Context: an optimization exercise on an open-source flow, tuned for small area, a short achievable clock period and few clock cycles. The choices shown serve that exercise and are no tape-out recipe. RTL that was checked went through simulation tests only; none was proved equivalent to the original. The series may have gaps, and a smaller design here may also do less where the tests do not look. Only the layout flow was run in runs 2 and 3; the RTL was not checked for function there.

==> run_1/placement_by_type.png <==
Bar = 50 µm. Fill, decap, tap and diode cells in grey.
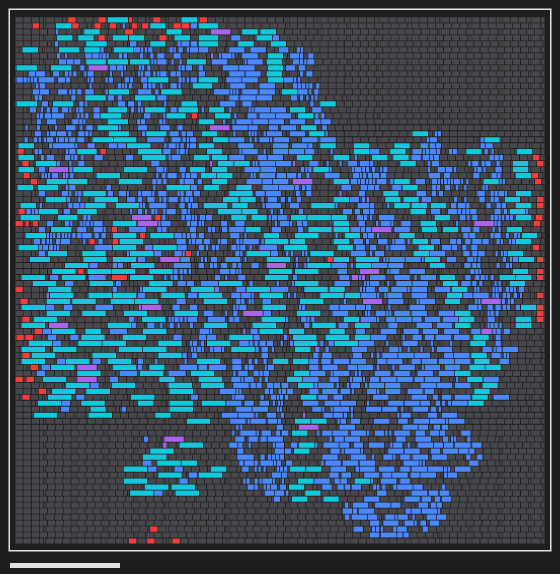
==> run_1/congestion.png <==
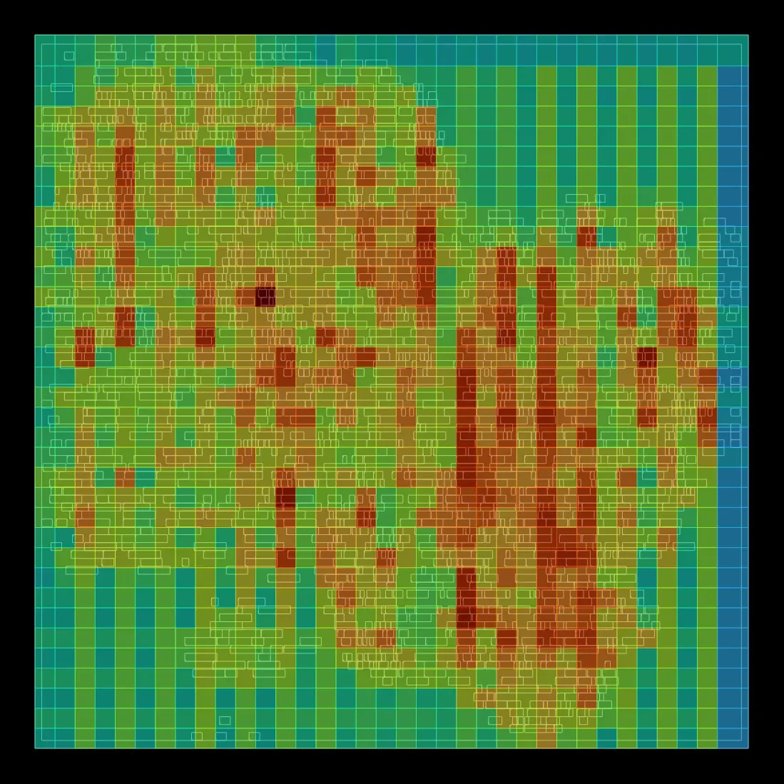
==> run_1/clk_routes.png <==
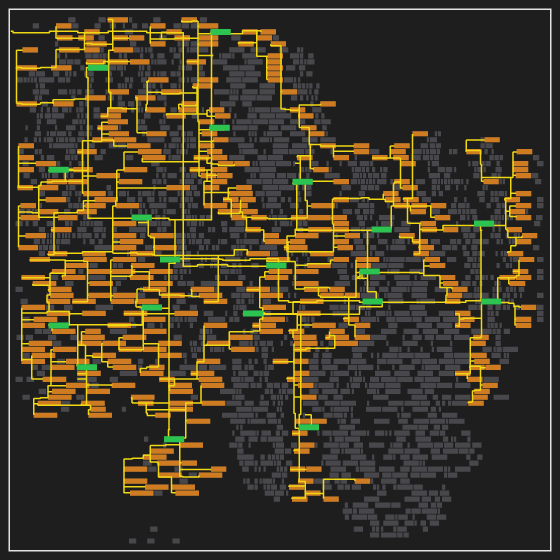
==> run_1/power_grid.png <==
Bar = 50 µm. Pins as bars on the die edge.
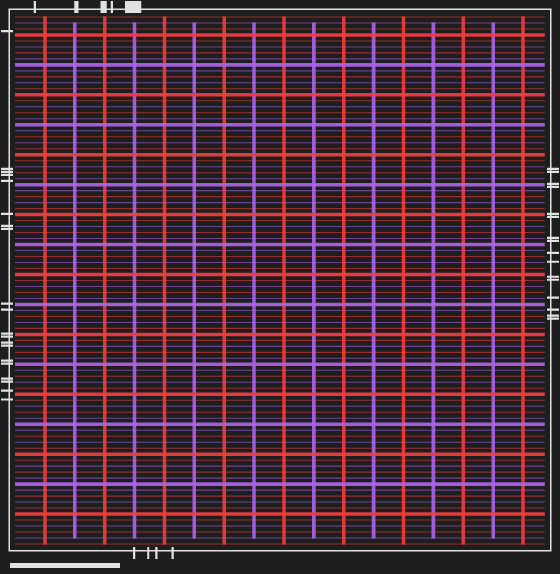
--- flow/design.v ---
`timescale 1ns/100ps
`default_nettype none
module milestone1 (
		input logic CLOCK_50_I,
		input logic resetn,
		output logic SRAM_we_n,
		output logic [17:0] SRAM_address,
		output logic [15:0] SRAM_write_data,
		input logic [15:0] SRAM_read_data,
		input logic M1_enable,
		output logic M1_finish
);
localparam logic [17:0] U_OFFSET = 18'd38400,
	  V_OFFSET = 18'd57600,
	  RGB_OFFSET = 18'd146944;
logic        run;
logic        p0, p1, p2, p3, p4;    
logic        wr_ok;                 
logic [7:0]  m;                     
logic [15:0] yaddr;                 
logic [17:0] waddr;
logic        par;                   
logic [14:0] uvw;                   
assign par = yaddr[0];
assign uvw = yaddr[15:1] + 15'd2;
logic [7:0]  qu [0:5];
logic [7:0]  qv [0:5];
logic [7:0]  ulb;
logic [15:0] vb;
logic [7:0]  ylo, ysel_r;
logic [8:0]  s1r, s2r, s3r;         
logic [8:0]  fha, fhb;              
logic        fhc;                   
logic [22:0] ytr;                   
logic [8:0]  pur, pvr;              
logic [7:0]  b0;
logic [10:0] tra, trb, tga, tgb, tba, tbb;    
logic        trc, tgc, tbc;         
logic [7:0] w0, w1, w2, w3, w4, w5;
assign w0 = p2 ? qv[0] : qu[0];
assign w1 = p2 ? qv[1] : qu[1];
assign w2 = p2 ? qv[2] : qu[2];
assign w3 = p2 ? qv[3] : qu[3];
assign w4 = p2 ? qv[4] : qu[4];
assign w5 = p2 ? qv[5] : qu[5];
logic m0, m1, m157, m158, m159;
assign m0 = (m == 8'd0);
assign m1 = (m == 8'd1);
assign m157 = (m == 8'd157);
assign m158 = (m == 8'd158);
assign m159 = (m == 8'd159);
logic [7:0] fa, fb, fc, fd, fe, ff;
always_comb begin
	fc = w2;
	fa = m0 ? w2 : m1 ? w1 : w0;
	fb = m0 ? w2 : w1;
	fd = m159 ? w2 : w3;
	fe = m159 ? w2 : m158 ? w3 : w4;
	ff = m159 ? w2 : m158 ? w3 : m157 ? w4 : w5;
end
wire fsum_w1 = ~s1r[7];
wire fsum_w2 = s1r[7];
wire fsum_w3, fsum_w4;
m1_ha fsum_w3_ha (.a(s1r[8]), .b(s1r[6]), .s(fsum_w3), .co(fsum_w4));
wire fsum_w5, fsum_w6;
m1_ha fsum_w5_ha (.a(s1r[5]), .b(s1r[3]), .s(fsum_w5), .co(fsum_w6));
wire fsum_w7 = ~(s1r[6] ^ s1r[4]);
wire fsum_w8 = s1r[6] | s1r[4];
wire fsum_w9, fsum_w10;
m1_fa fsum_w9_fa (.a(s1r[2]), .b(~s2r[4]), .c(s2r[2]), .s(fsum_w9), .co(fsum_w10));
wire fsum_w11, fsum_w12;
m1_fa fsum_w11_fa (.a(s1r[5]), .b(s1r[3]), .c(~s2r[5]), .s(fsum_w11), .co(fsum_w12));
wire fsum_w13, fsum_w14;
m1_fa fsum_w13_fa (.a(s2r[3]), .b(~s2r[1]), .c(~s3r[7]), .s(fsum_w13), .co(fsum_w14));
wire fsum_w15, fsum_w16;
m1_ha fsum_w15_ha (.a(s3r[2]), .b(s3r[0]), .s(fsum_w15), .co(fsum_w16));
wire fsum_w17, fsum_w18;
m1_fa fsum_w17_fa (.a(s1r[4]), .b(~s2r[6]), .c(s2r[4]), .s(fsum_w17), .co(fsum_w18));
wire fsum_w19, fsum_w20;
m1_fa fsum_w19_fa (.a(~s2r[2]), .b(~s3r[8]), .c(s3r[3]), .s(fsum_w19), .co(fsum_w20));
wire fsum_w21, fsum_w22;
m1_fa fsum_w21_fa (.a(s3r[1]), .b(fsum_w2), .c(fsum_w3), .s(fsum_w21), .co(fsum_w22));
wire fsum_w23 = ~(s1r[7] ^ s1r[5]);
wire fsum_w24 = s1r[7] | s1r[5];
wire fsum_w25, fsum_w26;
m1_fa fsum_w25_fa (.a(~s2r[7]), .b(s2r[5]), .c(~s2r[3]), .s(fsum_w25), .co(fsum_w26));
wire fsum_w27, fsum_w28;
m1_fa fsum_w27_fa (.a(s3r[4]), .b(s3r[2]), .c(fsum_w4), .s(fsum_w27), .co(fsum_w28));
wire fsum_w29 = ~(s1r[8] ^ s1r[6]);
wire fsum_w30 = s1r[8] | s1r[6];
wire fsum_w31, fsum_w32;
m1_fa fsum_w31_fa (.a(~s2r[8]), .b(s2r[6]), .c(~s2r[4]), .s(fsum_w31), .co(fsum_w32));
wire fsum_w33, fsum_w34;
m1_ha fsum_w33_ha (.a(s3r[5]), .b(s3r[3]), .s(fsum_w33), .co(fsum_w34));
wire fsum_w35, fsum_w36;
m1_fa fsum_w35_fa (.a(s1r[7]), .b(s2r[7]), .c(~s2r[5]), .s(fsum_w35), .co(fsum_w36));
wire fsum_w37 = ~s1r[8];
wire fsum_w38 = s1r[8];
wire fsum_w39 = ~s1r[2];
wire fsum_w40 = s1r[2];
wire fsum_w41, fsum_w42;
m1_ha fsum_w41_ha (.a(s1r[3]), .b(s1r[1]), .s(fsum_w41), .co(fsum_w42));
wire fsum_w43, fsum_w44;
m1_fa fsum_w43_fa (.a(s1r[4]), .b(s1r[2]), .c(s1r[0]), .s(fsum_w43), .co(fsum_w44));
wire fsum_w45, fsum_w46;
m1_ha fsum_w45_ha (.a(~s2r[2]), .b(s2r[0]), .s(fsum_w45), .co(fsum_w46));
wire fsum_w47, fsum_w48;
m1_fa fsum_w47_fa (.a(s1r[1]), .b(~s2r[3]), .c(s2r[1]), .s(fsum_w47), .co(fsum_w48));
wire fsum_w49, fsum_w50;
m1_fa fsum_w49_fa (.a(~s3r[5]), .b(s3r[0]), .c(fsum_w5), .s(fsum_w49), .co(fsum_w50));
wire fsum_w51, fsum_w52;
m1_fa fsum_w51_fa (.a(~s2r[0]), .b(~s3r[6]), .c(s3r[1]), .s(fsum_w51), .co(fsum_w52));
wire fsum_w53, fsum_w54;
m1_fa fsum_w53_fa (.a(fsum_w6), .b(fsum_w7), .c(fsum_w9), .s(fsum_w53), .co(fsum_w54));
wire fsum_w55, fsum_w56;
m1_fa fsum_w55_fa (.a(fsum_w1), .b(fsum_w15), .c(fsum_w8), .s(fsum_w55), .co(fsum_w56));
wire fsum_w57, fsum_w58;
m1_fa fsum_w57_fa (.a(fsum_w10), .b(fsum_w11), .c(fsum_w13), .s(fsum_w57), .co(fsum_w58));
wire fsum_w59, fsum_w60;
m1_fa fsum_w59_fa (.a(fsum_w16), .b(fsum_w12), .c(fsum_w14), .s(fsum_w59), .co(fsum_w60));
wire fsum_w61, fsum_w62;
m1_fa fsum_w61_fa (.a(fsum_w17), .b(fsum_w19), .c(fsum_w21), .s(fsum_w61), .co(fsum_w62));
wire fsum_w63, fsum_w64;
m1_fa fsum_w63_fa (.a(fsum_w18), .b(fsum_w20), .c(fsum_w23), .s(fsum_w63), .co(fsum_w64));
wire fsum_w65, fsum_w66;
m1_fa fsum_w65_fa (.a(fsum_w25), .b(fsum_w27), .c(fsum_w22), .s(fsum_w65), .co(fsum_w66));
wire fsum_w67, fsum_w68;
m1_fa fsum_w67_fa (.a(fsum_w33), .b(fsum_w24), .c(fsum_w26), .s(fsum_w67), .co(fsum_w68));
wire fsum_w69, fsum_w70;
m1_fa fsum_w69_fa (.a(fsum_w29), .b(fsum_w31), .c(fsum_w28), .s(fsum_w69), .co(fsum_w70));
wire fsum_w71, fsum_w72;
m1_fa fsum_w71_fa (.a(s3r[6]), .b(s3r[4]), .c(fsum_w34), .s(fsum_w71), .co(fsum_w72));
wire fsum_w73, fsum_w74;
m1_fa fsum_w73_fa (.a(fsum_w30), .b(fsum_w32), .c(fsum_w35), .s(fsum_w73), .co(fsum_w74));
wire fsum_w75, fsum_w76;
m1_fa fsum_w75_fa (.a(s2r[8]), .b(~s2r[6]), .c(s3r[7]), .s(fsum_w75), .co(fsum_w76));
wire fsum_w77, fsum_w78;
m1_fa fsum_w77_fa (.a(s3r[5]), .b(fsum_w37), .c(fsum_w36), .s(fsum_w77), .co(fsum_w78));
wire fsum_w79 = ~(~s2r[7] ^ s3r[8]);
wire fsum_w80 = ~s2r[7] | s3r[8];
wire fsum_w81, fsum_w82;
m1_ha fsum_w81_ha (.a(s3r[6]), .b(fsum_w38), .s(fsum_w81), .co(fsum_w82));
wire fsum_w83 = ~~s2r[8];
wire fsum_w84 = ~s2r[8];
wire fsum_w85, fsum_w86;
m1_ha fsum_w85_ha (.a(s1r[0]), .b(~s2r[0]), .s(fsum_w85), .co(fsum_w86));
wire fsum_w87, fsum_w88;
m1_fa fsum_w87_fa (.a(~s2r[1]), .b(~s3r[3]), .c(fsum_w40), .s(fsum_w87), .co(fsum_w88));
wire fsum_w89, fsum_w90;
m1_fa fsum_w89_fa (.a(~s3r[4]), .b(fsum_w42), .c(fsum_w45), .s(fsum_w89), .co(fsum_w90));
wire fsum_w91, fsum_w92;
m1_fa fsum_w91_fa (.a(fsum_w46), .b(fsum_w44), .c(fsum_w47), .s(fsum_w91), .co(fsum_w92));
wire fsum_w93, fsum_w94;
m1_fa fsum_w93_fa (.a(fsum_w48), .b(fsum_w51), .c(fsum_w50), .s(fsum_w93), .co(fsum_w94));
wire fsum_w95, fsum_w96;
m1_fa fsum_w95_fa (.a(fsum_w52), .b(fsum_w55), .c(fsum_w54), .s(fsum_w95), .co(fsum_w96));
wire fsum_w97, fsum_w98;
m1_fa fsum_w97_fa (.a(fsum_w56), .b(fsum_w59), .c(fsum_w58), .s(fsum_w97), .co(fsum_w98));
wire fsum_w99, fsum_w100;
m1_fa fsum_w99_fa (.a(fsum_w60), .b(fsum_w63), .c(fsum_w65), .s(fsum_w99), .co(fsum_w100));
wire fsum_w101, fsum_w102;
m1_fa fsum_w101_fa (.a(fsum_w67), .b(fsum_w64), .c(fsum_w69), .s(fsum_w101), .co(fsum_w102));
wire fsum_w103, fsum_w104;
m1_fa fsum_w103_fa (.a(fsum_w71), .b(fsum_w68), .c(fsum_w73), .s(fsum_w103), .co(fsum_w104));
wire fsum_w105, fsum_w106;
m1_fa fsum_w105_fa (.a(fsum_w75), .b(fsum_w72), .c(fsum_w77), .s(fsum_w105), .co(fsum_w106));
wire fsum_w107, fsum_w108;
m1_fa fsum_w107_fa (.a(fsum_w76), .b(fsum_w79), .c(fsum_w81), .s(fsum_w107), .co(fsum_w108));
wire fsum_w109, fsum_w110;
m1_fa fsum_w109_fa (.a(s3r[7]), .b(fsum_w83), .c(fsum_w80), .s(fsum_w109), .co(fsum_w110));
wire fsum_w111 = ~s3r[8];
wire fsum_w112 = s3r[8];
wire fsum_w113 = ~s1r[0];
wire fsum_w114 = s1r[0];
wire fsum_w115, fsum_w116;
m1_ha fsum_w115_ha (.a(s1r[1]), .b(~s3r[1]), .s(fsum_w115), .co(fsum_w116));
wire fsum_w117, fsum_w118;
m1_fa fsum_w117_fa (.a(~s3r[2]), .b(fsum_w39), .c(fsum_w85), .s(fsum_w117), .co(fsum_w118));
wire fsum_w119, fsum_w120;
m1_fa fsum_w119_fa (.a(fsum_w86), .b(fsum_w41), .c(fsum_w87), .s(fsum_w119), .co(fsum_w120));
wire fsum_w121, fsum_w122;
m1_fa fsum_w121_fa (.a(fsum_w43), .b(fsum_w88), .c(fsum_w89), .s(fsum_w121), .co(fsum_w122));
wire fsum_w123, fsum_w124;
m1_fa fsum_w123_fa (.a(fsum_w90), .b(fsum_w49), .c(fsum_w91), .s(fsum_w123), .co(fsum_w124));
wire fsum_w125, fsum_w126;
m1_fa fsum_w125_fa (.a(fsum_w92), .b(fsum_w53), .c(fsum_w93), .s(fsum_w125), .co(fsum_w126));
wire fsum_w127, fsum_w128;
m1_fa fsum_w127_fa (.a(fsum_w57), .b(fsum_w94), .c(fsum_w95), .s(fsum_w127), .co(fsum_w128));
wire fsum_w129, fsum_w130;
m1_fa fsum_w129_fa (.a(fsum_w61), .b(fsum_w96), .c(fsum_w97), .s(fsum_w129), .co(fsum_w130));
wire fsum_w131, fsum_w132;
m1_fa fsum_w131_fa (.a(fsum_w62), .b(fsum_w98), .c(fsum_w99), .s(fsum_w131), .co(fsum_w132));
wire fsum_w133, fsum_w134;
m1_fa fsum_w133_fa (.a(fsum_w66), .b(fsum_w101), .c(fsum_w100), .s(fsum_w133), .co(fsum_w134));
wire fsum_w135, fsum_w136;
m1_fa fsum_w135_fa (.a(fsum_w70), .b(fsum_w103), .c(fsum_w102), .s(fsum_w135), .co(fsum_w136));
wire fsum_w137, fsum_w138;
m1_fa fsum_w137_fa (.a(fsum_w74), .b(fsum_w105), .c(fsum_w104), .s(fsum_w137), .co(fsum_w138));
wire fsum_w139, fsum_w140;
m1_fa fsum_w139_fa (.a(fsum_w78), .b(fsum_w107), .c(fsum_w106), .s(fsum_w139), .co(fsum_w140));
wire fsum_w141, fsum_w142;
m1_fa fsum_w141_fa (.a(fsum_w82), .b(fsum_w109), .c(fsum_w108), .s(fsum_w141), .co(fsum_w142));
wire fsum_w143, fsum_w144;
m1_fa fsum_w143_fa (.a(fsum_w84), .b(fsum_w111), .c(fsum_w110), .s(fsum_w143), .co(fsum_w144));
wire fsum_w145 = ~fsum_w112;
wire fsum_w146 = fsum_w112;
wire [16:0] fsum_w147 = {fsum_w145, fsum_w143, fsum_w141, fsum_w139, fsum_w137, fsum_w135, fsum_w133, fsum_w131, fsum_w129, fsum_w127, fsum_w125, fsum_w123, fsum_w121, fsum_w119, fsum_w117, fsum_w115, ~s3r[0]};
wire [16:0] fsum_w148 = {fsum_w144, fsum_w142, fsum_w140, fsum_w138, fsum_w136, fsum_w134, fsum_w132, fsum_w130, fsum_w128, fsum_w126, fsum_w124, fsum_w122, fsum_w120, fsum_w118, fsum_w116, fsum_w114, fsum_w113};
wire [16:0] fsum_a = fsum_w147;
wire [16:0] fsum_b = fsum_w148;
logic [8:0] fsl;
assign fsl = {1'b0, fsum_a[7:0]} + {1'b0, fsum_b[7:0]};
logic [8:0] fout;                   
assign fout = fha + fhb + {8'd0, fhc};
wire yt_w1 = ~ysel_r[7];
wire yt_w2 = ysel_r[7];
wire yt_w3 = ~ysel_r[6];
wire yt_w4 = ysel_r[6];
wire yt_w5 = ~ysel_r[7];
wire yt_w6 = ysel_r[7];
wire yt_w7 = ~ysel_r[4];
wire yt_w8 = ysel_r[4];
wire yt_w9 = ~(ysel_r[5] ^ ysel_r[3]);
wire yt_w10 = ysel_r[5] | ysel_r[3];
wire yt_w11 = ~(ysel_r[6] ^ ysel_r[4]);
wire yt_w12 = ysel_r[6] | ysel_r[4];
wire yt_w13, yt_w14;
m1_fa yt_w13_fa (.a(ysel_r[5]), .b(ysel_r[3]), .c(ysel_r[0]), .s(yt_w13), .co(yt_w14));
wire yt_w15, yt_w16;
m1_fa yt_w15_fa (.a(ysel_r[4]), .b(ysel_r[1]), .c(yt_w2), .s(yt_w15), .co(yt_w16));
wire yt_w17, yt_w18;
m1_fa yt_w17_fa (.a(ysel_r[5]), .b(ysel_r[2]), .c(yt_w4), .s(yt_w17), .co(yt_w18));
wire yt_w19 = ~(ysel_r[6] ^ ysel_r[3]);
wire yt_w20 = ysel_r[6] | ysel_r[3];
wire yt_w21 = ~ysel_r[7];
wire yt_w22 = ysel_r[7];
wire yt_w23 = ~ysel_r[2];
wire yt_w24 = ysel_r[2];
wire yt_w25 = ~(ysel_r[3] ^ ysel_r[1]);
wire yt_w26 = ysel_r[3] | ysel_r[1];
wire yt_w27, yt_w28;
m1_fa yt_w27_fa (.a(ysel_r[2]), .b(ysel_r[0]), .c(yt_w7), .s(yt_w27), .co(yt_w28));
wire yt_w29, yt_w30;
m1_fa yt_w29_fa (.a(ysel_r[1]), .b(yt_w8), .c(yt_w9), .s(yt_w29), .co(yt_w30));
wire yt_w31, yt_w32;
m1_fa yt_w31_fa (.a(ysel_r[2]), .b(yt_w10), .c(yt_w11), .s(yt_w31), .co(yt_w32));
wire yt_w33, yt_w34;
m1_fa yt_w33_fa (.a(yt_w1), .b(yt_w12), .c(yt_w13), .s(yt_w33), .co(yt_w34));
wire yt_w35, yt_w36;
m1_fa yt_w35_fa (.a(yt_w3), .b(yt_w14), .c(yt_w15), .s(yt_w35), .co(yt_w36));
wire yt_w37, yt_w38;
m1_fa yt_w37_fa (.a(yt_w5), .b(yt_w16), .c(yt_w17), .s(yt_w37), .co(yt_w38));
wire yt_w39, yt_w40;
m1_fa yt_w39_fa (.a(yt_w6), .b(yt_w19), .c(yt_w18), .s(yt_w39), .co(yt_w40));
wire yt_w41, yt_w42;
m1_fa yt_w41_fa (.a(ysel_r[4]), .b(yt_w21), .c(yt_w20), .s(yt_w41), .co(yt_w42));
wire yt_w43 = ~(ysel_r[5] ^ yt_w22);
wire yt_w44 = ysel_r[5] | yt_w22;
wire yt_w45 = ~ysel_r[6];
wire yt_w46 = ysel_r[6];
wire yt_w47 = ~ysel_r[7];
wire yt_w48 = ysel_r[7];
wire [24:0] yt_w49 = {1'b1, yt_w47, yt_w45, yt_w43, yt_w41, yt_w39, yt_w37, yt_w35, yt_w33, yt_w31, yt_w29, yt_w27, yt_w25, ysel_r[0], 1'b1, ~ysel_r[7], ~ysel_r[6], ~ysel_r[5], ~ysel_r[4], ~ysel_r[3], ~ysel_r[2], ~ysel_r[1], 1'b1, 1'b0, 1'b0};
wire [24:0] yt_w50 = {yt_w48, yt_w46, yt_w44, yt_w42, yt_w40, yt_w38, yt_w36, yt_w34, yt_w32, yt_w30, yt_w28, yt_w26, yt_w24, yt_w23, ysel_r[1], ysel_r[0], 1'b0, 1'b0, 1'b0, 1'b0, 1'b0, 1'b0, ~ysel_r[0], 1'b0, 1'b0};
wire [24:0] yt = yt_w49 + yt_w50;
wire tr_w1 = ~ytr[4];
wire tr_w2 = ytr[4];
wire tr_w3, tr_w4;
m1_fa tr_w3_fa (.a(ytr[5]), .b(~pvr[7]), .c(pvr[5]), .s(tr_w3), .co(tr_w4));
wire tr_w5 = ~(ytr[6] ^ ~pvr[8]);
wire tr_w6 = ytr[6] | ~pvr[8];
wire tr_w7, tr_w8;
m1_ha tr_w7_ha (.a(pvr[6]), .b(pvr[4]), .s(tr_w7), .co(tr_w8));
wire tr_w9 = ~(ytr[7] ^ pvr[7]);
wire tr_w10 = ytr[7] | pvr[7];
wire tr_w11, tr_w12;
m1_ha tr_w11_ha (.a(pvr[5]), .b(pvr[2]), .s(tr_w11), .co(tr_w12));
wire tr_w13, tr_w14;
m1_fa tr_w13_fa (.a(ytr[8]), .b(pvr[8]), .c(pvr[6]), .s(tr_w13), .co(tr_w14));
wire tr_w15, tr_w16;
m1_ha tr_w15_ha (.a(ytr[9]), .b(pvr[7]), .s(tr_w15), .co(tr_w16));
wire tr_w17 = ~(ytr[10] ^ pvr[8]);
wire tr_w18 = ytr[10] | pvr[8];
wire tr_w19, tr_w20;
m1_ha tr_w19_ha (.a(ytr[11]), .b(pvr[6]), .s(tr_w19), .co(tr_w20));
wire tr_w21 = ~(ytr[12] ^ pvr[7]);
wire tr_w22 = ytr[12] | pvr[7];
wire tr_w23, tr_w24;
m1_fa tr_w23_fa (.a(ytr[13]), .b(pvr[8]), .c(~pvr[4]), .s(tr_w23), .co(tr_w24));
wire tr_w25 = ~(ytr[14] ^ ~pvr[5]);
wire tr_w26 = ytr[14] | ~pvr[5];
wire tr_w27, tr_w28;
m1_fa tr_w27_fa (.a(ytr[15]), .b(~pvr[6]), .c(pvr[4]), .s(tr_w27), .co(tr_w28));
wire tr_w29 = ~(ytr[16] ^ ~pvr[7]);
wire tr_w30 = ytr[16] | ~pvr[7];
wire tr_w31, tr_w32;
m1_ha tr_w31_ha (.a(pvr[5]), .b(~pvr[3]), .s(tr_w31), .co(tr_w32));
wire tr_w33, tr_w34;
m1_fa tr_w33_fa (.a(ytr[17]), .b(~pvr[8]), .c(pvr[6]), .s(tr_w33), .co(tr_w34));
wire tr_w35, tr_w36;
m1_ha tr_w35_ha (.a(~pvr[4]), .b(pvr[2]), .s(tr_w35), .co(tr_w36));
wire tr_w37, tr_w38;
m1_fa tr_w37_fa (.a(ytr[18]), .b(pvr[7]), .c(~pvr[5]), .s(tr_w37), .co(tr_w38));
wire tr_w39, tr_w40;
m1_ha tr_w39_ha (.a(ytr[19]), .b(pvr[8]), .s(tr_w39), .co(tr_w40));
wire tr_w41 = ~ytr[20];
wire tr_w42 = ytr[20];
wire tr_w43, tr_w44;
m1_ha tr_w43_ha (.a(ytr[2]), .b(~pvr[4]), .s(tr_w43), .co(tr_w44));
wire tr_w45, tr_w46;
m1_fa tr_w45_fa (.a(ytr[3]), .b(~pvr[5]), .c(pvr[3]), .s(tr_w45), .co(tr_w46));
wire tr_w47, tr_w48;
m1_fa tr_w47_fa (.a(~pvr[6]), .b(pvr[4]), .c(pvr[2]), .s(tr_w47), .co(tr_w48));
wire tr_w49, tr_w50;
m1_fa tr_w49_fa (.a(pvr[3]), .b(pvr[0]), .c(tr_w2), .s(tr_w49), .co(tr_w50));
wire tr_w51, tr_w52;
m1_fa tr_w51_fa (.a(pvr[1]), .b(tr_w7), .c(tr_w4), .s(tr_w51), .co(tr_w52));
wire tr_w53, tr_w54;
m1_fa tr_w53_fa (.a(tr_w8), .b(tr_w11), .c(tr_w6), .s(tr_w53), .co(tr_w54));
wire tr_w55, tr_w56;
m1_fa tr_w55_fa (.a(pvr[3]), .b(tr_w12), .c(tr_w10), .s(tr_w55), .co(tr_w56));
wire tr_w57, tr_w58;
m1_fa tr_w57_fa (.a(pvr[4]), .b(~pvr[0]), .c(tr_w15), .s(tr_w57), .co(tr_w58));
wire tr_w59, tr_w60;
m1_fa tr_w59_fa (.a(pvr[5]), .b(~pvr[1]), .c(tr_w16), .s(tr_w59), .co(tr_w60));
wire tr_w61, tr_w62;
m1_fa tr_w61_fa (.a(~pvr[2]), .b(pvr[0]), .c(tr_w19), .s(tr_w61), .co(tr_w62));
wire tr_w63, tr_w64;
m1_fa tr_w63_fa (.a(~pvr[3]), .b(pvr[1]), .c(tr_w20), .s(tr_w63), .co(tr_w64));
wire tr_w65, tr_w66;
m1_fa tr_w65_fa (.a(pvr[2]), .b(~pvr[0]), .c(tr_w22), .s(tr_w65), .co(tr_w66));
wire tr_w67, tr_w68;
m1_fa tr_w67_fa (.a(pvr[3]), .b(~pvr[1]), .c(tr_w24), .s(tr_w67), .co(tr_w68));
wire tr_w69, tr_w70;
m1_fa tr_w69_fa (.a(~pvr[2]), .b(pvr[0]), .c(tr_w26), .s(tr_w69), .co(tr_w70));
wire tr_w71, tr_w72;
m1_fa tr_w71_fa (.a(pvr[1]), .b(tr_w31), .c(tr_w28), .s(tr_w71), .co(tr_w72));
wire tr_w73, tr_w74;
m1_fa tr_w73_fa (.a(tr_w32), .b(tr_w35), .c(tr_w30), .s(tr_w73), .co(tr_w74));
wire tr_w75, tr_w76;
m1_fa tr_w75_fa (.a(pvr[3]), .b(tr_w36), .c(tr_w34), .s(tr_w75), .co(tr_w76));
wire tr_w77, tr_w78;
m1_fa tr_w77_fa (.a(~pvr[6]), .b(pvr[4]), .c(tr_w39), .s(tr_w77), .co(tr_w78));
wire tr_w79, tr_w80;
m1_fa tr_w79_fa (.a(~pvr[7]), .b(pvr[5]), .c(tr_w40), .s(tr_w79), .co(tr_w80));
wire tr_w81, tr_w82;
m1_fa tr_w81_fa (.a(ytr[21]), .b(~pvr[8]), .c(pvr[6]), .s(tr_w81), .co(tr_w82));
wire tr_w83 = ~ytr[22];
wire tr_w84 = ytr[22];
wire tr_w85, tr_w86;
m1_ha tr_w85_ha (.a(ytr[0]), .b(~pvr[2]), .s(tr_w85), .co(tr_w86));
wire tr_w87, tr_w88;
m1_fa tr_w87_fa (.a(ytr[1]), .b(~pvr[3]), .c(pvr[1]), .s(tr_w87), .co(tr_w88));
wire tr_w89, tr_w90;
m1_fa tr_w89_fa (.a(pvr[2]), .b(pvr[0]), .c(tr_w43), .s(tr_w89), .co(tr_w90));
wire tr_w91, tr_w92;
m1_fa tr_w91_fa (.a(pvr[1]), .b(tr_w44), .c(tr_w45), .s(tr_w91), .co(tr_w92));
wire tr_w93, tr_w94;
m1_fa tr_w93_fa (.a(tr_w1), .b(tr_w46), .c(tr_w47), .s(tr_w93), .co(tr_w94));
wire tr_w95, tr_w96;
m1_fa tr_w95_fa (.a(tr_w48), .b(tr_w3), .c(tr_w49), .s(tr_w95), .co(tr_w96));
wire tr_w97, tr_w98;
m1_fa tr_w97_fa (.a(tr_w5), .b(tr_w50), .c(tr_w51), .s(tr_w97), .co(tr_w98));
wire tr_w99, tr_w100;
m1_fa tr_w99_fa (.a(tr_w9), .b(tr_w52), .c(tr_w53), .s(tr_w99), .co(tr_w100));
wire tr_w101, tr_w102;
m1_fa tr_w101_fa (.a(tr_w13), .b(tr_w54), .c(tr_w55), .s(tr_w101), .co(tr_w102));
wire tr_w103, tr_w104;
m1_fa tr_w103_fa (.a(tr_w14), .b(tr_w57), .c(tr_w56), .s(tr_w103), .co(tr_w104));
wire tr_w105, tr_w106;
m1_fa tr_w105_fa (.a(tr_w17), .b(tr_w59), .c(tr_w58), .s(tr_w105), .co(tr_w106));
wire tr_w107, tr_w108;
m1_fa tr_w107_fa (.a(tr_w18), .b(tr_w60), .c(tr_w61), .s(tr_w107), .co(tr_w108));
wire tr_w109, tr_w110;
m1_fa tr_w109_fa (.a(tr_w21), .b(tr_w63), .c(tr_w62), .s(tr_w109), .co(tr_w110));
wire tr_w111, tr_w112;
m1_fa tr_w111_fa (.a(tr_w23), .b(tr_w64), .c(tr_w65), .s(tr_w111), .co(tr_w112));
wire tr_w113, tr_w114;
m1_fa tr_w113_fa (.a(tr_w25), .b(tr_w66), .c(tr_w67), .s(tr_w113), .co(tr_w114));
wire tr_w115, tr_w116;
m1_fa tr_w115_fa (.a(tr_w27), .b(tr_w68), .c(tr_w69), .s(tr_w115), .co(tr_w116));
wire tr_w117, tr_w118;
m1_fa tr_w117_fa (.a(tr_w29), .b(tr_w70), .c(tr_w71), .s(tr_w117), .co(tr_w118));
wire tr_w119, tr_w120;
m1_fa tr_w119_fa (.a(tr_w33), .b(tr_w72), .c(tr_w73), .s(tr_w119), .co(tr_w120));
wire tr_w121, tr_w122;
m1_fa tr_w121_fa (.a(tr_w37), .b(tr_w74), .c(tr_w75), .s(tr_w121), .co(tr_w122));
wire tr_w123, tr_w124;
m1_fa tr_w123_fa (.a(tr_w38), .b(tr_w77), .c(tr_w76), .s(tr_w123), .co(tr_w124));
wire tr_w125, tr_w126;
m1_fa tr_w125_fa (.a(tr_w41), .b(tr_w79), .c(tr_w78), .s(tr_w125), .co(tr_w126));
wire tr_w127, tr_w128;
m1_fa tr_w127_fa (.a(tr_w42), .b(tr_w81), .c(tr_w80), .s(tr_w127), .co(tr_w128));
wire tr_w129, tr_w130;
m1_fa tr_w129_fa (.a(pvr[7]), .b(tr_w83), .c(tr_w82), .s(tr_w129), .co(tr_w130));
wire tr_w131, tr_w132;
m1_ha tr_w131_ha (.a(pvr[8]), .b(tr_w84), .s(tr_w131), .co(tr_w132));
wire [26:0] tr_w133 = {1'b1, tr_w131, tr_w129, tr_w127, tr_w125, tr_w123, tr_w121, tr_w119, tr_w117, tr_w115, tr_w113, tr_w111, tr_w109, tr_w107, tr_w105, tr_w103, tr_w101, tr_w99, tr_w97, tr_w95, tr_w93, tr_w91, tr_w89, tr_w87, pvr[0], ~pvr[1], 1'b1};
wire [26:0] tr_w134 = {tr_w132, tr_w130, tr_w128, tr_w126, tr_w124, tr_w122, tr_w120, tr_w118, tr_w116, tr_w114, tr_w112, tr_w110, tr_w108, tr_w106, tr_w104, tr_w102, tr_w100, tr_w98, tr_w96, tr_w94, tr_w92, tr_w90, tr_w88, tr_w86, tr_w85, 1'b0, ~pvr[0]};
wire [26:0] tr_a = tr_w133;
wire [26:0] tr_b = tr_w134;
wire tg_w1 = ~ytr[11];
wire tg_w2 = ytr[11];
wire tg_w3 = ~ytr[13];
wire tg_w4 = ytr[13];
wire tg_w5, tg_w6;
m1_fa tg_w5_fa (.a(ytr[14]), .b(~pur[6]), .c(pur[3]), .s(tg_w5), .co(tg_w6));
wire tg_w7 = ~(ytr[15] ^ ~pur[7]);
wire tg_w8 = ytr[15] | ~pur[7];
wire tg_w9, tg_w10;
m1_ha tg_w9_ha (.a(pur[4]), .b(~pur[2]), .s(tg_w9), .co(tg_w10));
wire tg_w11, tg_w12;
m1_fa tg_w11_fa (.a(ytr[16]), .b(~pur[8]), .c(pur[5]), .s(tg_w11), .co(tg_w12));
wire tg_w13, tg_w14;
m1_ha tg_w13_ha (.a(~pur[3]), .b(~pvr[6]), .s(tg_w13), .co(tg_w14));
wire tg_w15 = ~(ytr[17] ^ pur[6]);
wire tg_w16 = ytr[17] | pur[6];
wire tg_w17, tg_w18;
m1_ha tg_w17_ha (.a(~pur[4]), .b(~pvr[7]), .s(tg_w17), .co(tg_w18));
wire tg_w19 = ~(ytr[18] ^ pur[7]);
wire tg_w20 = ytr[18] | pur[7];
wire tg_w21, tg_w22;
m1_ha tg_w21_ha (.a(~pur[5]), .b(~pvr[8]), .s(tg_w21), .co(tg_w22));
wire tg_w23 = ~(ytr[19] ^ pur[8]);
wire tg_w24 = ytr[19] | pur[8];
wire tg_w25, tg_w26;
m1_ha tg_w25_ha (.a(ytr[3]), .b(pur[2]), .s(tg_w25), .co(tg_w26));
wire tg_w27, tg_w28;
m1_fa tg_w27_fa (.a(ytr[4]), .b(pur[3]), .c(~pur[1]), .s(tg_w27), .co(tg_w28));
wire tg_w29 = ~(ytr[5] ^ pur[4]);
wire tg_w30 = ytr[5] | pur[4];
wire tg_w31, tg_w32;
m1_ha tg_w31_ha (.a(~pur[2]), .b(~pvr[7]), .s(tg_w31), .co(tg_w32));
wire tg_w33 = ~(ytr[6] ^ pur[5]);
wire tg_w34 = ytr[6] | pur[5];
wire tg_w35, tg_w36;
m1_fa tg_w35_fa (.a(~pur[3]), .b(~pvr[8]), .c(~pvr[3]), .s(tg_w35), .co(tg_w36));
wire tg_w37 = ~(ytr[7] ^ pur[6]);
wire tg_w38 = ytr[7] | pur[6];
wire tg_w39, tg_w40;
m1_ha tg_w39_ha (.a(~pur[4]), .b(~pvr[4]), .s(tg_w39), .co(tg_w40));
wire tg_w41, tg_w42;
m1_fa tg_w41_fa (.a(ytr[8]), .b(pur[7]), .c(~pur[5]), .s(tg_w41), .co(tg_w42));
wire tg_w43, tg_w44;
m1_ha tg_w43_ha (.a(~pur[0]), .b(~pvr[5]), .s(tg_w43), .co(tg_w44));
wire tg_w45 = ~(ytr[9] ^ pur[8]);
wire tg_w46 = ytr[9] | pur[8];
wire tg_w47, tg_w48;
m1_fa tg_w47_fa (.a(~pur[6]), .b(~pur[1]), .c(~pvr[6]), .s(tg_w47), .co(tg_w48));
wire tg_w49, tg_w50;
m1_fa tg_w49_fa (.a(ytr[10]), .b(~pur[7]), .c(~pur[2]), .s(tg_w49), .co(tg_w50));
wire tg_w51, tg_w52;
m1_ha tg_w51_ha (.a(~pvr[7]), .b(~pvr[0]), .s(tg_w51), .co(tg_w52));
wire tg_w53, tg_w54;
m1_fa tg_w53_fa (.a(~pur[8]), .b(~pur[3]), .c(pur[0]), .s(tg_w53), .co(tg_w54));
wire tg_w55, tg_w56;
m1_fa tg_w55_fa (.a(~pvr[8]), .b(~pvr[1]), .c(tg_w1), .s(tg_w55), .co(tg_w56));
wire tg_w57, tg_w58;
m1_fa tg_w57_fa (.a(ytr[12]), .b(~pur[4]), .c(pur[1]), .s(tg_w57), .co(tg_w58));
wire tg_w59, tg_w60;
m1_fa tg_w59_fa (.a(~pvr[2]), .b(pvr[0]), .c(tg_w2), .s(tg_w59), .co(tg_w60));
wire tg_w61, tg_w62;
m1_fa tg_w61_fa (.a(~pur[5]), .b(pur[2]), .c(~pur[0]), .s(tg_w61), .co(tg_w62));
wire tg_w63, tg_w64;
m1_fa tg_w63_fa (.a(~pvr[3]), .b(pvr[1]), .c(tg_w3), .s(tg_w63), .co(tg_w64));
wire tg_w65, tg_w66;
m1_fa tg_w65_fa (.a(~pur[1]), .b(~pvr[4]), .c(pvr[2]), .s(tg_w65), .co(tg_w66));
wire tg_w67, tg_w68;
m1_fa tg_w67_fa (.a(~pvr[0]), .b(tg_w4), .c(tg_w5), .s(tg_w67), .co(tg_w68));
wire tg_w69, tg_w70;
m1_fa tg_w69_fa (.a(~pvr[5]), .b(pvr[3]), .c(~pvr[1]), .s(tg_w69), .co(tg_w70));
wire tg_w71, tg_w72;
m1_fa tg_w71_fa (.a(tg_w9), .b(tg_w6), .c(tg_w7), .s(tg_w71), .co(tg_w72));
wire tg_w73, tg_w74;
m1_fa tg_w73_fa (.a(pvr[4]), .b(~pvr[2]), .c(tg_w10), .s(tg_w73), .co(tg_w74));
wire tg_w75, tg_w76;
m1_fa tg_w75_fa (.a(tg_w13), .b(tg_w8), .c(tg_w11), .s(tg_w75), .co(tg_w76));
wire tg_w77, tg_w78;
m1_fa tg_w77_fa (.a(pvr[5]), .b(~pvr[3]), .c(tg_w14), .s(tg_w77), .co(tg_w78));
wire tg_w79, tg_w80;
m1_fa tg_w79_fa (.a(tg_w17), .b(tg_w12), .c(tg_w15), .s(tg_w79), .co(tg_w80));
wire tg_w81, tg_w82;
m1_fa tg_w81_fa (.a(pvr[6]), .b(~pvr[4]), .c(tg_w18), .s(tg_w81), .co(tg_w82));
wire tg_w83, tg_w84;
m1_fa tg_w83_fa (.a(tg_w21), .b(tg_w16), .c(tg_w19), .s(tg_w83), .co(tg_w84));
wire tg_w85, tg_w86;
m1_fa tg_w85_fa (.a(~pur[6]), .b(pvr[7]), .c(~pvr[5]), .s(tg_w85), .co(tg_w86));
wire tg_w87, tg_w88;
m1_fa tg_w87_fa (.a(tg_w22), .b(tg_w20), .c(tg_w23), .s(tg_w87), .co(tg_w88));
wire tg_w89 = ~(ytr[20] ^ ~pur[7]);
wire tg_w90 = ytr[20] | ~pur[7];
wire tg_w91, tg_w92;
m1_fa tg_w91_fa (.a(pvr[8]), .b(~pvr[6]), .c(tg_w24), .s(tg_w91), .co(tg_w92));
wire tg_w93 = ~(ytr[21] ^ ~pur[8]);
wire tg_w94 = ytr[21] | ~pur[8];
wire tg_w95, tg_w96;
m1_ha tg_w95_ha (.a(~pur[0]), .b(~pvr[5]), .s(tg_w95), .co(tg_w96));
wire tg_w97, tg_w98;
m1_fa tg_w97_fa (.a(~pvr[6]), .b(~pvr[1]), .c(tg_w26), .s(tg_w97), .co(tg_w98));
wire tg_w99, tg_w100;
m1_fa tg_w99_fa (.a(~pvr[2]), .b(tg_w31), .c(tg_w28), .s(tg_w99), .co(tg_w100));
wire tg_w101, tg_w102;
m1_fa tg_w101_fa (.a(tg_w32), .b(tg_w30), .c(tg_w33), .s(tg_w101), .co(tg_w102));
wire tg_w103, tg_w104;
m1_fa tg_w103_fa (.a(tg_w39), .b(tg_w34), .c(tg_w36), .s(tg_w103), .co(tg_w104));
wire tg_w105, tg_w106;
m1_fa tg_w105_fa (.a(tg_w40), .b(tg_w43), .c(tg_w38), .s(tg_w105), .co(tg_w106));
wire tg_w107, tg_w108;
m1_fa tg_w107_fa (.a(tg_w44), .b(tg_w42), .c(tg_w45), .s(tg_w107), .co(tg_w108));
wire tg_w109, tg_w110;
m1_fa tg_w109_fa (.a(tg_w51), .b(tg_w46), .c(tg_w48), .s(tg_w109), .co(tg_w110));
wire tg_w111, tg_w112;
m1_fa tg_w111_fa (.a(tg_w52), .b(tg_w50), .c(tg_w53), .s(tg_w111), .co(tg_w112));
wire tg_w113, tg_w114;
m1_fa tg_w113_fa (.a(tg_w54), .b(tg_w57), .c(tg_w59), .s(tg_w113), .co(tg_w114));
wire tg_w115, tg_w116;
m1_fa tg_w115_fa (.a(tg_w58), .b(tg_w61), .c(tg_w60), .s(tg_w115), .co(tg_w116));
wire tg_w117, tg_w118;
m1_fa tg_w117_fa (.a(tg_w62), .b(tg_w65), .c(tg_w64), .s(tg_w117), .co(tg_w118));
wire tg_w119, tg_w120;
m1_fa tg_w119_fa (.a(tg_w66), .b(tg_w69), .c(tg_w68), .s(tg_w119), .co(tg_w120));
wire tg_w121, tg_w122;
m1_fa tg_w121_fa (.a(tg_w70), .b(tg_w73), .c(tg_w72), .s(tg_w121), .co(tg_w122));
wire tg_w123, tg_w124;
m1_fa tg_w123_fa (.a(tg_w74), .b(tg_w77), .c(tg_w76), .s(tg_w123), .co(tg_w124));
wire tg_w125, tg_w126;
m1_fa tg_w125_fa (.a(tg_w78), .b(tg_w81), .c(tg_w80), .s(tg_w125), .co(tg_w126));
wire tg_w127, tg_w128;
m1_fa tg_w127_fa (.a(tg_w85), .b(tg_w82), .c(tg_w84), .s(tg_w127), .co(tg_w128));
wire tg_w129, tg_w130;
m1_fa tg_w129_fa (.a(tg_w86), .b(tg_w89), .c(tg_w91), .s(tg_w129), .co(tg_w130));
wire tg_w131, tg_w132;
m1_fa tg_w131_fa (.a(~pvr[7]), .b(tg_w90), .c(tg_w93), .s(tg_w131), .co(tg_w132));
wire tg_w133 = ~(ytr[22] ^ ~pvr[8]);
wire tg_w134 = ytr[22] | ~pvr[8];
wire tg_w135, tg_w136;
m1_ha tg_w135_ha (.a(ytr[1]), .b(pur[0]), .s(tg_w135), .co(tg_w136));
wire tg_w137, tg_w138;
m1_fa tg_w137_fa (.a(ytr[2]), .b(pur[1]), .c(~pvr[4]), .s(tg_w137), .co(tg_w138));
wire tg_w139, tg_w140;
m1_fa tg_w139_fa (.a(~pvr[0]), .b(tg_w25), .c(tg_w95), .s(tg_w139), .co(tg_w140));
wire tg_w141, tg_w142;
m1_fa tg_w141_fa (.a(tg_w96), .b(tg_w27), .c(tg_w97), .s(tg_w141), .co(tg_w142));
wire tg_w143, tg_w144;
m1_fa tg_w143_fa (.a(tg_w29), .b(tg_w98), .c(tg_w99), .s(tg_w143), .co(tg_w144));
wire tg_w145, tg_w146;
m1_fa tg_w145_fa (.a(tg_w35), .b(tg_w100), .c(tg_w101), .s(tg_w145), .co(tg_w146));
wire tg_w147, tg_w148;
m1_fa tg_w147_fa (.a(tg_w37), .b(tg_w103), .c(tg_w102), .s(tg_w147), .co(tg_w148));
wire tg_w149, tg_w150;
m1_fa tg_w149_fa (.a(tg_w41), .b(tg_w104), .c(tg_w105), .s(tg_w149), .co(tg_w150));
wire tg_w151, tg_w152;
m1_fa tg_w151_fa (.a(tg_w47), .b(tg_w106), .c(tg_w107), .s(tg_w151), .co(tg_w152));
wire tg_w153, tg_w154;
m1_fa tg_w153_fa (.a(tg_w49), .b(tg_w109), .c(tg_w108), .s(tg_w153), .co(tg_w154));
wire tg_w155, tg_w156;
m1_fa tg_w155_fa (.a(tg_w55), .b(tg_w110), .c(tg_w111), .s(tg_w155), .co(tg_w156));
wire tg_w157, tg_w158;
m1_fa tg_w157_fa (.a(tg_w56), .b(tg_w112), .c(tg_w113), .s(tg_w157), .co(tg_w158));
wire tg_w159, tg_w160;
m1_fa tg_w159_fa (.a(tg_w63), .b(tg_w115), .c(tg_w114), .s(tg_w159), .co(tg_w160));
wire tg_w161, tg_w162;
m1_fa tg_w161_fa (.a(tg_w67), .b(tg_w116), .c(tg_w117), .s(tg_w161), .co(tg_w162));
wire tg_w163, tg_w164;
m1_fa tg_w163_fa (.a(tg_w71), .b(tg_w118), .c(tg_w119), .s(tg_w163), .co(tg_w164));
wire tg_w165, tg_w166;
m1_fa tg_w165_fa (.a(tg_w75), .b(tg_w120), .c(tg_w121), .s(tg_w165), .co(tg_w166));
wire tg_w167, tg_w168;
m1_fa tg_w167_fa (.a(tg_w79), .b(tg_w122), .c(tg_w123), .s(tg_w167), .co(tg_w168));
wire tg_w169, tg_w170;
m1_fa tg_w169_fa (.a(tg_w83), .b(tg_w124), .c(tg_w125), .s(tg_w169), .co(tg_w170));
wire tg_w171, tg_w172;
m1_fa tg_w171_fa (.a(tg_w87), .b(tg_w126), .c(tg_w127), .s(tg_w171), .co(tg_w172));
wire tg_w173, tg_w174;
m1_fa tg_w173_fa (.a(tg_w88), .b(tg_w128), .c(tg_w129), .s(tg_w173), .co(tg_w174));
wire tg_w175, tg_w176;
m1_fa tg_w175_fa (.a(tg_w92), .b(tg_w131), .c(tg_w130), .s(tg_w175), .co(tg_w176));
wire tg_w177, tg_w178;
m1_fa tg_w177_fa (.a(tg_w94), .b(tg_w133), .c(tg_w132), .s(tg_w177), .co(tg_w178));
wire [26:0] tg_w179 = {1'b1, tg_w134, tg_w177, tg_w175, tg_w173, tg_w171, tg_w169, tg_w167, tg_w165, tg_w163, tg_w161, tg_w159, tg_w157, tg_w155, tg_w153, tg_w151, tg_w149, tg_w147, tg_w145, tg_w143, tg_w141, tg_w139, tg_w137, ~pvr[3], ytr[0], ~pvr[1], 1'b1};
wire [26:0] tg_w180 = {1'b0, tg_w178, tg_w176, tg_w174, tg_w172, tg_w170, tg_w168, tg_w166, tg_w164, tg_w162, tg_w160, tg_w158, tg_w156, tg_w154, tg_w152, tg_w150, tg_w148, tg_w146, tg_w144, tg_w142, tg_w140, tg_w138, tg_w136, tg_w135, ~pvr[2], 1'b0, ~pvr[0]};
wire [26:0] tg_a = tg_w179;
wire [26:0] tg_b = tg_w180;
wire tb_w1 = ~ytr[4];
wire tb_w2 = ytr[4];
wire tb_w3, tb_w4;
m1_fa tb_w3_fa (.a(ytr[5]), .b(~pur[7]), .c(~pur[5]), .s(tb_w3), .co(tb_w4));
wire tb_w5 = ~(ytr[6] ^ ~pur[8]);
wire tb_w6 = ytr[6] | ~pur[8];
wire tb_w7, tb_w8;
m1_ha tb_w7_ha (.a(~pur[6]), .b(pur[3]), .s(tb_w7), .co(tb_w8));
wire tb_w9 = ~(ytr[7] ^ ~pur[7]);
wire tb_w10 = ytr[7] | ~pur[7];
wire tb_w11, tb_w12;
m1_ha tb_w11_ha (.a(pur[4]), .b(pur[2]), .s(tb_w11), .co(tb_w12));
wire tb_w13, tb_w14;
m1_fa tb_w13_fa (.a(ytr[8]), .b(~pur[8]), .c(pur[5]), .s(tb_w13), .co(tb_w14));
wire tb_w15, tb_w16;
m1_ha tb_w15_ha (.a(pur[3]), .b(pur[0]), .s(tb_w15), .co(tb_w16));
wire tb_w17 = ~(ytr[9] ^ pur[6]);
wire tb_w18 = ytr[9] | pur[6];
wire tb_w19, tb_w20;
m1_ha tb_w19_ha (.a(pur[4]), .b(pur[1]), .s(tb_w19), .co(tb_w20));
wire tb_w21 = ~(ytr[10] ^ pur[7]);
wire tb_w22 = ytr[10] | pur[7];
wire tb_w23, tb_w24;
m1_ha tb_w23_ha (.a(pur[5]), .b(pur[2]), .s(tb_w23), .co(tb_w24));
wire tb_w25 = ~(ytr[11] ^ pur[8]);
wire tb_w26 = ytr[11] | pur[8];
wire tb_w27, tb_w28;
m1_ha tb_w27_ha (.a(pur[6]), .b(pur[3]), .s(tb_w27), .co(tb_w28));
wire tb_w29, tb_w30;
m1_ha tb_w29_ha (.a(ytr[12]), .b(pur[7]), .s(tb_w29), .co(tb_w30));
wire tb_w31 = ~ytr[13];
wire tb_w32 = ytr[13];
wire tb_w33 = ~ytr[0];
wire tb_w34 = ytr[0];
wire tb_w35, tb_w36;
m1_ha tb_w35_ha (.a(ytr[1]), .b(~pur[3]), .s(tb_w35), .co(tb_w36));
wire tb_w37, tb_w38;
m1_ha tb_w37_ha (.a(ytr[2]), .b(~pur[4]), .s(tb_w37), .co(tb_w38));
wire tb_w39, tb_w40;
m1_fa tb_w39_fa (.a(ytr[3]), .b(~pur[5]), .c(~pur[3]), .s(tb_w39), .co(tb_w40));
wire tb_w41, tb_w42;
m1_fa tb_w41_fa (.a(~pur[6]), .b(~pur[4]), .c(pur[1]), .s(tb_w41), .co(tb_w42));
wire tb_w43, tb_w44;
m1_fa tb_w43_fa (.a(pur[2]), .b(pur[0]), .c(tb_w2), .s(tb_w43), .co(tb_w44));
wire tb_w45, tb_w46;
m1_fa tb_w45_fa (.a(pur[1]), .b(tb_w7), .c(tb_w4), .s(tb_w45), .co(tb_w46));
wire tb_w47, tb_w48;
m1_fa tb_w47_fa (.a(tb_w8), .b(tb_w11), .c(tb_w6), .s(tb_w47), .co(tb_w48));
wire tb_w49, tb_w50;
m1_fa tb_w49_fa (.a(tb_w12), .b(tb_w15), .c(tb_w10), .s(tb_w49), .co(tb_w50));
wire tb_w51, tb_w52;
m1_fa tb_w51_fa (.a(tb_w16), .b(tb_w19), .c(tb_w14), .s(tb_w51), .co(tb_w52));
wire tb_w53, tb_w54;
m1_fa tb_w53_fa (.a(tb_w20), .b(tb_w23), .c(tb_w18), .s(tb_w53), .co(tb_w54));
wire tb_w55, tb_w56;
m1_fa tb_w55_fa (.a(tb_w24), .b(tb_w27), .c(tb_w22), .s(tb_w55), .co(tb_w56));
wire tb_w57, tb_w58;
m1_fa tb_w57_fa (.a(pur[4]), .b(tb_w28), .c(tb_w29), .s(tb_w57), .co(tb_w58));
wire tb_w59, tb_w60;
m1_fa tb_w59_fa (.a(pur[8]), .b(pur[5]), .c(tb_w30), .s(tb_w59), .co(tb_w60));
wire tb_w61, tb_w62;
m1_ha tb_w61_ha (.a(ytr[14]), .b(pur[6]), .s(tb_w61), .co(tb_w62));
wire tb_w63, tb_w64;
m1_ha tb_w63_ha (.a(ytr[15]), .b(pur[7]), .s(tb_w63), .co(tb_w64));
wire tb_w65, tb_w66;
m1_ha tb_w65_ha (.a(ytr[16]), .b(pur[8]), .s(tb_w65), .co(tb_w66));
wire tb_w67 = ~ytr[17];
wire tb_w68 = ytr[17];
wire tb_w69, tb_w70;
m1_ha tb_w69_ha (.a(~pur[2]), .b(~pur[0]), .s(tb_w69), .co(tb_w70));
wire tb_w71, tb_w72;
m1_fa tb_w71_fa (.a(~pur[1]), .b(tb_w34), .c(tb_w35), .s(tb_w71), .co(tb_w72));
wire tb_w73, tb_w74;
m1_fa tb_w73_fa (.a(~pur[2]), .b(tb_w36), .c(tb_w37), .s(tb_w73), .co(tb_w74));
wire tb_w75, tb_w76;
m1_fa tb_w75_fa (.a(pur[0]), .b(tb_w38), .c(tb_w39), .s(tb_w75), .co(tb_w76));
wire tb_w77, tb_w78;
m1_fa tb_w77_fa (.a(tb_w1), .b(tb_w40), .c(tb_w41), .s(tb_w77), .co(tb_w78));
wire tb_w79, tb_w80;
m1_fa tb_w79_fa (.a(tb_w42), .b(tb_w3), .c(tb_w43), .s(tb_w79), .co(tb_w80));
wire tb_w81, tb_w82;
m1_fa tb_w81_fa (.a(tb_w5), .b(tb_w44), .c(tb_w45), .s(tb_w81), .co(tb_w82));
wire tb_w83, tb_w84;
m1_fa tb_w83_fa (.a(tb_w9), .b(tb_w46), .c(tb_w47), .s(tb_w83), .co(tb_w84));
wire tb_w85, tb_w86;
m1_fa tb_w85_fa (.a(tb_w13), .b(tb_w48), .c(tb_w49), .s(tb_w85), .co(tb_w86));
wire tb_w87, tb_w88;
m1_fa tb_w87_fa (.a(tb_w17), .b(tb_w50), .c(tb_w51), .s(tb_w87), .co(tb_w88));
wire tb_w89, tb_w90;
m1_fa tb_w89_fa (.a(tb_w21), .b(tb_w52), .c(tb_w53), .s(tb_w89), .co(tb_w90));
wire tb_w91, tb_w92;
m1_fa tb_w91_fa (.a(tb_w25), .b(tb_w54), .c(tb_w55), .s(tb_w91), .co(tb_w92));
wire tb_w93, tb_w94;
m1_fa tb_w93_fa (.a(tb_w26), .b(tb_w57), .c(tb_w56), .s(tb_w93), .co(tb_w94));
wire tb_w95, tb_w96;
m1_fa tb_w95_fa (.a(tb_w31), .b(tb_w59), .c(tb_w58), .s(tb_w95), .co(tb_w96));
wire tb_w97, tb_w98;
m1_fa tb_w97_fa (.a(tb_w32), .b(tb_w61), .c(tb_w60), .s(tb_w97), .co(tb_w98));
wire tb_w99, tb_w100;
m1_fa tb_w99_fa (.a(pur[0]), .b(tb_w62), .c(tb_w63), .s(tb_w99), .co(tb_w100));
wire tb_w101, tb_w102;
m1_fa tb_w101_fa (.a(pur[1]), .b(tb_w64), .c(tb_w65), .s(tb_w101), .co(tb_w102));
wire tb_w103, tb_w104;
m1_fa tb_w103_fa (.a(pur[2]), .b(tb_w66), .c(tb_w67), .s(tb_w103), .co(tb_w104));
wire tb_w105, tb_w106;
m1_fa tb_w105_fa (.a(ytr[18]), .b(pur[3]), .c(tb_w68), .s(tb_w105), .co(tb_w106));
wire tb_w107 = ~(ytr[19] ^ pur[4]);
wire tb_w108 = ytr[19] | pur[4];
wire tb_w109 = ~(ytr[20] ^ pur[5]);
wire tb_w110 = ytr[20] | pur[5];
wire tb_w111 = ~(ytr[21] ^ pur[6]);
wire tb_w112 = ytr[21] | pur[6];
wire tb_w113 = ~(ytr[22] ^ pur[7]);
wire tb_w114 = ytr[22] | pur[7];
wire [26:0] tb_w115 = {1'b1, pur[8], tb_w113, tb_w111, tb_w109, tb_w107, tb_w105, tb_w103, tb_w101, tb_w99, tb_w97, tb_w95, tb_w93, tb_w91, tb_w89, tb_w87, tb_w85, tb_w83, tb_w81, tb_w79, tb_w77, tb_w75, tb_w73, tb_w71, tb_w33, ~pur[1], 1'b1};
wire [26:0] tb_w116 = {1'b0, tb_w114, tb_w112, tb_w110, tb_w108, tb_w106, tb_w104, tb_w102, tb_w100, tb_w98, tb_w96, tb_w94, tb_w92, tb_w90, tb_w88, tb_w86, tb_w84, tb_w82, tb_w80, tb_w78, tb_w76, tb_w74, tb_w72, tb_w70, tb_w69, 1'b0, ~pur[0]};
wire [26:0] tb_a = tb_w115;
wire [26:0] tb_b = tb_w116;
logic [16:0] trl, tgl, tbl;
assign trl = {1'b0, tr_a[15:0]} + {1'b0, tr_b[15:0]};
assign tgl = {1'b0, tg_a[15:0]} + {1'b0, tg_b[15:0]};
assign tbl = {1'b0, tb_a[15:0]} + {1'b0, tb_b[15:0]};
logic [10:0] trr, tgr, tbr;
assign trr = tra + trb + {10'd0, trc};
assign tgr = tga + tgb + {10'd0, tgc};
assign tbr = tba + tbb + {10'd0, tbc};
function automatic logic [7:0] clip(input logic [10:0] t);
	clip = t[10] ? 8'd0 : (|t[9:8]) ? 8'd255 : t[7:0];
endfunction
logic [7:0] cr, cg, cb;
assign cr = clip(trr);
assign cg = clip(tgr);
assign cb = clip(tbr);
always_ff @(posedge CLOCK_50_I) begin
	if (p1) begin
		qu[0] <= qu[1]; qu[1] <= qu[2]; qu[2] <= qu[3]; qu[3] <= qu[4]; qu[4] <= qu[5];
		qv[0] <= qv[1]; qv[1] <= qv[2]; qv[2] <= qv[3]; qv[3] <= qv[4]; qv[4] <= qv[5];
		if (!par) begin
			qu[5] <= SRAM_read_data[15:8];
			ulb <= SRAM_read_data[7:0];
			qv[5] <= vb[15:8];
		end else begin
			qu[5] <= ulb;
			qv[5] <= vb[7:0];
			vb <= SRAM_read_data;
		end
	end
	if (p2) ylo <= SRAM_read_data[7:0];
	ysel_r <= p2 ? SRAM_read_data[15:8] : ylo;
	s1r <= {1'b0, fa} + {1'b0, ff};
	s2r <= {1'b0, fb} + {1'b0, fe};
	s3r <= {1'b0, fc} + {1'b0, fd};
	fha <= fsum_a[16:8];
	fhb <= fsum_b[16:8];
	fhc <= fsl[8];
	ytr <= yt[24:2];
	if (p3) pur <= {qu[2][7], ~qu[2][7], qu[2][6:0]};
	else if (p0) pur <= fout;
	if (p3) pvr <= {qv[2][7], ~qv[2][7], qv[2][6:0]};
	else if (p4) pvr <= fout;
	tra <= tr_a[26:16]; trb <= tr_b[26:16]; trc <= trl[16];
	tga <= tg_a[26:16]; tgb <= tg_b[26:16]; tgc <= tgl[16];
	tba <= tb_a[26:16]; tbb <= tb_b[26:16]; tbc <= tbl[16];
	b0 <= cb;
	SRAM_write_data <= p0 ? {cr, cg} : p1 ? {b0, cr} : {cg, cb};
end
always_ff @(posedge CLOCK_50_I or negedge resetn) begin
	if (!resetn) begin
		run <= 1'b0;
		M1_finish <= 1'b0;
		SRAM_we_n <= 1'b1;
		p0 <= 1'b1; p1 <= 1'b0; p2 <= 1'b0; p3 <= 1'b0; p4 <= 1'b0;
		wr_ok <= 1'b0;
		m <= 8'd154;
		yaddr <= 16'hFFFC;
		waddr <= RGB_OFFSET;
	end else if (run) begin
		{p0, p1, p2, p3, p4} <= {p4, p0, p1, p2, p3};
		if (p1) m <= m159 ? 8'd0 : m + 8'd1;
		if (p4) begin
			if (yaddr == 16'd1) wr_ok <= 1'b1;
			yaddr <= yaddr + 16'd1;
		end
		SRAM_we_n <= 1'b1;
		if ((p0 | p1 | p2) && wr_ok) begin
			SRAM_we_n <= 1'b0;
			waddr <= waddr + 18'd1;
			if (p2 && waddr == 18'h3FFFF) begin
				M1_finish <= 1'b1;
				run <= 1'b0;
			end
		end
	end else begin
		SRAM_we_n <= 1'b1;
		if (M1_enable && !M1_finish) run <= 1'b1;
	end
end
always_ff @(posedge CLOCK_50_I) begin
	if (p4) SRAM_address <= {2'b00, yaddr};
	else if (p3) SRAM_address <= (par ? U_OFFSET : V_OFFSET) + {3'd0, uvw};
	else SRAM_address <= waddr;
end
endmodule
module m1_fa (input logic a, b, c, output logic s, co);
	assign s = a ^ b ^ c;
	assign co = (a & b) | (a & c) | (b & c);
endmodule
module m1_ha (input logic a, b, output logic s, co);
	assign s = a ^ b;
	assign co = a & b;
endmodule
--- flow/flow/run.sh ---
#!/bin/bash
# Standard layout, with repair_timing asked for extra setup margin so that the
# optimiser works on paths well inside the design's clock period.
# Each step's full output goes to a log file of its own in this folder.
set -euo pipefail
MARGIN=${MARGIN:-10}
bash standard.sh synth > synth.log 2>&1
bash standard.sh SETUP_SLACK_MARGIN=$MARGIN finish > layout.log 2>&1
--- flow/standard.sh ---
#!/bin/bash
# synth_recipe.tcl (not shown) runs the flow's synth.tcl, then flattens the netlist and writes it again
# the make line also repeats each setting of config.mk as NAME=value (left out here)
make -C /OpenROAD-flow-scripts/flow DESIGN_CONFIG=/design/flow/config.mk WORK_HOME=/design/flow/orfs CLKGATE_MAP_FILE= SYNTH_SCRIPT=/design/flow/synth_recipe.tcl "${@:-finish}"
--- flow/config.mk ---
export PLATFORM = sky130hd
export DESIGN_NAME = milestone1
export DESIGN_NICKNAME = milestone1
export VERILOG_FILES = /design/flow/design.v
export SDC_FILE = /design/flow/constraint.sdc
export NUM_CORES = 4
export LEC_CHECK = 0
export CAP_MARGIN = 20
export CORE_MARGIN = 2
export CORE_UTILIZATION = 40
export CTS_CLUSTER_DIAMETER = 100
export CTS_CLUSTER_SIZE = 25
export PLACE_DENSITY = 0.6
export SLEW_MARGIN = 20
export SYNTH_HIERARCHICAL = 1
export SYNTH_MINIMUM_KEEP_SIZE = 0
--- flow/constraint.sdc ---
create_clock -name core_clock -period 14.0 [get_ports {CLOCK_50_I}]
set_input_delay 2.8000 -clock core_clock [delete_from_list [all_inputs] [get_ports {CLOCK_50_I}]]
set_output_delay 2.8000 -clock core_clock [all_outputs]
set_load 0.01 [all_outputs]
==> impl_metrics.ini, run 1 <==
[cells_and_area]
largest_class = multi-input gates
layout-drive-gt1-share = 0.0744
seqCellArea_um2 = 9370
fill_cells = 5318
design.seq.count = 380
num-multi-input-gates = 1315
fin_cells = 2769
sh_seq_area = 0.371
bufAreaShareNonClock = 0.0241
buffers = 67
num_antenna_cells = 0
clock_cell_area_share = 0.0234
final_cell_mix = fa_1, ha_1, inv_1, dfxtp_1, edfxtp_1
n_all_inverters = 208
fin_nets = 2444
nClkBuffers = 30
multi_input_area_share = 0.513
final_common_cell = fa_1
syn2layout_area_growth_pct = 8.43
reg_top3 = qu (48), qv (48), ytr (23)
multi_input_area_um2 = 12900

[critical_path]
critPathMaxStageDelay_ns = 0.54
critPathKind = flop to output port
worst_ep_arrival_time_ns = 1.19
critPathMaxFanout = 1
startpoint_type = flop
critPathBufInv = 1
ff2ff_path_depth = 9
critPathTopFamily = flip-flops
critPathCaptureType = output port
critPathSlowestCell = dfstp_2
crit_path_cell_trace = buf_6
crit_required_ns = 11.20
rr_startpoint = pvr[3]
r2r_slack_ns = 10.23
reg2reg_to = tgc

[cts]
root_buffer = clkbuf_16
postCtsSetupBuffers = 1
clk_path_buf_depth = 3
post_cts_resize_count = 40
insertion_delay_ns = 0.56
cts_sinks = 380
cts_tree = yes
clk_pin_slew_ns = 0.10
htreeDepth = 1
holdBufCountCts = 0
cts_buffers = 19

[die]
die_height_um = 245
core-area_um2 = 57600
io_pins = 55
dieArea_um2 = 60100
start_util = 0.404
tap_cells = 765
chipWidth_um = 245
rows = 88

[logic_synthesis]
syn_inst = 1955
ys.warnings.count = 9
synth-compound-area-share = 0.0887
synthArstFlopShare = 0.134
synth.area.top_cells = edfxtp_1, fa_1, dfxtp_1
synth_top_family_by_area = adder cells
synth_area_um2 = 23300
yosys.area_share.simple = 0.0751
ys_seq_elements = 380
synthMuxAreaShare = 0.0470
synth_common_cells = fa_1, ha_1, inv_1
yosys.area_share.adder = 0.304
synth.avg_cell_area_um2 = 11.9
synth_top_area_frac = 0.188
synth_nets = 2408
yosysSeqAreaShare = 0.402
synth_cell_types = 82
yosys.area_share.xor_xnor = 0.0406
synth.most_common_cell = fa_1
synth-edff-count = 146
synth_largest_area_cell = edfxtp_1
yosys_most_used_dff = dfxtp_1

[placement]
gp_congestion = 0.884
dp_slack_ns = 10.01
place_inst = 2731
io_buffers = 54
hpwl_um = 41000

[sta]
period_minus_slack_ns = 3.99
hold_slack_ns = 0.444
maxSlewViolCount = 0
finalSetupViolations = 0
fin_skew_ns = 0.0372
setup_slack_ns = 10.01
rsz0062_at_grt = yes
post-route-period-util = 0.285
fmax_mhz = 251
finalHoldViolations = 0
max_slew.worst_pin.slew_ns = 1.13
slew_headroom = 0.247
fin_tns_setup_ns = 0

[routing]
drt_pass1_iterations = 5
routedWlPerCell_um = 18.7
drc = 0
num_vias = 14100
drtIter0Drc = 699
ant_nets = 0
viasPerCell = 5.10
wirelength_um = 51700

[global_route]
use_met3 = 0.0237
grt_max_degree = 75
antenna_found_initial = 2
grt.busiest_layer = met2
grt_pass1_wl_um = 83900
grt_usage = 0.178
grt_pass1_vias = 15300
grt_overflow = 0

[outcome]
outcome = no timing/DRC/antenna violations

[min_path]
hold_class = flop to flop
hold_depth = 0
min_to = qu[2][2]
worstHoldStart = qu[3][2]

[job]
maxCapViolCount = 0
Testbench counts for the RTL of run 1, summed over its fixed seeds: cycles 1,536,240.
-- placement_by_type.png (at the start) --
Key: clock drivers and dummy loads = purple [cells 34, share of their area 2.4%]; flops = cyan [cells 380, share of their area 39%]; other buffers and delay cells = red [cells 67, share of their area 2.5%]; combinational and other logic = blue [cells 1523, share of their area 56%]

-- congestion.png (at the start) --
GR Layer Usage met2: 0.313
post-layout util: 0.438
grt met1 use: 0.228

-- clk_routes.png (at the start) --
Key: flip-flops = orange [count 380]; clock drivers = green [count 19]; clock wires = yellow [length 4480 µm]
There are 20 routed clock nets.

-- power_grid.png (at the start) --
Key: VDD = purple; VSS = red
55 signal pins sit on the boundary. The core has 88 rows. 17 straps on met5. 17 straps on met4.

[run 1: Yosys stat by module, one instance, submodules excluded]
module | flip-flops and latches | cells | copies in the design | area (µm²)
milestone1 | 380 | 1705 | 1 | 18600
m1_fa | 0 | 1 | 207 | 20.0
m1_ha | 0 | 1 | 43 | 12.5
[run 1: routing by layer]
layer / wire length, µm / part of all wire
met1: 22800 / 0.44
met2: 25600 / 0.49
met3: 1910 / 0.037
met4: 1420 / 0.028
met5: 13 / 0.00025
[run 1: worst max-delay path by stage]
stage	startpoint	to	slack (ns)	depth (start not counted)
2_1_floorplan	p1	waddr[15]	10.15	8
3_5_place_dp	p2	s1r[8]	10.01	14
3_3_place_gp	p2	s1r[8]	10.08	14
6_report	SRAM_we_n	SRAM_we_n	10.01	1
4_1_cts	SRAM_we_n	SRAM_we_n	9.83	1
5_1_grt	SRAM_we_n	SRAM_we_n	9.97	1
[run 1: metrics by stage]
| stage | area (µm²) |
|---|---|
| 5_1_grt | 25200 |
| 6_report | 25200 |
| 4_1_cts | 25200 |
| 3_5_place_dp | 24600 |
| 3_3_place_gp | 24600 |
| 2_1_floorplan | 23300 |
==> run_1/flops_by_reg.png <==
Other sequential cells in the stronger grey, the rest of the logic in the fainter grey.
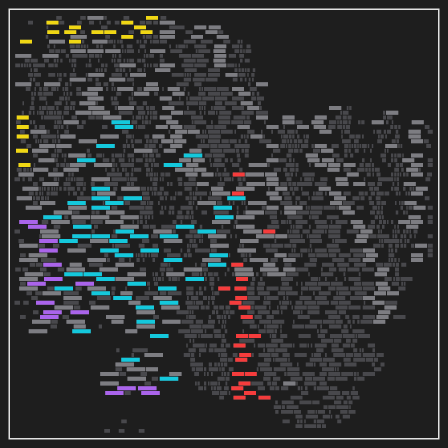

==> run 1 -> run 2 <==
--- a/flow/design.v
+++ b/flow/design.v
@@ -15,4 +15,6 @@
 	  RGB_OFFSET = 18'd146944;
 logic        run;
+logic        we;                    
+assign SRAM_we_n = ~we;
 logic        p0, p1, p2, p3, p4;    
 logic        wr_ok;                 
@@ -752,5 +754,5 @@
 		run <= 1'b0;
 		M1_finish <= 1'b0;
-		SRAM_we_n <= 1'b1;
+		we <= 1'b0;
 		p0 <= 1'b1; p1 <= 1'b0; p2 <= 1'b0; p3 <= 1'b0; p4 <= 1'b0;
 		wr_ok <= 1'b0;
@@ -765,7 +767,7 @@
 			yaddr <= yaddr + 16'd1;
 		end
-		SRAM_we_n <= 1'b1;
+		we <= 1'b0;
 		if ((p0 | p1 | p2) && wr_ok) begin
-			SRAM_we_n <= 1'b0;
+			we <= 1'b1;
 			waddr <= waddr + 18'd1;
 			if (p2 && waddr == 18'h3FFFF) begin
@@ -775,5 +777,5 @@
 		end
 	end else begin
-		SRAM_we_n <= 1'b1;
+		we <= 1'b0;
 		if (M1_enable && !M1_finish) run <= 1'b1;
 	end
==> run_2/flops_by_reg.png <==
Other sequential cells in the stronger grey, the rest of the logic in the fainter grey.
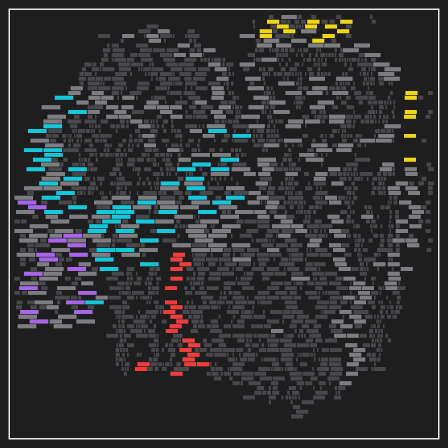
Key: ytr = red [placed flops 23, where south]; SRAM_address = yellow [placed flops 18]; vb = purple [placed flops 16, where west]; qv = cyan [placed flops 48]
Another 275 sequential cells are not coloured.

==> run_2/power_grid.png <==
Bar = 50 µm. Pins as bars on the die edge.
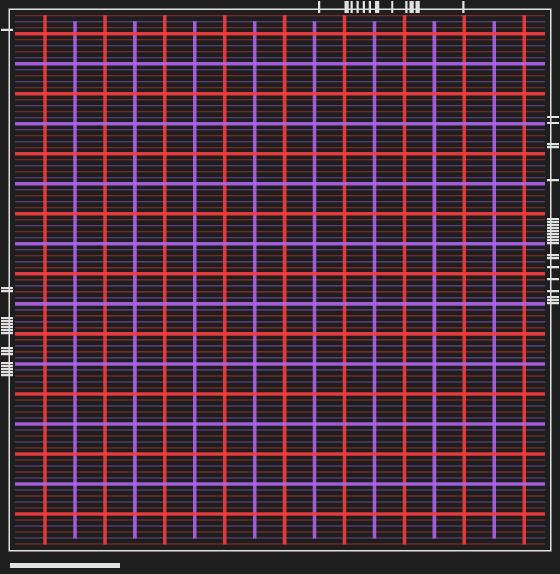
Key: VSS = red; VDD = purple
The core has 88 rows. 17 straps on met5. 17 straps on met4. 89 met1 rails follow the rows.

==> run_2/placement_by_type.png <==
Bar = 50 µm. Fill, decap, tap and diode cells in grey.
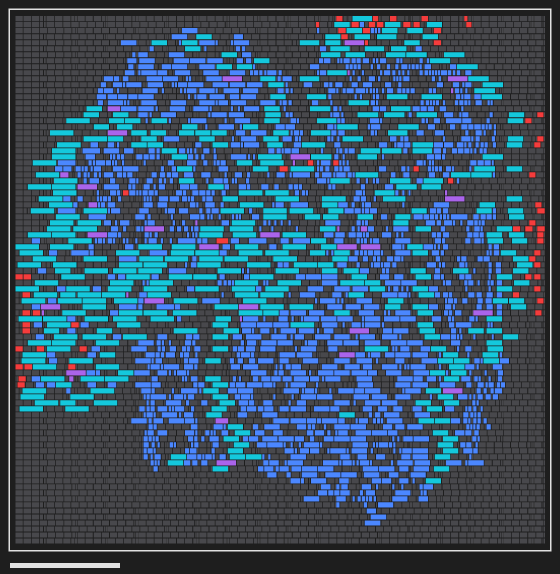
Key: combinational and other logic = blue [cells 1523, share of their area 56%]; flops = cyan [cells 380, share of their area 39%]; clock drivers and dummy loads = purple [cells 37, share of their area 2.7%]; other buffers and delay cells = red [cells 63, share of their area 2.4%]

==> impl_metrics.ini, run 2 <==
[cells_and_area]
layout-drive-gt1-share = 0.0674
num_antenna_cells = 0
final_cell_mix = fa_1, ha_1, inv_1, dfxtp_1, edfxtp_1
reg_top3 = qu (48), qv (48), ytr (23)
final_common_cell = fa_1
final_area_um2 = 25200
fin_nets = 2442
syn2layout_area_growth_pct = 8.72

[routing]
drt_pass1_iterations = 5
dr_wl_met2_um = 24800
wirelength_um = 51400
ant_nets = 0
num_vias = 14200
viasPerCell = 5.15
wl_met1_um = 23800
dr_wl_met3_um = 1860
drc = 0
routedWlPerCell_um = 18.6
drtIter0Drc = 789
dr.max_layer_used = met4

[logic_synthesis]
yosys.area_share.xor_xnor = 0.0386
synth_common_cells = fa_1, ha_1, inv_1
synth-compound-area-share = 0.0915
synthMuxAreaShare = 0.0459
synth.most_common_cell = fa_1
synth_nets = 2400
syn_inst = 1947
synth_top_area_frac = 0.189
synth_cell_types = 68
ys.warnings.count = 9
synth-edff-count = 146
yosys.area_share.adder = 0.305
yosys_most_used_dff = dfxtp_1
synth.avg_cell_area_um2 = 11.9
synth_largest_area_cell = edfxtp_1
synthArstFlopShare = 0.134
yosysSeqAreaShare = 0.404
yosys.area_share.simple = 0.0735
synth_top_family_by_area = adder cells
ys_seq_elements = 380
synth.area.top_cells = edfxtp_1, fa_1, dfxtp_1
synth_area_um2 = 23200

[job]
maxCapViolCount = 0

[die]
core-area_um2 = 57500
rows = 88
dieArea_um2 = 59900
die_height_um = 245
chipWidth_um = 245
io_pins = 55
start_util = 0.403

[global_route]
grt_pass1_vias = 15100
use_met2 = 0.300
grt_max_degree = 64
met1_usage = 0.250
grt_usage = 0.177
grt.busiest_layer = met2
antenna_found_initial = 0
grt_pass1_wl_um = 84000
use_met3 = 0.0197
grt_overflow = 0

[sta]
fin_skew_ns = 0.0232
maxSlewViolCount = 0
fmax_mhz = 254
period_minus_slack_ns = 3.94
max_slew.worst_pin.slew_ns = 1.04
finalSetupViolations = 0
finalHoldViolations = 0
fin_tns_setup_ns = 0
slew_headroom = 0.304
rsz0062_at_grt = no
hold_slack_ns = 0.457
post-route-period-util = 0.282

[critical_path]
ff2ff_path_depth = 9
startpoint_type = flop
critPathMaxStageDelay_ns = 0.33
critPathMaxFanout = 1
critPathCaptureType = output port
path_depth = 1
reg2reg_to = tgc
crit_path_cell_trace = dlygate4sd2_1
endpoint = SRAM_address[5]
rr_startpoint = pur[1]
critPathBufInv = 1
setup.worst_path.start = SRAM_address[5]
r2r_slack_ns = 10.22
critPathSlowestCell = dfxtp_1
worst_ep_arrival_time_ns = 1.14
critPathKind = flop to output port
critPathTopFamily = flip-flops
crit_required_ns = 11.20

[min_path]
min_to = qv[2][1]
worstHoldStart = qv[3][1]
hold_depth = 0
hold_class = flop to flop

[cts]
clk_pin_slew_ns = 0.10
root_buffer = clkbuf_16
htreeDepth = 1
clk_path_buf_depth = 3
insertion_delay_ns = 0.56
holdBufCountCts = 0
cts_buffers = 21
cts_tree = yes
cts_sinks = 380

[placement]
gp_congestion = 0.905
dpl-instance-area_um2 = 24600
hpwl_um = 40000
io_buffers = 54

[outcome]
outcome = no timing/DRC/antenna violations
[run 2: layout make-up]
type | instances | area, µm²
clock buffer | 30 | 559
clock inverter | 7 | 90.1
fill | 5370 | 32300
inverter | 210 | 788
multi-input combinational | 1313 | 12900
sequential | 380 | 9360
tap | 765 | 957
timing repair buffer | 63 | 573
[run 2: per-stage QoR]
stage	utilization	setup slack [ns]	std cells
6_report	0.438	10.06	2768
5_1_grt	0.438	10.00	2768
4_1_cts	0.438	9.93	2768
3_5_place_dp	0.427	10.05	2730
3_3_place_gp	0.427	10.02	2730
2_1_floorplan	-	10.04	1947
[run 2: per-module statistics from Yosys, one instance, submodules excluded]
module	cells	times used	cell area [µm²]
m1_ha	1	43	12.5
milestone1	1697	1	18500
m1_fa	1	207	20.0
[run 2: repair_timing]
action / in CTS / in global routing
cloned: 0 / 0
buffers inserted: 1 / 0
resized for setup: 40 / 16
endpoints found under the setup margin: 37 / 12
==> run_2/congestion.png <==
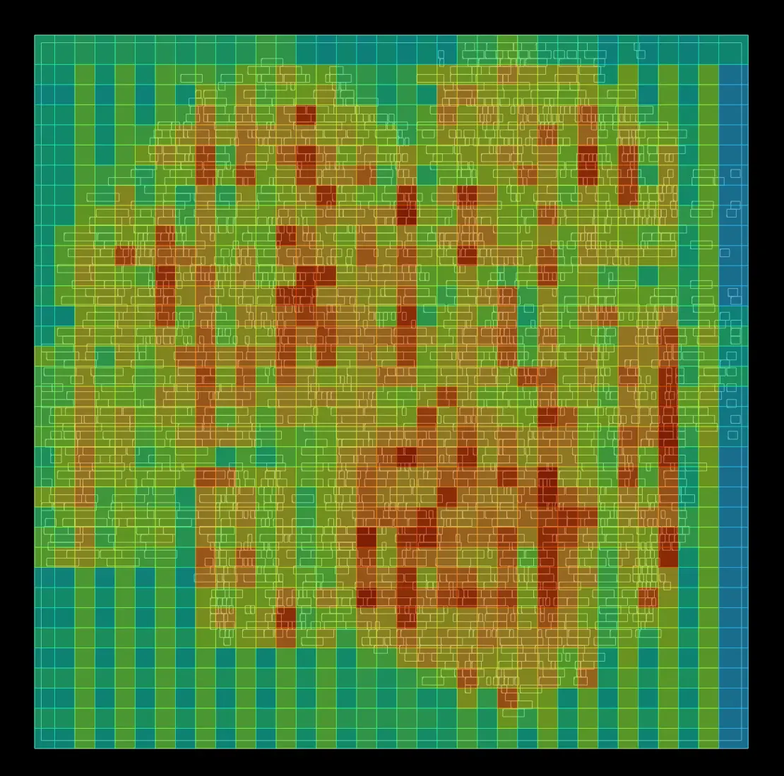

==> run 2 -> run 3 <==
--- a/flow/flow/run.sh
+++ b/flow/flow/run.sh
@@ -4,5 +4,5 @@
 # Each step's full output goes to a log file of its own in this folder.
 set -euo pipefail
-MARGIN=${MARGIN:-10}
+MARGIN=${MARGIN:-10.3}
 bash standard.sh synth > synth.log 2>&1
 bash standard.sh SETUP_SLACK_MARGIN=$MARGIN finish > layout.log 2>&1
==> run_3/congestion.png <==
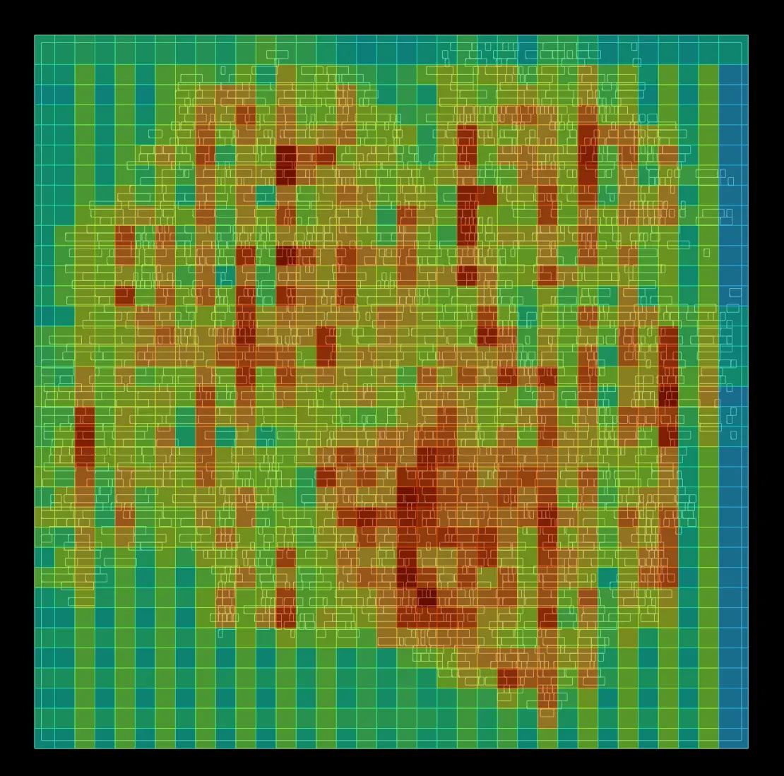
grt met1 use: 0.248
Tot GR Track Use: 0.179
met3 usage: 0.0243
Routed wire per std cell: 18.8 µm
post-layout util: 0.443

==> run_3/clk_routes.png <==
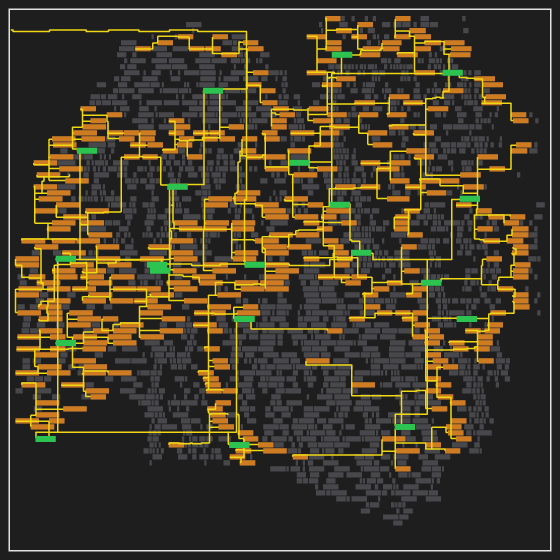
Worst Skew: 0.0265 ns

==> run_3/flops_by_reg.png <==
Other sequential cells in the stronger grey, the rest of the logic in the fainter grey.
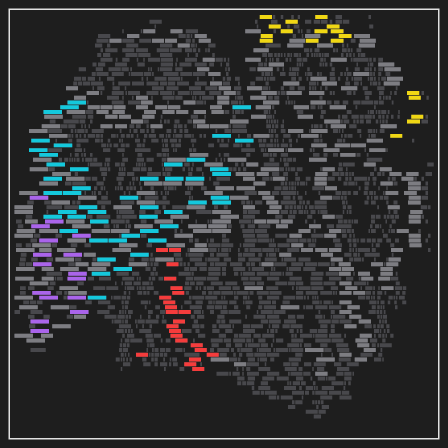
Key: SRAM_address = yellow [placed flops 18]; vb = purple [placed flops 16, where west]; ytr = red [placed flops 23, where south]; qv = cyan [placed flops 48]
Another 275 sequential cells are not coloured.

==> impl_metrics.ini, run 3 <==
[cts]
clk_pin_slew_ns = 0.10
cts_buffers = 20
cts_tree = yes
root_buffer = clkbuf_16
cts_sinks = 380
clk_path_buf_depth = 3
htreeDepth = 1
insertion_delay_ns = 0.56

[logic_synthesis]
synth_top_family_by_area = adder cells
synth-edff-count = 146
synthArstFlopShare = 0.134
yosys_most_used_dff = dfxtp_1
ys_seq_elements = 380
yosysSeqAreaShare = 0.404
synth.most_common_cell = fa_1
synth.avg_cell_area_um2 = 11.9
yosys.area_share.simple = 0.0735
synth.area.top_cells = edfxtp_1, fa_1, dfxtp_1
yosys.area_share.xor_xnor = 0.0386
synth_top_area_frac = 0.189
synth_nets = 2400
synth_common_cells = fa_1, ha_1, inv_1
synth_largest_area_cell = edfxtp_1
synth_cell_types = 68
ys.warnings.count = 9
synth_area_um2 = 23200
synth-compound-area-share = 0.0915
syn_inst = 1947
synthMuxAreaShare = 0.0459
yosys.area_share.adder = 0.305

[cells_and_area]
seqCellArea_um2 = 9380
fill_cells = 5355
reg_top3 = qu (48), qv (48), ytr (23)
num_antenna_cells = 0
layout-drive-gt1-share = 0.111
final_area_um2 = 25500
fin_nets = 2480
syn2layout_area_growth_pct = 9.86
final_common_cell = fa_1
fin_cells = 2805
multi_input_area_um2 = 12900
final_cell_mix = fa_1, ha_1, inv_1, dfxtp_1, edfxtp_1

[critical_path]
startpoint_type = flop
critPathMaxFanout = 2
critPathMaxStageDelay_ns = 0.39
path_depth = 1
ff2ff_path_depth = 7
critPathSlowestCell = dfrtp_1
crit_required_ns = 11.20
critPathKind = flop to output port
crit_path_cell_trace = buf_2
critPathCaptureType = output port
r2r_slack_ns = 10.39
critPathBufInv = 1
reg2reg_to = tgc
rr_startpoint = pvr[2]
critPathTopFamily = flip-flops
setup.worst_path.start = M1_finish
worst_ep_arrival_time_ns = 1.07

[placement]
dp_slack_ns = 10.22
gp_congestion = 0.928
place_inst = 2730
hpwl_um = 41000
io_buffers = 54
dpl-instance-area_um2 = 24600

[routing]
drtIter0Drc = 873
wl_met1_um = 24200
dr_wl_met3_um = 2440
dr.max_layer_used = met4
num_vias = 14500
drt_pass1_iterations = 6
wirelength_um = 52600
dr_wl_met2_um = 24700
viasPerCell = 5.19

[sta]
fmax_mhz = 258
period_minus_slack_ns = 3.87
finalSetupViolations = 0
post-route-period-util = 0.276
setup_slack_ns = 10.13
max_slew.worst_pin.slew_ns = 1.04
hold_slack_ns = 0.456
finalHoldViolations = 0
slew_headroom = 0.305
maxSlewViolCount = 0
rsz0062_at_grt = yes

[global_route]
use_met2 = 0.299
grt_pass1_wl_um = 84600
grt_pass1_vias = 15300
grt_overflow = 0
antenna_found_initial = 0
grt.busiest_layer = met2
grt_max_degree = 73

[outcome]
outcome = no timing/DRC/antenna violations

[die]
rows = 88
dieArea_um2 = 59900
io_pins = 55
chipWidth_um = 245
core-area_um2 = 57500
start_util = 0.403
die_height_um = 245

[job]
maxCapViolCount = 0

[min_path]
worstHoldStart = qv[3][2]
hold_depth = 0
min_to = qv[2][2]
hold_class = flop to flop
==> run 3: cell counts after synthesis <==
No cell type changed its count.
==> run 3: repair_timing <==
| item | 4_1_cts | 5_1_grt |
|---|---|---|
| endpoints found under the setup margin | 37 | 48 |
| hold buffers | 0 | 0 |
| gates cloned | 0 | 0 |
| setup buffers | 0 | 40 |
| resized for setup | 159 | 25 |
| pin swaps | 0 | 1 |
==> run 3: per-module statistics from Yosys (local to each module, per instance) <==
module	area (µm²)	copies in the design	cells
milestone1	18500	1	1697
m1_ha	12.5	43	1
m1_fa	20.0	207	1
==> run 3: cell type report <==
type,count,share of cell area
clock buffer,32,0.0227
clock inverter,3,0.00206
tap,765,0.0376
multi-input combinational,1313,0.506
inverter,210,0.0311
sequential,380,0.369
timing repair buffer,102,0.0318
==> run_3/placement_by_type.png <==
Bar = 50 µm. Fill, decap, tap and diode cells in grey.
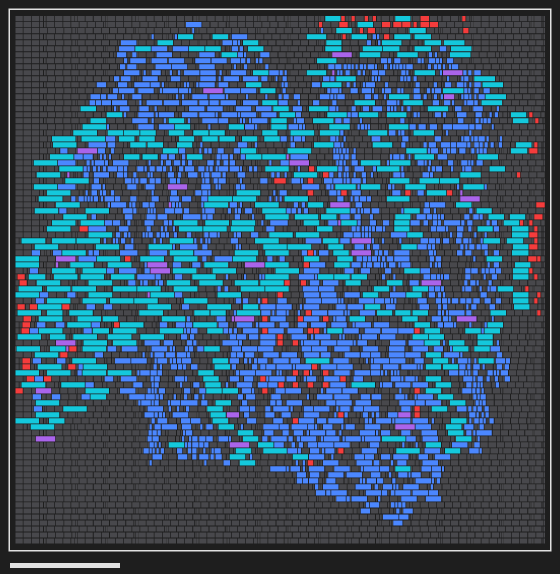

==> run 3 -> run 4 <==
--- a/flow/design.v
+++ b/flow/design.v
@@ -15,6 +15,4 @@
 	  RGB_OFFSET = 18'd146944;
 logic        run;
-logic        we;                    
-assign SRAM_we_n = ~we;
 logic        p0, p1, p2, p3, p4;    
 logic        wr_ok;                 
@@ -754,5 +752,5 @@
 		run <= 1'b0;
 		M1_finish <= 1'b0;
-		we <= 1'b0;
+		SRAM_we_n <= 1'b1;
 		p0 <= 1'b1; p1 <= 1'b0; p2 <= 1'b0; p3 <= 1'b0; p4 <= 1'b0;
 		wr_ok <= 1'b0;
@@ -767,7 +765,7 @@
 			yaddr <= yaddr + 16'd1;
 		end
-		we <= 1'b0;
+		SRAM_we_n <= 1'b1;
 		if ((p0 | p1 | p2) && wr_ok) begin
-			we <= 1'b1;
+			SRAM_we_n <= 1'b0;
 			waddr <= waddr + 18'd1;
 			if (p2 && waddr == 18'h3FFFF) begin
@@ -777,5 +775,5 @@
 		end
 	end else begin
-		we <= 1'b0;
+		SRAM_we_n <= 1'b1;
 		if (M1_enable && !M1_finish) run <= 1'b1;
 	end
--- a/flow/flow/run.sh
+++ b/flow/flow/run.sh
@@ -4,5 +4,5 @@
 # Each step's full output goes to a log file of its own in this folder.
 set -euo pipefail
-MARGIN=${MARGIN:-10.3}
+MARGIN=${MARGIN:-10}
 bash standard.sh synth > synth.log 2>&1
 bash standard.sh SETUP_SLACK_MARGIN=$MARGIN finish > layout.log 2>&1
--- a/flow/config.mk
+++ b/flow/config.mk
@@ -9,6 +9,4 @@
 export CORE_MARGIN = 2
 export CORE_UTILIZATION = 40
-export CTS_CLUSTER_DIAMETER = 100
-export CTS_CLUSTER_SIZE = 25
 export PLACE_DENSITY = 0.6
 export SLEW_MARGIN = 20
==> run_4/placement_by_type.png <==
Bar = 50 µm. Fill, decap, tap and diode cells in grey.
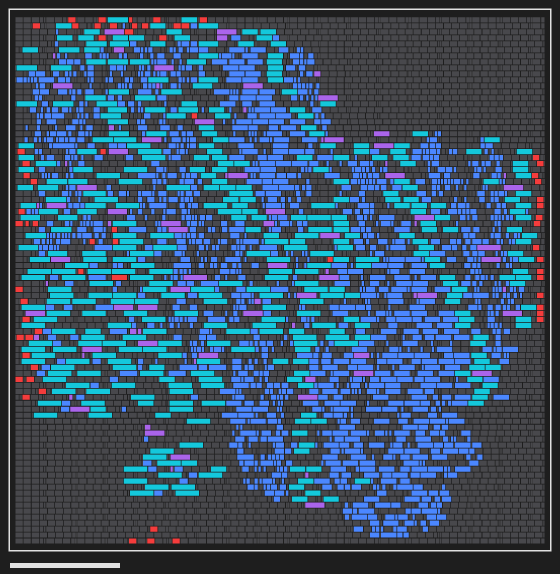
Key: combinational and other logic = blue [cells 1523, share of their area 55%]; other buffers and delay cells = red [cells 64, share of their area 2.4%]; flops = cyan [cells 380, share of their area 37%]; clock drivers and dummy loads = purple [cells 80, share of their area 5.6%]

==> run_4/clk_routes.png <==
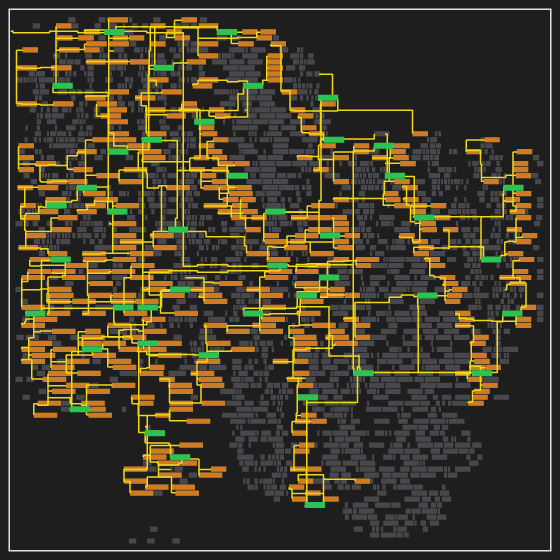
Key: clock drivers = green [count 43]; clock wires = yellow [length 5190 µm]; flip-flops = orange [count 380]
There are 44 routed clock nets.

==> impl_metrics.ini, run 4 <==
[sta]
period_minus_slack_ns = 4.01
fmax_mhz = 250
fin_tns_setup_ns = 0
rsz0062_at_grt = yes
setup_slack_ns = 9.99
post-route-period-util = 0.286
maxSlewViolCount = 0
finalSetupViolations = 0
slew_headroom = 0.274
max_slew.worst_pin.slew_ns = 1.09
fin_skew_ns = 0.0304

[routing]
wl_met1_um = 23000
dr_wl_met3_um = 2090
drtIter0Drc = 766
num_vias = 14400
wirelength_um = 52600
dr_wl_met2_um = 25900
drt_pass1_iterations = 5
viasPerCell = 5.11
drc = 0
dr.max_layer_used = met5
ant_nets = 0

[critical_path]
rr_startpoint = pvr[3]
critPathBufInv = 1
startpoint_type = flop
critPathCaptureType = output port
worst_ep_arrival_time_ns = 1.21
endpoint = SRAM_we_n
path_depth = 1
critPathMaxStageDelay_ns = 0.52
critPathTopFamily = flip-flops
ff2ff_path_depth = 9
r2r_slack_ns = 10.24
crit_path_cell_trace = buf_6
setup.worst_path.start = SRAM_we_n
reg2reg_to = tgc
crit_required_ns = 11.20
critPathMaxFanout = 1
critPathKind = flop to output port
critPathSlowestCell = dfstp_2

[cells_and_area]
layout-drive-gt1-share = 0.0918
reg_top3 = qu (48), qv (48), ytr (23)
fin_nets = 2465
final_common_cell = fa_1
fill_cells = 5243

[job]
maxCapViolCount = 0

[die]
io_pins = 55
chipWidth_um = 245
start_util = 0.404
dieArea_um2 = 60100
core-area_um2 = 57600
rows = 88
die_height_um = 245

[cts]
clk_pin_slew_ns = 0.06
root_buffer = clkbuf_16
cts_sinks = 380
cts_buffers = 43
clk_path_buf_depth = 3
htreeDepth = 2
insertion_delay_ns = 0.60

[logic_synthesis]
synth_cell_types = 82
yosys.area_share.adder = 0.304
synth.avg_cell_area_um2 = 11.9
synth_area_um2 = 23300
synth_top_family_by_area = adder cells
synth_nets = 2408
yosys.area_share.xor_xnor = 0.0406
synth.most_common_cell = fa_1
synth-edff-count = 146
ys_seq_elements = 380
synthMuxAreaShare = 0.0470
synth_common_cells = fa_1, ha_1, inv_1
syn_inst = 1955
synth-compound-area-share = 0.0887
synthArstFlopShare = 0.134
synth_largest_area_cell = edfxtp_1
ys.warnings.count = 9
yosys.area_share.simple = 0.0751

[placement]
hpwl_um = 41000
dp_slack_ns = 10.01
io_buffers = 54
gp_congestion = 0.884

[global_route]
grt_overflow = 0
met1_usage = 0.229
antenna_found_initial = 4
grt_pass1_vias = 15600
grt_pass1_wl_um = 85600
grt_max_degree = 75

[min_path]
hold_depth = 0
min_to = qv[2][6]
hold_class = flop to flop
worstHoldStart = qv[3][6]

[outcome]
outcome = no timing/DRC/antenna violations
Testbench counts for the RTL of run 4, summed over its fixed seeds: cycles 1,536,240.
==> run_4/congestion.png <==
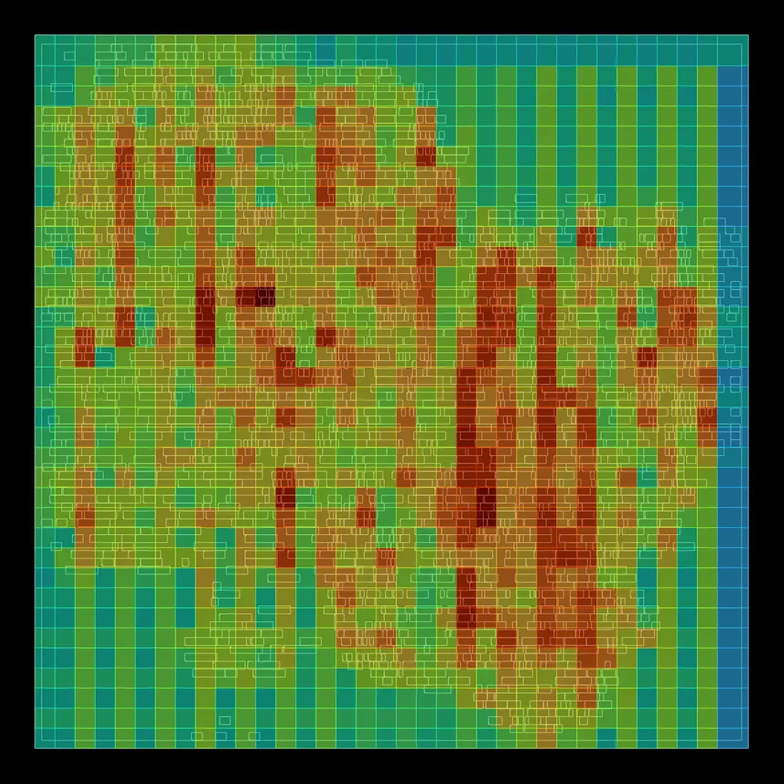
Routed wire per std cell: 18.7 µm
post-layout util: 0.452
Tot GR Track Use: 0.182
gr busiest metal: met2
GR Layer Usage met2: 0.317

run 4: cell types whose count changed after synthesis, moves of 8 or more:
cell and delta:
a21oi_1 -8, a22oi_1 -9, nand2_1 +8, nor2_1 -15, o21ai_0 +10, o31ai_1 -13
run 4: final cells by class:
| cell class | instances | area (µm²) | area share |
|---|---|---|---|
| flip-flops and latches | 380 | 9370 | 0.360 |
| multi-input cells | 1315 | 12900 | 0.497 |
| repair buffers | 64 | 592 | 0.0227 |
| well taps | 765 | 957 | 0.0368 |
| inverters | 208 | 781 | 0.0300 |
| clock inverters | 24 | 214 | 0.00822 |
| diodes | 1 | 2.50 | 0.0000961 |
| clock buffers | 56 | 1190 | 0.0456 |
run 4: through the flow:
stage,cells,hold slack [ns],cell area [µm²],util
finish,2813,0.434,26000,0.452
global route,2812,0.451,26000,0.452
CTS,2812,0.431,26000,0.452
detailed placement,2731,0.428,24600,0.428
global placement,2731,0.427,24600,0.428
floorplan,1955,0.415,23300,-
run 4: what timing repair did:
item,CTS,global route
setup buffers,1,0
resized for setup,48,14
setup endpoints to repair,37,7
hold buffers,0,0
==> run_4/flops_by_reg.png <==
Other sequential cells in the stronger grey, the rest of the logic in the fainter grey.
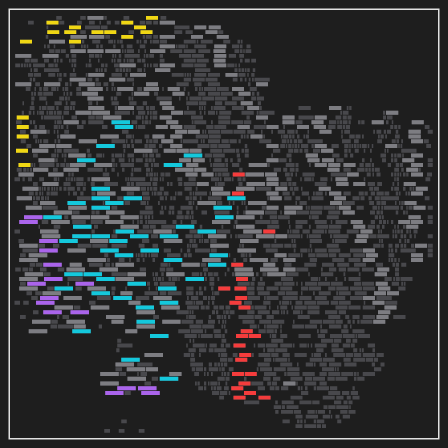

==> run 5: a larger rewrite; changed files in full <==
==> flow/design.v <==
`timescale 1ns/100ps
`default_nettype none
module milestone1 (
		input logic CLOCK_50_I,
		input logic resetn,
		output logic SRAM_we_n,
		output logic [17:0] SRAM_address,
		output logic [15:0] SRAM_write_data,
		input logic [15:0] SRAM_read_data,
		input logic M1_enable,
		output logic M1_finish
);
localparam logic [17:0] U_OFFSET = 18'd38400,
	  V_OFFSET = 18'd57600,
	  RGB_OFFSET = 18'd146944;
logic        run;
logic        we;                    
assign SRAM_we_n = ~we;
logic        p0, p1, p2, p3, p4;    
logic        wr_ok;                 
logic [7:0]  m;                     
logic [15:0] yaddr;                 
logic [17:0] waddr;
logic        par;                   
logic [14:0] uvw;                   
assign par = yaddr[0];
assign uvw = yaddr[15:1] + 15'd2;
logic [7:0]  qu [0:5];
logic [7:0]  qv [0:5];
logic [7:0]  ulb;
logic [15:0] vb;
logic [7:0]  ylo, py;               
logic [8:0]  s1r, s2r, s3r;         
logic [8:0]  fha, fhb;              
logic        fhc;                   
logic [8:0]  pur, pvr;              
logic [7:0]  b0;
logic [10:0] tra, trb, tga, tgb, tba, tbb;    
logic        trc, tgc, tbc;         
logic [7:0] w0, w1, w2, w3, w4, w5;
assign w0 = p2 ? qv[0] : qu[0];
assign w1 = p2 ? qv[1] : qu[1];
assign w2 = p2 ? qv[2] : qu[2];
assign w3 = p2 ? qv[3] : qu[3];
assign w4 = p2 ? qv[4] : qu[4];
assign w5 = p2 ? qv[5] : qu[5];
logic m0, m1, m157, m158, m159;
assign m0 = (m == 8'd0);
assign m1 = (m == 8'd1);
assign m157 = (m == 8'd157);
assign m158 = (m == 8'd158);
assign m159 = (m == 8'd159);
logic [7:0] fa, fb, fc, fd, fe, ff;
always_comb begin
	fc = w2;
	fa = m0 ? w2 : m1 ? w1 : w0;
	fb = m0 ? w2 : w1;
	fd = m159 ? w2 : w3;
	fe = m159 ? w2 : m158 ? w3 : w4;
	ff = m159 ? w2 : m158 ? w3 : m157 ? w4 : w5;
end
wire fsum_w1 = ~s1r[7];
wire fsum_w2 = s1r[7];
wire fsum_w3, fsum_w4;
m1_ha fsum_w3_ha (.a(s1r[8]), .b(s1r[6]), .s(fsum_w3), .co(fsum_w4));
wire fsum_w5, fsum_w6;
m1_ha fsum_w5_ha (.a(s1r[5]), .b(s1r[3]), .s(fsum_w5), .co(fsum_w6));
wire fsum_w7 = ~(s1r[6] ^ s1r[4]);
wire fsum_w8 = s1r[6] | s1r[4];
wire fsum_w9, fsum_w10;
m1_fa fsum_w9_fa (.a(s1r[2]), .b(~s2r[4]), .c(s2r[2]), .s(fsum_w9), .co(fsum_w10));
wire fsum_w11, fsum_w12;
m1_fa fsum_w11_fa (.a(s1r[5]), .b(s1r[3]), .c(~s2r[5]), .s(fsum_w11), .co(fsum_w12));
wire fsum_w13, fsum_w14;
m1_fa fsum_w13_fa (.a(s2r[3]), .b(~s2r[1]), .c(~s3r[7]), .s(fsum_w13), .co(fsum_w14));
wire fsum_w15, fsum_w16;
m1_ha fsum_w15_ha (.a(s3r[2]), .b(s3r[0]), .s(fsum_w15), .co(fsum_w16));
wire fsum_w17, fsum_w18;
m1_fa fsum_w17_fa (.a(s1r[4]), .b(~s2r[6]), .c(s2r[4]), .s(fsum_w17), .co(fsum_w18));
wire fsum_w19, fsum_w20;
m1_fa fsum_w19_fa (.a(~s2r[2]), .b(~s3r[8]), .c(s3r[3]), .s(fsum_w19), .co(fsum_w20));
wire fsum_w21, fsum_w22;
m1_fa fsum_w21_fa (.a(s3r[1]), .b(fsum_w2), .c(fsum_w3), .s(fsum_w21), .co(fsum_w22));
wire fsum_w23 = ~(s1r[7] ^ s1r[5]);
wire fsum_w24 = s1r[7] | s1r[5];
wire fsum_w25, fsum_w26;
m1_fa fsum_w25_fa (.a(~s2r[7]), .b(s2r[5]), .c(~s2r[3]), .s(fsum_w25), .co(fsum_w26));
wire fsum_w27, fsum_w28;
m1_fa fsum_w27_fa (.a(s3r[4]), .b(s3r[2]), .c(fsum_w4), .s(fsum_w27), .co(fsum_w28));
wire fsum_w29 = ~(s1r[8] ^ s1r[6]);
wire fsum_w30 = s1r[8] | s1r[6];
wire fsum_w31, fsum_w32;
m1_fa fsum_w31_fa (.a(~s2r[8]), .b(s2r[6]), .c(~s2r[4]), .s(fsum_w31), .co(fsum_w32));
wire fsum_w33, fsum_w34;
m1_ha fsum_w33_ha (.a(s3r[5]), .b(s3r[3]), .s(fsum_w33), .co(fsum_w34));
wire fsum_w35, fsum_w36;
m1_fa fsum_w35_fa (.a(s1r[7]), .b(s2r[7]), .c(~s2r[5]), .s(fsum_w35), .co(fsum_w36));
wire fsum_w37 = ~s1r[8];
wire fsum_w38 = s1r[8];
wire fsum_w39 = ~s1r[2];
wire fsum_w40 = s1r[2];
wire fsum_w41, fsum_w42;
m1_ha fsum_w41_ha (.a(s1r[3]), .b(s1r[1]), .s(fsum_w41), .co(fsum_w42));
wire fsum_w43, fsum_w44;
m1_fa fsum_w43_fa (.a(s1r[4]), .b(s1r[2]), .c(s1r[0]), .s(fsum_w43), .co(fsum_w44));
wire fsum_w45, fsum_w46;
m1_ha fsum_w45_ha (.a(~s2r[2]), .b(s2r[0]), .s(fsum_w45), .co(fsum_w46));
wire fsum_w47, fsum_w48;
m1_fa fsum_w47_fa (.a(s1r[1]), .b(~s2r[3]), .c(s2r[1]), .s(fsum_w47), .co(fsum_w48));
wire fsum_w49, fsum_w50;
m1_fa fsum_w49_fa (.a(~s3r[5]), .b(s3r[0]), .c(fsum_w5), .s(fsum_w49), .co(fsum_w50));
wire fsum_w51, fsum_w52;
m1_fa fsum_w51_fa (.a(~s2r[0]), .b(~s3r[6]), .c(s3r[1]), .s(fsum_w51), .co(fsum_w52));
wire fsum_w53, fsum_w54;
m1_fa fsum_w53_fa (.a(fsum_w6), .b(fsum_w7), .c(fsum_w9), .s(fsum_w53), .co(fsum_w54));
wire fsum_w55, fsum_w56;
m1_fa fsum_w55_fa (.a(fsum_w1), .b(fsum_w15), .c(fsum_w8), .s(fsum_w55), .co(fsum_w56));
wire fsum_w57, fsum_w58;
m1_fa fsum_w57_fa (.a(fsum_w10), .b(fsum_w11), .c(fsum_w13), .s(fsum_w57), .co(fsum_w58));
wire fsum_w59, fsum_w60;
m1_fa fsum_w59_fa (.a(fsum_w16), .b(fsum_w12), .c(fsum_w14), .s(fsum_w59), .co(fsum_w60));
wire fsum_w61, fsum_w62;
m1_fa fsum_w61_fa (.a(fsum_w17), .b(fsum_w19), .c(fsum_w21), .s(fsum_w61), .co(fsum_w62));
wire fsum_w63, fsum_w64;
m1_fa fsum_w63_fa (.a(fsum_w18), .b(fsum_w20), .c(fsum_w23), .s(fsum_w63), .co(fsum_w64));
wire fsum_w65, fsum_w66;
m1_fa fsum_w65_fa (.a(fsum_w25), .b(fsum_w27), .c(fsum_w22), .s(fsum_w65), .co(fsum_w66));
wire fsum_w67, fsum_w68;
m1_fa fsum_w67_fa (.a(fsum_w33), .b(fsum_w24), .c(fsum_w26), .s(fsum_w67), .co(fsum_w68));
wire fsum_w69, fsum_w70;
m1_fa fsum_w69_fa (.a(fsum_w29), .b(fsum_w31), .c(fsum_w28), .s(fsum_w69), .co(fsum_w70));
wire fsum_w71, fsum_w72;
m1_fa fsum_w71_fa (.a(s3r[6]), .b(s3r[4]), .c(fsum_w34), .s(fsum_w71), .co(fsum_w72));
wire fsum_w73, fsum_w74;
m1_fa fsum_w73_fa (.a(fsum_w30), .b(fsum_w32), .c(fsum_w35), .s(fsum_w73), .co(fsum_w74));
wire fsum_w75, fsum_w76;
m1_fa fsum_w75_fa (.a(s2r[8]), .b(~s2r[6]), .c(s3r[7]), .s(fsum_w75), .co(fsum_w76));
wire fsum_w77, fsum_w78;
m1_fa fsum_w77_fa (.a(s3r[5]), .b(fsum_w37), .c(fsum_w36), .s(fsum_w77), .co(fsum_w78));
wire fsum_w79 = ~(~s2r[7] ^ s3r[8]);
wire fsum_w80 = ~s2r[7] | s3r[8];
wire fsum_w81, fsum_w82;
m1_ha fsum_w81_ha (.a(s3r[6]), .b(fsum_w38), .s(fsum_w81), .co(fsum_w82));
wire fsum_w83 = ~~s2r[8];
wire fsum_w84 = ~s2r[8];
wire fsum_w85, fsum_w86;
m1_ha fsum_w85_ha (.a(s1r[0]), .b(~s2r[0]), .s(fsum_w85), .co(fsum_w86));
wire fsum_w87, fsum_w88;
m1_fa fsum_w87_fa (.a(~s2r[1]), .b(~s3r[3]), .c(fsum_w40), .s(fsum_w87), .co(fsum_w88));
wire fsum_w89, fsum_w90;
m1_fa fsum_w89_fa (.a(~s3r[4]), .b(fsum_w42), .c(fsum_w45), .s(fsum_w89), .co(fsum_w90));
wire fsum_w91, fsum_w92;
m1_fa fsum_w91_fa (.a(fsum_w46), .b(fsum_w44), .c(fsum_w47), .s(fsum_w91), .co(fsum_w92));
wire fsum_w93, fsum_w94;
m1_fa fsum_w93_fa (.a(fsum_w48), .b(fsum_w51), .c(fsum_w50), .s(fsum_w93), .co(fsum_w94));
wire fsum_w95, fsum_w96;
m1_fa fsum_w95_fa (.a(fsum_w52), .b(fsum_w55), .c(fsum_w54), .s(fsum_w95), .co(fsum_w96));
wire fsum_w97, fsum_w98;
m1_fa fsum_w97_fa (.a(fsum_w56), .b(fsum_w59), .c(fsum_w58), .s(fsum_w97), .co(fsum_w98));
wire fsum_w99, fsum_w100;
m1_fa fsum_w99_fa (.a(fsum_w60), .b(fsum_w63), .c(fsum_w65), .s(fsum_w99), .co(fsum_w100));
wire fsum_w101, fsum_w102;
m1_fa fsum_w101_fa (.a(fsum_w67), .b(fsum_w64), .c(fsum_w69), .s(fsum_w101), .co(fsum_w102));
wire fsum_w103, fsum_w104;
m1_fa fsum_w103_fa (.a(fsum_w71), .b(fsum_w68), .c(fsum_w73), .s(fsum_w103), .co(fsum_w104));
wire fsum_w105, fsum_w106;
m1_fa fsum_w105_fa (.a(fsum_w75), .b(fsum_w72), .c(fsum_w77), .s(fsum_w105), .co(fsum_w106));
wire fsum_w107, fsum_w108;
m1_fa fsum_w107_fa (.a(fsum_w76), .b(fsum_w79), .c(fsum_w81), .s(fsum_w107), .co(fsum_w108));
wire fsum_w109, fsum_w110;
m1_fa fsum_w109_fa (.a(s3r[7]), .b(fsum_w83), .c(fsum_w80), .s(fsum_w109), .co(fsum_w110));
wire fsum_w111 = ~s3r[8];
wire fsum_w112 = s3r[8];
wire fsum_w113 = ~s1r[0];
wire fsum_w114 = s1r[0];
wire fsum_w115, fsum_w116;
m1_ha fsum_w115_ha (.a(s1r[1]), .b(~s3r[1]), .s(fsum_w115), .co(fsum_w116));
wire fsum_w117, fsum_w118;
m1_fa fsum_w117_fa (.a(~s3r[2]), .b(fsum_w39), .c(fsum_w85), .s(fsum_w117), .co(fsum_w118));
wire fsum_w119, fsum_w120;
m1_fa fsum_w119_fa (.a(fsum_w86), .b(fsum_w41), .c(fsum_w87), .s(fsum_w119), .co(fsum_w120));
wire fsum_w121, fsum_w122;
m1_fa fsum_w121_fa (.a(fsum_w43), .b(fsum_w88), .c(fsum_w89), .s(fsum_w121), .co(fsum_w122));
wire fsum_w123, fsum_w124;
m1_fa fsum_w123_fa (.a(fsum_w90), .b(fsum_w49), .c(fsum_w91), .s(fsum_w123), .co(fsum_w124));
wire fsum_w125, fsum_w126;
m1_fa fsum_w125_fa (.a(fsum_w92), .b(fsum_w53), .c(fsum_w93), .s(fsum_w125), .co(fsum_w126));
wire fsum_w127, fsum_w128;
m1_fa fsum_w127_fa (.a(fsum_w57), .b(fsum_w94), .c(fsum_w95), .s(fsum_w127), .co(fsum_w128));
wire fsum_w129, fsum_w130;
m1_fa fsum_w129_fa (.a(fsum_w61), .b(fsum_w96), .c(fsum_w97), .s(fsum_w129), .co(fsum_w130));
wire fsum_w131, fsum_w132;
m1_fa fsum_w131_fa (.a(fsum_w62), .b(fsum_w98), .c(fsum_w99), .s(fsum_w131), .co(fsum_w132));
wire fsum_w133, fsum_w134;
m1_fa fsum_w133_fa (.a(fsum_w66), .b(fsum_w101), .c(fsum_w100), .s(fsum_w133), .co(fsum_w134));
wire fsum_w135, fsum_w136;
m1_fa fsum_w135_fa (.a(fsum_w70), .b(fsum_w103), .c(fsum_w102), .s(fsum_w135), .co(fsum_w136));
wire fsum_w137, fsum_w138;
m1_fa fsum_w137_fa (.a(fsum_w74), .b(fsum_w105), .c(fsum_w104), .s(fsum_w137), .co(fsum_w138));
wire fsum_w139, fsum_w140;
m1_fa fsum_w139_fa (.a(fsum_w78), .b(fsum_w107), .c(fsum_w106), .s(fsum_w139), .co(fsum_w140));
wire fsum_w141, fsum_w142;
m1_fa fsum_w141_fa (.a(fsum_w82), .b(fsum_w109), .c(fsum_w108), .s(fsum_w141), .co(fsum_w142));
wire fsum_w143, fsum_w144;
m1_fa fsum_w143_fa (.a(fsum_w84), .b(fsum_w111), .c(fsum_w110), .s(fsum_w143), .co(fsum_w144));
wire fsum_w145 = ~fsum_w112;
wire fsum_w146 = fsum_w112;
wire [16:0] fsum_w147 = {fsum_w145, fsum_w143, fsum_w141, fsum_w139, fsum_w137, fsum_w135, fsum_w133, fsum_w131, fsum_w129, fsum_w127, fsum_w125, fsum_w123, fsum_w121, fsum_w119, fsum_w117, fsum_w115, ~s3r[0]};
wire [16:0] fsum_w148 = {fsum_w144, fsum_w142, fsum_w140, fsum_w138, fsum_w136, fsum_w134, fsum_w132, fsum_w130, fsum_w128, fsum_w126, fsum_w124, fsum_w122, fsum_w120, fsum_w118, fsum_w116, fsum_w114, fsum_w113};
wire [16:0] fsum_a = fsum_w147;
wire [16:0] fsum_b = fsum_w148;
logic [8:0] fsl;
assign fsl = {1'b0, fsum_a[7:0]} + {1'b0, fsum_b[7:0]};
logic [8:0] fout;                   
assign fout = fha + fhb + {8'd0, fhc};
wire tr_w1 = ~py[5];
wire tr_w2 = py[5];
wire tr_w3, tr_w4;
m1_fa tr_w3_fa (.a(py[6]), .b(py[4]), .c(py[2]), .s(tr_w3), .co(tr_w4));
wire tr_w5 = ~(py[7] ^ py[5]);
wire tr_w6 = py[7] | py[5];
wire tr_w7, tr_w8;
m1_ha tr_w7_ha (.a(py[3]), .b(py[0]), .s(tr_w7), .co(tr_w8));
wire tr_w9, tr_w10;
m1_fa tr_w9_fa (.a(py[6]), .b(py[4]), .c(py[1]), .s(tr_w9), .co(tr_w10));
wire tr_w11, tr_w12;
m1_ha tr_w11_ha (.a(~pvr[6]), .b(pvr[4]), .s(tr_w11), .co(tr_w12));
wire tr_w13 = ~(py[7] ^ py[5]);
wire tr_w14 = py[7] | py[5];
wire tr_w15, tr_w16;
m1_fa tr_w15_fa (.a(py[2]), .b(~pvr[7]), .c(pvr[5]), .s(tr_w15), .co(tr_w16));
wire tr_w17, tr_w18;
m1_fa tr_w17_fa (.a(py[6]), .b(py[3]), .c(~pvr[8]), .s(tr_w17), .co(tr_w18));
wire tr_w19 = ~~py[4];
wire tr_w20 = ~py[4];
wire tr_w21, tr_w22;
m1_fa tr_w21_fa (.a(~py[5]), .b(~pvr[7]), .c(pvr[5]), .s(tr_w21), .co(tr_w22));
wire tr_w23 = ~(~py[6] ^ ~pvr[8]);
wire tr_w24 = ~py[6] | ~pvr[8];
wire tr_w25, tr_w26;
m1_ha tr_w25_ha (.a(pvr[6]), .b(pvr[4]), .s(tr_w25), .co(tr_w26));
wire tr_w27 = ~(~py[7] ^ py[0]);
wire tr_w28 = ~py[7] | py[0];
wire tr_w29, tr_w30;
m1_fa tr_w29_fa (.a(pvr[7]), .b(pvr[5]), .c(pvr[2]), .s(tr_w29), .co(tr_w30));
wire tr_w31 = ~(py[1] ^ pvr[8]);
wire tr_w32 = py[1] | pvr[8];
wire tr_w33, tr_w34;
m1_ha tr_w33_ha (.a(pvr[6]), .b(pvr[3]), .s(tr_w33), .co(tr_w34));
wire tr_w35 = ~(py[2] ^ py[0]);
wire tr_w36 = py[2] | py[0];
wire tr_w37, tr_w38;
m1_fa tr_w37_fa (.a(pvr[7]), .b(pvr[4]), .c(~pvr[0]), .s(tr_w37), .co(tr_w38));
wire tr_w39, tr_w40;
m1_fa tr_w39_fa (.a(py[3]), .b(py[1]), .c(pvr[8]), .s(tr_w39), .co(tr_w40));
wire tr_w41, tr_w42;
m1_ha tr_w41_ha (.a(pvr[5]), .b(~pvr[1]), .s(tr_w41), .co(tr_w42));
wire tr_w43, tr_w44;
m1_fa tr_w43_fa (.a(py[4]), .b(py[2]), .c(py[0]), .s(tr_w43), .co(tr_w44));
wire tr_w45, tr_w46;
m1_fa tr_w45_fa (.a(pvr[6]), .b(~pvr[2]), .c(pvr[0]), .s(tr_w45), .co(tr_w46));
wire tr_w47, tr_w48;
m1_fa tr_w47_fa (.a(py[3]), .b(py[1]), .c(pvr[7]), .s(tr_w47), .co(tr_w48));
wire tr_w49, tr_w50;
m1_fa tr_w49_fa (.a(~pvr[3]), .b(pvr[1]), .c(tr_w1), .s(tr_w49), .co(tr_w50));
wire tr_w51, tr_w52;
m1_fa tr_w51_fa (.a(pvr[8]), .b(~pvr[4]), .c(pvr[2]), .s(tr_w51), .co(tr_w52));
wire tr_w53, tr_w54;
m1_fa tr_w53_fa (.a(~pvr[0]), .b(tr_w2), .c(tr_w3), .s(tr_w53), .co(tr_w54));
wire tr_w55, tr_w56;
m1_fa tr_w55_fa (.a(~pvr[5]), .b(pvr[3]), .c(~pvr[1]), .s(tr_w55), .co(tr_w56));
wire tr_w57, tr_w58;
m1_fa tr_w57_fa (.a(tr_w7), .b(tr_w4), .c(tr_w5), .s(tr_w57), .co(tr_w58));
wire tr_w59, tr_w60;
m1_fa tr_w59_fa (.a(~pvr[2]), .b(pvr[0]), .c(tr_w8), .s(tr_w59), .co(tr_w60));
wire tr_w61, tr_w62;
m1_fa tr_w61_fa (.a(tr_w11), .b(tr_w6), .c(tr_w9), .s(tr_w61), .co(tr_w62));
wire tr_w63, tr_w64;
m1_fa tr_w63_fa (.a(~pvr[3]), .b(pvr[1]), .c(tr_w12), .s(tr_w63), .co(tr_w64));
wire tr_w65, tr_w66;
m1_fa tr_w65_fa (.a(tr_w10), .b(tr_w13), .c(tr_w15), .s(tr_w65), .co(tr_w66));
wire tr_w67, tr_w68;
m1_fa tr_w67_fa (.a(pvr[6]), .b(~pvr[4]), .c(pvr[2]), .s(tr_w67), .co(tr_w68));
wire tr_w69, tr_w70;
m1_fa tr_w69_fa (.a(tr_w14), .b(tr_w16), .c(tr_w17), .s(tr_w69), .co(tr_w70));
wire tr_w71, tr_w72;
m1_fa tr_w71_fa (.a(py[7]), .b(py[4]), .c(pvr[7]), .s(tr_w71), .co(tr_w72));
wire tr_w73, tr_w74;
m1_fa tr_w73_fa (.a(~pvr[5]), .b(pvr[3]), .c(tr_w18), .s(tr_w73), .co(tr_w74));
wire tr_w75, tr_w76;
m1_fa tr_w75_fa (.a(py[5]), .b(pvr[8]), .c(~pvr[6]), .s(tr_w75), .co(tr_w76));
wire tr_w77 = ~py[6];
wire tr_w78 = py[6];
wire tr_w79 = ~~py[0];
wire tr_w80 = ~py[0];
wire tr_w81, tr_w82;
m1_ha tr_w81_ha (.a(~py[1]), .b(~pvr[3]), .s(tr_w81), .co(tr_w82));
wire tr_w83, tr_w84;
m1_fa tr_w83_fa (.a(~py[2]), .b(~pvr[4]), .c(pvr[2]), .s(tr_w83), .co(tr_w84));
wire tr_w85, tr_w86;
m1_fa tr_w85_fa (.a(~py[3]), .b(~pvr[5]), .c(pvr[3]), .s(tr_w85), .co(tr_w86));
wire tr_w87, tr_w88;
m1_fa tr_w87_fa (.a(~pvr[6]), .b(pvr[4]), .c(pvr[2]), .s(tr_w87), .co(tr_w88));
wire tr_w89, tr_w90;
m1_fa tr_w89_fa (.a(pvr[3]), .b(pvr[0]), .c(tr_w20), .s(tr_w89), .co(tr_w90));
wire tr_w91, tr_w92;
m1_fa tr_w91_fa (.a(pvr[1]), .b(tr_w25), .c(tr_w22), .s(tr_w91), .co(tr_w92));
wire tr_w93, tr_w94;
m1_fa tr_w93_fa (.a(tr_w26), .b(tr_w24), .c(tr_w27), .s(tr_w93), .co(tr_w94));
wire tr_w95, tr_w96;
m1_fa tr_w95_fa (.a(tr_w33), .b(tr_w28), .c(tr_w30), .s(tr_w95), .co(tr_w96));
wire tr_w97, tr_w98;
m1_fa tr_w97_fa (.a(tr_w34), .b(tr_w32), .c(tr_w35), .s(tr_w97), .co(tr_w98));
wire tr_w99, tr_w100;
m1_fa tr_w99_fa (.a(tr_w41), .b(tr_w36), .c(tr_w38), .s(tr_w99), .co(tr_w100));
wire tr_w101, tr_w102;
m1_fa tr_w101_fa (.a(tr_w42), .b(tr_w40), .c(tr_w43), .s(tr_w101), .co(tr_w102));
wire tr_w103, tr_w104;
m1_fa tr_w103_fa (.a(tr_w44), .b(tr_w46), .c(tr_w47), .s(tr_w103), .co(tr_w104));
wire tr_w105, tr_w106;
m1_fa tr_w105_fa (.a(tr_w48), .b(tr_w51), .c(tr_w50), .s(tr_w105), .co(tr_w106));
wire tr_w107, tr_w108;
m1_fa tr_w107_fa (.a(tr_w52), .b(tr_w55), .c(tr_w54), .s(tr_w107), .co(tr_w108));
wire tr_w109, tr_w110;
m1_fa tr_w109_fa (.a(tr_w56), .b(tr_w59), .c(tr_w58), .s(tr_w109), .co(tr_w110));
wire tr_w111, tr_w112;
m1_fa tr_w111_fa (.a(tr_w60), .b(tr_w63), .c(tr_w62), .s(tr_w111), .co(tr_w112));
wire tr_w113, tr_w114;
m1_fa tr_w113_fa (.a(tr_w67), .b(tr_w64), .c(tr_w66), .s(tr_w113), .co(tr_w114));
wire tr_w115, tr_w116;
m1_fa tr_w115_fa (.a(tr_w68), .b(tr_w71), .c(tr_w73), .s(tr_w115), .co(tr_w116));
wire tr_w117, tr_w118;
m1_fa tr_w117_fa (.a(pvr[4]), .b(tr_w72), .c(tr_w75), .s(tr_w117), .co(tr_w118));
wire tr_w119, tr_w120;
m1_fa tr_w119_fa (.a(~pvr[7]), .b(pvr[5]), .c(tr_w77), .s(tr_w119), .co(tr_w120));
wire tr_w121, tr_w122;
m1_fa tr_w121_fa (.a(py[7]), .b(~pvr[8]), .c(pvr[6]), .s(tr_w121), .co(tr_w122));
wire tr_w123, tr_w124;
m1_ha tr_w123_ha (.a(~pvr[2]), .b(pvr[0]), .s(tr_w123), .co(tr_w124));
wire tr_w125, tr_w126;
m1_fa tr_w125_fa (.a(pvr[1]), .b(tr_w80), .c(tr_w81), .s(tr_w125), .co(tr_w126));
wire tr_w127, tr_w128;
m1_fa tr_w127_fa (.a(pvr[0]), .b(tr_w82), .c(tr_w83), .s(tr_w127), .co(tr_w128));
wire tr_w129, tr_w130;
m1_fa tr_w129_fa (.a(pvr[1]), .b(tr_w84), .c(tr_w85), .s(tr_w129), .co(tr_w130));
wire tr_w131, tr_w132;
m1_fa tr_w131_fa (.a(tr_w19), .b(tr_w86), .c(tr_w87), .s(tr_w131), .co(tr_w132));
wire tr_w133, tr_w134;
m1_fa tr_w133_fa (.a(tr_w88), .b(tr_w21), .c(tr_w89), .s(tr_w133), .co(tr_w134));
wire tr_w135, tr_w136;
m1_fa tr_w135_fa (.a(tr_w23), .b(tr_w90), .c(tr_w91), .s(tr_w135), .co(tr_w136));
wire tr_w137, tr_w138;
m1_fa tr_w137_fa (.a(tr_w29), .b(tr_w92), .c(tr_w93), .s(tr_w137), .co(tr_w138));
wire tr_w139, tr_w140;
m1_fa tr_w139_fa (.a(tr_w31), .b(tr_w95), .c(tr_w94), .s(tr_w139), .co(tr_w140));
wire tr_w141, tr_w142;
m1_fa tr_w141_fa (.a(tr_w37), .b(tr_w96), .c(tr_w97), .s(tr_w141), .co(tr_w142));
wire tr_w143, tr_w144;
m1_fa tr_w143_fa (.a(tr_w39), .b(tr_w99), .c(tr_w98), .s(tr_w143), .co(tr_w144));
wire tr_w145, tr_w146;
m1_fa tr_w145_fa (.a(tr_w45), .b(tr_w100), .c(tr_w101), .s(tr_w145), .co(tr_w146));
wire tr_w147, tr_w148;
m1_fa tr_w147_fa (.a(tr_w49), .b(tr_w102), .c(tr_w103), .s(tr_w147), .co(tr_w148));
wire tr_w149, tr_w150;
m1_fa tr_w149_fa (.a(tr_w104), .b(tr_w53), .c(tr_w105), .s(tr_w149), .co(tr_w150));
wire tr_w151, tr_w152;
m1_fa tr_w151_fa (.a(tr_w57), .b(tr_w106), .c(tr_w107), .s(tr_w151), .co(tr_w152));
wire tr_w153, tr_w154;
m1_fa tr_w153_fa (.a(tr_w61), .b(tr_w108), .c(tr_w109), .s(tr_w153), .co(tr_w154));
wire tr_w155, tr_w156;
m1_fa tr_w155_fa (.a(tr_w65), .b(tr_w110), .c(tr_w111), .s(tr_w155), .co(tr_w156));
wire tr_w157, tr_w158;
m1_fa tr_w157_fa (.a(tr_w69), .b(tr_w112), .c(tr_w113), .s(tr_w157), .co(tr_w158));
wire tr_w159, tr_w160;
m1_fa tr_w159_fa (.a(tr_w70), .b(tr_w114), .c(tr_w115), .s(tr_w159), .co(tr_w160));
wire tr_w161, tr_w162;
m1_fa tr_w161_fa (.a(tr_w74), .b(tr_w117), .c(tr_w116), .s(tr_w161), .co(tr_w162));
wire tr_w163, tr_w164;
m1_fa tr_w163_fa (.a(tr_w76), .b(tr_w119), .c(tr_w118), .s(tr_w163), .co(tr_w164));
wire tr_w165, tr_w166;
m1_fa tr_w165_fa (.a(tr_w78), .b(tr_w121), .c(tr_w120), .s(tr_w165), .co(tr_w166));
wire tr_w167 = ~(pvr[7] ^ tr_w122);
wire tr_w168 = pvr[7] | tr_w122;
wire [26:0] tr_w169 = {1'b1, pvr[8], tr_w167, tr_w165, tr_w163, tr_w161, tr_w159, tr_w157, tr_w155, tr_w153, tr_w151, tr_w149, tr_w147, tr_w145, tr_w143, tr_w141, tr_w139, tr_w137, tr_w135, tr_w133, tr_w131, tr_w129, tr_w127, tr_w125, tr_w79, ~pvr[1], 1'b1};
wire [26:0] tr_w170 = {1'b0, tr_w168, tr_w166, tr_w164, tr_w162, tr_w160, tr_w158, tr_w156, tr_w154, tr_w152, tr_w150, tr_w148, tr_w146, tr_w144, tr_w142, tr_w140, tr_w138, tr_w136, tr_w134, tr_w132, tr_w130, tr_w128, tr_w126, tr_w124, tr_w123, 1'b0, ~pvr[0]};
wire [26:0] tr_a = tr_w169;
wire [26:0] tr_b = tr_w170;
wire tg_w1, tg_w2;
m1_ha tg_w1_ha (.a(py[7]), .b(py[5]), .s(tg_w1), .co(tg_w2));
wire tg_w3 = ~(py[6] ^ py[4]);
wire tg_w4 = py[6] | py[4];
wire tg_w5, tg_w6;
m1_ha tg_w5_ha (.a(py[7]), .b(py[5]), .s(tg_w5), .co(tg_w6));
wire tg_w7 = ~(py[4] ^ py[2]);
wire tg_w8 = py[4] | py[2];
wire tg_w9, tg_w10;
m1_ha tg_w9_ha (.a(py[0]), .b(~pur[8]), .s(tg_w9), .co(tg_w10));
wire tg_w11, tg_w12;
m1_fa tg_w11_fa (.a(py[5]), .b(py[3]), .c(py[1]), .s(tg_w11), .co(tg_w12));
wire tg_w13, tg_w14;
m1_ha tg_w13_ha (.a(~pur[4]), .b(pur[1]), .s(tg_w13), .co(tg_w14));
wire tg_w15 = ~(py[6] ^ py[4]);
wire tg_w16 = py[6] | py[4];
wire tg_w17, tg_w18;
m1_fa tg_w17_fa (.a(py[2]), .b(~pur[5]), .c(pur[2]), .s(tg_w17), .co(tg_w18));
wire tg_w19, tg_w20;
m1_ha tg_w19_ha (.a(~pur[0]), .b(~pvr[3]), .s(tg_w19), .co(tg_w20));
wire tg_w21, tg_w22;
m1_fa tg_w21_fa (.a(py[3]), .b(py[0]), .c(~pur[6]), .s(tg_w21), .co(tg_w22));
wire tg_w23, tg_w24;
m1_fa tg_w23_fa (.a(pur[3]), .b(~pur[1]), .c(~pvr[4]), .s(tg_w23), .co(tg_w24));
wire tg_w25, tg_w26;
m1_fa tg_w25_fa (.a(pvr[2]), .b(~pvr[0]), .c(tg_w1), .s(tg_w25), .co(tg_w26));
wire tg_w27, tg_w28;
m1_fa tg_w27_fa (.a(py[1]), .b(~pur[7]), .c(pur[4]), .s(tg_w27), .co(tg_w28));
wire tg_w29, tg_w30;
m1_fa tg_w29_fa (.a(~pur[2]), .b(~pvr[5]), .c(pvr[3]), .s(tg_w29), .co(tg_w30));
wire tg_w31, tg_w32;
m1_fa tg_w31_fa (.a(~pvr[1]), .b(tg_w2), .c(tg_w3), .s(tg_w31), .co(tg_w32));
wire tg_w33, tg_w34;
m1_fa tg_w33_fa (.a(py[2]), .b(~pur[8]), .c(pur[5]), .s(tg_w33), .co(tg_w34));
wire tg_w35, tg_w36;
m1_fa tg_w35_fa (.a(~pur[3]), .b(~pvr[6]), .c(pvr[4]), .s(tg_w35), .co(tg_w36));
wire tg_w37, tg_w38;
m1_fa tg_w37_fa (.a(~pvr[2]), .b(tg_w5), .c(tg_w4), .s(tg_w37), .co(tg_w38));
wire tg_w39 = ~(py[6] ^ py[3]);
wire tg_w40 = py[6] | py[3];
wire tg_w41, tg_w42;
m1_fa tg_w41_fa (.a(pur[6]), .b(~pur[4]), .c(~pvr[7]), .s(tg_w41), .co(tg_w42));
wire tg_w43, tg_w44;
m1_fa tg_w43_fa (.a(pvr[5]), .b(~pvr[3]), .c(tg_w6), .s(tg_w43), .co(tg_w44));
wire tg_w45 = ~(py[7] ^ py[4]);
wire tg_w46 = py[7] | py[4];
wire tg_w47, tg_w48;
m1_fa tg_w47_fa (.a(pur[7]), .b(~pur[5]), .c(~pvr[8]), .s(tg_w47), .co(tg_w48));
wire tg_w49, tg_w50;
m1_ha tg_w49_ha (.a(pvr[6]), .b(~pvr[4]), .s(tg_w49), .co(tg_w50));
wire tg_w51 = ~(py[5] ^ pur[8]);
wire tg_w52 = py[5] | pur[8];
wire tg_w53, tg_w54;
m1_ha tg_w53_ha (.a(~pur[6]), .b(pvr[7]), .s(tg_w53), .co(tg_w54));
wire tg_w55 = ~py[6];
wire tg_w56 = py[6];
wire tg_w57, tg_w58;
m1_ha tg_w57_ha (.a(~py[3]), .b(pur[2]), .s(tg_w57), .co(tg_w58));
wire tg_w59, tg_w60;
m1_fa tg_w59_fa (.a(~py[4]), .b(pur[3]), .c(~pur[1]), .s(tg_w59), .co(tg_w60));
wire tg_w61 = ~(~py[5] ^ pur[4]);
wire tg_w62 = ~py[5] | pur[4];
wire tg_w63, tg_w64;
m1_ha tg_w63_ha (.a(~pur[2]), .b(~pvr[7]), .s(tg_w63), .co(tg_w64));
wire tg_w65 = ~(~py[6] ^ pur[5]);
wire tg_w66 = ~py[6] | pur[5];
wire tg_w67, tg_w68;
m1_fa tg_w67_fa (.a(~pur[3]), .b(~pvr[8]), .c(~pvr[3]), .s(tg_w67), .co(tg_w68));
wire tg_w69 = ~(~py[7] ^ py[0]);
wire tg_w70 = ~py[7] | py[0];
wire tg_w71, tg_w72;
m1_fa tg_w71_fa (.a(pur[6]), .b(~pur[4]), .c(~pvr[4]), .s(tg_w71), .co(tg_w72));
wire tg_w73 = ~(py[1] ^ pur[7]);
wire tg_w74 = py[1] | pur[7];
wire tg_w75, tg_w76;
m1_fa tg_w75_fa (.a(~pur[5]), .b(~pur[0]), .c(~pvr[5]), .s(tg_w75), .co(tg_w76));
wire tg_w77, tg_w78;
m1_fa tg_w77_fa (.a(py[2]), .b(py[0]), .c(pur[8]), .s(tg_w77), .co(tg_w78));
wire tg_w79, tg_w80;
m1_fa tg_w79_fa (.a(~pur[6]), .b(~pur[1]), .c(~pvr[6]), .s(tg_w79), .co(tg_w80));
wire tg_w81, tg_w82;
m1_fa tg_w81_fa (.a(py[3]), .b(py[1]), .c(~pur[7]), .s(tg_w81), .co(tg_w82));
wire tg_w83, tg_w84;
m1_fa tg_w83_fa (.a(~pur[2]), .b(~pvr[7]), .c(~pvr[0]), .s(tg_w83), .co(tg_w84));
wire tg_w85, tg_w86;
m1_fa tg_w85_fa (.a(~pur[3]), .b(pur[0]), .c(~pvr[8]), .s(tg_w85), .co(tg_w86));
wire tg_w87, tg_w88;
m1_fa tg_w87_fa (.a(~pvr[1]), .b(tg_w9), .c(tg_w7), .s(tg_w87), .co(tg_w88));
wire tg_w89, tg_w90;
m1_fa tg_w89_fa (.a(~pvr[2]), .b(pvr[0]), .c(tg_w10), .s(tg_w89), .co(tg_w90));
wire tg_w91, tg_w92;
m1_fa tg_w91_fa (.a(tg_w13), .b(tg_w8), .c(tg_w11), .s(tg_w91), .co(tg_w92));
wire tg_w93, tg_w94;
m1_fa tg_w93_fa (.a(pvr[1]), .b(tg_w14), .c(tg_w19), .s(tg_w93), .co(tg_w94));
wire tg_w95, tg_w96;
m1_fa tg_w95_fa (.a(tg_w12), .b(tg_w15), .c(tg_w17), .s(tg_w95), .co(tg_w96));
wire tg_w97, tg_w98;
m1_fa tg_w97_fa (.a(tg_w20), .b(tg_w16), .c(tg_w18), .s(tg_w97), .co(tg_w98));
wire tg_w99, tg_w100;
m1_fa tg_w99_fa (.a(tg_w21), .b(tg_w23), .c(tg_w25), .s(tg_w99), .co(tg_w100));
wire tg_w101, tg_w102;
m1_fa tg_w101_fa (.a(tg_w22), .b(tg_w24), .c(tg_w27), .s(tg_w101), .co(tg_w102));
wire tg_w103, tg_w104;
m1_fa tg_w103_fa (.a(tg_w29), .b(tg_w26), .c(tg_w31), .s(tg_w103), .co(tg_w104));
wire tg_w105, tg_w106;
m1_fa tg_w105_fa (.a(tg_w28), .b(tg_w30), .c(tg_w33), .s(tg_w105), .co(tg_w106));
wire tg_w107, tg_w108;
m1_fa tg_w107_fa (.a(tg_w35), .b(tg_w37), .c(tg_w32), .s(tg_w107), .co(tg_w108));
wire tg_w109, tg_w110;
m1_fa tg_w109_fa (.a(tg_w34), .b(tg_w36), .c(tg_w39), .s(tg_w109), .co(tg_w110));
wire tg_w111, tg_w112;
m1_fa tg_w111_fa (.a(tg_w41), .b(tg_w43), .c(tg_w38), .s(tg_w111), .co(tg_w112));
wire tg_w113, tg_w114;
m1_fa tg_w113_fa (.a(tg_w49), .b(tg_w40), .c(tg_w42), .s(tg_w113), .co(tg_w114));
wire tg_w115, tg_w116;
m1_fa tg_w115_fa (.a(tg_w45), .b(tg_w47), .c(tg_w44), .s(tg_w115), .co(tg_w116));
wire tg_w117, tg_w118;
m1_fa tg_w117_fa (.a(~pvr[5]), .b(tg_w50), .c(tg_w53), .s(tg_w117), .co(tg_w118));
wire tg_w119, tg_w120;
m1_fa tg_w119_fa (.a(tg_w46), .b(tg_w48), .c(tg_w51), .s(tg_w119), .co(tg_w120));
wire tg_w121, tg_w122;
m1_fa tg_w121_fa (.a(~pur[7]), .b(pvr[8]), .c(~pvr[6]), .s(tg_w121), .co(tg_w122));
wire tg_w123, tg_w124;
m1_fa tg_w123_fa (.a(tg_w54), .b(tg_w55), .c(tg_w52), .s(tg_w123), .co(tg_w124));
wire tg_w125 = ~(py[7] ^ ~pur[8]);
wire tg_w126 = py[7] | ~pur[8];
wire tg_w127, tg_w128;
m1_ha tg_w127_ha (.a(~pvr[7]), .b(tg_w56), .s(tg_w127), .co(tg_w128));
wire tg_w129, tg_w130;
m1_ha tg_w129_ha (.a(~pur[0]), .b(~pvr[5]), .s(tg_w129), .co(tg_w130));
wire tg_w131, tg_w132;
m1_fa tg_w131_fa (.a(~pvr[6]), .b(~pvr[1]), .c(tg_w58), .s(tg_w131), .co(tg_w132));
wire tg_w133, tg_w134;
m1_fa tg_w133_fa (.a(~pvr[2]), .b(tg_w63), .c(tg_w60), .s(tg_w133), .co(tg_w134));
wire tg_w135, tg_w136;
m1_fa tg_w135_fa (.a(tg_w64), .b(tg_w62), .c(tg_w65), .s(tg_w135), .co(tg_w136));
wire tg_w137, tg_w138;
m1_fa tg_w137_fa (.a(tg_w66), .b(tg_w68), .c(tg_w69), .s(tg_w137), .co(tg_w138));
wire tg_w139, tg_w140;
m1_fa tg_w139_fa (.a(tg_w70), .b(tg_w72), .c(tg_w73), .s(tg_w139), .co(tg_w140));
wire tg_w141, tg_w142;
m1_fa tg_w141_fa (.a(tg_w74), .b(tg_w76), .c(tg_w77), .s(tg_w141), .co(tg_w142));
wire tg_w143, tg_w144;
m1_fa tg_w143_fa (.a(tg_w78), .b(tg_w80), .c(tg_w81), .s(tg_w143), .co(tg_w144));
wire tg_w145, tg_w146;
m1_fa tg_w145_fa (.a(tg_w82), .b(tg_w84), .c(tg_w85), .s(tg_w145), .co(tg_w146));
wire tg_w147, tg_w148;
m1_fa tg_w147_fa (.a(tg_w86), .b(tg_w89), .c(tg_w88), .s(tg_w147), .co(tg_w148));
wire tg_w149, tg_w150;
m1_fa tg_w149_fa (.a(tg_w90), .b(tg_w93), .c(tg_w92), .s(tg_w149), .co(tg_w150));
wire tg_w151, tg_w152;
m1_fa tg_w151_fa (.a(tg_w94), .b(tg_w97), .c(tg_w96), .s(tg_w151), .co(tg_w152));
wire tg_w153, tg_w154;
m1_fa tg_w153_fa (.a(tg_w98), .b(tg_w101), .c(tg_w100), .s(tg_w153), .co(tg_w154));
wire tg_w155, tg_w156;
m1_fa tg_w155_fa (.a(tg_w102), .b(tg_w105), .c(tg_w107), .s(tg_w155), .co(tg_w156));
wire tg_w157, tg_w158;
m1_fa tg_w157_fa (.a(tg_w106), .b(tg_w109), .c(tg_w111), .s(tg_w157), .co(tg_w158));
wire tg_w159, tg_w160;
m1_fa tg_w159_fa (.a(tg_w113), .b(tg_w110), .c(tg_w115), .s(tg_w159), .co(tg_w160));
wire tg_w161, tg_w162;
m1_fa tg_w161_fa (.a(tg_w117), .b(tg_w114), .c(tg_w119), .s(tg_w161), .co(tg_w162));
wire tg_w163, tg_w164;
m1_fa tg_w163_fa (.a(tg_w121), .b(tg_w118), .c(tg_w123), .s(tg_w163), .co(tg_w164));
wire tg_w165, tg_w166;
m1_fa tg_w165_fa (.a(tg_w122), .b(tg_w125), .c(tg_w127), .s(tg_w165), .co(tg_w166));
wire tg_w167 = ~(~pvr[8] ^ tg_w126);
wire tg_w168 = ~pvr[8] | tg_w126;
wire tg_w169 = ~~py[0];
wire tg_w170 = ~py[0];
wire tg_w171, tg_w172;
m1_fa tg_w171_fa (.a(~py[1]), .b(pur[0]), .c(~pvr[3]), .s(tg_w171), .co(tg_w172));
wire tg_w173, tg_w174;
m1_fa tg_w173_fa (.a(~py[2]), .b(pur[1]), .c(~pvr[4]), .s(tg_w173), .co(tg_w174));
wire tg_w175, tg_w176;
m1_fa tg_w175_fa (.a(~pvr[0]), .b(tg_w57), .c(tg_w129), .s(tg_w175), .co(tg_w176));
wire tg_w177, tg_w178;
m1_fa tg_w177_fa (.a(tg_w130), .b(tg_w59), .c(tg_w131), .s(tg_w177), .co(tg_w178));
wire tg_w179, tg_w180;
m1_fa tg_w179_fa (.a(tg_w61), .b(tg_w132), .c(tg_w133), .s(tg_w179), .co(tg_w180));
wire tg_w181, tg_w182;
m1_fa tg_w181_fa (.a(tg_w67), .b(tg_w134), .c(tg_w135), .s(tg_w181), .co(tg_w182));
wire tg_w183, tg_w184;
m1_fa tg_w183_fa (.a(tg_w71), .b(tg_w136), .c(tg_w137), .s(tg_w183), .co(tg_w184));
wire tg_w185, tg_w186;
m1_fa tg_w185_fa (.a(tg_w75), .b(tg_w138), .c(tg_w139), .s(tg_w185), .co(tg_w186));
wire tg_w187, tg_w188;
m1_fa tg_w187_fa (.a(tg_w79), .b(tg_w140), .c(tg_w141), .s(tg_w187), .co(tg_w188));
wire tg_w189, tg_w190;
m1_fa tg_w189_fa (.a(tg_w83), .b(tg_w142), .c(tg_w143), .s(tg_w189), .co(tg_w190));
wire tg_w191, tg_w192;
m1_fa tg_w191_fa (.a(tg_w144), .b(tg_w87), .c(tg_w145), .s(tg_w191), .co(tg_w192));
wire tg_w193, tg_w194;
m1_fa tg_w193_fa (.a(tg_w146), .b(tg_w91), .c(tg_w147), .s(tg_w193), .co(tg_w194));
wire tg_w195, tg_w196;
m1_fa tg_w195_fa (.a(tg_w95), .b(tg_w148), .c(tg_w149), .s(tg_w195), .co(tg_w196));
wire tg_w197, tg_w198;
m1_fa tg_w197_fa (.a(tg_w99), .b(tg_w150), .c(tg_w151), .s(tg_w197), .co(tg_w198));
wire tg_w199, tg_w200;
m1_fa tg_w199_fa (.a(tg_w152), .b(tg_w103), .c(tg_w153), .s(tg_w199), .co(tg_w200));
wire tg_w201, tg_w202;
m1_fa tg_w201_fa (.a(tg_w104), .b(tg_w154), .c(tg_w155), .s(tg_w201), .co(tg_w202));
wire tg_w203, tg_w204;
m1_fa tg_w203_fa (.a(tg_w108), .b(tg_w157), .c(tg_w156), .s(tg_w203), .co(tg_w204));
wire tg_w205, tg_w206;
m1_fa tg_w205_fa (.a(tg_w112), .b(tg_w159), .c(tg_w158), .s(tg_w205), .co(tg_w206));
wire tg_w207, tg_w208;
m1_fa tg_w207_fa (.a(tg_w116), .b(tg_w161), .c(tg_w160), .s(tg_w207), .co(tg_w208));
wire tg_w209, tg_w210;
m1_fa tg_w209_fa (.a(tg_w120), .b(tg_w163), .c(tg_w162), .s(tg_w209), .co(tg_w210));
wire tg_w211, tg_w212;
m1_fa tg_w211_fa (.a(tg_w124), .b(tg_w165), .c(tg_w164), .s(tg_w211), .co(tg_w212));
wire tg_w213, tg_w214;
m1_fa tg_w213_fa (.a(tg_w128), .b(tg_w167), .c(tg_w166), .s(tg_w213), .co(tg_w214));
wire [26:0] tg_w215 = {1'b1, tg_w168, tg_w213, tg_w211, tg_w209, tg_w207, tg_w205, tg_w203, tg_w201, tg_w199, tg_w197, tg_w195, tg_w193, tg_w191, tg_w189, tg_w187, tg_w185, tg_w183, tg_w181, tg_w179, tg_w177, tg_w175, tg_w173, tg_w171, ~pvr[2], ~pvr[1], 1'b1};
wire [26:0] tg_w216 = {1'b0, tg_w214, tg_w212, tg_w210, tg_w208, tg_w206, tg_w204, tg_w202, tg_w200, tg_w198, tg_w196, tg_w194, tg_w192, tg_w190, tg_w188, tg_w186, tg_w184, tg_w182, tg_w180, tg_w178, tg_w176, tg_w174, tg_w172, tg_w170, tg_w169, 1'b0, ~pvr[0]};
wire [26:0] tg_a = tg_w215;
wire [26:0] tg_b = tg_w216;
wire tb_w1 = ~py[4];
wire tb_w2 = py[4];
wire tb_w3 = ~~py[4];
wire tb_w4 = ~py[4];
wire tb_w5, tb_w6;
m1_fa tb_w5_fa (.a(~py[5]), .b(~pur[7]), .c(~pur[5]), .s(tb_w5), .co(tb_w6));
wire tb_w7 = ~(~py[6] ^ ~pur[8]);
wire tb_w8 = ~py[6] | ~pur[8];
wire tb_w9, tb_w10;
m1_ha tb_w9_ha (.a(~pur[6]), .b(pur[3]), .s(tb_w9), .co(tb_w10));
wire tb_w11 = ~(~py[7] ^ py[0]);
wire tb_w12 = ~py[7] | py[0];
wire tb_w13, tb_w14;
m1_fa tb_w13_fa (.a(~pur[7]), .b(pur[4]), .c(pur[2]), .s(tb_w13), .co(tb_w14));
wire tb_w15 = ~(py[1] ^ ~pur[8]);
wire tb_w16 = py[1] | ~pur[8];
wire tb_w17, tb_w18;
m1_fa tb_w17_fa (.a(pur[5]), .b(pur[3]), .c(pur[0]), .s(tb_w17), .co(tb_w18));
wire tb_w19, tb_w20;
m1_fa tb_w19_fa (.a(py[2]), .b(py[0]), .c(pur[6]), .s(tb_w19), .co(tb_w20));
wire tb_w21, tb_w22;
m1_ha tb_w21_ha (.a(pur[4]), .b(pur[1]), .s(tb_w21), .co(tb_w22));
wire tb_w23 = ~(py[3] ^ py[1]);
wire tb_w24 = py[3] | py[1];
wire tb_w25, tb_w26;
m1_fa tb_w25_fa (.a(pur[7]), .b(pur[5]), .c(pur[2]), .s(tb_w25), .co(tb_w26));
wire tb_w27, tb_w28;
m1_fa tb_w27_fa (.a(py[2]), .b(py[0]), .c(pur[8]), .s(tb_w27), .co(tb_w28));
wire tb_w29, tb_w30;
m1_fa tb_w29_fa (.a(pur[6]), .b(pur[3]), .c(tb_w1), .s(tb_w29), .co(tb_w30));
wire tb_w31, tb_w32;
m1_fa tb_w31_fa (.a(py[5]), .b(py[3]), .c(py[1]), .s(tb_w31), .co(tb_w32));
wire tb_w33, tb_w34;
m1_fa tb_w33_fa (.a(pur[7]), .b(pur[4]), .c(tb_w2), .s(tb_w33), .co(tb_w34));
wire tb_w35 = ~(py[6] ^ py[4]);
wire tb_w36 = py[6] | py[4];
wire tb_w37, tb_w38;
m1_fa tb_w37_fa (.a(py[2]), .b(pur[8]), .c(pur[5]), .s(tb_w37), .co(tb_w38));
wire tb_w39, tb_w40;
m1_fa tb_w39_fa (.a(py[7]), .b(py[5]), .c(py[3]), .s(tb_w39), .co(tb_w40));
wire tb_w41, tb_w42;
m1_ha tb_w41_ha (.a(py[0]), .b(pur[6]), .s(tb_w41), .co(tb_w42));
wire tb_w43, tb_w44;
m1_fa tb_w43_fa (.a(py[6]), .b(py[4]), .c(py[1]), .s(tb_w43), .co(tb_w44));
wire tb_w45, tb_w46;
m1_ha tb_w45_ha (.a(pur[7]), .b(pur[0]), .s(tb_w45), .co(tb_w46));
wire tb_w47, tb_w48;
m1_fa tb_w47_fa (.a(py[7]), .b(py[5]), .c(py[2]), .s(tb_w47), .co(tb_w48));
wire tb_w49, tb_w50;
m1_ha tb_w49_ha (.a(pur[8]), .b(pur[1]), .s(tb_w49), .co(tb_w50));
wire tb_w51 = ~(py[6] ^ py[3]);
wire tb_w52 = py[6] | py[3];
wire tb_w53 = ~~py[1];
wire tb_w54 = ~py[1];
wire tb_w55, tb_w56;
m1_ha tb_w55_ha (.a(~py[2]), .b(~pur[4]), .s(tb_w55), .co(tb_w56));
wire tb_w57, tb_w58;
m1_fa tb_w57_fa (.a(~py[3]), .b(~pur[5]), .c(~pur[3]), .s(tb_w57), .co(tb_w58));
wire tb_w59, tb_w60;
m1_fa tb_w59_fa (.a(~pur[6]), .b(~pur[4]), .c(pur[1]), .s(tb_w59), .co(tb_w60));
wire tb_w61, tb_w62;
m1_fa tb_w61_fa (.a(pur[2]), .b(pur[0]), .c(tb_w4), .s(tb_w61), .co(tb_w62));
wire tb_w63, tb_w64;
m1_fa tb_w63_fa (.a(pur[1]), .b(tb_w9), .c(tb_w6), .s(tb_w63), .co(tb_w64));
wire tb_w65, tb_w66;
m1_fa tb_w65_fa (.a(tb_w10), .b(tb_w8), .c(tb_w11), .s(tb_w65), .co(tb_w66));
wire tb_w67, tb_w68;
m1_fa tb_w67_fa (.a(tb_w12), .b(tb_w14), .c(tb_w15), .s(tb_w67), .co(tb_w68));
wire tb_w69, tb_w70;
m1_fa tb_w69_fa (.a(tb_w21), .b(tb_w16), .c(tb_w18), .s(tb_w69), .co(tb_w70));
wire tb_w71, tb_w72;
m1_fa tb_w71_fa (.a(tb_w22), .b(tb_w20), .c(tb_w23), .s(tb_w71), .co(tb_w72));
wire tb_w73, tb_w74;
m1_fa tb_w73_fa (.a(tb_w24), .b(tb_w26), .c(tb_w27), .s(tb_w73), .co(tb_w74));
wire tb_w75, tb_w76;
m1_fa tb_w75_fa (.a(tb_w28), .b(tb_w31), .c(tb_w33), .s(tb_w75), .co(tb_w76));
wire tb_w77, tb_w78;
m1_fa tb_w77_fa (.a(tb_w32), .b(tb_w35), .c(tb_w37), .s(tb_w77), .co(tb_w78));
wire tb_w79, tb_w80;
m1_fa tb_w79_fa (.a(tb_w41), .b(tb_w36), .c(tb_w38), .s(tb_w79), .co(tb_w80));
wire tb_w81, tb_w82;
m1_fa tb_w81_fa (.a(tb_w42), .b(tb_w45), .c(tb_w40), .s(tb_w81), .co(tb_w82));
wire tb_w83, tb_w84;
m1_fa tb_w83_fa (.a(tb_w46), .b(tb_w49), .c(tb_w44), .s(tb_w83), .co(tb_w84));
wire tb_w85, tb_w86;
m1_fa tb_w85_fa (.a(pur[2]), .b(tb_w50), .c(tb_w48), .s(tb_w85), .co(tb_w86));
wire tb_w87, tb_w88;
m1_fa tb_w87_fa (.a(py[7]), .b(py[4]), .c(pur[3]), .s(tb_w87), .co(tb_w88));
wire tb_w89 = ~py[5];
wire tb_w90 = py[5];
wire tb_w91 = ~py[6];
wire tb_w92 = py[6];
wire tb_w93 = ~py[7];
wire tb_w94 = py[7];
wire tb_w95, tb_w96;
m1_ha tb_w95_ha (.a(~py[0]), .b(~pur[2]), .s(tb_w95), .co(tb_w96));
wire tb_w97, tb_w98;
m1_fa tb_w97_fa (.a(~pur[3]), .b(~pur[1]), .c(tb_w53), .s(tb_w97), .co(tb_w98));
wire tb_w99, tb_w100;
m1_fa tb_w99_fa (.a(~pur[2]), .b(tb_w54), .c(tb_w55), .s(tb_w99), .co(tb_w100));
wire tb_w101, tb_w102;
m1_fa tb_w101_fa (.a(pur[0]), .b(tb_w56), .c(tb_w57), .s(tb_w101), .co(tb_w102));
wire tb_w103, tb_w104;
m1_fa tb_w103_fa (.a(tb_w3), .b(tb_w58), .c(tb_w59), .s(tb_w103), .co(tb_w104));
wire tb_w105, tb_w106;
m1_fa tb_w105_fa (.a(tb_w60), .b(tb_w5), .c(tb_w61), .s(tb_w105), .co(tb_w106));
wire tb_w107, tb_w108;
m1_fa tb_w107_fa (.a(tb_w7), .b(tb_w62), .c(tb_w63), .s(tb_w107), .co(tb_w108));
wire tb_w109, tb_w110;
m1_fa tb_w109_fa (.a(tb_w13), .b(tb_w64), .c(tb_w65), .s(tb_w109), .co(tb_w110));
wire tb_w111, tb_w112;
m1_fa tb_w111_fa (.a(tb_w17), .b(tb_w66), .c(tb_w67), .s(tb_w111), .co(tb_w112));
wire tb_w113, tb_w114;
m1_fa tb_w113_fa (.a(tb_w19), .b(tb_w69), .c(tb_w68), .s(tb_w113), .co(tb_w114));
wire tb_w115, tb_w116;
m1_fa tb_w115_fa (.a(tb_w25), .b(tb_w70), .c(tb_w71), .s(tb_w115), .co(tb_w116));
wire tb_w117, tb_w118;
m1_fa tb_w117_fa (.a(tb_w29), .b(tb_w72), .c(tb_w73), .s(tb_w117), .co(tb_w118));
wire tb_w119, tb_w120;
m1_fa tb_w119_fa (.a(tb_w30), .b(tb_w74), .c(tb_w75), .s(tb_w119), .co(tb_w120));
wire tb_w121, tb_w122;
m1_fa tb_w121_fa (.a(tb_w34), .b(tb_w77), .c(tb_w76), .s(tb_w121), .co(tb_w122));
wire tb_w123, tb_w124;
m1_fa tb_w123_fa (.a(tb_w39), .b(tb_w79), .c(tb_w78), .s(tb_w123), .co(tb_w124));
wire tb_w125, tb_w126;
m1_fa tb_w125_fa (.a(tb_w43), .b(tb_w80), .c(tb_w81), .s(tb_w125), .co(tb_w126));
wire tb_w127, tb_w128;
m1_fa tb_w127_fa (.a(tb_w47), .b(tb_w82), .c(tb_w83), .s(tb_w127), .co(tb_w128));
wire tb_w129, tb_w130;
m1_fa tb_w129_fa (.a(tb_w51), .b(tb_w84), .c(tb_w85), .s(tb_w129), .co(tb_w130));
wire tb_w131, tb_w132;
m1_fa tb_w131_fa (.a(tb_w52), .b(tb_w87), .c(tb_w86), .s(tb_w131), .co(tb_w132));
wire tb_w133, tb_w134;
m1_fa tb_w133_fa (.a(pur[4]), .b(tb_w89), .c(tb_w88), .s(tb_w133), .co(tb_w134));
wire tb_w135, tb_w136;
m1_fa tb_w135_fa (.a(pur[5]), .b(tb_w90), .c(tb_w91), .s(tb_w135), .co(tb_w136));
wire tb_w137, tb_w138;
m1_fa tb_w137_fa (.a(pur[6]), .b(tb_w92), .c(tb_w93), .s(tb_w137), .co(tb_w138));
wire tb_w139 = ~(pur[7] ^ tb_w94);
wire tb_w140 = pur[7] | tb_w94;
wire [26:0] tb_w141 = {1'b1, pur[8], tb_w139, tb_w137, tb_w135, tb_w133, tb_w131, tb_w129, tb_w127, tb_w125, tb_w123, tb_w121, tb_w119, tb_w117, tb_w115, tb_w113, tb_w111, tb_w109, tb_w107, tb_w105, tb_w103, tb_w101, tb_w99, tb_w97, ~pur[0], ~pur[1], 1'b1};
wire [26:0] tb_w142 = {1'b0, tb_w140, tb_w138, tb_w136, tb_w134, tb_w132, tb_w130, tb_w128, tb_w126, tb_w124, tb_w122, tb_w120, tb_w118, tb_w116, tb_w114, tb_w112, tb_w110, tb_w108, tb_w106, tb_w104, tb_w102, tb_w100, tb_w98, tb_w96, tb_w95, 1'b0, ~pur[0]};
wire [26:0] tb_a = tb_w141;
wire [26:0] tb_b = tb_w142;
logic [16:0] trl, tgl, tbl;
assign trl = {1'b0, tr_a[15:0]} + {1'b0, tr_b[15:0]};
assign tgl = {1'b0, tg_a[15:0]} + {1'b0, tg_b[15:0]};
assign tbl = {1'b0, tb_a[15:0]} + {1'b0, tb_b[15:0]};
logic [10:0] trr, tgr, tbr;
assign trr = tra + trb + {10'd0, trc};
assign tgr = tga + tgb + {10'd0, tgc};
assign tbr = tba + tbb + {10'd0, tbc};
function automatic logic [7:0] clip(input logic [10:0] t);
	clip = t[10] ? 8'd0 : (|t[9:8]) ? 8'd255 : t[7:0];
endfunction
logic [7:0] cr, cg, cb;
assign cr = clip(trr);
assign cg = clip(tgr);
assign cb = clip(tbr);
always_ff @(posedge CLOCK_50_I) begin
	if (p1) begin
		qu[0] <= qu[1]; qu[1] <= qu[2]; qu[2] <= qu[3]; qu[3] <= qu[4]; qu[4] <= qu[5];
		qv[0] <= qv[1]; qv[1] <= qv[2]; qv[2] <= qv[3]; qv[3] <= qv[4]; qv[4] <= qv[5];
		if (!par) begin
			qu[5] <= SRAM_read_data[15:8];
			ulb <= SRAM_read_data[7:0];
			qv[5] <= vb[15:8];
		end else begin
			qu[5] <= ulb;
			qv[5] <= vb[7:0];
			vb <= SRAM_read_data;
		end
	end
	if (p2) ylo <= SRAM_read_data[7:0];
	if (p2) py <= SRAM_read_data[15:8];
	else if (!p3) py <= ylo;
	s1r <= {1'b0, fa} + {1'b0, ff};
	s2r <= {1'b0, fb} + {1'b0, fe};
	s3r <= {1'b0, fc} + {1'b0, fd};
	fha <= fsum_a[16:8];
	fhb <= fsum_b[16:8];
	fhc <= fsl[8];
	if (p3) pur <= {qu[2][7], ~qu[2][7], qu[2][6:0]};
	else if (p0) pur <= fout;
	if (p3) pvr <= {qv[2][7], ~qv[2][7], qv[2][6:0]};
	else if (p4) pvr <= fout;
	tra <= tr_a[26:16]; trb <= tr_b[26:16]; trc <= trl[16];
	tga <= tg_a[26:16]; tgb <= tg_b[26:16]; tgc <= tgl[16];
	tba <= tb_a[26:16]; tbb <= tb_b[26:16]; tbc <= tbl[16];
	b0 <= cb;
	SRAM_write_data <= p0 ? {cr, cg} : p1 ? {b0, cr} : {cg, cb};
end
always_ff @(posedge CLOCK_50_I or negedge resetn) begin
	if (!resetn) begin
		run <= 1'b0;
		M1_finish <= 1'b0;
		we <= 1'b0;
		p0 <= 1'b1; p1 <= 1'b0; p2 <= 1'b0; p3 <= 1'b0; p4 <= 1'b0;
		wr_ok <= 1'b0;
		m <= 8'd154;
		yaddr <= 16'hFFFC;
		waddr <= RGB_OFFSET;
	end else if (run) begin
		{p0, p1, p2, p3, p4} <= {p4, p0, p1, p2, p3};
		if (p1) m <= m159 ? 8'd0 : m + 8'd1;
		if (p4) begin
			if (yaddr == 16'd1) wr_ok <= 1'b1;
			yaddr <= yaddr + 16'd1;
		end
		we <= 1'b0;
		if ((p0 | p1 | p2) && wr_ok) begin
			we <= 1'b1;
			waddr <= waddr + 18'd1;
			if (p2 && waddr == 18'h3FFFF) begin
				M1_finish <= 1'b1;
				run <= 1'b0;
			end
		end
	end else begin
		we <= 1'b0;
		if (M1_enable && !M1_finish) run <= 1'b1;
	end
end
always_ff @(posedge CLOCK_50_I) begin
	if (p4) SRAM_address <= {2'b00, yaddr};
	else if (p3) SRAM_address <= (par ? U_OFFSET : V_OFFSET) + {3'd0, uvw};
	else SRAM_address <= waddr;
end
endmodule
module m1_fa (input logic a, b, c, output logic s, co);
	assign s = a ^ b ^ c;
	assign co = (a & b) | (a & c) | (b & c);
endmodule
module m1_ha (input logic a, b, output logic s, co);
	assign s = a ^ b;
	assign co = a & b;
endmodule
==> flow/flow/run.sh <==
#!/bin/bash
# Standard layout, with repair_timing asked for extra setup margin so that the
# optimiser works on paths well inside the design's clock period.
# Each step's full output goes to a log file of its own in this folder.
set -euo pipefail
MARGIN=${MARGIN:-10.3}
bash standard.sh synth > synth.log 2>&1
bash standard.sh SETUP_SLACK_MARGIN=$MARGIN finish > layout.log 2>&1
==> flow/config.mk <==
export PLATFORM = sky130hd
export DESIGN_NAME = milestone1
export DESIGN_NICKNAME = milestone1
export VERILOG_FILES = /design/flow/design.v
export SDC_FILE = /design/flow/constraint.sdc
export NUM_CORES = 4
export LEC_CHECK = 0
export CAP_MARGIN = 20
export CORE_MARGIN = 2
export CORE_UTILIZATION = 40
export CTS_CLUSTER_DIAMETER = 100
export CTS_CLUSTER_SIZE = 25
export PLACE_DENSITY = 0.6
export SLEW_MARGIN = 20
export SYNTH_HIERARCHICAL = 1
export SYNTH_MINIMUM_KEEP_SIZE = 0
==> run_5/flops_by_reg.png <==
Other sequential cells in the stronger grey, the rest of the logic in the fainter grey.
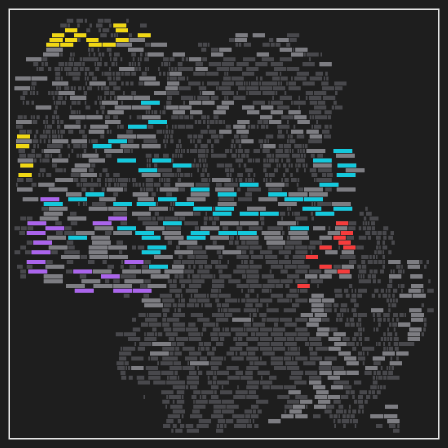
Key: tra = red [placed flops 10, where east]; qv = cyan [placed flops 48]; SRAM_address = yellow [placed flops 18]; vb = purple [placed flops 16, where west]

==> run_5/power_grid.png <==
Bar = 50 µm. Pins as bars on the die edge.
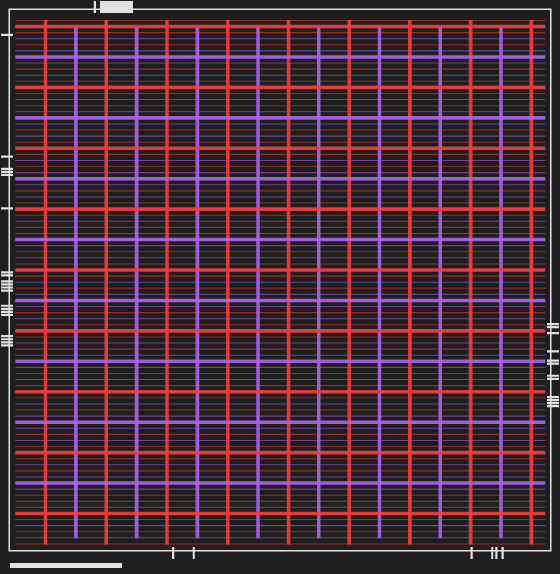
Key: VSS = red; VDD = purple
55 signal pins sit on the boundary. 87 met1 rails follow the rows. 17 straps on met5. 17 straps on met4. The core has 86 rows.

==> impl_metrics.ini, run 5 <==
[outcome]
outcome = no timing/DRC/antenna violations

[sta]
post-route-period-util = 0.280
finalSetupViolations = 0
max_slew.worst_pin.slew_ns = 1.00
slew_headroom = 0.332
rsz0062_at_grt = yes
fin_tns_setup_ns = 0
fin_skew_ns = 0.0271
fmax_mhz = 255
maxSlewViolCount = 0
period_minus_slack_ns = 3.93

[critical_path]
critPathCaptureType = output port
critPathMaxFanout = 3
critPathBufInv = 1
critPathKind = flop to output port
ff2ff_path_depth = 16
critPathTopFamily = flip-flops
worst_ep_arrival_time_ns = 1.13
path_depth = 1
reg2reg_to = s1r[8]
r2r_slack_ns = 10.44
crit_path_cell_trace = buf_2
setup.worst_path.start = M1_finish
endpoint = M1_finish
critPathMaxStageDelay_ns = 0.41
critPathSlowestCell = dfrtp_1
crit_required_ns = 11.20
rr_startpoint = m[2]

[routing]
wirelength_um = 53200
viasPerCell = 5.20
routedWlPerCell_um = 20.1
ant_nets = 0
drc = 0
dr_wl_met2_um = 24300
dr_wl_met3_um = 3060
num_vias = 13800
wl_met1_um = 24400
drtIter0Drc = 982

[cts]
htreeDepth = 1
postCtsSetupBuffers = 31
cts_tree = yes
root_buffer = clkbuf_16
cts_sinks = 356
post_cts_resize_count = 177
insertion_delay_ns = 0.57
cts_buffers = 20

[logic_synthesis]
synth.avg_cell_area_um2 = 12.6
synthMuxAreaShare = 0.0481
synth_nets = 2255
synth-compound-area-share = 0.0860
yosys.area_share.xor_xnor = 0.0346
ys.warnings.count = 9
synth.most_common_cell = fa_1
synthArstFlopShare = 0.143
yosys.area_share.simple = 0.0648
ys_seq_elements = 356
syn_inst = 1793
synth_cell_types = 74
yosys.area_share.adder = 0.334
synth_area_um2 = 22500
synth_largest_area_cell = fa_1
synth_top_area_frac = 0.234
synth-edff-count = 154

[global_route]
grt_max_degree = 57
grt_pass1_vias = 14600
met1_usage = 0.265
grt_usage = 0.191
grt_pass1_wl_um = 84500
antenna_found_initial = 0

[cells_and_area]
final_cell_mix = fa_1, ha_1, inv_1, edfxtp_1, dfxtp_1
bufAreaShareNonClock = 0.0391
multi_input_area_share = 0.512
fin_util = 0.452
fill_cells = 5032
layout-drive-gt1-share = 0.137
reg_top3 = qu (48), qv (48)
sh_seq_area = 0.359
syn2layout_area_growth_pct = 11.2
largest_class = multi-input gates
nClkBuffers = 27
seqCellArea_um2 = 8980
clock_cell_area_share = 0.0265
final_common_cell = fa_1
buffers = 118
design.seq.count = 356
fin_nets = 2353

[die]
rows = 86
core-area_um2 = 55400
io_pins = 55
chipWidth_um = 241
die_height_um = 241
dieArea_um2 = 58200

[min_path]
hold_depth = 0
min_to = qu[2][6]
hold_class = flop to flop
worstHoldStart = qu[3][6]

[placement]
io_buffers = 54
hpwl_um = 40100

[job]
maxCapViolCount = 0
Testbench counts for the RTL of run 5, summed over its fixed seeds: cycles 1,536,240.
==> run_5/congestion.png <==
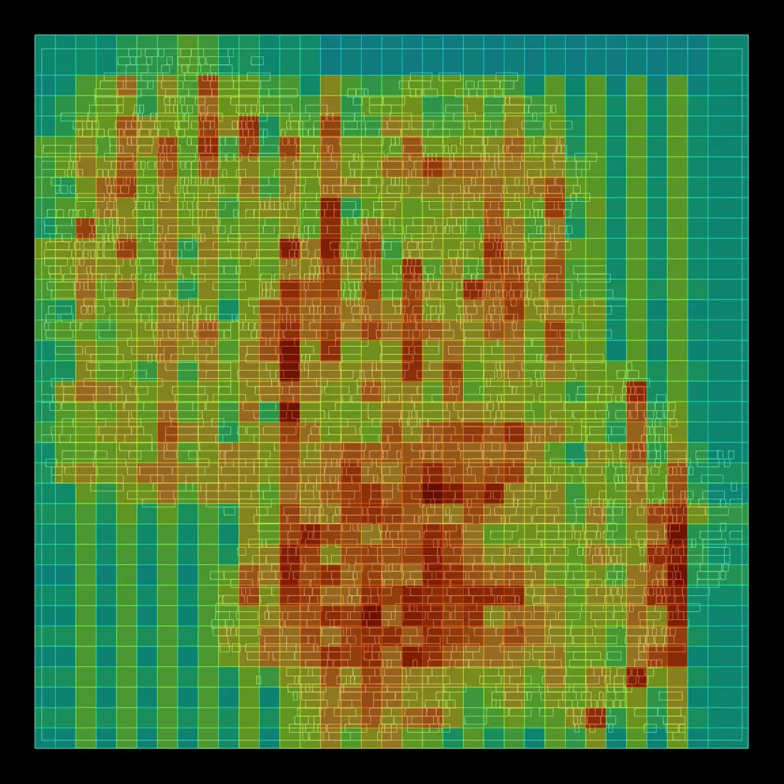
GR Layer Usage met2: 0.305
met3 usage: 0.0398

[run 5: changes by cell type after synthesis, sizes merged, moves of 18 or more]
cell / change
fa: +44
inv: -43
ha: -35
dfxtp: -32
xnor2: -22
o21ai: -18
[run 5: modules after synthesis, one instance, submodules excluded]
module / area (µm²) / cells / copies in the design
milestone1: 17100 / 1508 / 1
m1_fa: 20.0 / 1 / 251
m1_ha: 12.5 / 1 / 34
[run 5: metrics by stage]
step	instance area (µm²)	setup WS [ns]	hold slack, ns	cells
after global placement	23900	9.97	0.426	2564
final	25000	10.07	0.454	2653
after detailed placement	23900	9.94	0.430	2564
after CTS	24800	10.04	0.450	2630
after global routing	25000	10.03	0.464	2652
after floorplan	22500	10.42	0.420	1793
==> run_5/placement_by_type.png <==
Bar = 50 µm. Fill, decap, tap and diode cells in grey.
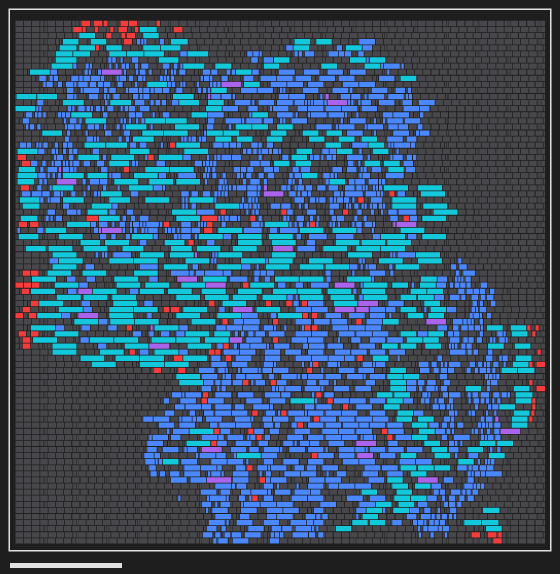

==> run 5 -> run 6 <==
--- a/flow/flow/run.sh
+++ b/flow/flow/run.sh
@@ -4,5 +4,5 @@
 # Each step's full output goes to a log file of its own in this folder.
 set -euo pipefail
-MARGIN=${MARGIN:-10.3}
+MARGIN=${MARGIN:-10}
 bash standard.sh synth > synth.log 2>&1
 bash standard.sh SETUP_SLACK_MARGIN=$MARGIN finish > layout.log 2>&1
==> run_6/placement_by_type.png <==
Bar = 50 µm. Fill, decap, tap and diode cells in grey.
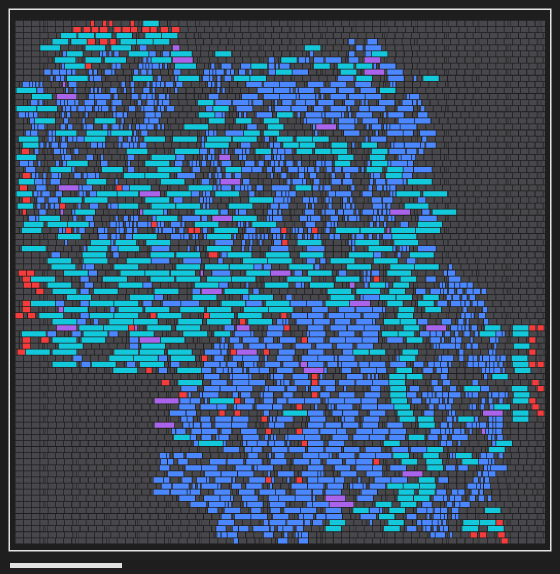
row cnt: 86
Seq/total area: 0.362
fin area: 24800 µm²
core area: 55400 µm²

==> run_6/congestion.png <==
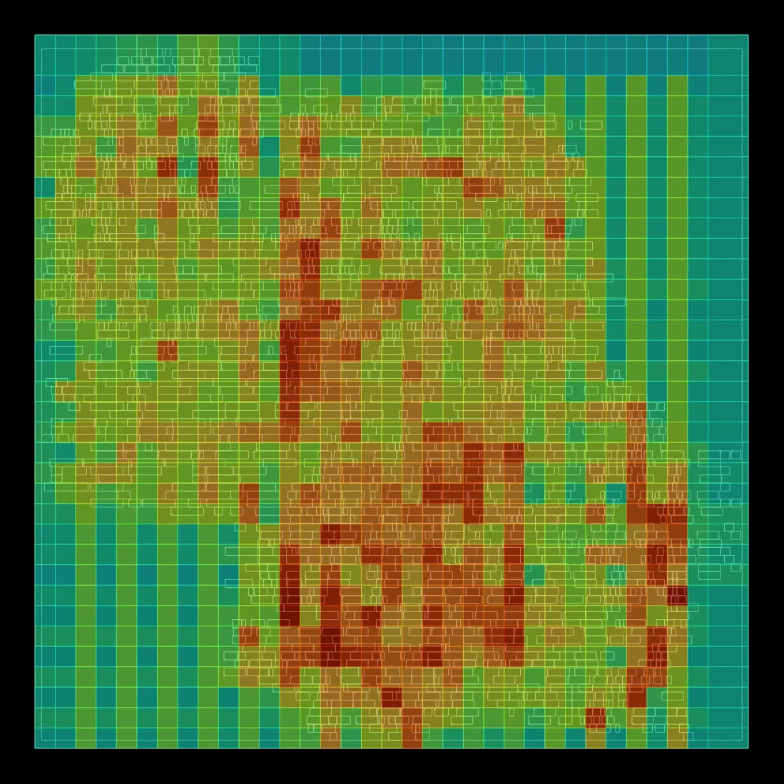
GR Layer Usage met2: 0.298
met3 usage: 0.0273
grt met1 use: 0.263
Routed wire per std cell: 19.5 µm
Tot GR Track Use: 0.185

==> impl_metrics.ini, run 6 <==
[outcome]
outcome = no timing/DRC/antenna violations

[cts]
cts_tree = yes
holdBufCountCts = 0
insertion_delay_ns = 0.57
cts_sinks = 356
postCtsSetupBuffers = 3
clk_path_buf_depth = 3
cts_buffers = 21
root_buffer = clkbuf_16
post_cts_resize_count = 45
clk_pin_slew_ns = 0.09
htreeDepth = 1

[sta]
period_minus_slack_ns = 3.96
hold_slack_ns = 0.439
maxSlewViolCount = 0
finalSetupViolations = 0
fmax_mhz = 252
finalHoldViolations = 0
post-route-period-util = 0.283

[die]
chipWidth_um = 241
dieArea_um2 = 58200
start_util = 0.407
io_pins = 55
die_height_um = 241

[critical_path]
critPathBufInv = 1
critPathSlowestCell = dfxtp_1
critPathKind = flop to output port
worst_ep_arrival_time_ns = 1.16
critPathMaxFanout = 1
critPathCaptureType = output port
startpoint_type = flop

[cells_and_area]
reg_top3 = qu (48), qv (48)
syn2layout_area_growth_pct = 9.98
final_common_cell = fa_1
fin_nets = 2328
layout-drive-gt1-share = 0.0910
final_cell_mix = fa_1, ha_1, inv_1, edfxtp_1, dfxtp_1
fill_cells = 5038

[placement]
gp_congestion = 0.937
hpwl_um = 39800
io_buffers = 54
dp_slack_ns = 9.89

[global_route]
grt_pass1_wl_um = 83100
grt_pass1_vias = 14400
grt_overflow = 0
grt_max_degree = 59
antenna_found_initial = 0

[logic_synthesis]
yosys.area_share.adder = 0.334
synth_common_cells = fa_1, ha_1, inv_1
syn_inst = 1793
synthMuxAreaShare = 0.0481
synth_top_family_by_area = adder cells
yosys.area_share.simple = 0.0648
synth_area_um2 = 22500
yosysSeqAreaShare = 0.398
ys_seq_elements = 356
synth.most_common_cell = fa_1
synth.area.top_cells = fa_1, edfxtp_1, dfxtp_1
synth-edff-count = 154
synth_nets = 2255
synth_largest_area_cell = fa_1
synthArstFlopShare = 0.143
synth_top_area_frac = 0.234
ys.warnings.count = 9
yosys_most_used_dff = edfxtp_1
yosys.area_share.xor_xnor = 0.0346

[routing]
drt_pass1_iterations = 5
viasPerCell = 5.22
drc = 0
drtIter0Drc = 976
num_vias = 13700
wirelength_um = 51300
ant_nets = 0
dr.max_layer_used = met4
dr_wl_met2_um = 23700
dr_wl_met3_um = 2970

[min_path]
hold_class = flop to flop

[job]
maxCapViolCount = 0
==> run_6/flops_by_reg.png <==
Other sequential cells in the stronger grey, the rest of the logic in the fainter grey.
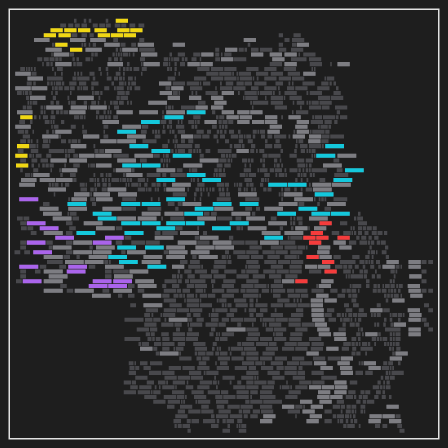
post-layout util: 0.447

run 6: through the flow:
stage | cell area, µm² | std cells
5_1_grt | 24800 | 2628
4_1_cts | 24600 | 2606
2_1_floorplan | 22500 | 1793
3_5_place_dp | 23900 | 2566
6_report | 24800 | 2628
3_3_place_gp | 23900 | 2566
run 6: final timing paths:
path,start,end,slack (ns),depth (start not counted)
setup / recovery,SRAM_address[12],SRAM_address[12],10.04,1
hold / removal,qv[5][0],qv[4][0],0.44,0
setup reg to reg,pur[1],tgc,10.14,9
hold reg to reg,qv[5][0],qv[4][0],0.44,0
max in group asynchronous,resetn,p2,11.17,2
min in group asynchronous,resetn,run,2.33,2
run 6: layout make-up:
type	instances	area share
multi-input cells	1230	0.516
flip-flops and latches	356	0.362
well taps	748	0.0378
repair buffers	92	0.0314
inverters	165	0.0252
clock buffers	28	0.0227
clock inverters	9	0.00530
==> run_6/power_grid.png <==
Bar = 50 µm. Pins as bars on the die edge.
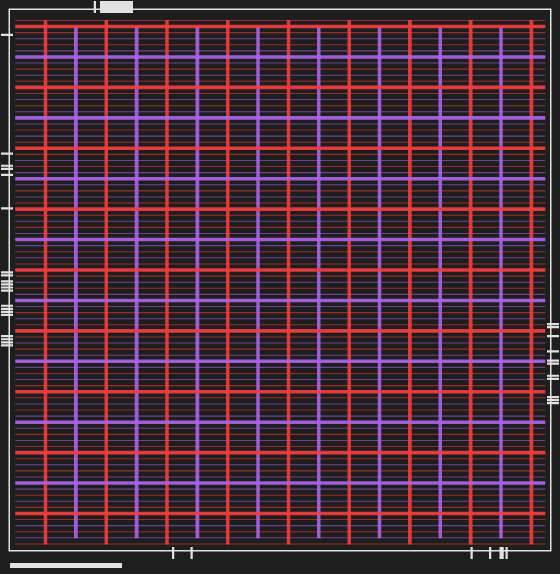

==> run 6 -> run 7 <==
--- a/flow/flow/run.sh
+++ b/flow/flow/run.sh
@@ -4,5 +4,5 @@
 # Each step's full output goes to a log file of its own in this folder.
 set -euo pipefail
-MARGIN=${MARGIN:-10}
+MARGIN=${MARGIN:-10.3}
 bash standard.sh synth > synth.log 2>&1
 bash standard.sh SETUP_SLACK_MARGIN=$MARGIN finish > layout.log 2>&1
--- a/flow/config.mk
+++ b/flow/config.mk
@@ -8,8 +8,8 @@
 export CAP_MARGIN = 20
 export CORE_MARGIN = 2
-export CORE_UTILIZATION = 40
+export CORE_UTILIZATION = 70
 export CTS_CLUSTER_DIAMETER = 100
 export CTS_CLUSTER_SIZE = 25
-export PLACE_DENSITY = 0.6
+export PLACE_DENSITY = 0.85
 export SLEW_MARGIN = 20
 export SYNTH_HIERARCHICAL = 1
==> run_7/power_grid.png <==
Bar = 50 µm. Pins as bars on the die edge.
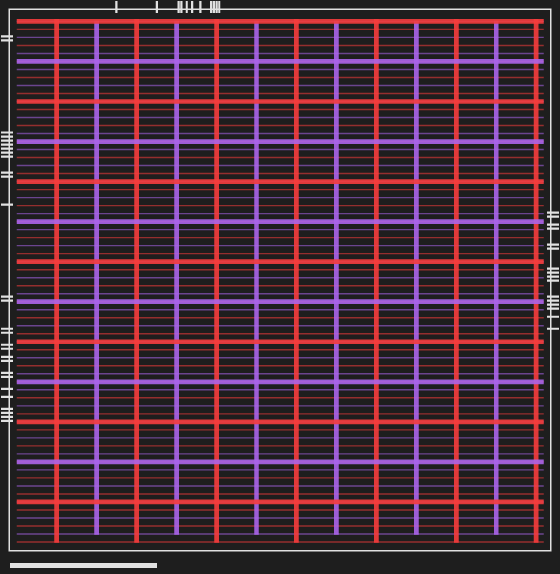
Key: VDD = purple; VSS = red
55 signal pins sit on the boundary. The core has 65 rows. 13 straps on met5. 13 straps on met4. 66 met1 rails follow the rows.

==> run_7/clk_routes.png <==
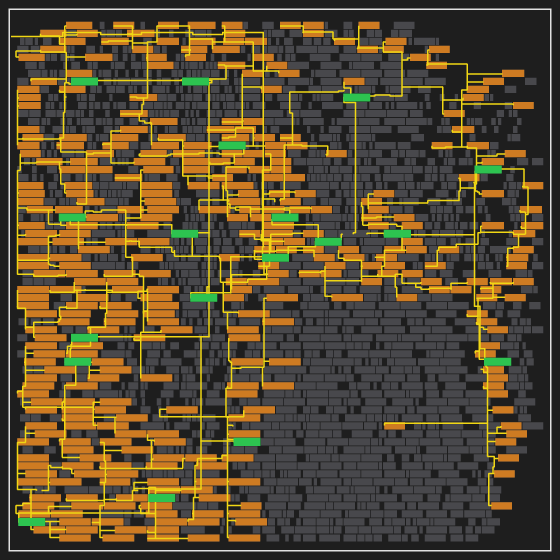
Key: clock wires = yellow [length 3750 µm]; flip-flops = orange [count 356]; clock drivers = green [count 18]
Position of the flops: widely spread. There are 19 routed clock nets.

==> impl_metrics.ini, run 7 <==
[die]
io_pins = 55
dieArea_um2 = 33600
tap_cells = 402
chipWidth_um = 183
rows = 65
die_height_um = 183
start_util = 0.712

[routing]
ant_nets = 0
num_vias = 14900
drt_pass1_iterations = 5
viasPerCell = 6.40
drtIter0Drc = 1291
routedWlPerCell_um = 24.6
wirelength_um = 57400

[logic_synthesis]
synth.most_common_cell = fa_1
synthArstFlopShare = 0.143
synth_nets = 2255
ys.warnings.count = 9
synth-compound-area-share = 0.0860
synthMuxAreaShare = 0.0481
synth-edff-count = 154
synth_largest_area_cell = fa_1
yosys_most_used_dff = edfxtp_1
synth_common_cells = fa_1, ha_1, inv_1
ys_seq_elements = 356
yosys.area_share.adder = 0.334
synth_area_um2 = 22500
yosys.area_share.xor_xnor = 0.0346
synth_cell_types = 74
synth_top_family_by_area = adder cells

[cells_and_area]
multi_input_area_share = 0.520
bufAreaShareNonClock = 0.0469
n_all_inverters = 165
fin_cells = 2328
design.seq.count = 356
num-multi-input-gates = 1230
largest_class = multi-input gates
syn2layout_area_growth_pct = 9.53
final_common_cell = fa_1
num_antenna_cells = 0
final_cell_mix = fa_1, ha_1, edfxtp_1, inv_1, dfxtp_1
seqCellArea_um2 = 8990
final_area_um2 = 24700
fill_cells = 1883
nClkBuffers = 27
layout-drive-gt1-share = 0.147
buffers = 143
fin_nets = 2376
multi_input_area_um2 = 12800
clock_cell_area_share = 0.0219

[global_route]
grt_pass1_vias = 15400
grt_pass1_wl_um = 86400
antenna_found_initial = 0
grt_usage = 0.342
grt_max_degree = 82

[placement]
io_buffers = 54
gp_congestion = 0.944
dp_slack_ns = 9.96
hpwl_um = 41800
place_inst = 2215

[cts]
holdBufCountCts = 0
insertion_delay_ns = 0.56
clk_pin_slew_ns = 0.10
clk_path_buf_depth = 3
cts_sinks = 356
cts_buffers = 18
htreeDepth = 1
cts_tree = yes
root_buffer = clkbuf_16

[sta]
maxSlewViolCount = 0
period_minus_slack_ns = 3.90
fmax_mhz = 256
finalHoldViolations = 0
finalSetupViolations = 0
post-route-period-util = 0.279
rsz0062_at_grt = yes
fin_skew_ns = 0.0461
max_slew.worst_pin.slew_ns = 0.977
hold_slack_ns = 0.436
setup_slack_ns = 10.10
slew_headroom = 0.348

[critical_path]
critPathMaxFanout = 1
startpoint_type = flop
r2r_slack_ns = 10.26
critPathTopFamily = flip-flops
critPathSlowestCell = dfrtp_1
critPathBufInv = 2
critPathCaptureType = output port
crit_required_ns = 11.20

[outcome]
outcome = no timing/DRC/antenna violations

[min_path]
hold_class = flop to flop

[job]
maxCapViolCount = 0
==> run_7/placement_by_type.png <==
Bar = 50 µm. Fill, decap, tap and diode cells in grey.
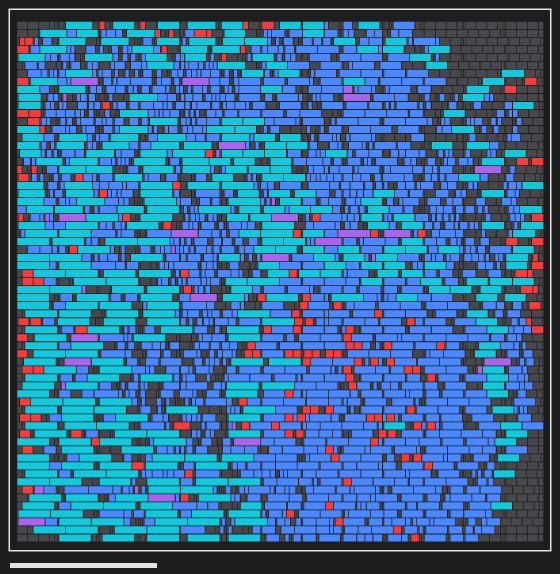
Seq/total area: 0.364
core area: 31600 µm²
post-layout util: 0.780

run 7: changes by cell type in the layout (fill, tap and decap cells not counted), moves of 10 or more:
cell and change:
clkdlybuf4s15_1 -11, dfxtp_2 +19, buf_6 +20, buf_4 +49, dfxtp_1 -19, buf_2 +16, inv_1 -10, dlygate4sd2_1 -21
run 7: kinds of logic after synthesis:
| family | after synthesis |
|---|---|
| and+or+nand+nor | 314 |
| buffers and inverters | 207 |
| DFF | 356 |
| adders and majority gates | 443 |
| AOI/OAI and AO/OA | 300 |
| xor gates and xnor gates | 89 |
| muxes | 84 |
run 7: worst paths after layout:
kind,from,end,depth (start not counted)
max in group asynchronous,resetn,p2,2
setup reg to reg,py[0],tbc,10
hold reg to reg,qv[5][1],qv[4][1],0
hold / removal,qv[5][1],qv[4][1],0
setup / recovery,we,SRAM_we_n,2
min in group asynchronous,resetn,waddr[1],2
run 7: per-layer routing:
layer,wire length (µm),global-route usage
met1,21100,0.432
met2,28000,0.573
met3,4460,0.0612
met4,3790,0.172
met5,0,0
run 7: timing repair:
action / 4_1_cts / 5_1_grt
pin swaps: 0 / 2
gates resized for setup: 177 / 36
setup buffers: 32 / 49
endpoints found under the setup margin: 48 / 46
==> run_7/congestion.png <==
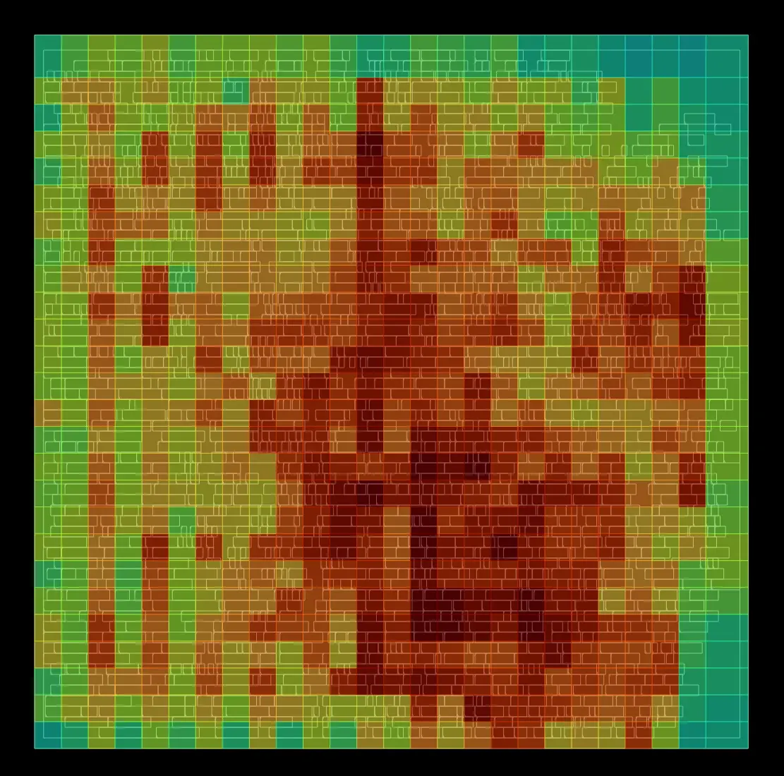

==> run 7 -> run 8 <==
--- a/flow/config.mk
+++ b/flow/config.mk
@@ -8,8 +8,8 @@
 export CAP_MARGIN = 20
 export CORE_MARGIN = 2
-export CORE_UTILIZATION = 70
+export CORE_UTILIZATION = 50
 export CTS_CLUSTER_DIAMETER = 100
 export CTS_CLUSTER_SIZE = 25
-export PLACE_DENSITY = 0.85
+export PLACE_DENSITY = 0.7
 export SLEW_MARGIN = 20
 export SYNTH_HIERARCHICAL = 1
==> run_8/congestion.png <==
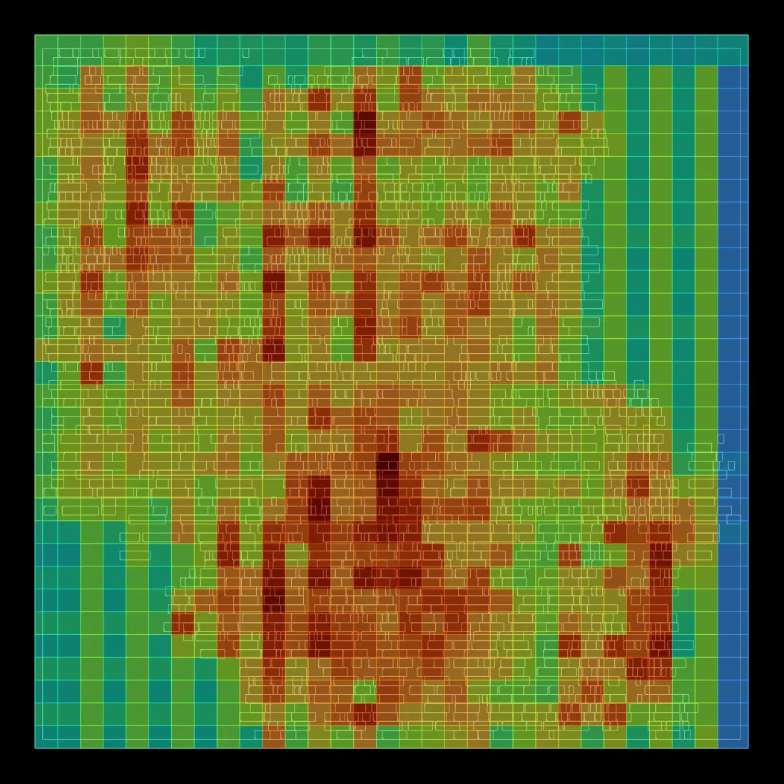
Routed wire per std cell: 20.7 µm
met3 usage: 0.0347
grt met1 use: 0.315

==> run_8/flops_by_reg.png <==
Other sequential cells in the stronger grey, the rest of the logic in the fainter grey.
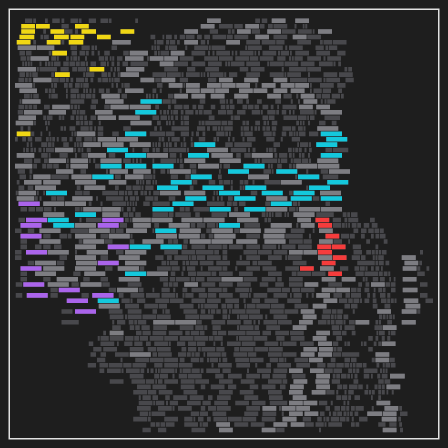
Reg area: 8980 µm²
post-layout util: 0.557
Seq/total area: 0.364

==> impl_metrics.ini, run 8 <==
[cells_and_area]
bufAreaShareNonClock = 0.0382
final_area_um2 = 24700
fin_nets = 2353
buffers = 119
fill_cells = 3701
layout-drive-gt1-share = 0.128
syn2layout_area_growth_pct = 9.58
n_all_inverters = 165
num_antenna_cells = 0
design.seq.count = 356
final_cell_mix = fa_1, ha_1, inv_1, edfxtp_1, dfxtp_1
largest_class = multi-input gates
num-multi-input-gates = 1230
nClkBuffers = 29
multi_input_area_share = 0.518
final_common_cell = fa_1
clock_cell_area_share = 0.0238
multi_input_area_um2 = 12800
reg_top3 = qu (48), qv (48)
fin_cells = 2495

[logic_synthesis]
synth.area.top_cells = fa_1, edfxtp_1, dfxtp_1
synth_top_family_by_area = adder cells
synth_top_area_frac = 0.234
yosysSeqAreaShare = 0.398
yosys.area_share.adder = 0.334
synthArstFlopShare = 0.143
syn_inst = 1793
synth_common_cells = fa_1, ha_1, inv_1
synth.most_common_cell = fa_1
yosys_most_used_dff = edfxtp_1
ys.warnings.count = 9
yosys.area_share.xor_xnor = 0.0346
synth_cell_types = 74
ys_seq_elements = 356
synth.avg_cell_area_um2 = 12.6
yosys.area_share.simple = 0.0648
synthMuxAreaShare = 0.0481
synth_nets = 2255
synth_area_um2 = 22500
synth-compound-area-share = 0.0860
synth_largest_area_cell = fa_1

[cts]
clk_pin_slew_ns = 0.10
root_buffer = clkbuf_16
htreeDepth = 1
holdBufCountCts = 0
cts_sinks = 356
insertion_delay_ns = 0.55
cts_buffers = 19
postCtsSetupBuffers = 30
clk_path_buf_depth = 3
post_cts_resize_count = 162
cts_tree = yes

[routing]
viasPerCell = 5.59
wirelength_um = 51700
wl_met1_um = 22700
drt_pass1_iterations = 6
dr_wl_met3_um = 2750
dr_wl_met2_um = 24900
dr.max_layer_used = met5
num_vias = 13900
drc = 0
ant_nets = 0
drtIter0Drc = 1060

[global_route]
antenna_found_initial = 1
grt_usage = 0.230
grt_pass1_wl_um = 83800
use_met2 = 0.384
grt_overflow = 0
grt.busiest_layer = met2
grt_max_degree = 66
grt_pass1_vias = 14900

[die]
io_pins = 55
chipWidth_um = 216
start_util = 0.508
die_height_um = 216
core-area_um2 = 44300
rows = 77
tap_cells = 592
dieArea_um2 = 46800

[critical_path]
startpoint_type = flop
critPathTopFamily = flip-flops
critPathMaxStageDelay_ns = 0.38
critPathSlowestCell = dfrtp_1
critPathCaptureType = output port
crit_required_ns = 11.20
critPathKind = flop to output port
worst_ep_arrival_time_ns = 1.09
ff2ff_path_depth = 15
critPathMaxFanout = 1
r2r_slack_ns = 10.41
endpoint = SRAM_we_n
rr_startpoint = p2
crit_path_cell_trace = inv_1 > buf_2
path_depth = 2
critPathBufInv = 2
reg2reg_to = s2r[8]

[placement]
hpwl_um = 39200
io_buffers = 54
place_inst = 2405
gp_congestion = 0.949
dpl-instance-area_um2 = 23700

[min_path]
worstHoldStart = qv[3][7]
min_to = qv[2][7]
hold_class = flop to flop
hold_depth = 0

[sta]
max_slew.worst_pin.slew_ns = 1.01
post-route-period-util = 0.278
fin_skew_ns = 0.0166
rsz0062_at_grt = yes
maxSlewViolCount = 0
fmax_mhz = 257
finalHoldViolations = 0
finalSetupViolations = 0
slew_headroom = 0.327
fin_tns_setup_ns = 0
period_minus_slack_ns = 3.89

[job]
maxCapViolCount = 0

[outcome]
outcome = no timing/DRC/antenna violations
==> run_8/placement_by_type.png <==
Bar = 50 µm. Fill, decap, tap and diode cells in grey.
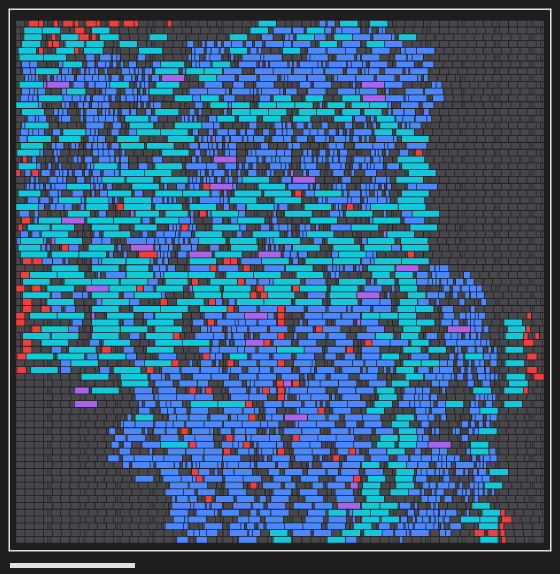
Key: clock drivers and dummy loads = purple [cells 33, share of their area 2.5%]; flops = cyan [cells 356, share of their area 38%]; other buffers and delay cells = red [cells 119, share of their area 3.9%]; combinational and other logic = blue [cells 1395, share of their area 56%]

-- run 8: cell counts after synthesis --
No cell type changed its count.
-- run 8: through the flow --
stage	util	setup slack, ns	hold WS [ns]
2_1_floorplan	-	10.42	0.420
3_3_place_gp	0.535	9.96	0.429
3_5_place_dp	0.535	9.91	0.429
4_1_cts	0.550	10.08	0.449
5_1_grt	0.557	10.07	0.469
6_report	0.557	10.11	0.447
-- run 8: worst reg2reg max path: stages (launching register included) --
cell      delay [ns]
dfrtp_4         0.65
buf_12          0.35
mux2_2          0.43
nand2_1         0.08
o21ai_0         0.09
nand2_1         0.08
o21ai_0         0.08
ha_1            0.24
fa_1            0.41
a21o_1          0.18
a21oi_1         0.26
o21bai_1        0.10
a21oi_1         0.25
nor2b_1         0.07
o21ai_0         0.15
nand2b_1        0.07
==> run_8/power_grid.png <==
Bar = 50 µm. Pins as bars on the die edge.
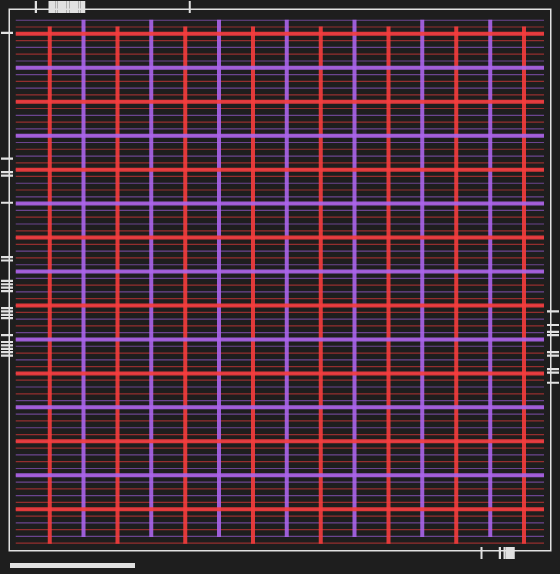

==> run 8 -> run 9 <==
--- a/flow/flow/run.sh
+++ b/flow/flow/run.sh
@@ -4,5 +4,5 @@
 # Each step's full output goes to a log file of its own in this folder.
 set -euo pipefail
-MARGIN=${MARGIN:-10.3}
+MARGIN=${MARGIN:-10.5}
 bash standard.sh synth > synth.log 2>&1
 bash standard.sh SETUP_SLACK_MARGIN=$MARGIN finish > layout.log 2>&1
--- a/flow/config.mk
+++ b/flow/config.mk
@@ -8,8 +8,8 @@
 export CAP_MARGIN = 20
 export CORE_MARGIN = 2
-export CORE_UTILIZATION = 50
+export CORE_UTILIZATION = 60
 export CTS_CLUSTER_DIAMETER = 100
 export CTS_CLUSTER_SIZE = 25
-export PLACE_DENSITY = 0.7
+export PLACE_DENSITY = 0.75
 export SLEW_MARGIN = 20
 export SYNTH_HIERARCHICAL = 1
==> run_9/power_grid.png <==
Bar = 50 µm. Pins as bars on the die edge.
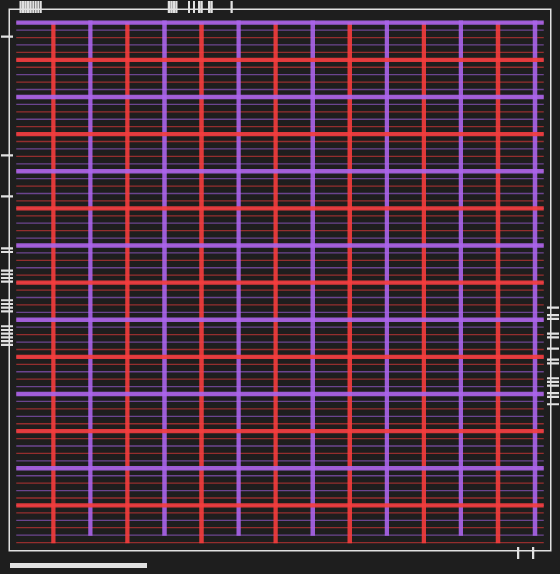
Key: VDD = purple; VSS = red
14 straps on met4. 14 straps on met5. 71 met1 rails follow the rows. The core has 70 rows. 55 signal pins sit on the boundary.

==> run_9/flops_by_reg.png <==
Other sequential cells in the stronger grey, the rest of the logic in the fainter grey.
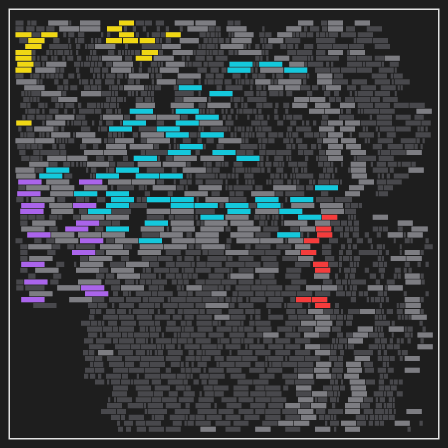
Key: vb = purple [placed flops 16, where west]; qv = cyan [placed flops 48]; SRAM_address = yellow [placed flops 18, where north-west]; tra = red [placed flops 10, where east]
Another 264 sequential cells are not coloured.

==> impl_metrics.ini, run 9 <==
[die]
die_height_um = 198
core-area_um2 = 36800
dieArea_um2 = 39100
rows = 70

[sta]
fmax_mhz = 258
setup_slack_ns = 10.12
fin_skew_ns = 0.0256
period_minus_slack_ns = 3.88
finalSetupViolations = 0
max_slew.worst_pin.slew_ns = 1.04
hold_slack_ns = 0.448
fin_tns_setup_ns = 0

[logic_synthesis]
syn_inst = 1793
synth_area_um2 = 22500
synth_top_family_by_area = adder cells
yosys.area_share.xor_xnor = 0.0346
ys.warnings.count = 9
synth.avg_cell_area_um2 = 12.6
synth.area.top_cells = fa_1, edfxtp_1, dfxtp_1
synth_largest_area_cell = fa_1
synth_nets = 2255
yosys.area_share.adder = 0.334
synth_common_cells = fa_1, ha_1, inv_1
synth.most_common_cell = fa_1
synth-compound-area-share = 0.0860
yosys.area_share.simple = 0.0648

[critical_path]
critPathMaxFanout = 1
ff2ff_path_depth = 9
critPathCaptureType = output port
rr_startpoint = py[1]
reg2reg_to = tgc
r2r_slack_ns = 10.51
crit_required_ns = 11.20
worst_ep_arrival_time_ns = 1.08
critPathSlowestCell = dfrtp_1

[cells_and_area]
fin_nets = 2365
num_antenna_cells = 0
final_cell_mix = fa_1, ha_1, edfxtp_1, inv_1, dfxtp_1
final_common_cell = fa_1
reg_top3 = qu (48), qv (48)
syn2layout_area_growth_pct = 10.2
layout-drive-gt1-share = 0.146
final_area_um2 = 24800
fill_cells = 2621

[placement]
dpl-instance-area_um2 = 23600
hpwl_um = 39000
dp_slack_ns = 9.99
place_inst = 2283
io_buffers = 54

[cts]
clk_pin_slew_ns = 0.10
cts_buffers = 20
cts_sinks = 356
root_buffer = clkbuf_16
postCtsSetupBuffers = 46
holdBufCountCts = 0
htreeDepth = 1
clk_path_buf_depth = 3

[global_route]
grt_overflow = 0
use_met2 = 0.448
grt_pass1_wl_um = 83300
grt_usage = 0.282
grt.busiest_layer = met2
grt_pass1_vias = 14800

[min_path]
hold_class = flop to flop
min_to = qu[2][3]
worstHoldStart = qu[3][3]

[job]
maxCapViolCount = 0

[routing]
drt_pass1_iterations = 8
dr_wl_met3_um = 4300
dr.max_layer_used = met5
wirelength_um = 53000
ant_nets = 0
dr_wl_met2_um = 24700
drc = 0

[outcome]
outcome = no timing/DRC/antenna violations
==> run_9/congestion.png <==
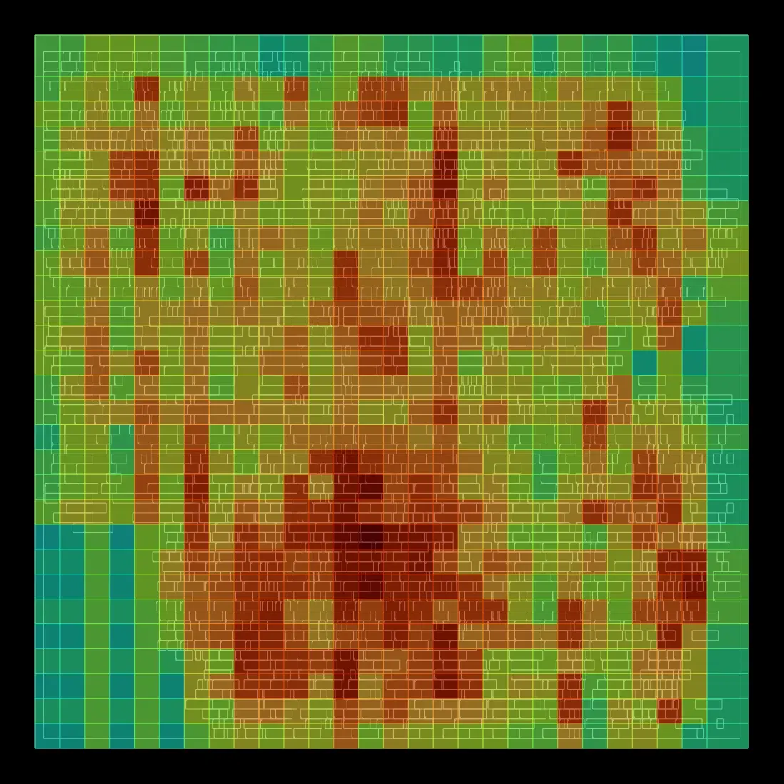
Routed wire per std cell: 22.2 µm
grt met1 use: 0.396

-- run 9: cell counts after synthesis --
Identical to the previous run, type by type.
-- run 9: how the worst max path moves through the flow --
stage               start   endpoint  slack, ns  cells past startpoint
global route           we  SRAM_we_n      10.07                      2
detailed placement  py[2]        tgc       9.99                     10
floorplan              p2     s2r[8]      10.52                     16
finish                 we  SRAM_we_n      10.12                      2
CTS                    we  SRAM_we_n      10.07                      2
global placement    py[5]        trc      10.06                     10
-- run 9: area by class of cell --
type / instances / area [µm²] / share of cell area
sequential: 356 / 8980 / 0.362
clock buffer: 30 / 559 / 0.0225
clock inverter: 5 / 115 / 0.00464
tap: 468 / 586 / 0.0236
timing repair buffer: 129 / 1030 / 0.0417
inverter: 165 / 656 / 0.0264
multi-input combinational: 1231 / 12900 / 0.519
-- run 9: critical path, delay by kind of cell, from the launching register on --
kind	cells	cell delay [ns]
flops	1	0.39
buf+inv	2	0.15
-- run 9: cell families after synthesis --
family                     count (synthesis)
xor gates and xnor gates                  89
DFF                                      356
buffers and inverters                    207
adders and majority gates                443
and+or+nand+nor                          314
muxes                                     84
AOI/OAI and AO/OA                        300
==> run_9/placement_by_type.png <==
Bar = 50 µm. Fill, decap, tap and diode cells in grey.
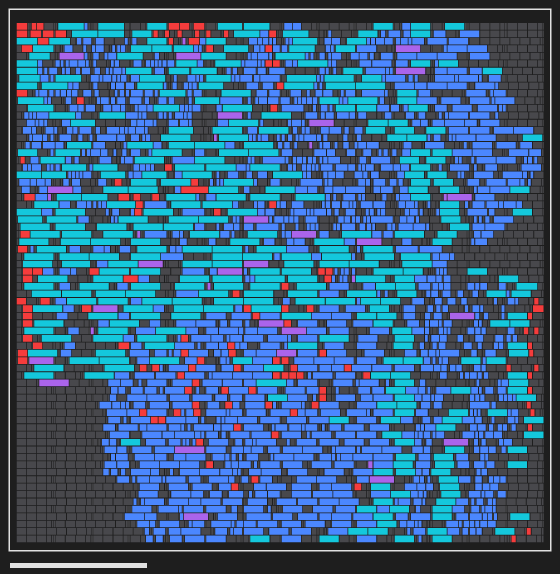

==> run 9 -> run 10 <==
--- a/flow/flow/run.sh
+++ b/flow/flow/run.sh
@@ -4,5 +4,5 @@
 # Each step's full output goes to a log file of its own in this folder.
 set -euo pipefail
-MARGIN=${MARGIN:-10.5}
+MARGIN=${MARGIN:-10.1}
 bash standard.sh synth > synth.log 2>&1
 bash standard.sh SETUP_SLACK_MARGIN=$MARGIN finish > layout.log 2>&1
==> run_10/placement_by_type.png <==
Bar = 50 µm. Fill, decap, tap and diode cells in grey.
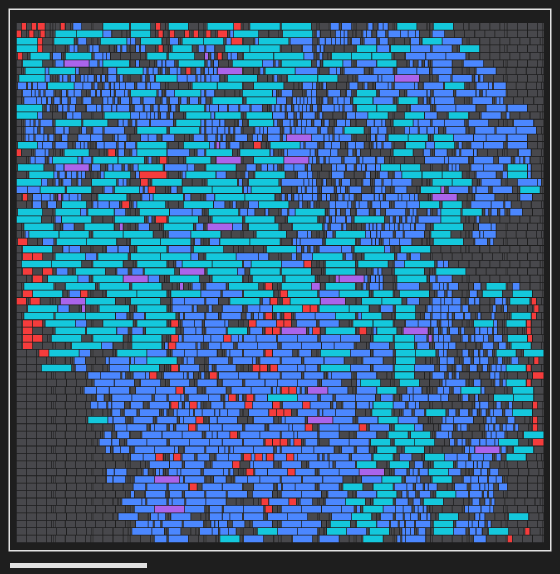
Key: clock drivers and dummy loads = purple [cells 32, share of their area 2.5%]; flops = cyan [cells 356, share of their area 37%]; combinational and other logic = blue [cells 1395, share of their area 56%]; other buffers and delay cells = red [cells 127, share of their area 4.0%]

==> run_10/power_grid.png <==
Bar = 50 µm. Pins as bars on the die edge.
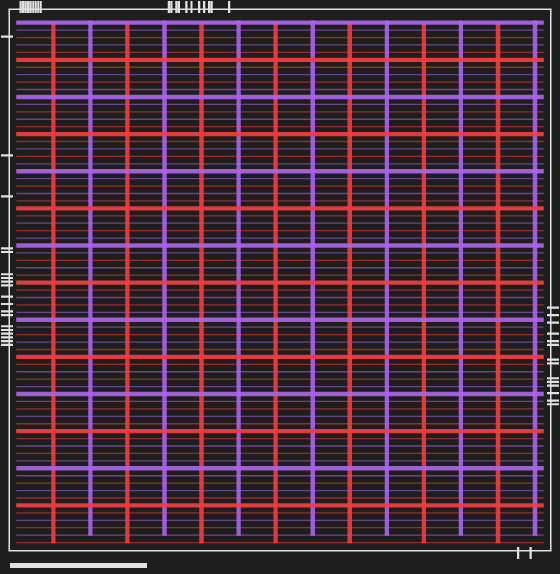
Die W: 198 µm
core area: 36800 µm²

==> run_10/flops_by_reg.png <==
Other sequential cells in the stronger grey, the rest of the logic in the fainter grey.
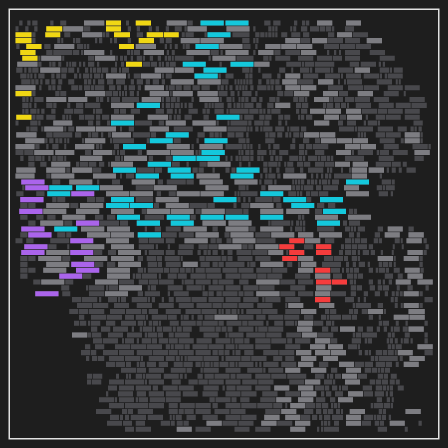
Key: qv = cyan [placed flops 48]; vb = purple [placed flops 16, where west]; tra = red [placed flops 10, where east]; SRAM_address = yellow [placed flops 18, where north-west]
Another 264 sequential cells are not coloured.

==> impl_metrics.ini, run 10 <==
[logic_synthesis]
synth_area_um2 = 22500
synth_nets = 2255
synth.avg_cell_area_um2 = 12.6
synth_cell_types = 74
synth-edff-count = 154
synth.area.top_cells = fa_1, edfxtp_1, dfxtp_1
synth_common_cells = fa_1, ha_1, inv_1
yosys_most_used_dff = edfxtp_1
synth_largest_area_cell = fa_1
yosysSeqAreaShare = 0.398
ys_seq_elements = 356
synth_top_area_frac = 0.234
ys.warnings.count = 9

[cells_and_area]
fin_cells = 2379
fin_nets = 2361
fin_util = 0.666
design.seq.count = 356
clock_cell_area_share = 0.0242
multi_input_area_um2 = 12800
reg_top3 = qu (48), qv (48)
sh_seq_area = 0.366
n_all_inverters = 165
nClkBuffers = 29
num_antenna_cells = 1
final_area_um2 = 24500
largest_class = multi-input gates
multi_input_area_share = 0.522
fill_cells = 2661
bufAreaShareNonClock = 0.0386
num-multi-input-gates = 1230
final_cell_mix = fa_1, ha_1, inv_1, edfxtp_1, dfxtp_1
seqCellArea_um2 = 8970
buffers = 127
syn2layout_area_growth_pct = 8.83

[routing]
ant_nets = 0
drtIter0Drc = 1032
viasPerCell = 5.95
drc = 0
drt_pass1_iterations = 5
num_vias = 14100
routedWlPerCell_um = 21.6
wirelength_um = 51500

[placement]
gp_congestion = 0.973
io_buffers = 54
dp_slack_ns = 9.84
place_inst = 2282
dpl-instance-area_um2 = 23500

[cts]
post_cts_resize_count = 115
holdBufCountCts = 0
root_buffer = clkbuf_16
htreeDepth = 1
cts_sinks = 356
cts_tree = yes
cts_buffers = 19
insertion_delay_ns = 0.54
clk_path_buf_depth = 3
clk_pin_slew_ns = 0.10

[sta]
finalSetupViolations = 0
fmax_mhz = 258
fin_skew_ns = 0.0239
rsz0062_at_grt = yes
fin_tns_setup_ns = 0
slew_headroom = 0.413
max_slew.worst_pin.slew_ns = 0.878
setup_slack_ns = 10.12
finalHoldViolations = 0
hold_slack_ns = 0.458
period_minus_slack_ns = 3.88

[global_route]
grt_pass1_vias = 14600
grt_pass1_wl_um = 81000
grt_max_degree = 62
antenna_found_initial = 2
grt_overflow = 0
grt_usage = 0.272

[critical_path]
crit_path_cell_trace = inv_1 > buf_2
critPathCaptureType = output port
path_depth = 2
critPathMaxFanout = 1
rr_startpoint = pvr[7]
critPathBufInv = 2
critPathTopFamily = flip-flops
critPathKind = flop to output port
startpoint_type = flop
ff2ff_path_depth = 11
r2r_slack_ns = 10.19
endpoint = SRAM_we_n
critPathMaxStageDelay_ns = 0.38
worst_ep_arrival_time_ns = 1.08
crit_required_ns = 11.20
critPathSlowestCell = dfrtp_1
reg2reg_to = trc

[die]
io_pins = 55
dieArea_um2 = 39100
start_util = 0.612
tap_cells = 468
rows = 70

[min_path]
min_to = qv[2][5]
hold_depth = 0
hold_class = flop to flop
worstHoldStart = qv[3][5]

[job]
maxCapViolCount = 0

[outcome]
outcome = no timing/DRC/antenna violations
run 10: cell counts after synthesis:
No cell type changed its count.
run 10: layer usage:
| layer | share of wire | GRT usage |
|---|---|---|
| met3 | 0.073 | 0.0400 |
| met2 | 0.47 | 0.441 |
| met4 | 0.027 | 0.0746 |
| met5 | 0.00025 | 0 |
| met1 | 0.43 | 0.389 |
run 10: cells by family (layout without fill, tap and decap cells):
| group | after synthesis | in the layout | share of synthesized area |
|---|---|---|---|
| fa+ha+maj | 443 | 443 | 0.334 |
| xor+xnor | 89 | 89 | 0.0346 |
| simple gates | 314 | 314 | 0.0648 |
| flops | 356 | 356 | 0.398 |
| mux | 84 | 84 | 0.0481 |
| compound gates | 300 | 300 | 0.0860 |
| other cells | 0 | 1 | 0 |
| buf+inv | 207 | 324 | 0.0353 |
run 10: Yosys stat by module, one instance, submodules excluded:
module      cells inside  times used  flops+latches
m1_ha                  1          34              0
m1_fa                  1         251              0
milestone1          1508           1            356
==> run_10/congestion.png <==
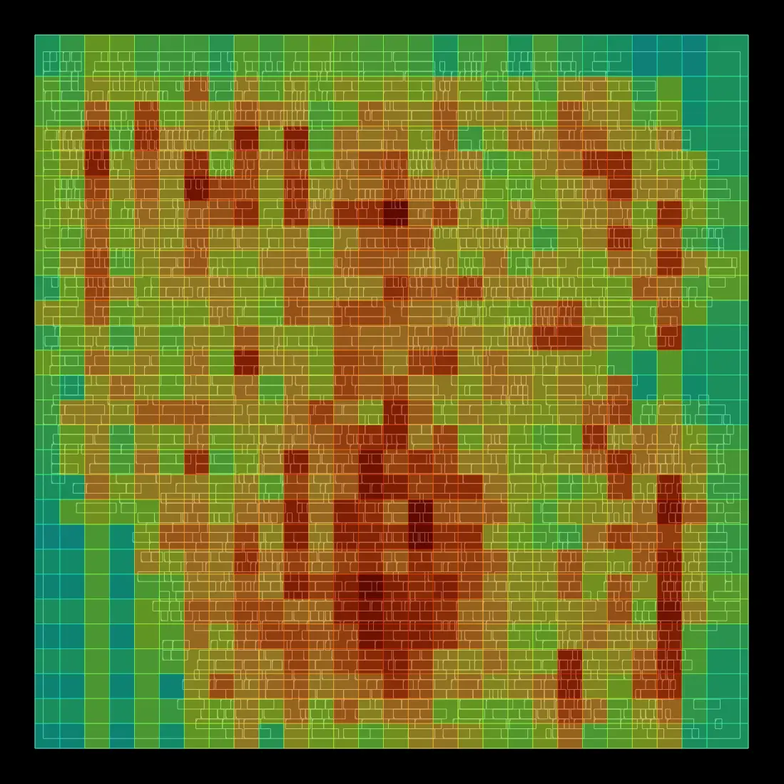

==> run 10 -> run 11 <==
--- a/flow/flow/run.sh
+++ b/flow/flow/run.sh
@@ -4,5 +4,5 @@
 # Each step's full output goes to a log file of its own in this folder.
 set -euo pipefail
-MARGIN=${MARGIN:-10.1}
+MARGIN=${MARGIN:-10.3}
 bash standard.sh synth > synth.log 2>&1
 bash standard.sh SETUP_SLACK_MARGIN=$MARGIN finish > layout.log 2>&1
--- a/flow/config.mk
+++ b/flow/config.mk
@@ -15,2 +15,3 @@
 export SYNTH_HIERARCHICAL = 1
 export SYNTH_MINIMUM_KEEP_SIZE = 0
+export TNS_END_PERCENT = 10
==> run_11/congestion.png <==
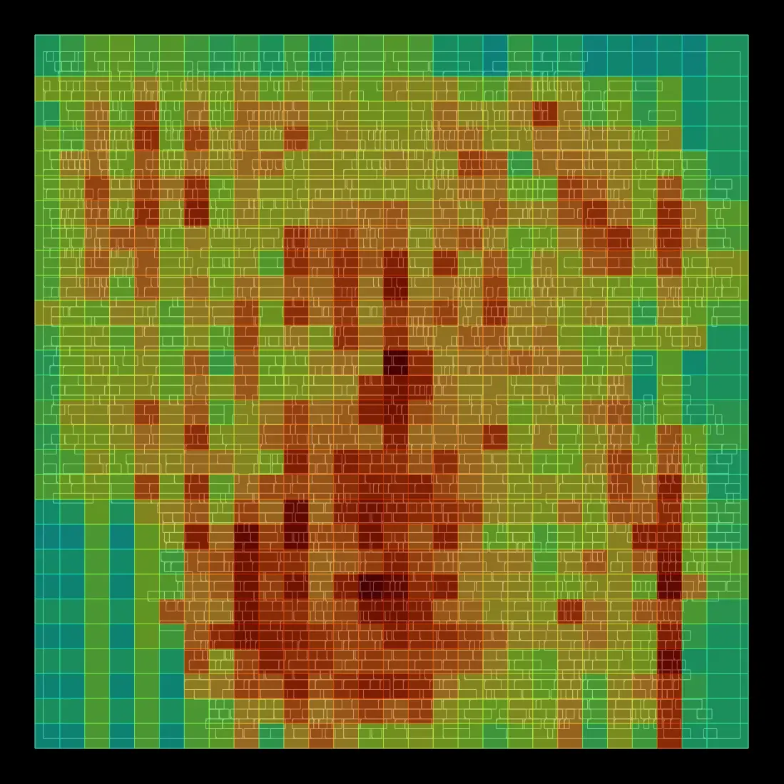
Tot GR Track Use: 0.271
post-layout util: 0.679

==> run_11/placement_by_type.png <==
Bar = 50 µm. Fill, decap, tap and diode cells in grey.
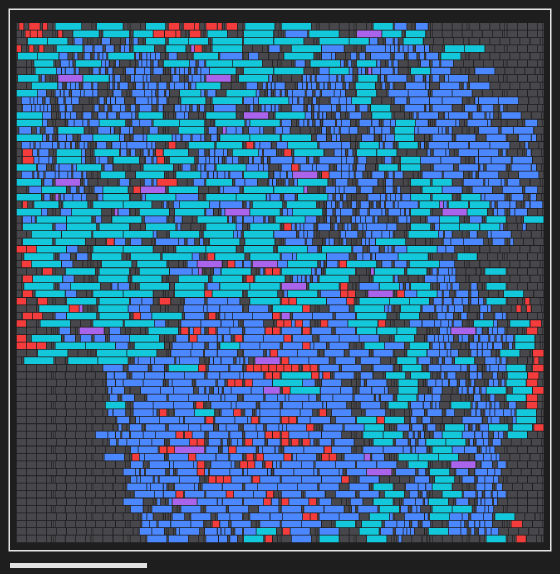
Key: clock drivers and dummy loads = purple [cells 33, share of their area 2.4%]; other buffers and delay cells = red [cells 174, share of their area 5.7%]; combinational and other logic = blue [cells 1395, share of their area 55%]; flops = cyan [cells 356, share of their area 37%]

==> run_11/clk_routes.png <==
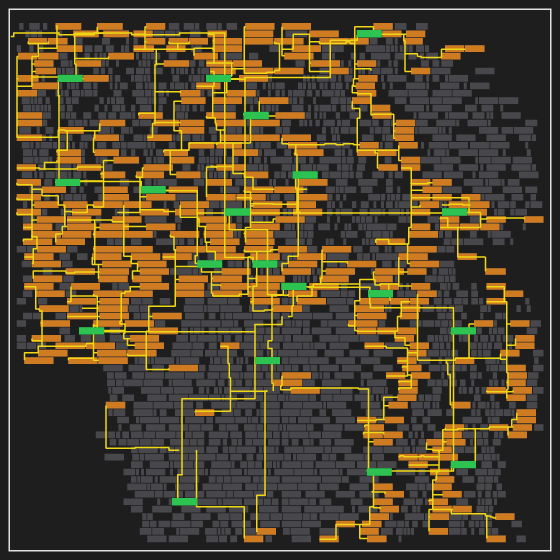
Key: flip-flops = orange [count 356]; clock drivers = green [count 19]; clock wires = yellow [length 3890 µm]
Position of the flops: widely spread. There are 20 routed clock nets.

==> impl_metrics.ini, run 11 <==
[outcome]
outcome = no timing/DRC/antenna violations

[cts]
clk_path_buf_depth = 3
clk_pin_slew_ns = 0.10
htreeDepth = 1
cts_tree = yes
insertion_delay_ns = 0.54
post_cts_resize_count = 135
postCtsSetupBuffers = 6
root_buffer = clkbuf_16
cts_sinks = 356
holdBufCountCts = 0
cts_buffers = 19

[logic_synthesis]
synth_area_um2 = 22500
synth.area.top_cells = fa_1, edfxtp_1, dfxtp_1
ys_seq_elements = 356
synth-edff-count = 154
synth_common_cells = fa_1, ha_1, inv_1
syn_inst = 1793
yosys.area_share.xor_xnor = 0.0346
yosys.area_share.adder = 0.334
synth_largest_area_cell = fa_1
synth.avg_cell_area_um2 = 12.6
ys.warnings.count = 9
yosys_most_used_dff = edfxtp_1
yosys.area_share.simple = 0.0648
synthArstFlopShare = 0.143
yosysSeqAreaShare = 0.398
synth.most_common_cell = fa_1
synth_cell_types = 74
synth_nets = 2255
synthMuxAreaShare = 0.0481

[die]
tap_cells = 468
dieArea_um2 = 39100
start_util = 0.612
rows = 70
io_pins = 55
die_height_um = 198
core-area_um2 = 36800

[global_route]
grt_overflow = 0
met1_usage = 0.385
antenna_found_initial = 0
grt_pass1_vias = 14500
grt_pass1_wl_um = 80900
grt.busiest_layer = met2
use_met2 = 0.440
grt_max_degree = 61
use_met3 = 0.0497

[critical_path]
startpoint_type = flop
setup.worst_path.start = we
critPathCaptureType = output port
r2r_slack_ns = 10.30
critPathMaxFanout = 1
crit_required_ns = 11.20
rr_startpoint = pvr[3]
ff2ff_path_depth = 10
reg2reg_to = tgc
endpoint = SRAM_we_n
critPathKind = flop to output port
worst_ep_arrival_time_ns = 1.08

[routing]
drc = 0
drt_pass1_iterations = 7
ant_nets = 0
viasPerCell = 5.96
wl_met1_um = 22400
dr_wl_met3_um = 3940
num_vias = 14500
dr.max_layer_used = met4
wirelength_um = 52900
routedWlPerCell_um = 21.8
drtIter0Drc = 1172

[cells_and_area]
num_antenna_cells = 0
bufAreaShareNonClock = 0.0561
n_all_inverters = 165
nClkBuffers = 29
syn2layout_area_growth_pct = 10.9
largest_class = multi-input gates
num-multi-input-gates = 1230
buffers = 174
design.seq.count = 356
fin_nets = 2408
reg_top3 = qu (48), qv (48)
multi_input_area_um2 = 12800
final_cell_mix = fa_1, ha_1, inv_1, edfxtp_1, dfxtp_1
final_common_cell = fa_1
fin_cells = 2426
sh_seq_area = 0.359
multi_input_area_share = 0.513
final_area_um2 = 25000
fill_cells = 2583

[sta]
finalSetupViolations = 0
hold_slack_ns = 0.452
slew_headroom = 0.400
fin_tns_setup_ns = 0
fin_skew_ns = 0.0186
finalHoldViolations = 0
maxSlewViolCount = 0
max_slew.worst_pin.slew_ns = 0.898
fmax_mhz = 258

[placement]
dpl-instance-area_um2 = 23600
gp_congestion = 0.928
place_inst = 2284
hpwl_um = 38700

[min_path]
hold_depth = 0
hold_class = flop to flop

[job]
maxCapViolCount = 0
==> run 11: cell count changes in the layout (fill, tap and decap cells not counted), sizes merged <==
cell,before,now
buf,96,138
diode,1,0
inv,166,161
clkinvlp,1,7
clkdlybuf4s15,2,19
clkbuf,41,29
==> run 11: worst max-delay path, cell delays in order (launching register included) <==
cell and delay [ns]:
dfrtp_1 0.37, inv_1 0.05, buf_2 0.12
==> run 11: how the worst min path moves through the flow <==
stage	start	to	slack, ns
2_1_floorplan	qv[3][0]	qv[2][0]	0.42
5_1_grt	qu[3][4]	qu[2][4]	0.45
6_report	qv[3][7]	qv[2][7]	0.45
4_1_cts	qu[3][4]	qu[2][4]	0.45
3_3_place_gp	qv[3][5]	qv[2][5]	0.42
3_5_place_dp	qv[3][7]	qv[2][7]	0.43
==> run 11: stage by stage <==
step,setup slack [ns]
floorplan,10.42
global placement,10.00
detailed placement,9.90
CTS,10.11
global route,10.08
finish,10.12
==> run_11/flops_by_reg.png <==
Other sequential cells in the stronger grey, the rest of the logic in the fainter grey.
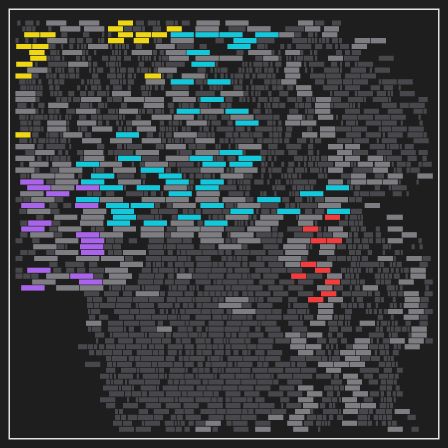

==> run 11 -> run 12 <==
--- a/flow/config.mk
+++ b/flow/config.mk
@@ -15,3 +15,2 @@
 export SYNTH_HIERARCHICAL = 1
 export SYNTH_MINIMUM_KEEP_SIZE = 0
-export TNS_END_PERCENT = 10
==> run_12/flops_by_reg.png <==
Other sequential cells in the stronger grey, the rest of the logic in the fainter grey.
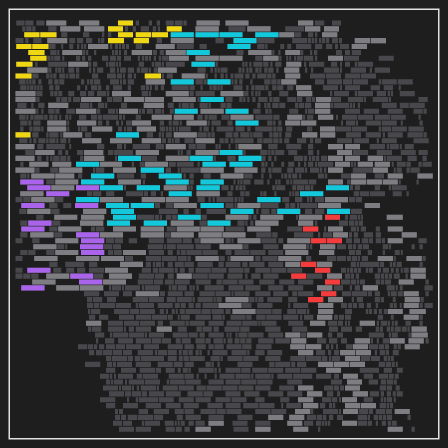
post-layout util: 0.667
Reg area: 8980 µm²
Seq/total area: 0.366

==> run_12/clk_routes.png <==
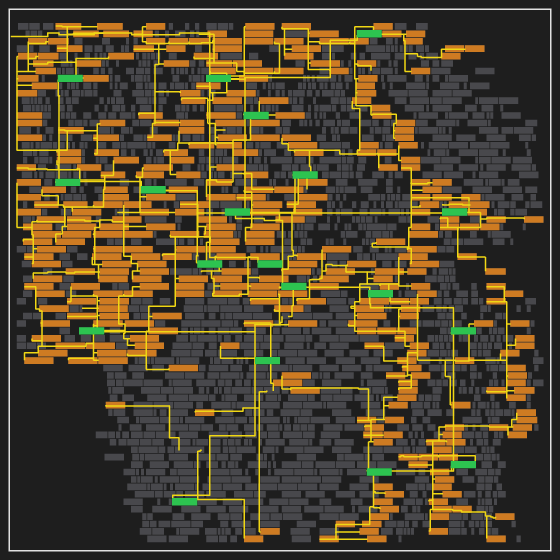
Key: clock drivers = green [count 19]; flip-flops = orange [count 356]; clock wires = yellow [length 3890 µm]
Position of the flops: widely spread. There are 20 routed clock nets.

==> run_12/congestion.png <==
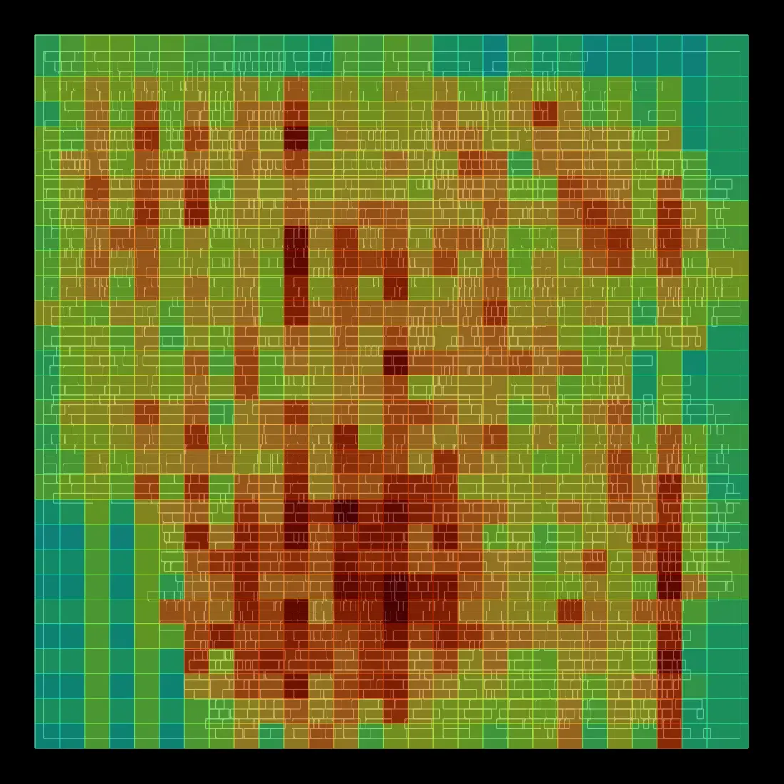
grt met1 use: 0.392
GR Layer Usage met2: 0.442

==> impl_metrics.ini, run 12 <==
[cells_and_area]
final_common_cell = fa_1
syn2layout_area_growth_pct = 8.91
reg_top3 = qu (48), qv (48)
fin_nets = 2355
final_area_um2 = 24500
fin_cells = 2374
fill_cells = 2673
layout-drive-gt1-share = 0.128
final_cell_mix = fa_1, ha_1, inv_1, edfxtp_1, dfxtp_1
multi_input_area_um2 = 12800

[die]
rows = 70
dieArea_um2 = 39100
io_pins = 55
start_util = 0.612
chipWidth_um = 198
core-area_um2 = 36800
die_height_um = 198

[global_route]
antenna_found_initial = 1
grt.busiest_layer = met2
grt_usage = 0.276
use_met3 = 0.0472
grt_max_degree = 61
grt_pass1_wl_um = 82000
grt_overflow = 0
grt_pass1_vias = 14700

[logic_synthesis]
yosysSeqAreaShare = 0.398
synth_nets = 2255
synth_top_area_frac = 0.234
syn_inst = 1793
synth_area_um2 = 22500
ys.warnings.count = 9
synth_largest_area_cell = fa_1
synth_common_cells = fa_1, ha_1, inv_1
synthArstFlopShare = 0.143
synth.area.top_cells = fa_1, edfxtp_1, dfxtp_1
synth-edff-count = 154
yosys_most_used_dff = edfxtp_1
ys_seq_elements = 356
synth_cell_types = 74
synth.most_common_cell = fa_1
synth.avg_cell_area_um2 = 12.6

[sta]
slew_headroom = 0.406
period_minus_slack_ns = 3.87
fin_skew_ns = 0.0194
fmax_mhz = 258
hold_slack_ns = 0.453
maxSlewViolCount = 0
setup_slack_ns = 10.13
finalSetupViolations = 0
fin_tns_setup_ns = 0
rsz0062_at_grt = yes
finalHoldViolations = 0
max_slew.worst_pin.slew_ns = 0.889
post-route-period-util = 0.277

[cts]
clk_path_buf_depth = 3
cts_sinks = 356
insertion_delay_ns = 0.53
htreeDepth = 1
cts_tree = yes
root_buffer = clkbuf_16
cts_buffers = 19
clk_pin_slew_ns = 0.10
holdBufCountCts = 0

[critical_path]
r2r_slack_ns = 10.37
worst_ep_arrival_time_ns = 1.07
critPathCaptureType = output port
startpoint_type = flop
rr_startpoint = pvr[8]
reg2reg_to = tgc
critPathMaxFanout = 1
endpoint = SRAM_we_n
critPathKind = flop to output port
ff2ff_path_depth = 9
setup.worst_path.start = we
crit_required_ns = 11.20

[min_path]
hold_depth = 0
worstHoldStart = qv[3][7]
hold_class = flop to flop
min_to = qv[2][7]

[placement]
place_inst = 2284
hpwl_um = 38700
io_buffers = 54
dpl-instance-area_um2 = 23600
gp_congestion = 0.928
dp_slack_ns = 9.90

[routing]
dr_wl_met2_um = 24300
num_vias = 14200
drt_pass1_iterations = 5
drc = 0
routedWlPerCell_um = 21.9
wirelength_um = 52100
drtIter0Drc = 1112
ant_nets = 0
dr_wl_met3_um = 3840
wl_met1_um = 22300
viasPerCell = 5.97
dr.max_layer_used = met4

[job]
maxCapViolCount = 0

[outcome]
outcome = no timing/DRC/antenna violations
## run 12: cell count changes in the layout (fill, tap and decap cells not counted), sizes merged
cell           previous run  this run
clkdlybuf4s15            19         0
clkinvlp                  7         4
diode                     0         1
buf                     138       104
inv                     161       164
## run 12: timing repair
item	4_1_cts	5_1_grt
pin swaps	0	2
resized for setup	167	19
endpoints found under the setup margin	49	46
buffers inserted	29	27
## run 12: cell type report
class,count,area share
Multi-Input combinational cell,1230,0.522
Antenna cell,1,0.000102
Timing Repair Buffer,121,0.0387
Clock buffer,29,0.0209
Clock inverter,4,0.00250
Inverter,165,0.0259
Sequential cell,356,0.366
Tap cell,468,0.0239
## run 12: kinds of logic after synthesis
kind of cell / Yosys count / share of synthesized area
fa+ha+maj: 443 / 0.334
compound gates: 300 / 0.0860
simple gates: 314 / 0.0648
flops: 356 / 0.398
buf+inv: 207 / 0.0353
xor+xnor: 89 / 0.0346
mux: 84 / 0.0481
## run 12: worst max-delay path, stage by stage (launching register included)
cell     delay, ns
dfrtp_1       0.37
inv_1         0.05
buf_2         0.12
==> run_12/placement_by_type.png <==
Bar = 50 µm. Fill, decap, tap and diode cells in grey.
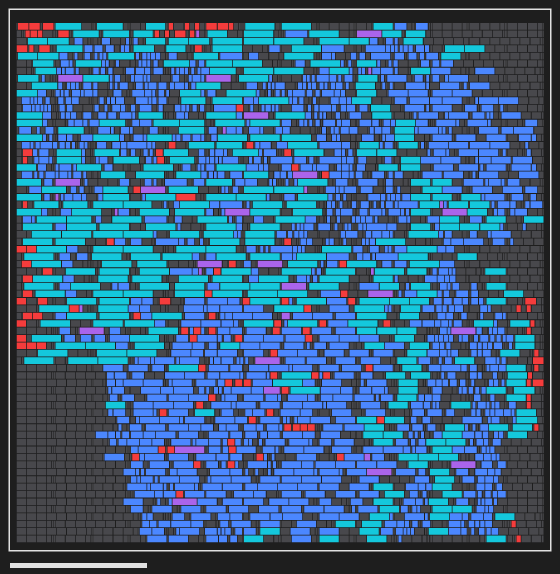

==> run 12 -> run 13 <==
--- a/flow/config.mk
+++ b/flow/config.mk
@@ -9,6 +9,6 @@
 export CORE_MARGIN = 2
 export CORE_UTILIZATION = 60
-export CTS_CLUSTER_DIAMETER = 100
-export CTS_CLUSTER_SIZE = 25
+export CTS_CLUSTER_DIAMETER = 80
+export CTS_CLUSTER_SIZE = 30
 export PLACE_DENSITY = 0.75
 export SLEW_MARGIN = 20
==> run_13/placement_by_type.png <==
Bar = 50 µm. Fill, decap, tap and diode cells in grey.
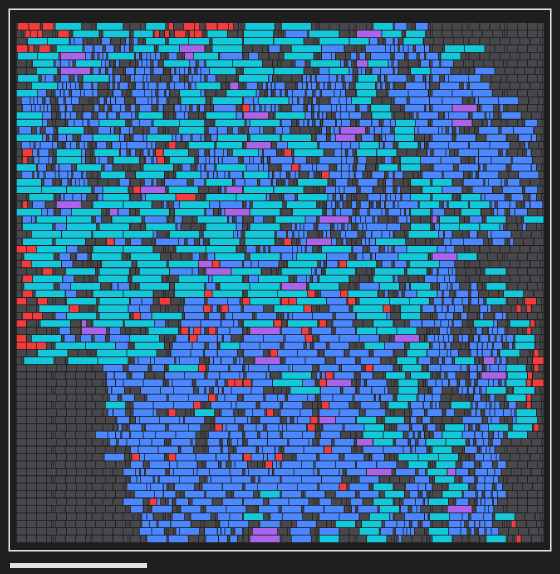
post-layout util: 0.673
fin area: 24800 µm²

==> run_13/clk_routes.png <==
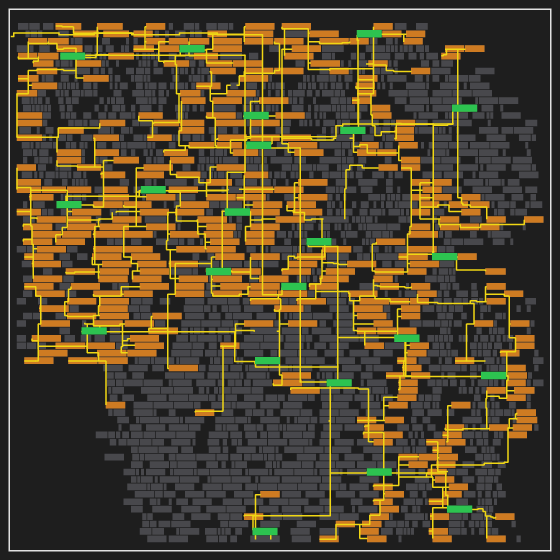
Key: clock wires = yellow [length 4050 µm]; flip-flops = orange [count 356]; clock drivers = green [count 22]
There are 23 routed clock nets.

==> impl_metrics.ini, run 13 <==
[logic_synthesis]
synth_largest_area_cell = fa_1
synth_cell_types = 74
ys.warnings.count = 9
synth_area_um2 = 22500
synth_top_area_frac = 0.234
yosys.area_share.simple = 0.0648
yosysSeqAreaShare = 0.398
synth.most_common_cell = fa_1
yosys.area_share.xor_xnor = 0.0346
synth_top_family_by_area = adder cells
synthMuxAreaShare = 0.0481
synth-compound-area-share = 0.0860
yosys_most_used_dff = edfxtp_1
ys_seq_elements = 356
synth-edff-count = 154
yosys.area_share.adder = 0.334
synth.avg_cell_area_um2 = 12.6
synthArstFlopShare = 0.143
syn_inst = 1793
synth.area.top_cells = fa_1, edfxtp_1, dfxtp_1
synth_common_cells = fa_1, ha_1, inv_1
synth_nets = 2255

[die]
start_util = 0.612
die_height_um = 198
core-area_um2 = 36800
io_pins = 55
dieArea_um2 = 39100
chipWidth_um = 198
rows = 70

[cells_and_area]
final_common_cell = fa_1
fin_nets = 2351
syn2layout_area_growth_pct = 9.94
layout-drive-gt1-share = 0.135
reg_top3 = qu (48), qv (48)
fill_cells = 2611
final_cell_mix = fa_1, ha_1, inv_1, edfxtp_1, dfxtp_1
fin_cells = 2374

[outcome]
outcome = no timing/DRC/antenna violations

[global_route]
grt_pass1_wl_um = 82500
grt.busiest_layer = met2
grt_max_degree = 61
met1_usage = 0.390
grt_pass1_vias = 14800
use_met2 = 0.445
antenna_found_initial = 1
grt_overflow = 0

[routing]
ant_nets = 0
num_vias = 14200
drt_pass1_iterations = 6
routedWlPerCell_um = 22.0
dr_wl_met3_um = 3880
dr_wl_met2_um = 24600
dr.max_layer_used = met4
viasPerCell = 5.99
wirelength_um = 52200
wl_met1_um = 22100
drtIter0Drc = 985
drc = 0

[sta]
period_minus_slack_ns = 3.91
fmax_mhz = 256
max_slew.worst_pin.slew_ns = 0.927
setup_slack_ns = 10.09
post-route-period-util = 0.279
maxSlewViolCount = 0
fin_skew_ns = 0.0338
hold_slack_ns = 0.445
rsz0062_at_grt = yes
slew_headroom = 0.381
fin_tns_setup_ns = 0
finalSetupViolations = 0
finalHoldViolations = 0

[cts]
cts_tree = yes
clk_pin_slew_ns = 0.10
clk_path_buf_depth = 3
cts_buffers = 22
postCtsSetupBuffers = 29
root_buffer = clkbuf_16
post_cts_resize_count = 165
cts_sinks = 356
insertion_delay_ns = 0.57
holdBufCountCts = 0
htreeDepth = 1

[critical_path]
crit_required_ns = 11.20
startpoint_type = flop
worst_ep_arrival_time_ns = 1.11
endpoint = M1_finish
setup.worst_path.start = M1_finish
rr_startpoint = py[5]
critPathBufInv = 1
critPathTopFamily = flip-flops
crit_path_cell_trace = buf_2
path_depth = 1
critPathSlowestCell = dfrtp_1
reg2reg_to = tgc
critPathMaxStageDelay_ns = 0.40
critPathMaxFanout = 2
critPathKind = flop to output port
critPathCaptureType = output port
r2r_slack_ns = 10.38
ff2ff_path_depth = 10

[placement]
dpl-instance-area_um2 = 23600
io_buffers = 54
gp_congestion = 0.928
dp_slack_ns = 9.90
place_inst = 2284
hpwl_um = 38700

[min_path]
hold_class = flop to flop

[job]
maxCapViolCount = 0
==> run_13/congestion.png <==
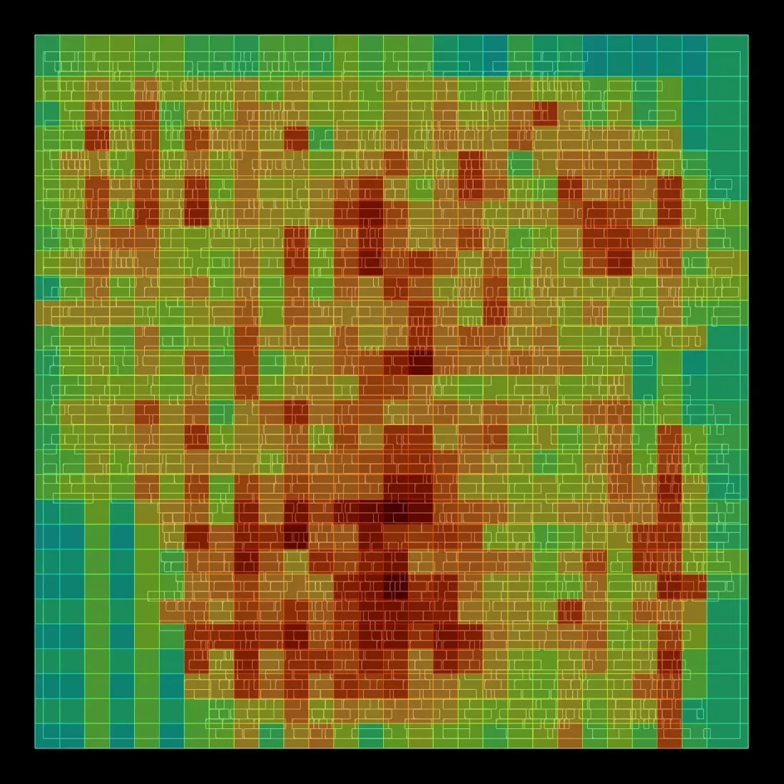
met3 usage: 0.0548
Tot GR Track Use: 0.280

-- run 13: layout make-up --
cell class	instances	area [µm²]	area share
antenna	1	2.50	0.000101
clock buffer	23	564	0.0228
clock inverter	17	277	0.0112
inverter	165	642	0.0259
multi-input combinational	1230	12800	0.517
sequential	356	8980	0.363
tap	468	586	0.0236
timing repair buffer	114	903	0.0365
-- run 13: Yosys stat by module (local to each module, per instance) --
module / cells / copies in the design / flops+latches / cell area [µm²]
m1_ha: 1 / 34 / 0 / 12.5
m1_fa: 1 / 251 / 0 / 20.0
milestone1: 1508 / 1 / 356 / 17100
-- run 13: worst min path at each step --
stage             start  endpoint  slack (ns)  cells past startpoint
4_1_cts        qv[3][7]  qv[2][7]        0.45                      0
5_1_grt        qv[5][2]  qv[4][2]        0.47                      0
2_1_floorplan  qv[3][0]  qv[2][0]        0.42                      0
3_3_place_gp   qv[3][5]  qv[2][5]        0.42                      0
3_5_place_dp   qv[3][7]  qv[2][7]        0.43                      0
6_report       qv[3][7]  qv[2][7]        0.44                      0
==> run_13/flops_by_reg.png <==
Other sequential cells in the stronger grey, the rest of the logic in the fainter grey.
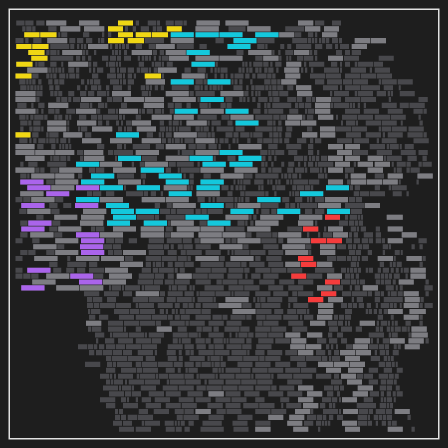

==> run 13 -> run 14 <==
--- a/flow/config.mk
+++ b/flow/config.mk
@@ -9,6 +9,7 @@
 export CORE_MARGIN = 2
 export CORE_UTILIZATION = 60
-export CTS_CLUSTER_DIAMETER = 80
-export CTS_CLUSTER_SIZE = 30
+export CTS_BUF_LIST = sky130_fd_sc_hd__clkbuf_8
+export CTS_CLUSTER_DIAMETER = 60
+export CTS_CLUSTER_SIZE = 16
 export PLACE_DENSITY = 0.75
 export SLEW_MARGIN = 20
==> run_14/flops_by_reg.png <==
Other sequential cells in the stronger grey, the rest of the logic in the fainter grey.
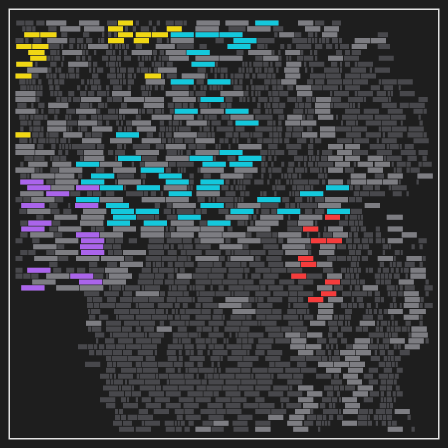
Key: vb = purple [placed flops 16, where west]; qv = cyan [placed flops 48]; SRAM_address = yellow [placed flops 18, where north-west]; tra = red [placed flops 10, where east]
Another 264 sequential cells are not coloured.

==> run_14/congestion.png <==
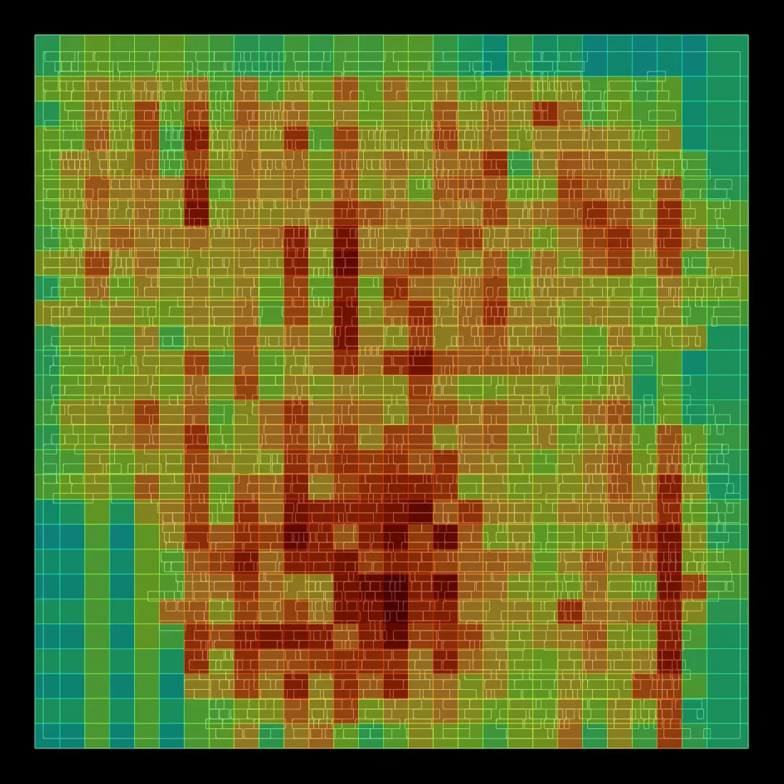
Tot GR Track Use: 0.280
met3 usage: 0.0680

==> run_14/power_grid.png <==
Bar = 50 µm. Pins as bars on the die edge.
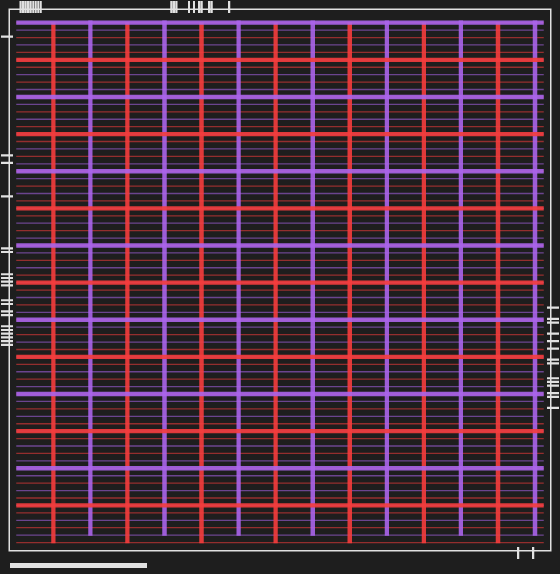
Key: VSS = red; VDD = purple
The core has 70 rows. 55 signal pins sit on the boundary. 71 met1 rails follow the rows. 14 straps on met4.

==> impl_metrics.ini, run 14 <==
[routing]
drt_pass1_iterations = 6
num_vias = 14200
routedWlPerCell_um = 21.7
drtIter0Drc = 1059
ant_nets = 0
viasPerCell = 5.90
drc = 0
wirelength_um = 52100

[cts]
cts_sinks = 356
htreeDepth = 2
cts_buffers = 34
cts_tree = yes
holdBufCountCts = 0
clk_path_buf_depth = 3
clk_pin_slew_ns = 0.11
root_buffer = clkbuf_8
insertion_delay_ns = 0.63

[logic_synthesis]
synth_largest_area_cell = fa_1
yosys.area_share.simple = 0.0648
synthArstFlopShare = 0.143
synth.most_common_cell = fa_1
synth_common_cells = fa_1, ha_1, inv_1
synth_top_family_by_area = adder cells
synth-edff-count = 154
synth_area_um2 = 22500
ys.warnings.count = 9
ys_seq_elements = 356
syn_inst = 1793
synth_top_area_frac = 0.234
synth-compound-area-share = 0.0860
yosysSeqAreaShare = 0.398
yosys_most_used_dff = edfxtp_1
yosys.area_share.xor_xnor = 0.0346
synth.avg_cell_area_um2 = 12.6
yosys.area_share.adder = 0.334
synth_nets = 2255
synth_cell_types = 74
synth.area.top_cells = fa_1, edfxtp_1, dfxtp_1
synthMuxAreaShare = 0.0481

[sta]
post-route-period-util = 0.283
fin_skew_ns = 0.0361
finalHoldViolations = 0
slew_headroom = 0.392
maxSlewViolCount = 0
fmax_mhz = 252
fin_tns_setup_ns = 0
finalSetupViolations = 0
period_minus_slack_ns = 3.96
setup_slack_ns = 10.04
max_slew.worst_pin.slew_ns = 0.910
rsz0062_at_grt = yes

[cells_and_area]
fin_cells = 2399
reg_top3 = qu (48), qv (48)
fin_nets = 2368
fin_util = 0.670
syn2layout_area_growth_pct = 9.47
fill_cells = 2671
layout-drive-gt1-share = 0.142
final_common_cell = fa_1
final_cell_mix = fa_1, ha_1, inv_1, edfxtp_1, dfxtp_1
num_antenna_cells = 0

[min_path]
hold_depth = 0
min_to = qv[2][7]
worstHoldStart = qv[3][7]
hold_class = flop to flop

[critical_path]
crit_required_ns = 11.20
critPathTopFamily = flip-flops
critPathMaxStageDelay_ns = 0.38
reg2reg_to = tgc
setup.worst_path.start = we
endpoint = SRAM_we_n
critPathBufInv = 2
rr_startpoint = pvr[8]
ff2ff_path_depth = 9
r2r_slack_ns = 10.32
critPathSlowestCell = dfrtp_1
critPathMaxFanout = 1
path_depth = 2
worst_ep_arrival_time_ns = 1.16
critPathKind = flop to output port
startpoint_type = flop
critPathCaptureType = output port
crit_path_cell_trace = inv_1 > buf_2

[die]
start_util = 0.612
io_pins = 55
chipWidth_um = 198
dieArea_um2 = 39100
rows = 70
core-area_um2 = 36800
die_height_um = 198

[global_route]
grt_pass1_vias = 14800
antenna_found_initial = 1
grt_overflow = 0
grt_pass1_wl_um = 82300
grt_max_degree = 61

[placement]
gp_congestion = 0.928
dp_slack_ns = 9.90
place_inst = 2284
hpwl_um = 38700
io_buffers = 54

[job]
maxCapViolCount = 0

[outcome]
outcome = no timing/DRC/antenna violations
[run 14: cell counts after synthesis]
Identical to the previous run, type by type.
[run 14: area by class of cell]
class / instances / area (µm²) / share of cell area
timing repair buffer: 119 / 935 / 0.0379
inverter: 165 / 638 / 0.0259
clock buffer: 36 / 495 / 0.0201
multi-input combinational: 1230 / 12800 / 0.520
sequential: 356 / 8980 / 0.364
clock inverter: 25 / 210 / 0.00852
tap: 468 / 586 / 0.0237
[run 14: metal layers]
metal,track usage,vias to the layer above,part of all wire
li1,-,6411,-
met1,0.385,7085,0.43
met2,0.440,556,0.47
met3,0.0680,111,0.075
met4,0.0964,0,0.033
met5,0,-,0
[run 14: cell families after synthesis]
logic type,Yosys count
DFF,356
xor gates and xnor gates,89
AOI/OAI and AO/OA,300
muxes,84
adders and majority gates,443
and+or+nand+nor,314
buffers and inverters,207
[run 14: repair_timing]
action                                  CTS  global route
resized for setup                       164            26
pin swaps                                 0             2
setup buffers                            30            24
endpoints found under the setup margin   49            46
hold endpoints to repair                  0             0
[run 14: stage by stage]
step	hold slack (ns)	area, µm²
after floorplan	0.420	22500
after CTS	0.443	24400
after detailed placement	0.430	23600
after global routing	0.466	24700
final	0.436	24700
after global placement	0.423	23600
==> run_14/placement_by_type.png <==
Bar = 50 µm. Fill, decap, tap and diode cells in grey.
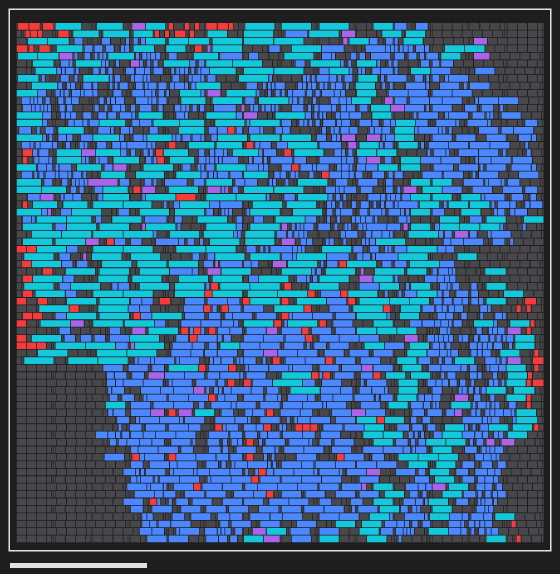

==> run 14 -> run 15 <==
==> flow/run.sh (new file) <==
#!/bin/bash
# synth_recipe.tcl (not shown) runs the flow's synth.tcl, then flattens the netlist and writes it again
# the make line also repeats each setting of config.mk as NAME=value (left out here)
make -C /OpenROAD-flow-scripts/flow DESIGN_CONFIG=/design/flow/config.mk WORK_HOME=/design/flow/orfs CLKGATE_MAP_FILE= SYNTH_SCRIPT=/design/flow/synth_recipe.tcl finish
--- a/flow/config.mk
+++ b/flow/config.mk
@@ -9,7 +9,6 @@
 export CORE_MARGIN = 2
 export CORE_UTILIZATION = 60
-export CTS_BUF_LIST = sky130_fd_sc_hd__clkbuf_8
-export CTS_CLUSTER_DIAMETER = 60
-export CTS_CLUSTER_SIZE = 16
+export CTS_CLUSTER_DIAMETER = 100
+export CTS_CLUSTER_SIZE = 25
 export PLACE_DENSITY = 0.75
 export SLEW_MARGIN = 20
removed: flow/flow/run.sh
removed: flow/standard.sh
==> run_15/placement_by_type.png <==
Bar = 50 µm. Fill, decap, tap and diode cells in grey.
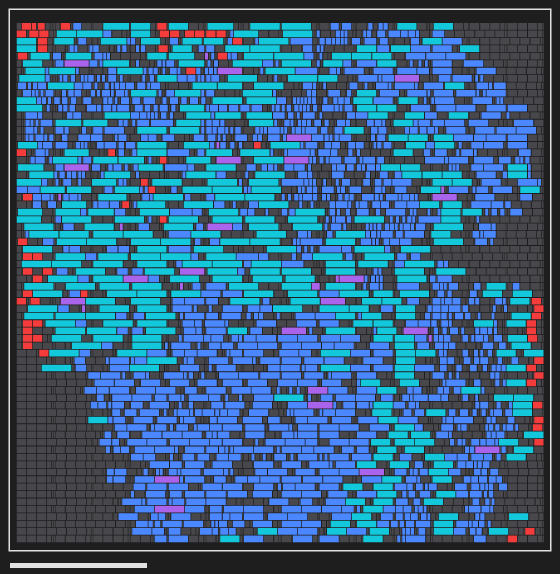
Key: clock drivers and dummy loads = purple [cells 32, share of their area 2.5%]; flops = cyan [cells 356, share of their area 38%]; combinational and other logic = blue [cells 1395, share of their area 57%]; other buffers and delay cells = red [cells 63, share of their area 2.6%]

==> run_15/clk_routes.png <==
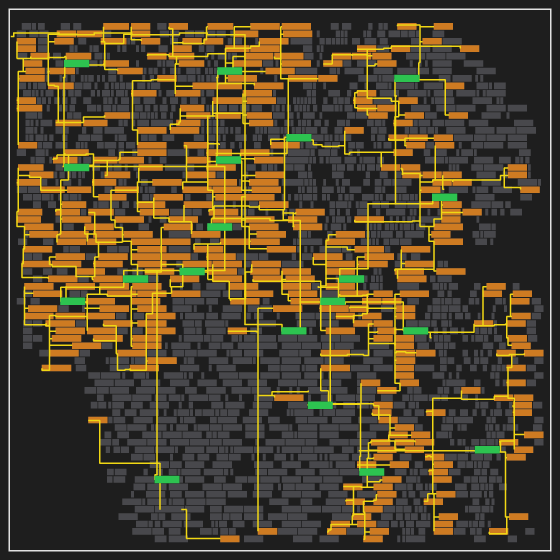
Key: flip-flops = orange [count 356]; clock drivers = green [count 19]; clock wires = yellow [length 3900 µm]
There are 20 routed clock nets.

==> run_15/congestion.png <==
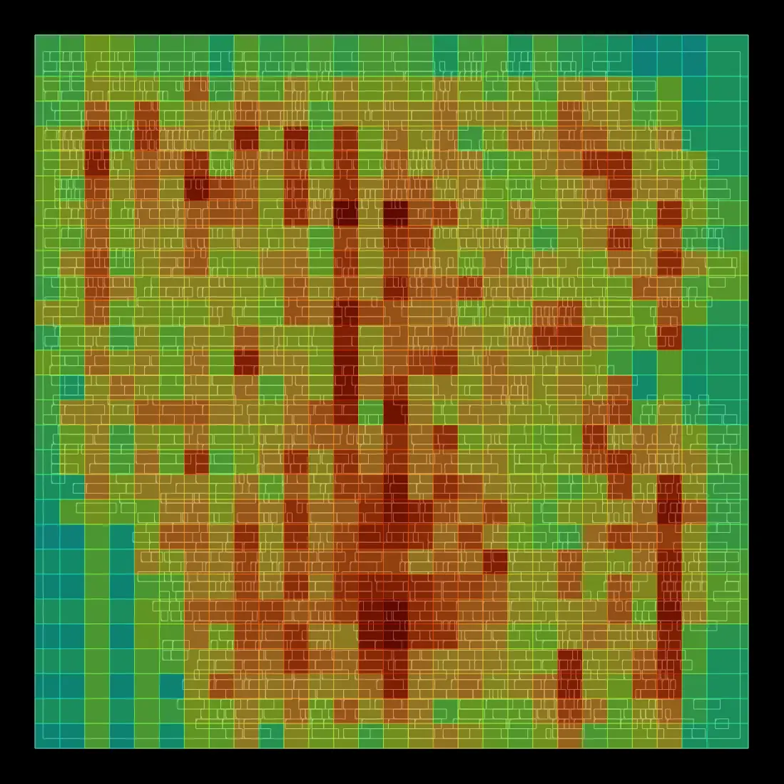
Routed wire per std cell: 21.8 µm
GR Layer Usage met2: 0.440
grt met1 use: 0.388
Tot GR Track Use: 0.272
post-layout util: 0.656

==> impl_metrics.ini, run 15 <==
[sta]
setup_slack_ns = 9.71
fin_tns_setup_ns = 0
finalHoldViolations = 0
post-route-period-util = 0.307
rsz0062_at_grt = no

[critical_path]
worst_ep_arrival_time_ns = 1.49
ff2ff_path_depth = 10
path_depth = 2
critPathMaxStageDelay_ns = 0.52
critPathTopFamily = buffers and inverters
critPathSlowestCell = clkdlybuf4s50_1
startpoint_type = flop
critPathKind = flop to output port
critPathBufInv = 2
critPathCaptureType = output port
critPathMaxFanout = 1

[outcome]
outcome = no timing/DRC/antenna violations

[logic_synthesis]
synth.area.top_cells = fa_1, edfxtp_1, dfxtp_1
synth-compound-area-share = 0.0860
syn_inst = 1793
yosysSeqAreaShare = 0.398
yosys.area_share.xor_xnor = 0.0346
yosys_most_used_dff = edfxtp_1
yosys.area_share.adder = 0.334
synth-edff-count = 154
synthMuxAreaShare = 0.0481
ys.warnings.count = 9
synth.most_common_cell = fa_1
synth_cell_types = 74
synth_top_area_frac = 0.234
synth_area_um2 = 22500
yosys.area_share.simple = 0.0648
synthArstFlopShare = 0.143
ys_seq_elements = 356

[placement]
gp_congestion = 0.973
io_buffers = 54
hpwl_um = 39300

[cts]
cts_sinks = 356
holdBufCountCts = 0
postCtsSetupBuffers = 0
clk_path_buf_depth = 3
htreeDepth = 1
root_buffer = clkbuf_16
clk_pin_slew_ns = 0.10
post_cts_resize_count = 0
cts_buffers = 19

[die]
chipWidth_um = 198
rows = 70
core-area_um2 = 36800
start_util = 0.612

[routing]
num_vias = 13800
wl_met1_um = 22400
drc = 0
drt_pass1_iterations = 5
dr_wl_met2_um = 23700
drtIter0Drc = 1012
ant_nets = 0

[min_path]
hold_depth = 0
hold_class = flop to flop

[cells_and_area]
final_cell_mix = fa_1, ha_1, inv_1, edfxtp_1, dfxtp_1
fin_nets = 2297
layout-drive-gt1-share = 0.0688
reg_top3 = qu (48), qv (48)

[global_route]
grt_pass1_vias = 14600
use_met3 = 0.0405
grt.busiest_layer = met2
antenna_found_initial = 2

[job]
maxCapViolCount = 0
[run 15: cell count changes in the layout (fill, tap and decap cells not counted), sizes merged]
cell | previous run | this run
inv | 177 | 167
diode | 0 | 1
clkinv | 6 | 1
clkdlybuf4s50 | 17 | 53
buf | 102 | 10
clkbuf | 36 | 29
bufinv | 1 | 0
clkinvlp | 6 | 0
[run 15: worst paths after layout]
path	startpoint	to	slack [ns]
max	we	SRAM_we_n	9.71
min reg2reg	qv[3][2]	qv[2][2]	0.45
min	qv[3][2]	qv[2][2]	0.45
max reg2reg	py[5]	trc	9.76
min in group asynchronous	resetn	waddr[15]	2.38
max in group asynchronous	resetn	p1	11.12
[run 15: layout make-up]
type / count / area, µm²
Sequential cell: 356 / 8960
Fill cell: 2706 / 12600
Inverter: 165 / 619
Clock inverter: 3 / 58.8
Tap cell: 468 / 586
Multi-Input combinational cell: 1230 / 12800
Clock buffer: 29 / 534
Timing Repair Buffer: 63 / 603
Antenna cell: 1 / 2.50
[run 15: stage by stage]
step                       util  std cells
final                     0.656       2315
after global placement    0.640       2282
after CTS                 0.656       2314
after global routing      0.656       2314
after floorplan               -       1793
after detailed placement  0.640       2282

==> screenshots <==
Clock distribution.
panel A
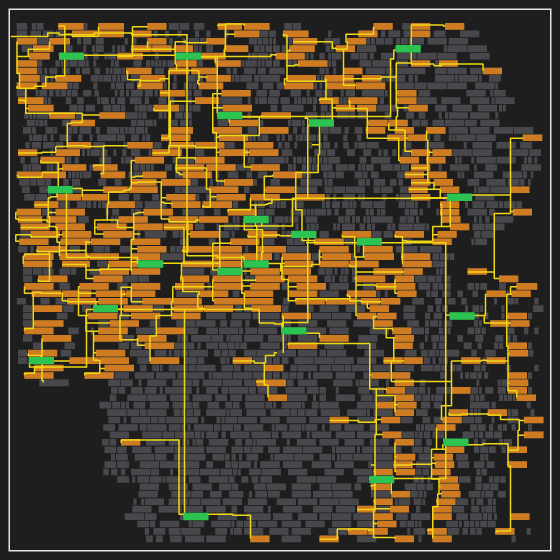
panel B
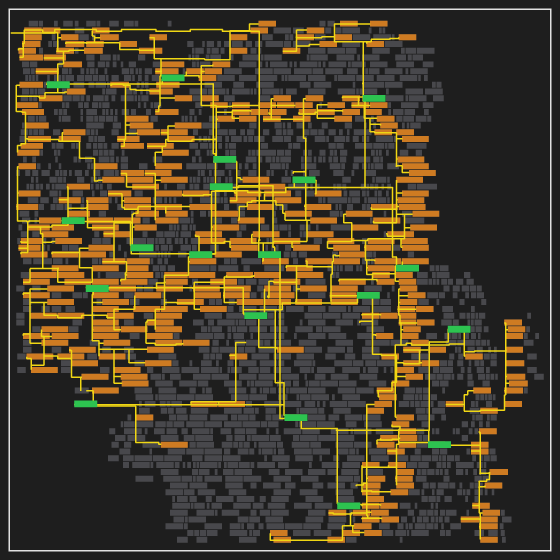
panel C
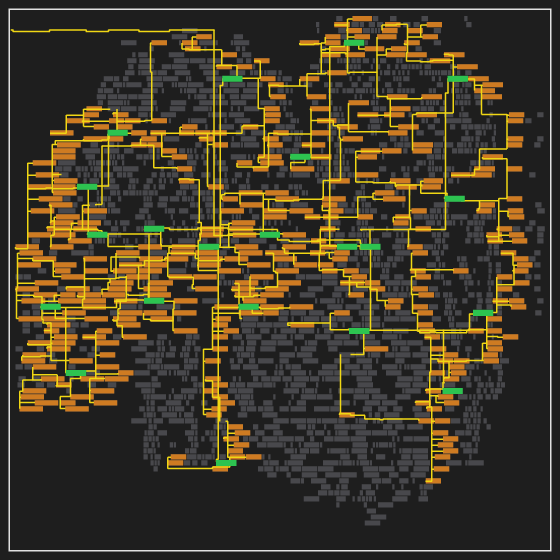
panel B: run 8
panel C: run 2
panel A: run 9

Key to panel C:
Key: clock drivers = green [count 21]; clock wires = yellow [length 4570 µm]; flip-flops = orange [count 380]
There are 22 routed clock nets.


==> notes/layouts.md <==
Pictures saved along the way, in no particular order.

Clock distribution.
shot_01.png
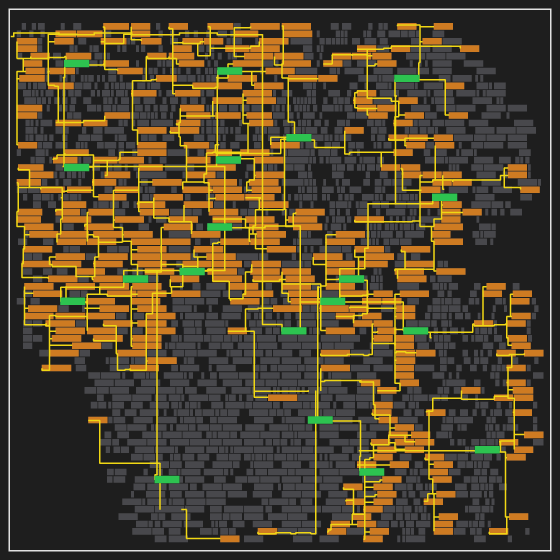
shot_02.png
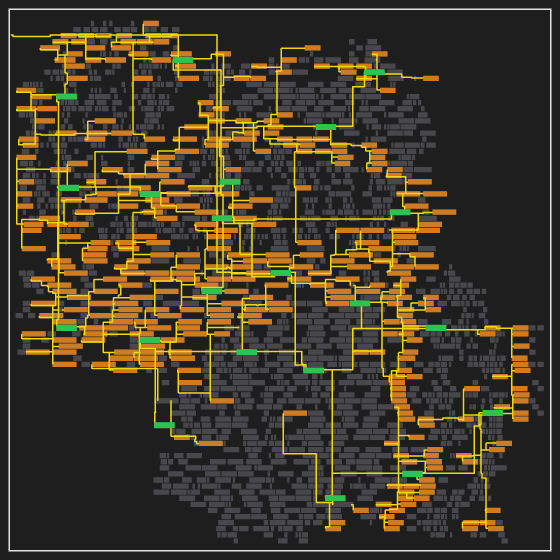
| picture | from |
|---|---|
| shot_01.png | run 10 |
| shot_02.png | run 6 |

Key to shot_01.png:
Key: flip-flops = orange [count 356]; clock wires = yellow [length 3920 µm]; clock drivers = green [count 19]
Position of the flops: widely spread. There are 20 routed clock nets.

-- re-timing with driven ports --
The results above use ideal ports. As a check the final layouts listed here were re-extracted and re-timed, cells and wires unchanged. Step 1 assumes that a clkbuf_16 drives the clock port and a buf_2 every other input. Step 2 adds t to the input delays and takes it off the output delays; t is the mean of the earliest and latest rising clock arrival at the registers after step 1. Input paths then give back, and output paths get back, about the clock's delay inside the block. a / b / c = no drivers / after step 1 / after step 2; a / b = the first two.
run | t, ns | setup slack, ns | hold WS [ns] | cell pins on the clock port's net
run 1 | 0.602 | 10.014 / 9.954 / 10.207 | 0.444 / 0.444 / 0.444 | 1
run 2 | 0.607 | 10.057 / 10.001 / 10.212 | 0.457 / 0.457 / 0.457 | 1
run 3 | 0.598 | 10.131 / 10.076 / 10.209 | 0.456 / 0.456 / 0.456 | 1
run 4 | 0.639 | 9.993 / 9.933 / 10.172 | 0.434 / 0.434 / 0.434 | 1
run 5 | 0.613 | 10.074 / 10.016 / 10.118 | 0.454 / 0.454 / 0.454 | 1
run 6 | 0.613 | 10.039 / 9.980 / 10.133 | 0.439 / 0.439 / 0.439 | 1
run 7 | 0.591 | 10.098 / 10.045 / 10.156 | 0.436 / 0.436 / 0.436 | 1
run 8 | 0.599 | 10.108 / 10.053 / 10.154 | 0.447 / 0.447 / 0.447 | 1
run 9 | 0.586 | 10.121 / 10.070 / 10.145 | 0.448 / 0.448 / 0.448 | 1
run 10 | 0.589 | 10.117 / 10.060 / 10.151 | 0.458 / 0.458 / 0.458 | 1
run 11 | 0.581 | 10.118 / 10.067 / 10.143 | 0.452 / 0.452 / 0.452 | 1
run 12 | 0.581 | 10.127 / 10.073 / 10.148 | 0.453 / 0.453 / 0.453 | 1
run 13 | 0.613 | 10.093 / 10.037 / 10.163 | 0.445 / 0.445 / 0.445 | 1
run 14 | 0.663 | 10.039 / 9.989 / 10.145 | 0.436 / 0.436 / 0.436 | 1
run 15 | 0.591 | 9.706 / 9.645 / 9.765 | 0.452 / 0.452 / 0.452 | 1
After both steps every run listed still meets setup and hold.
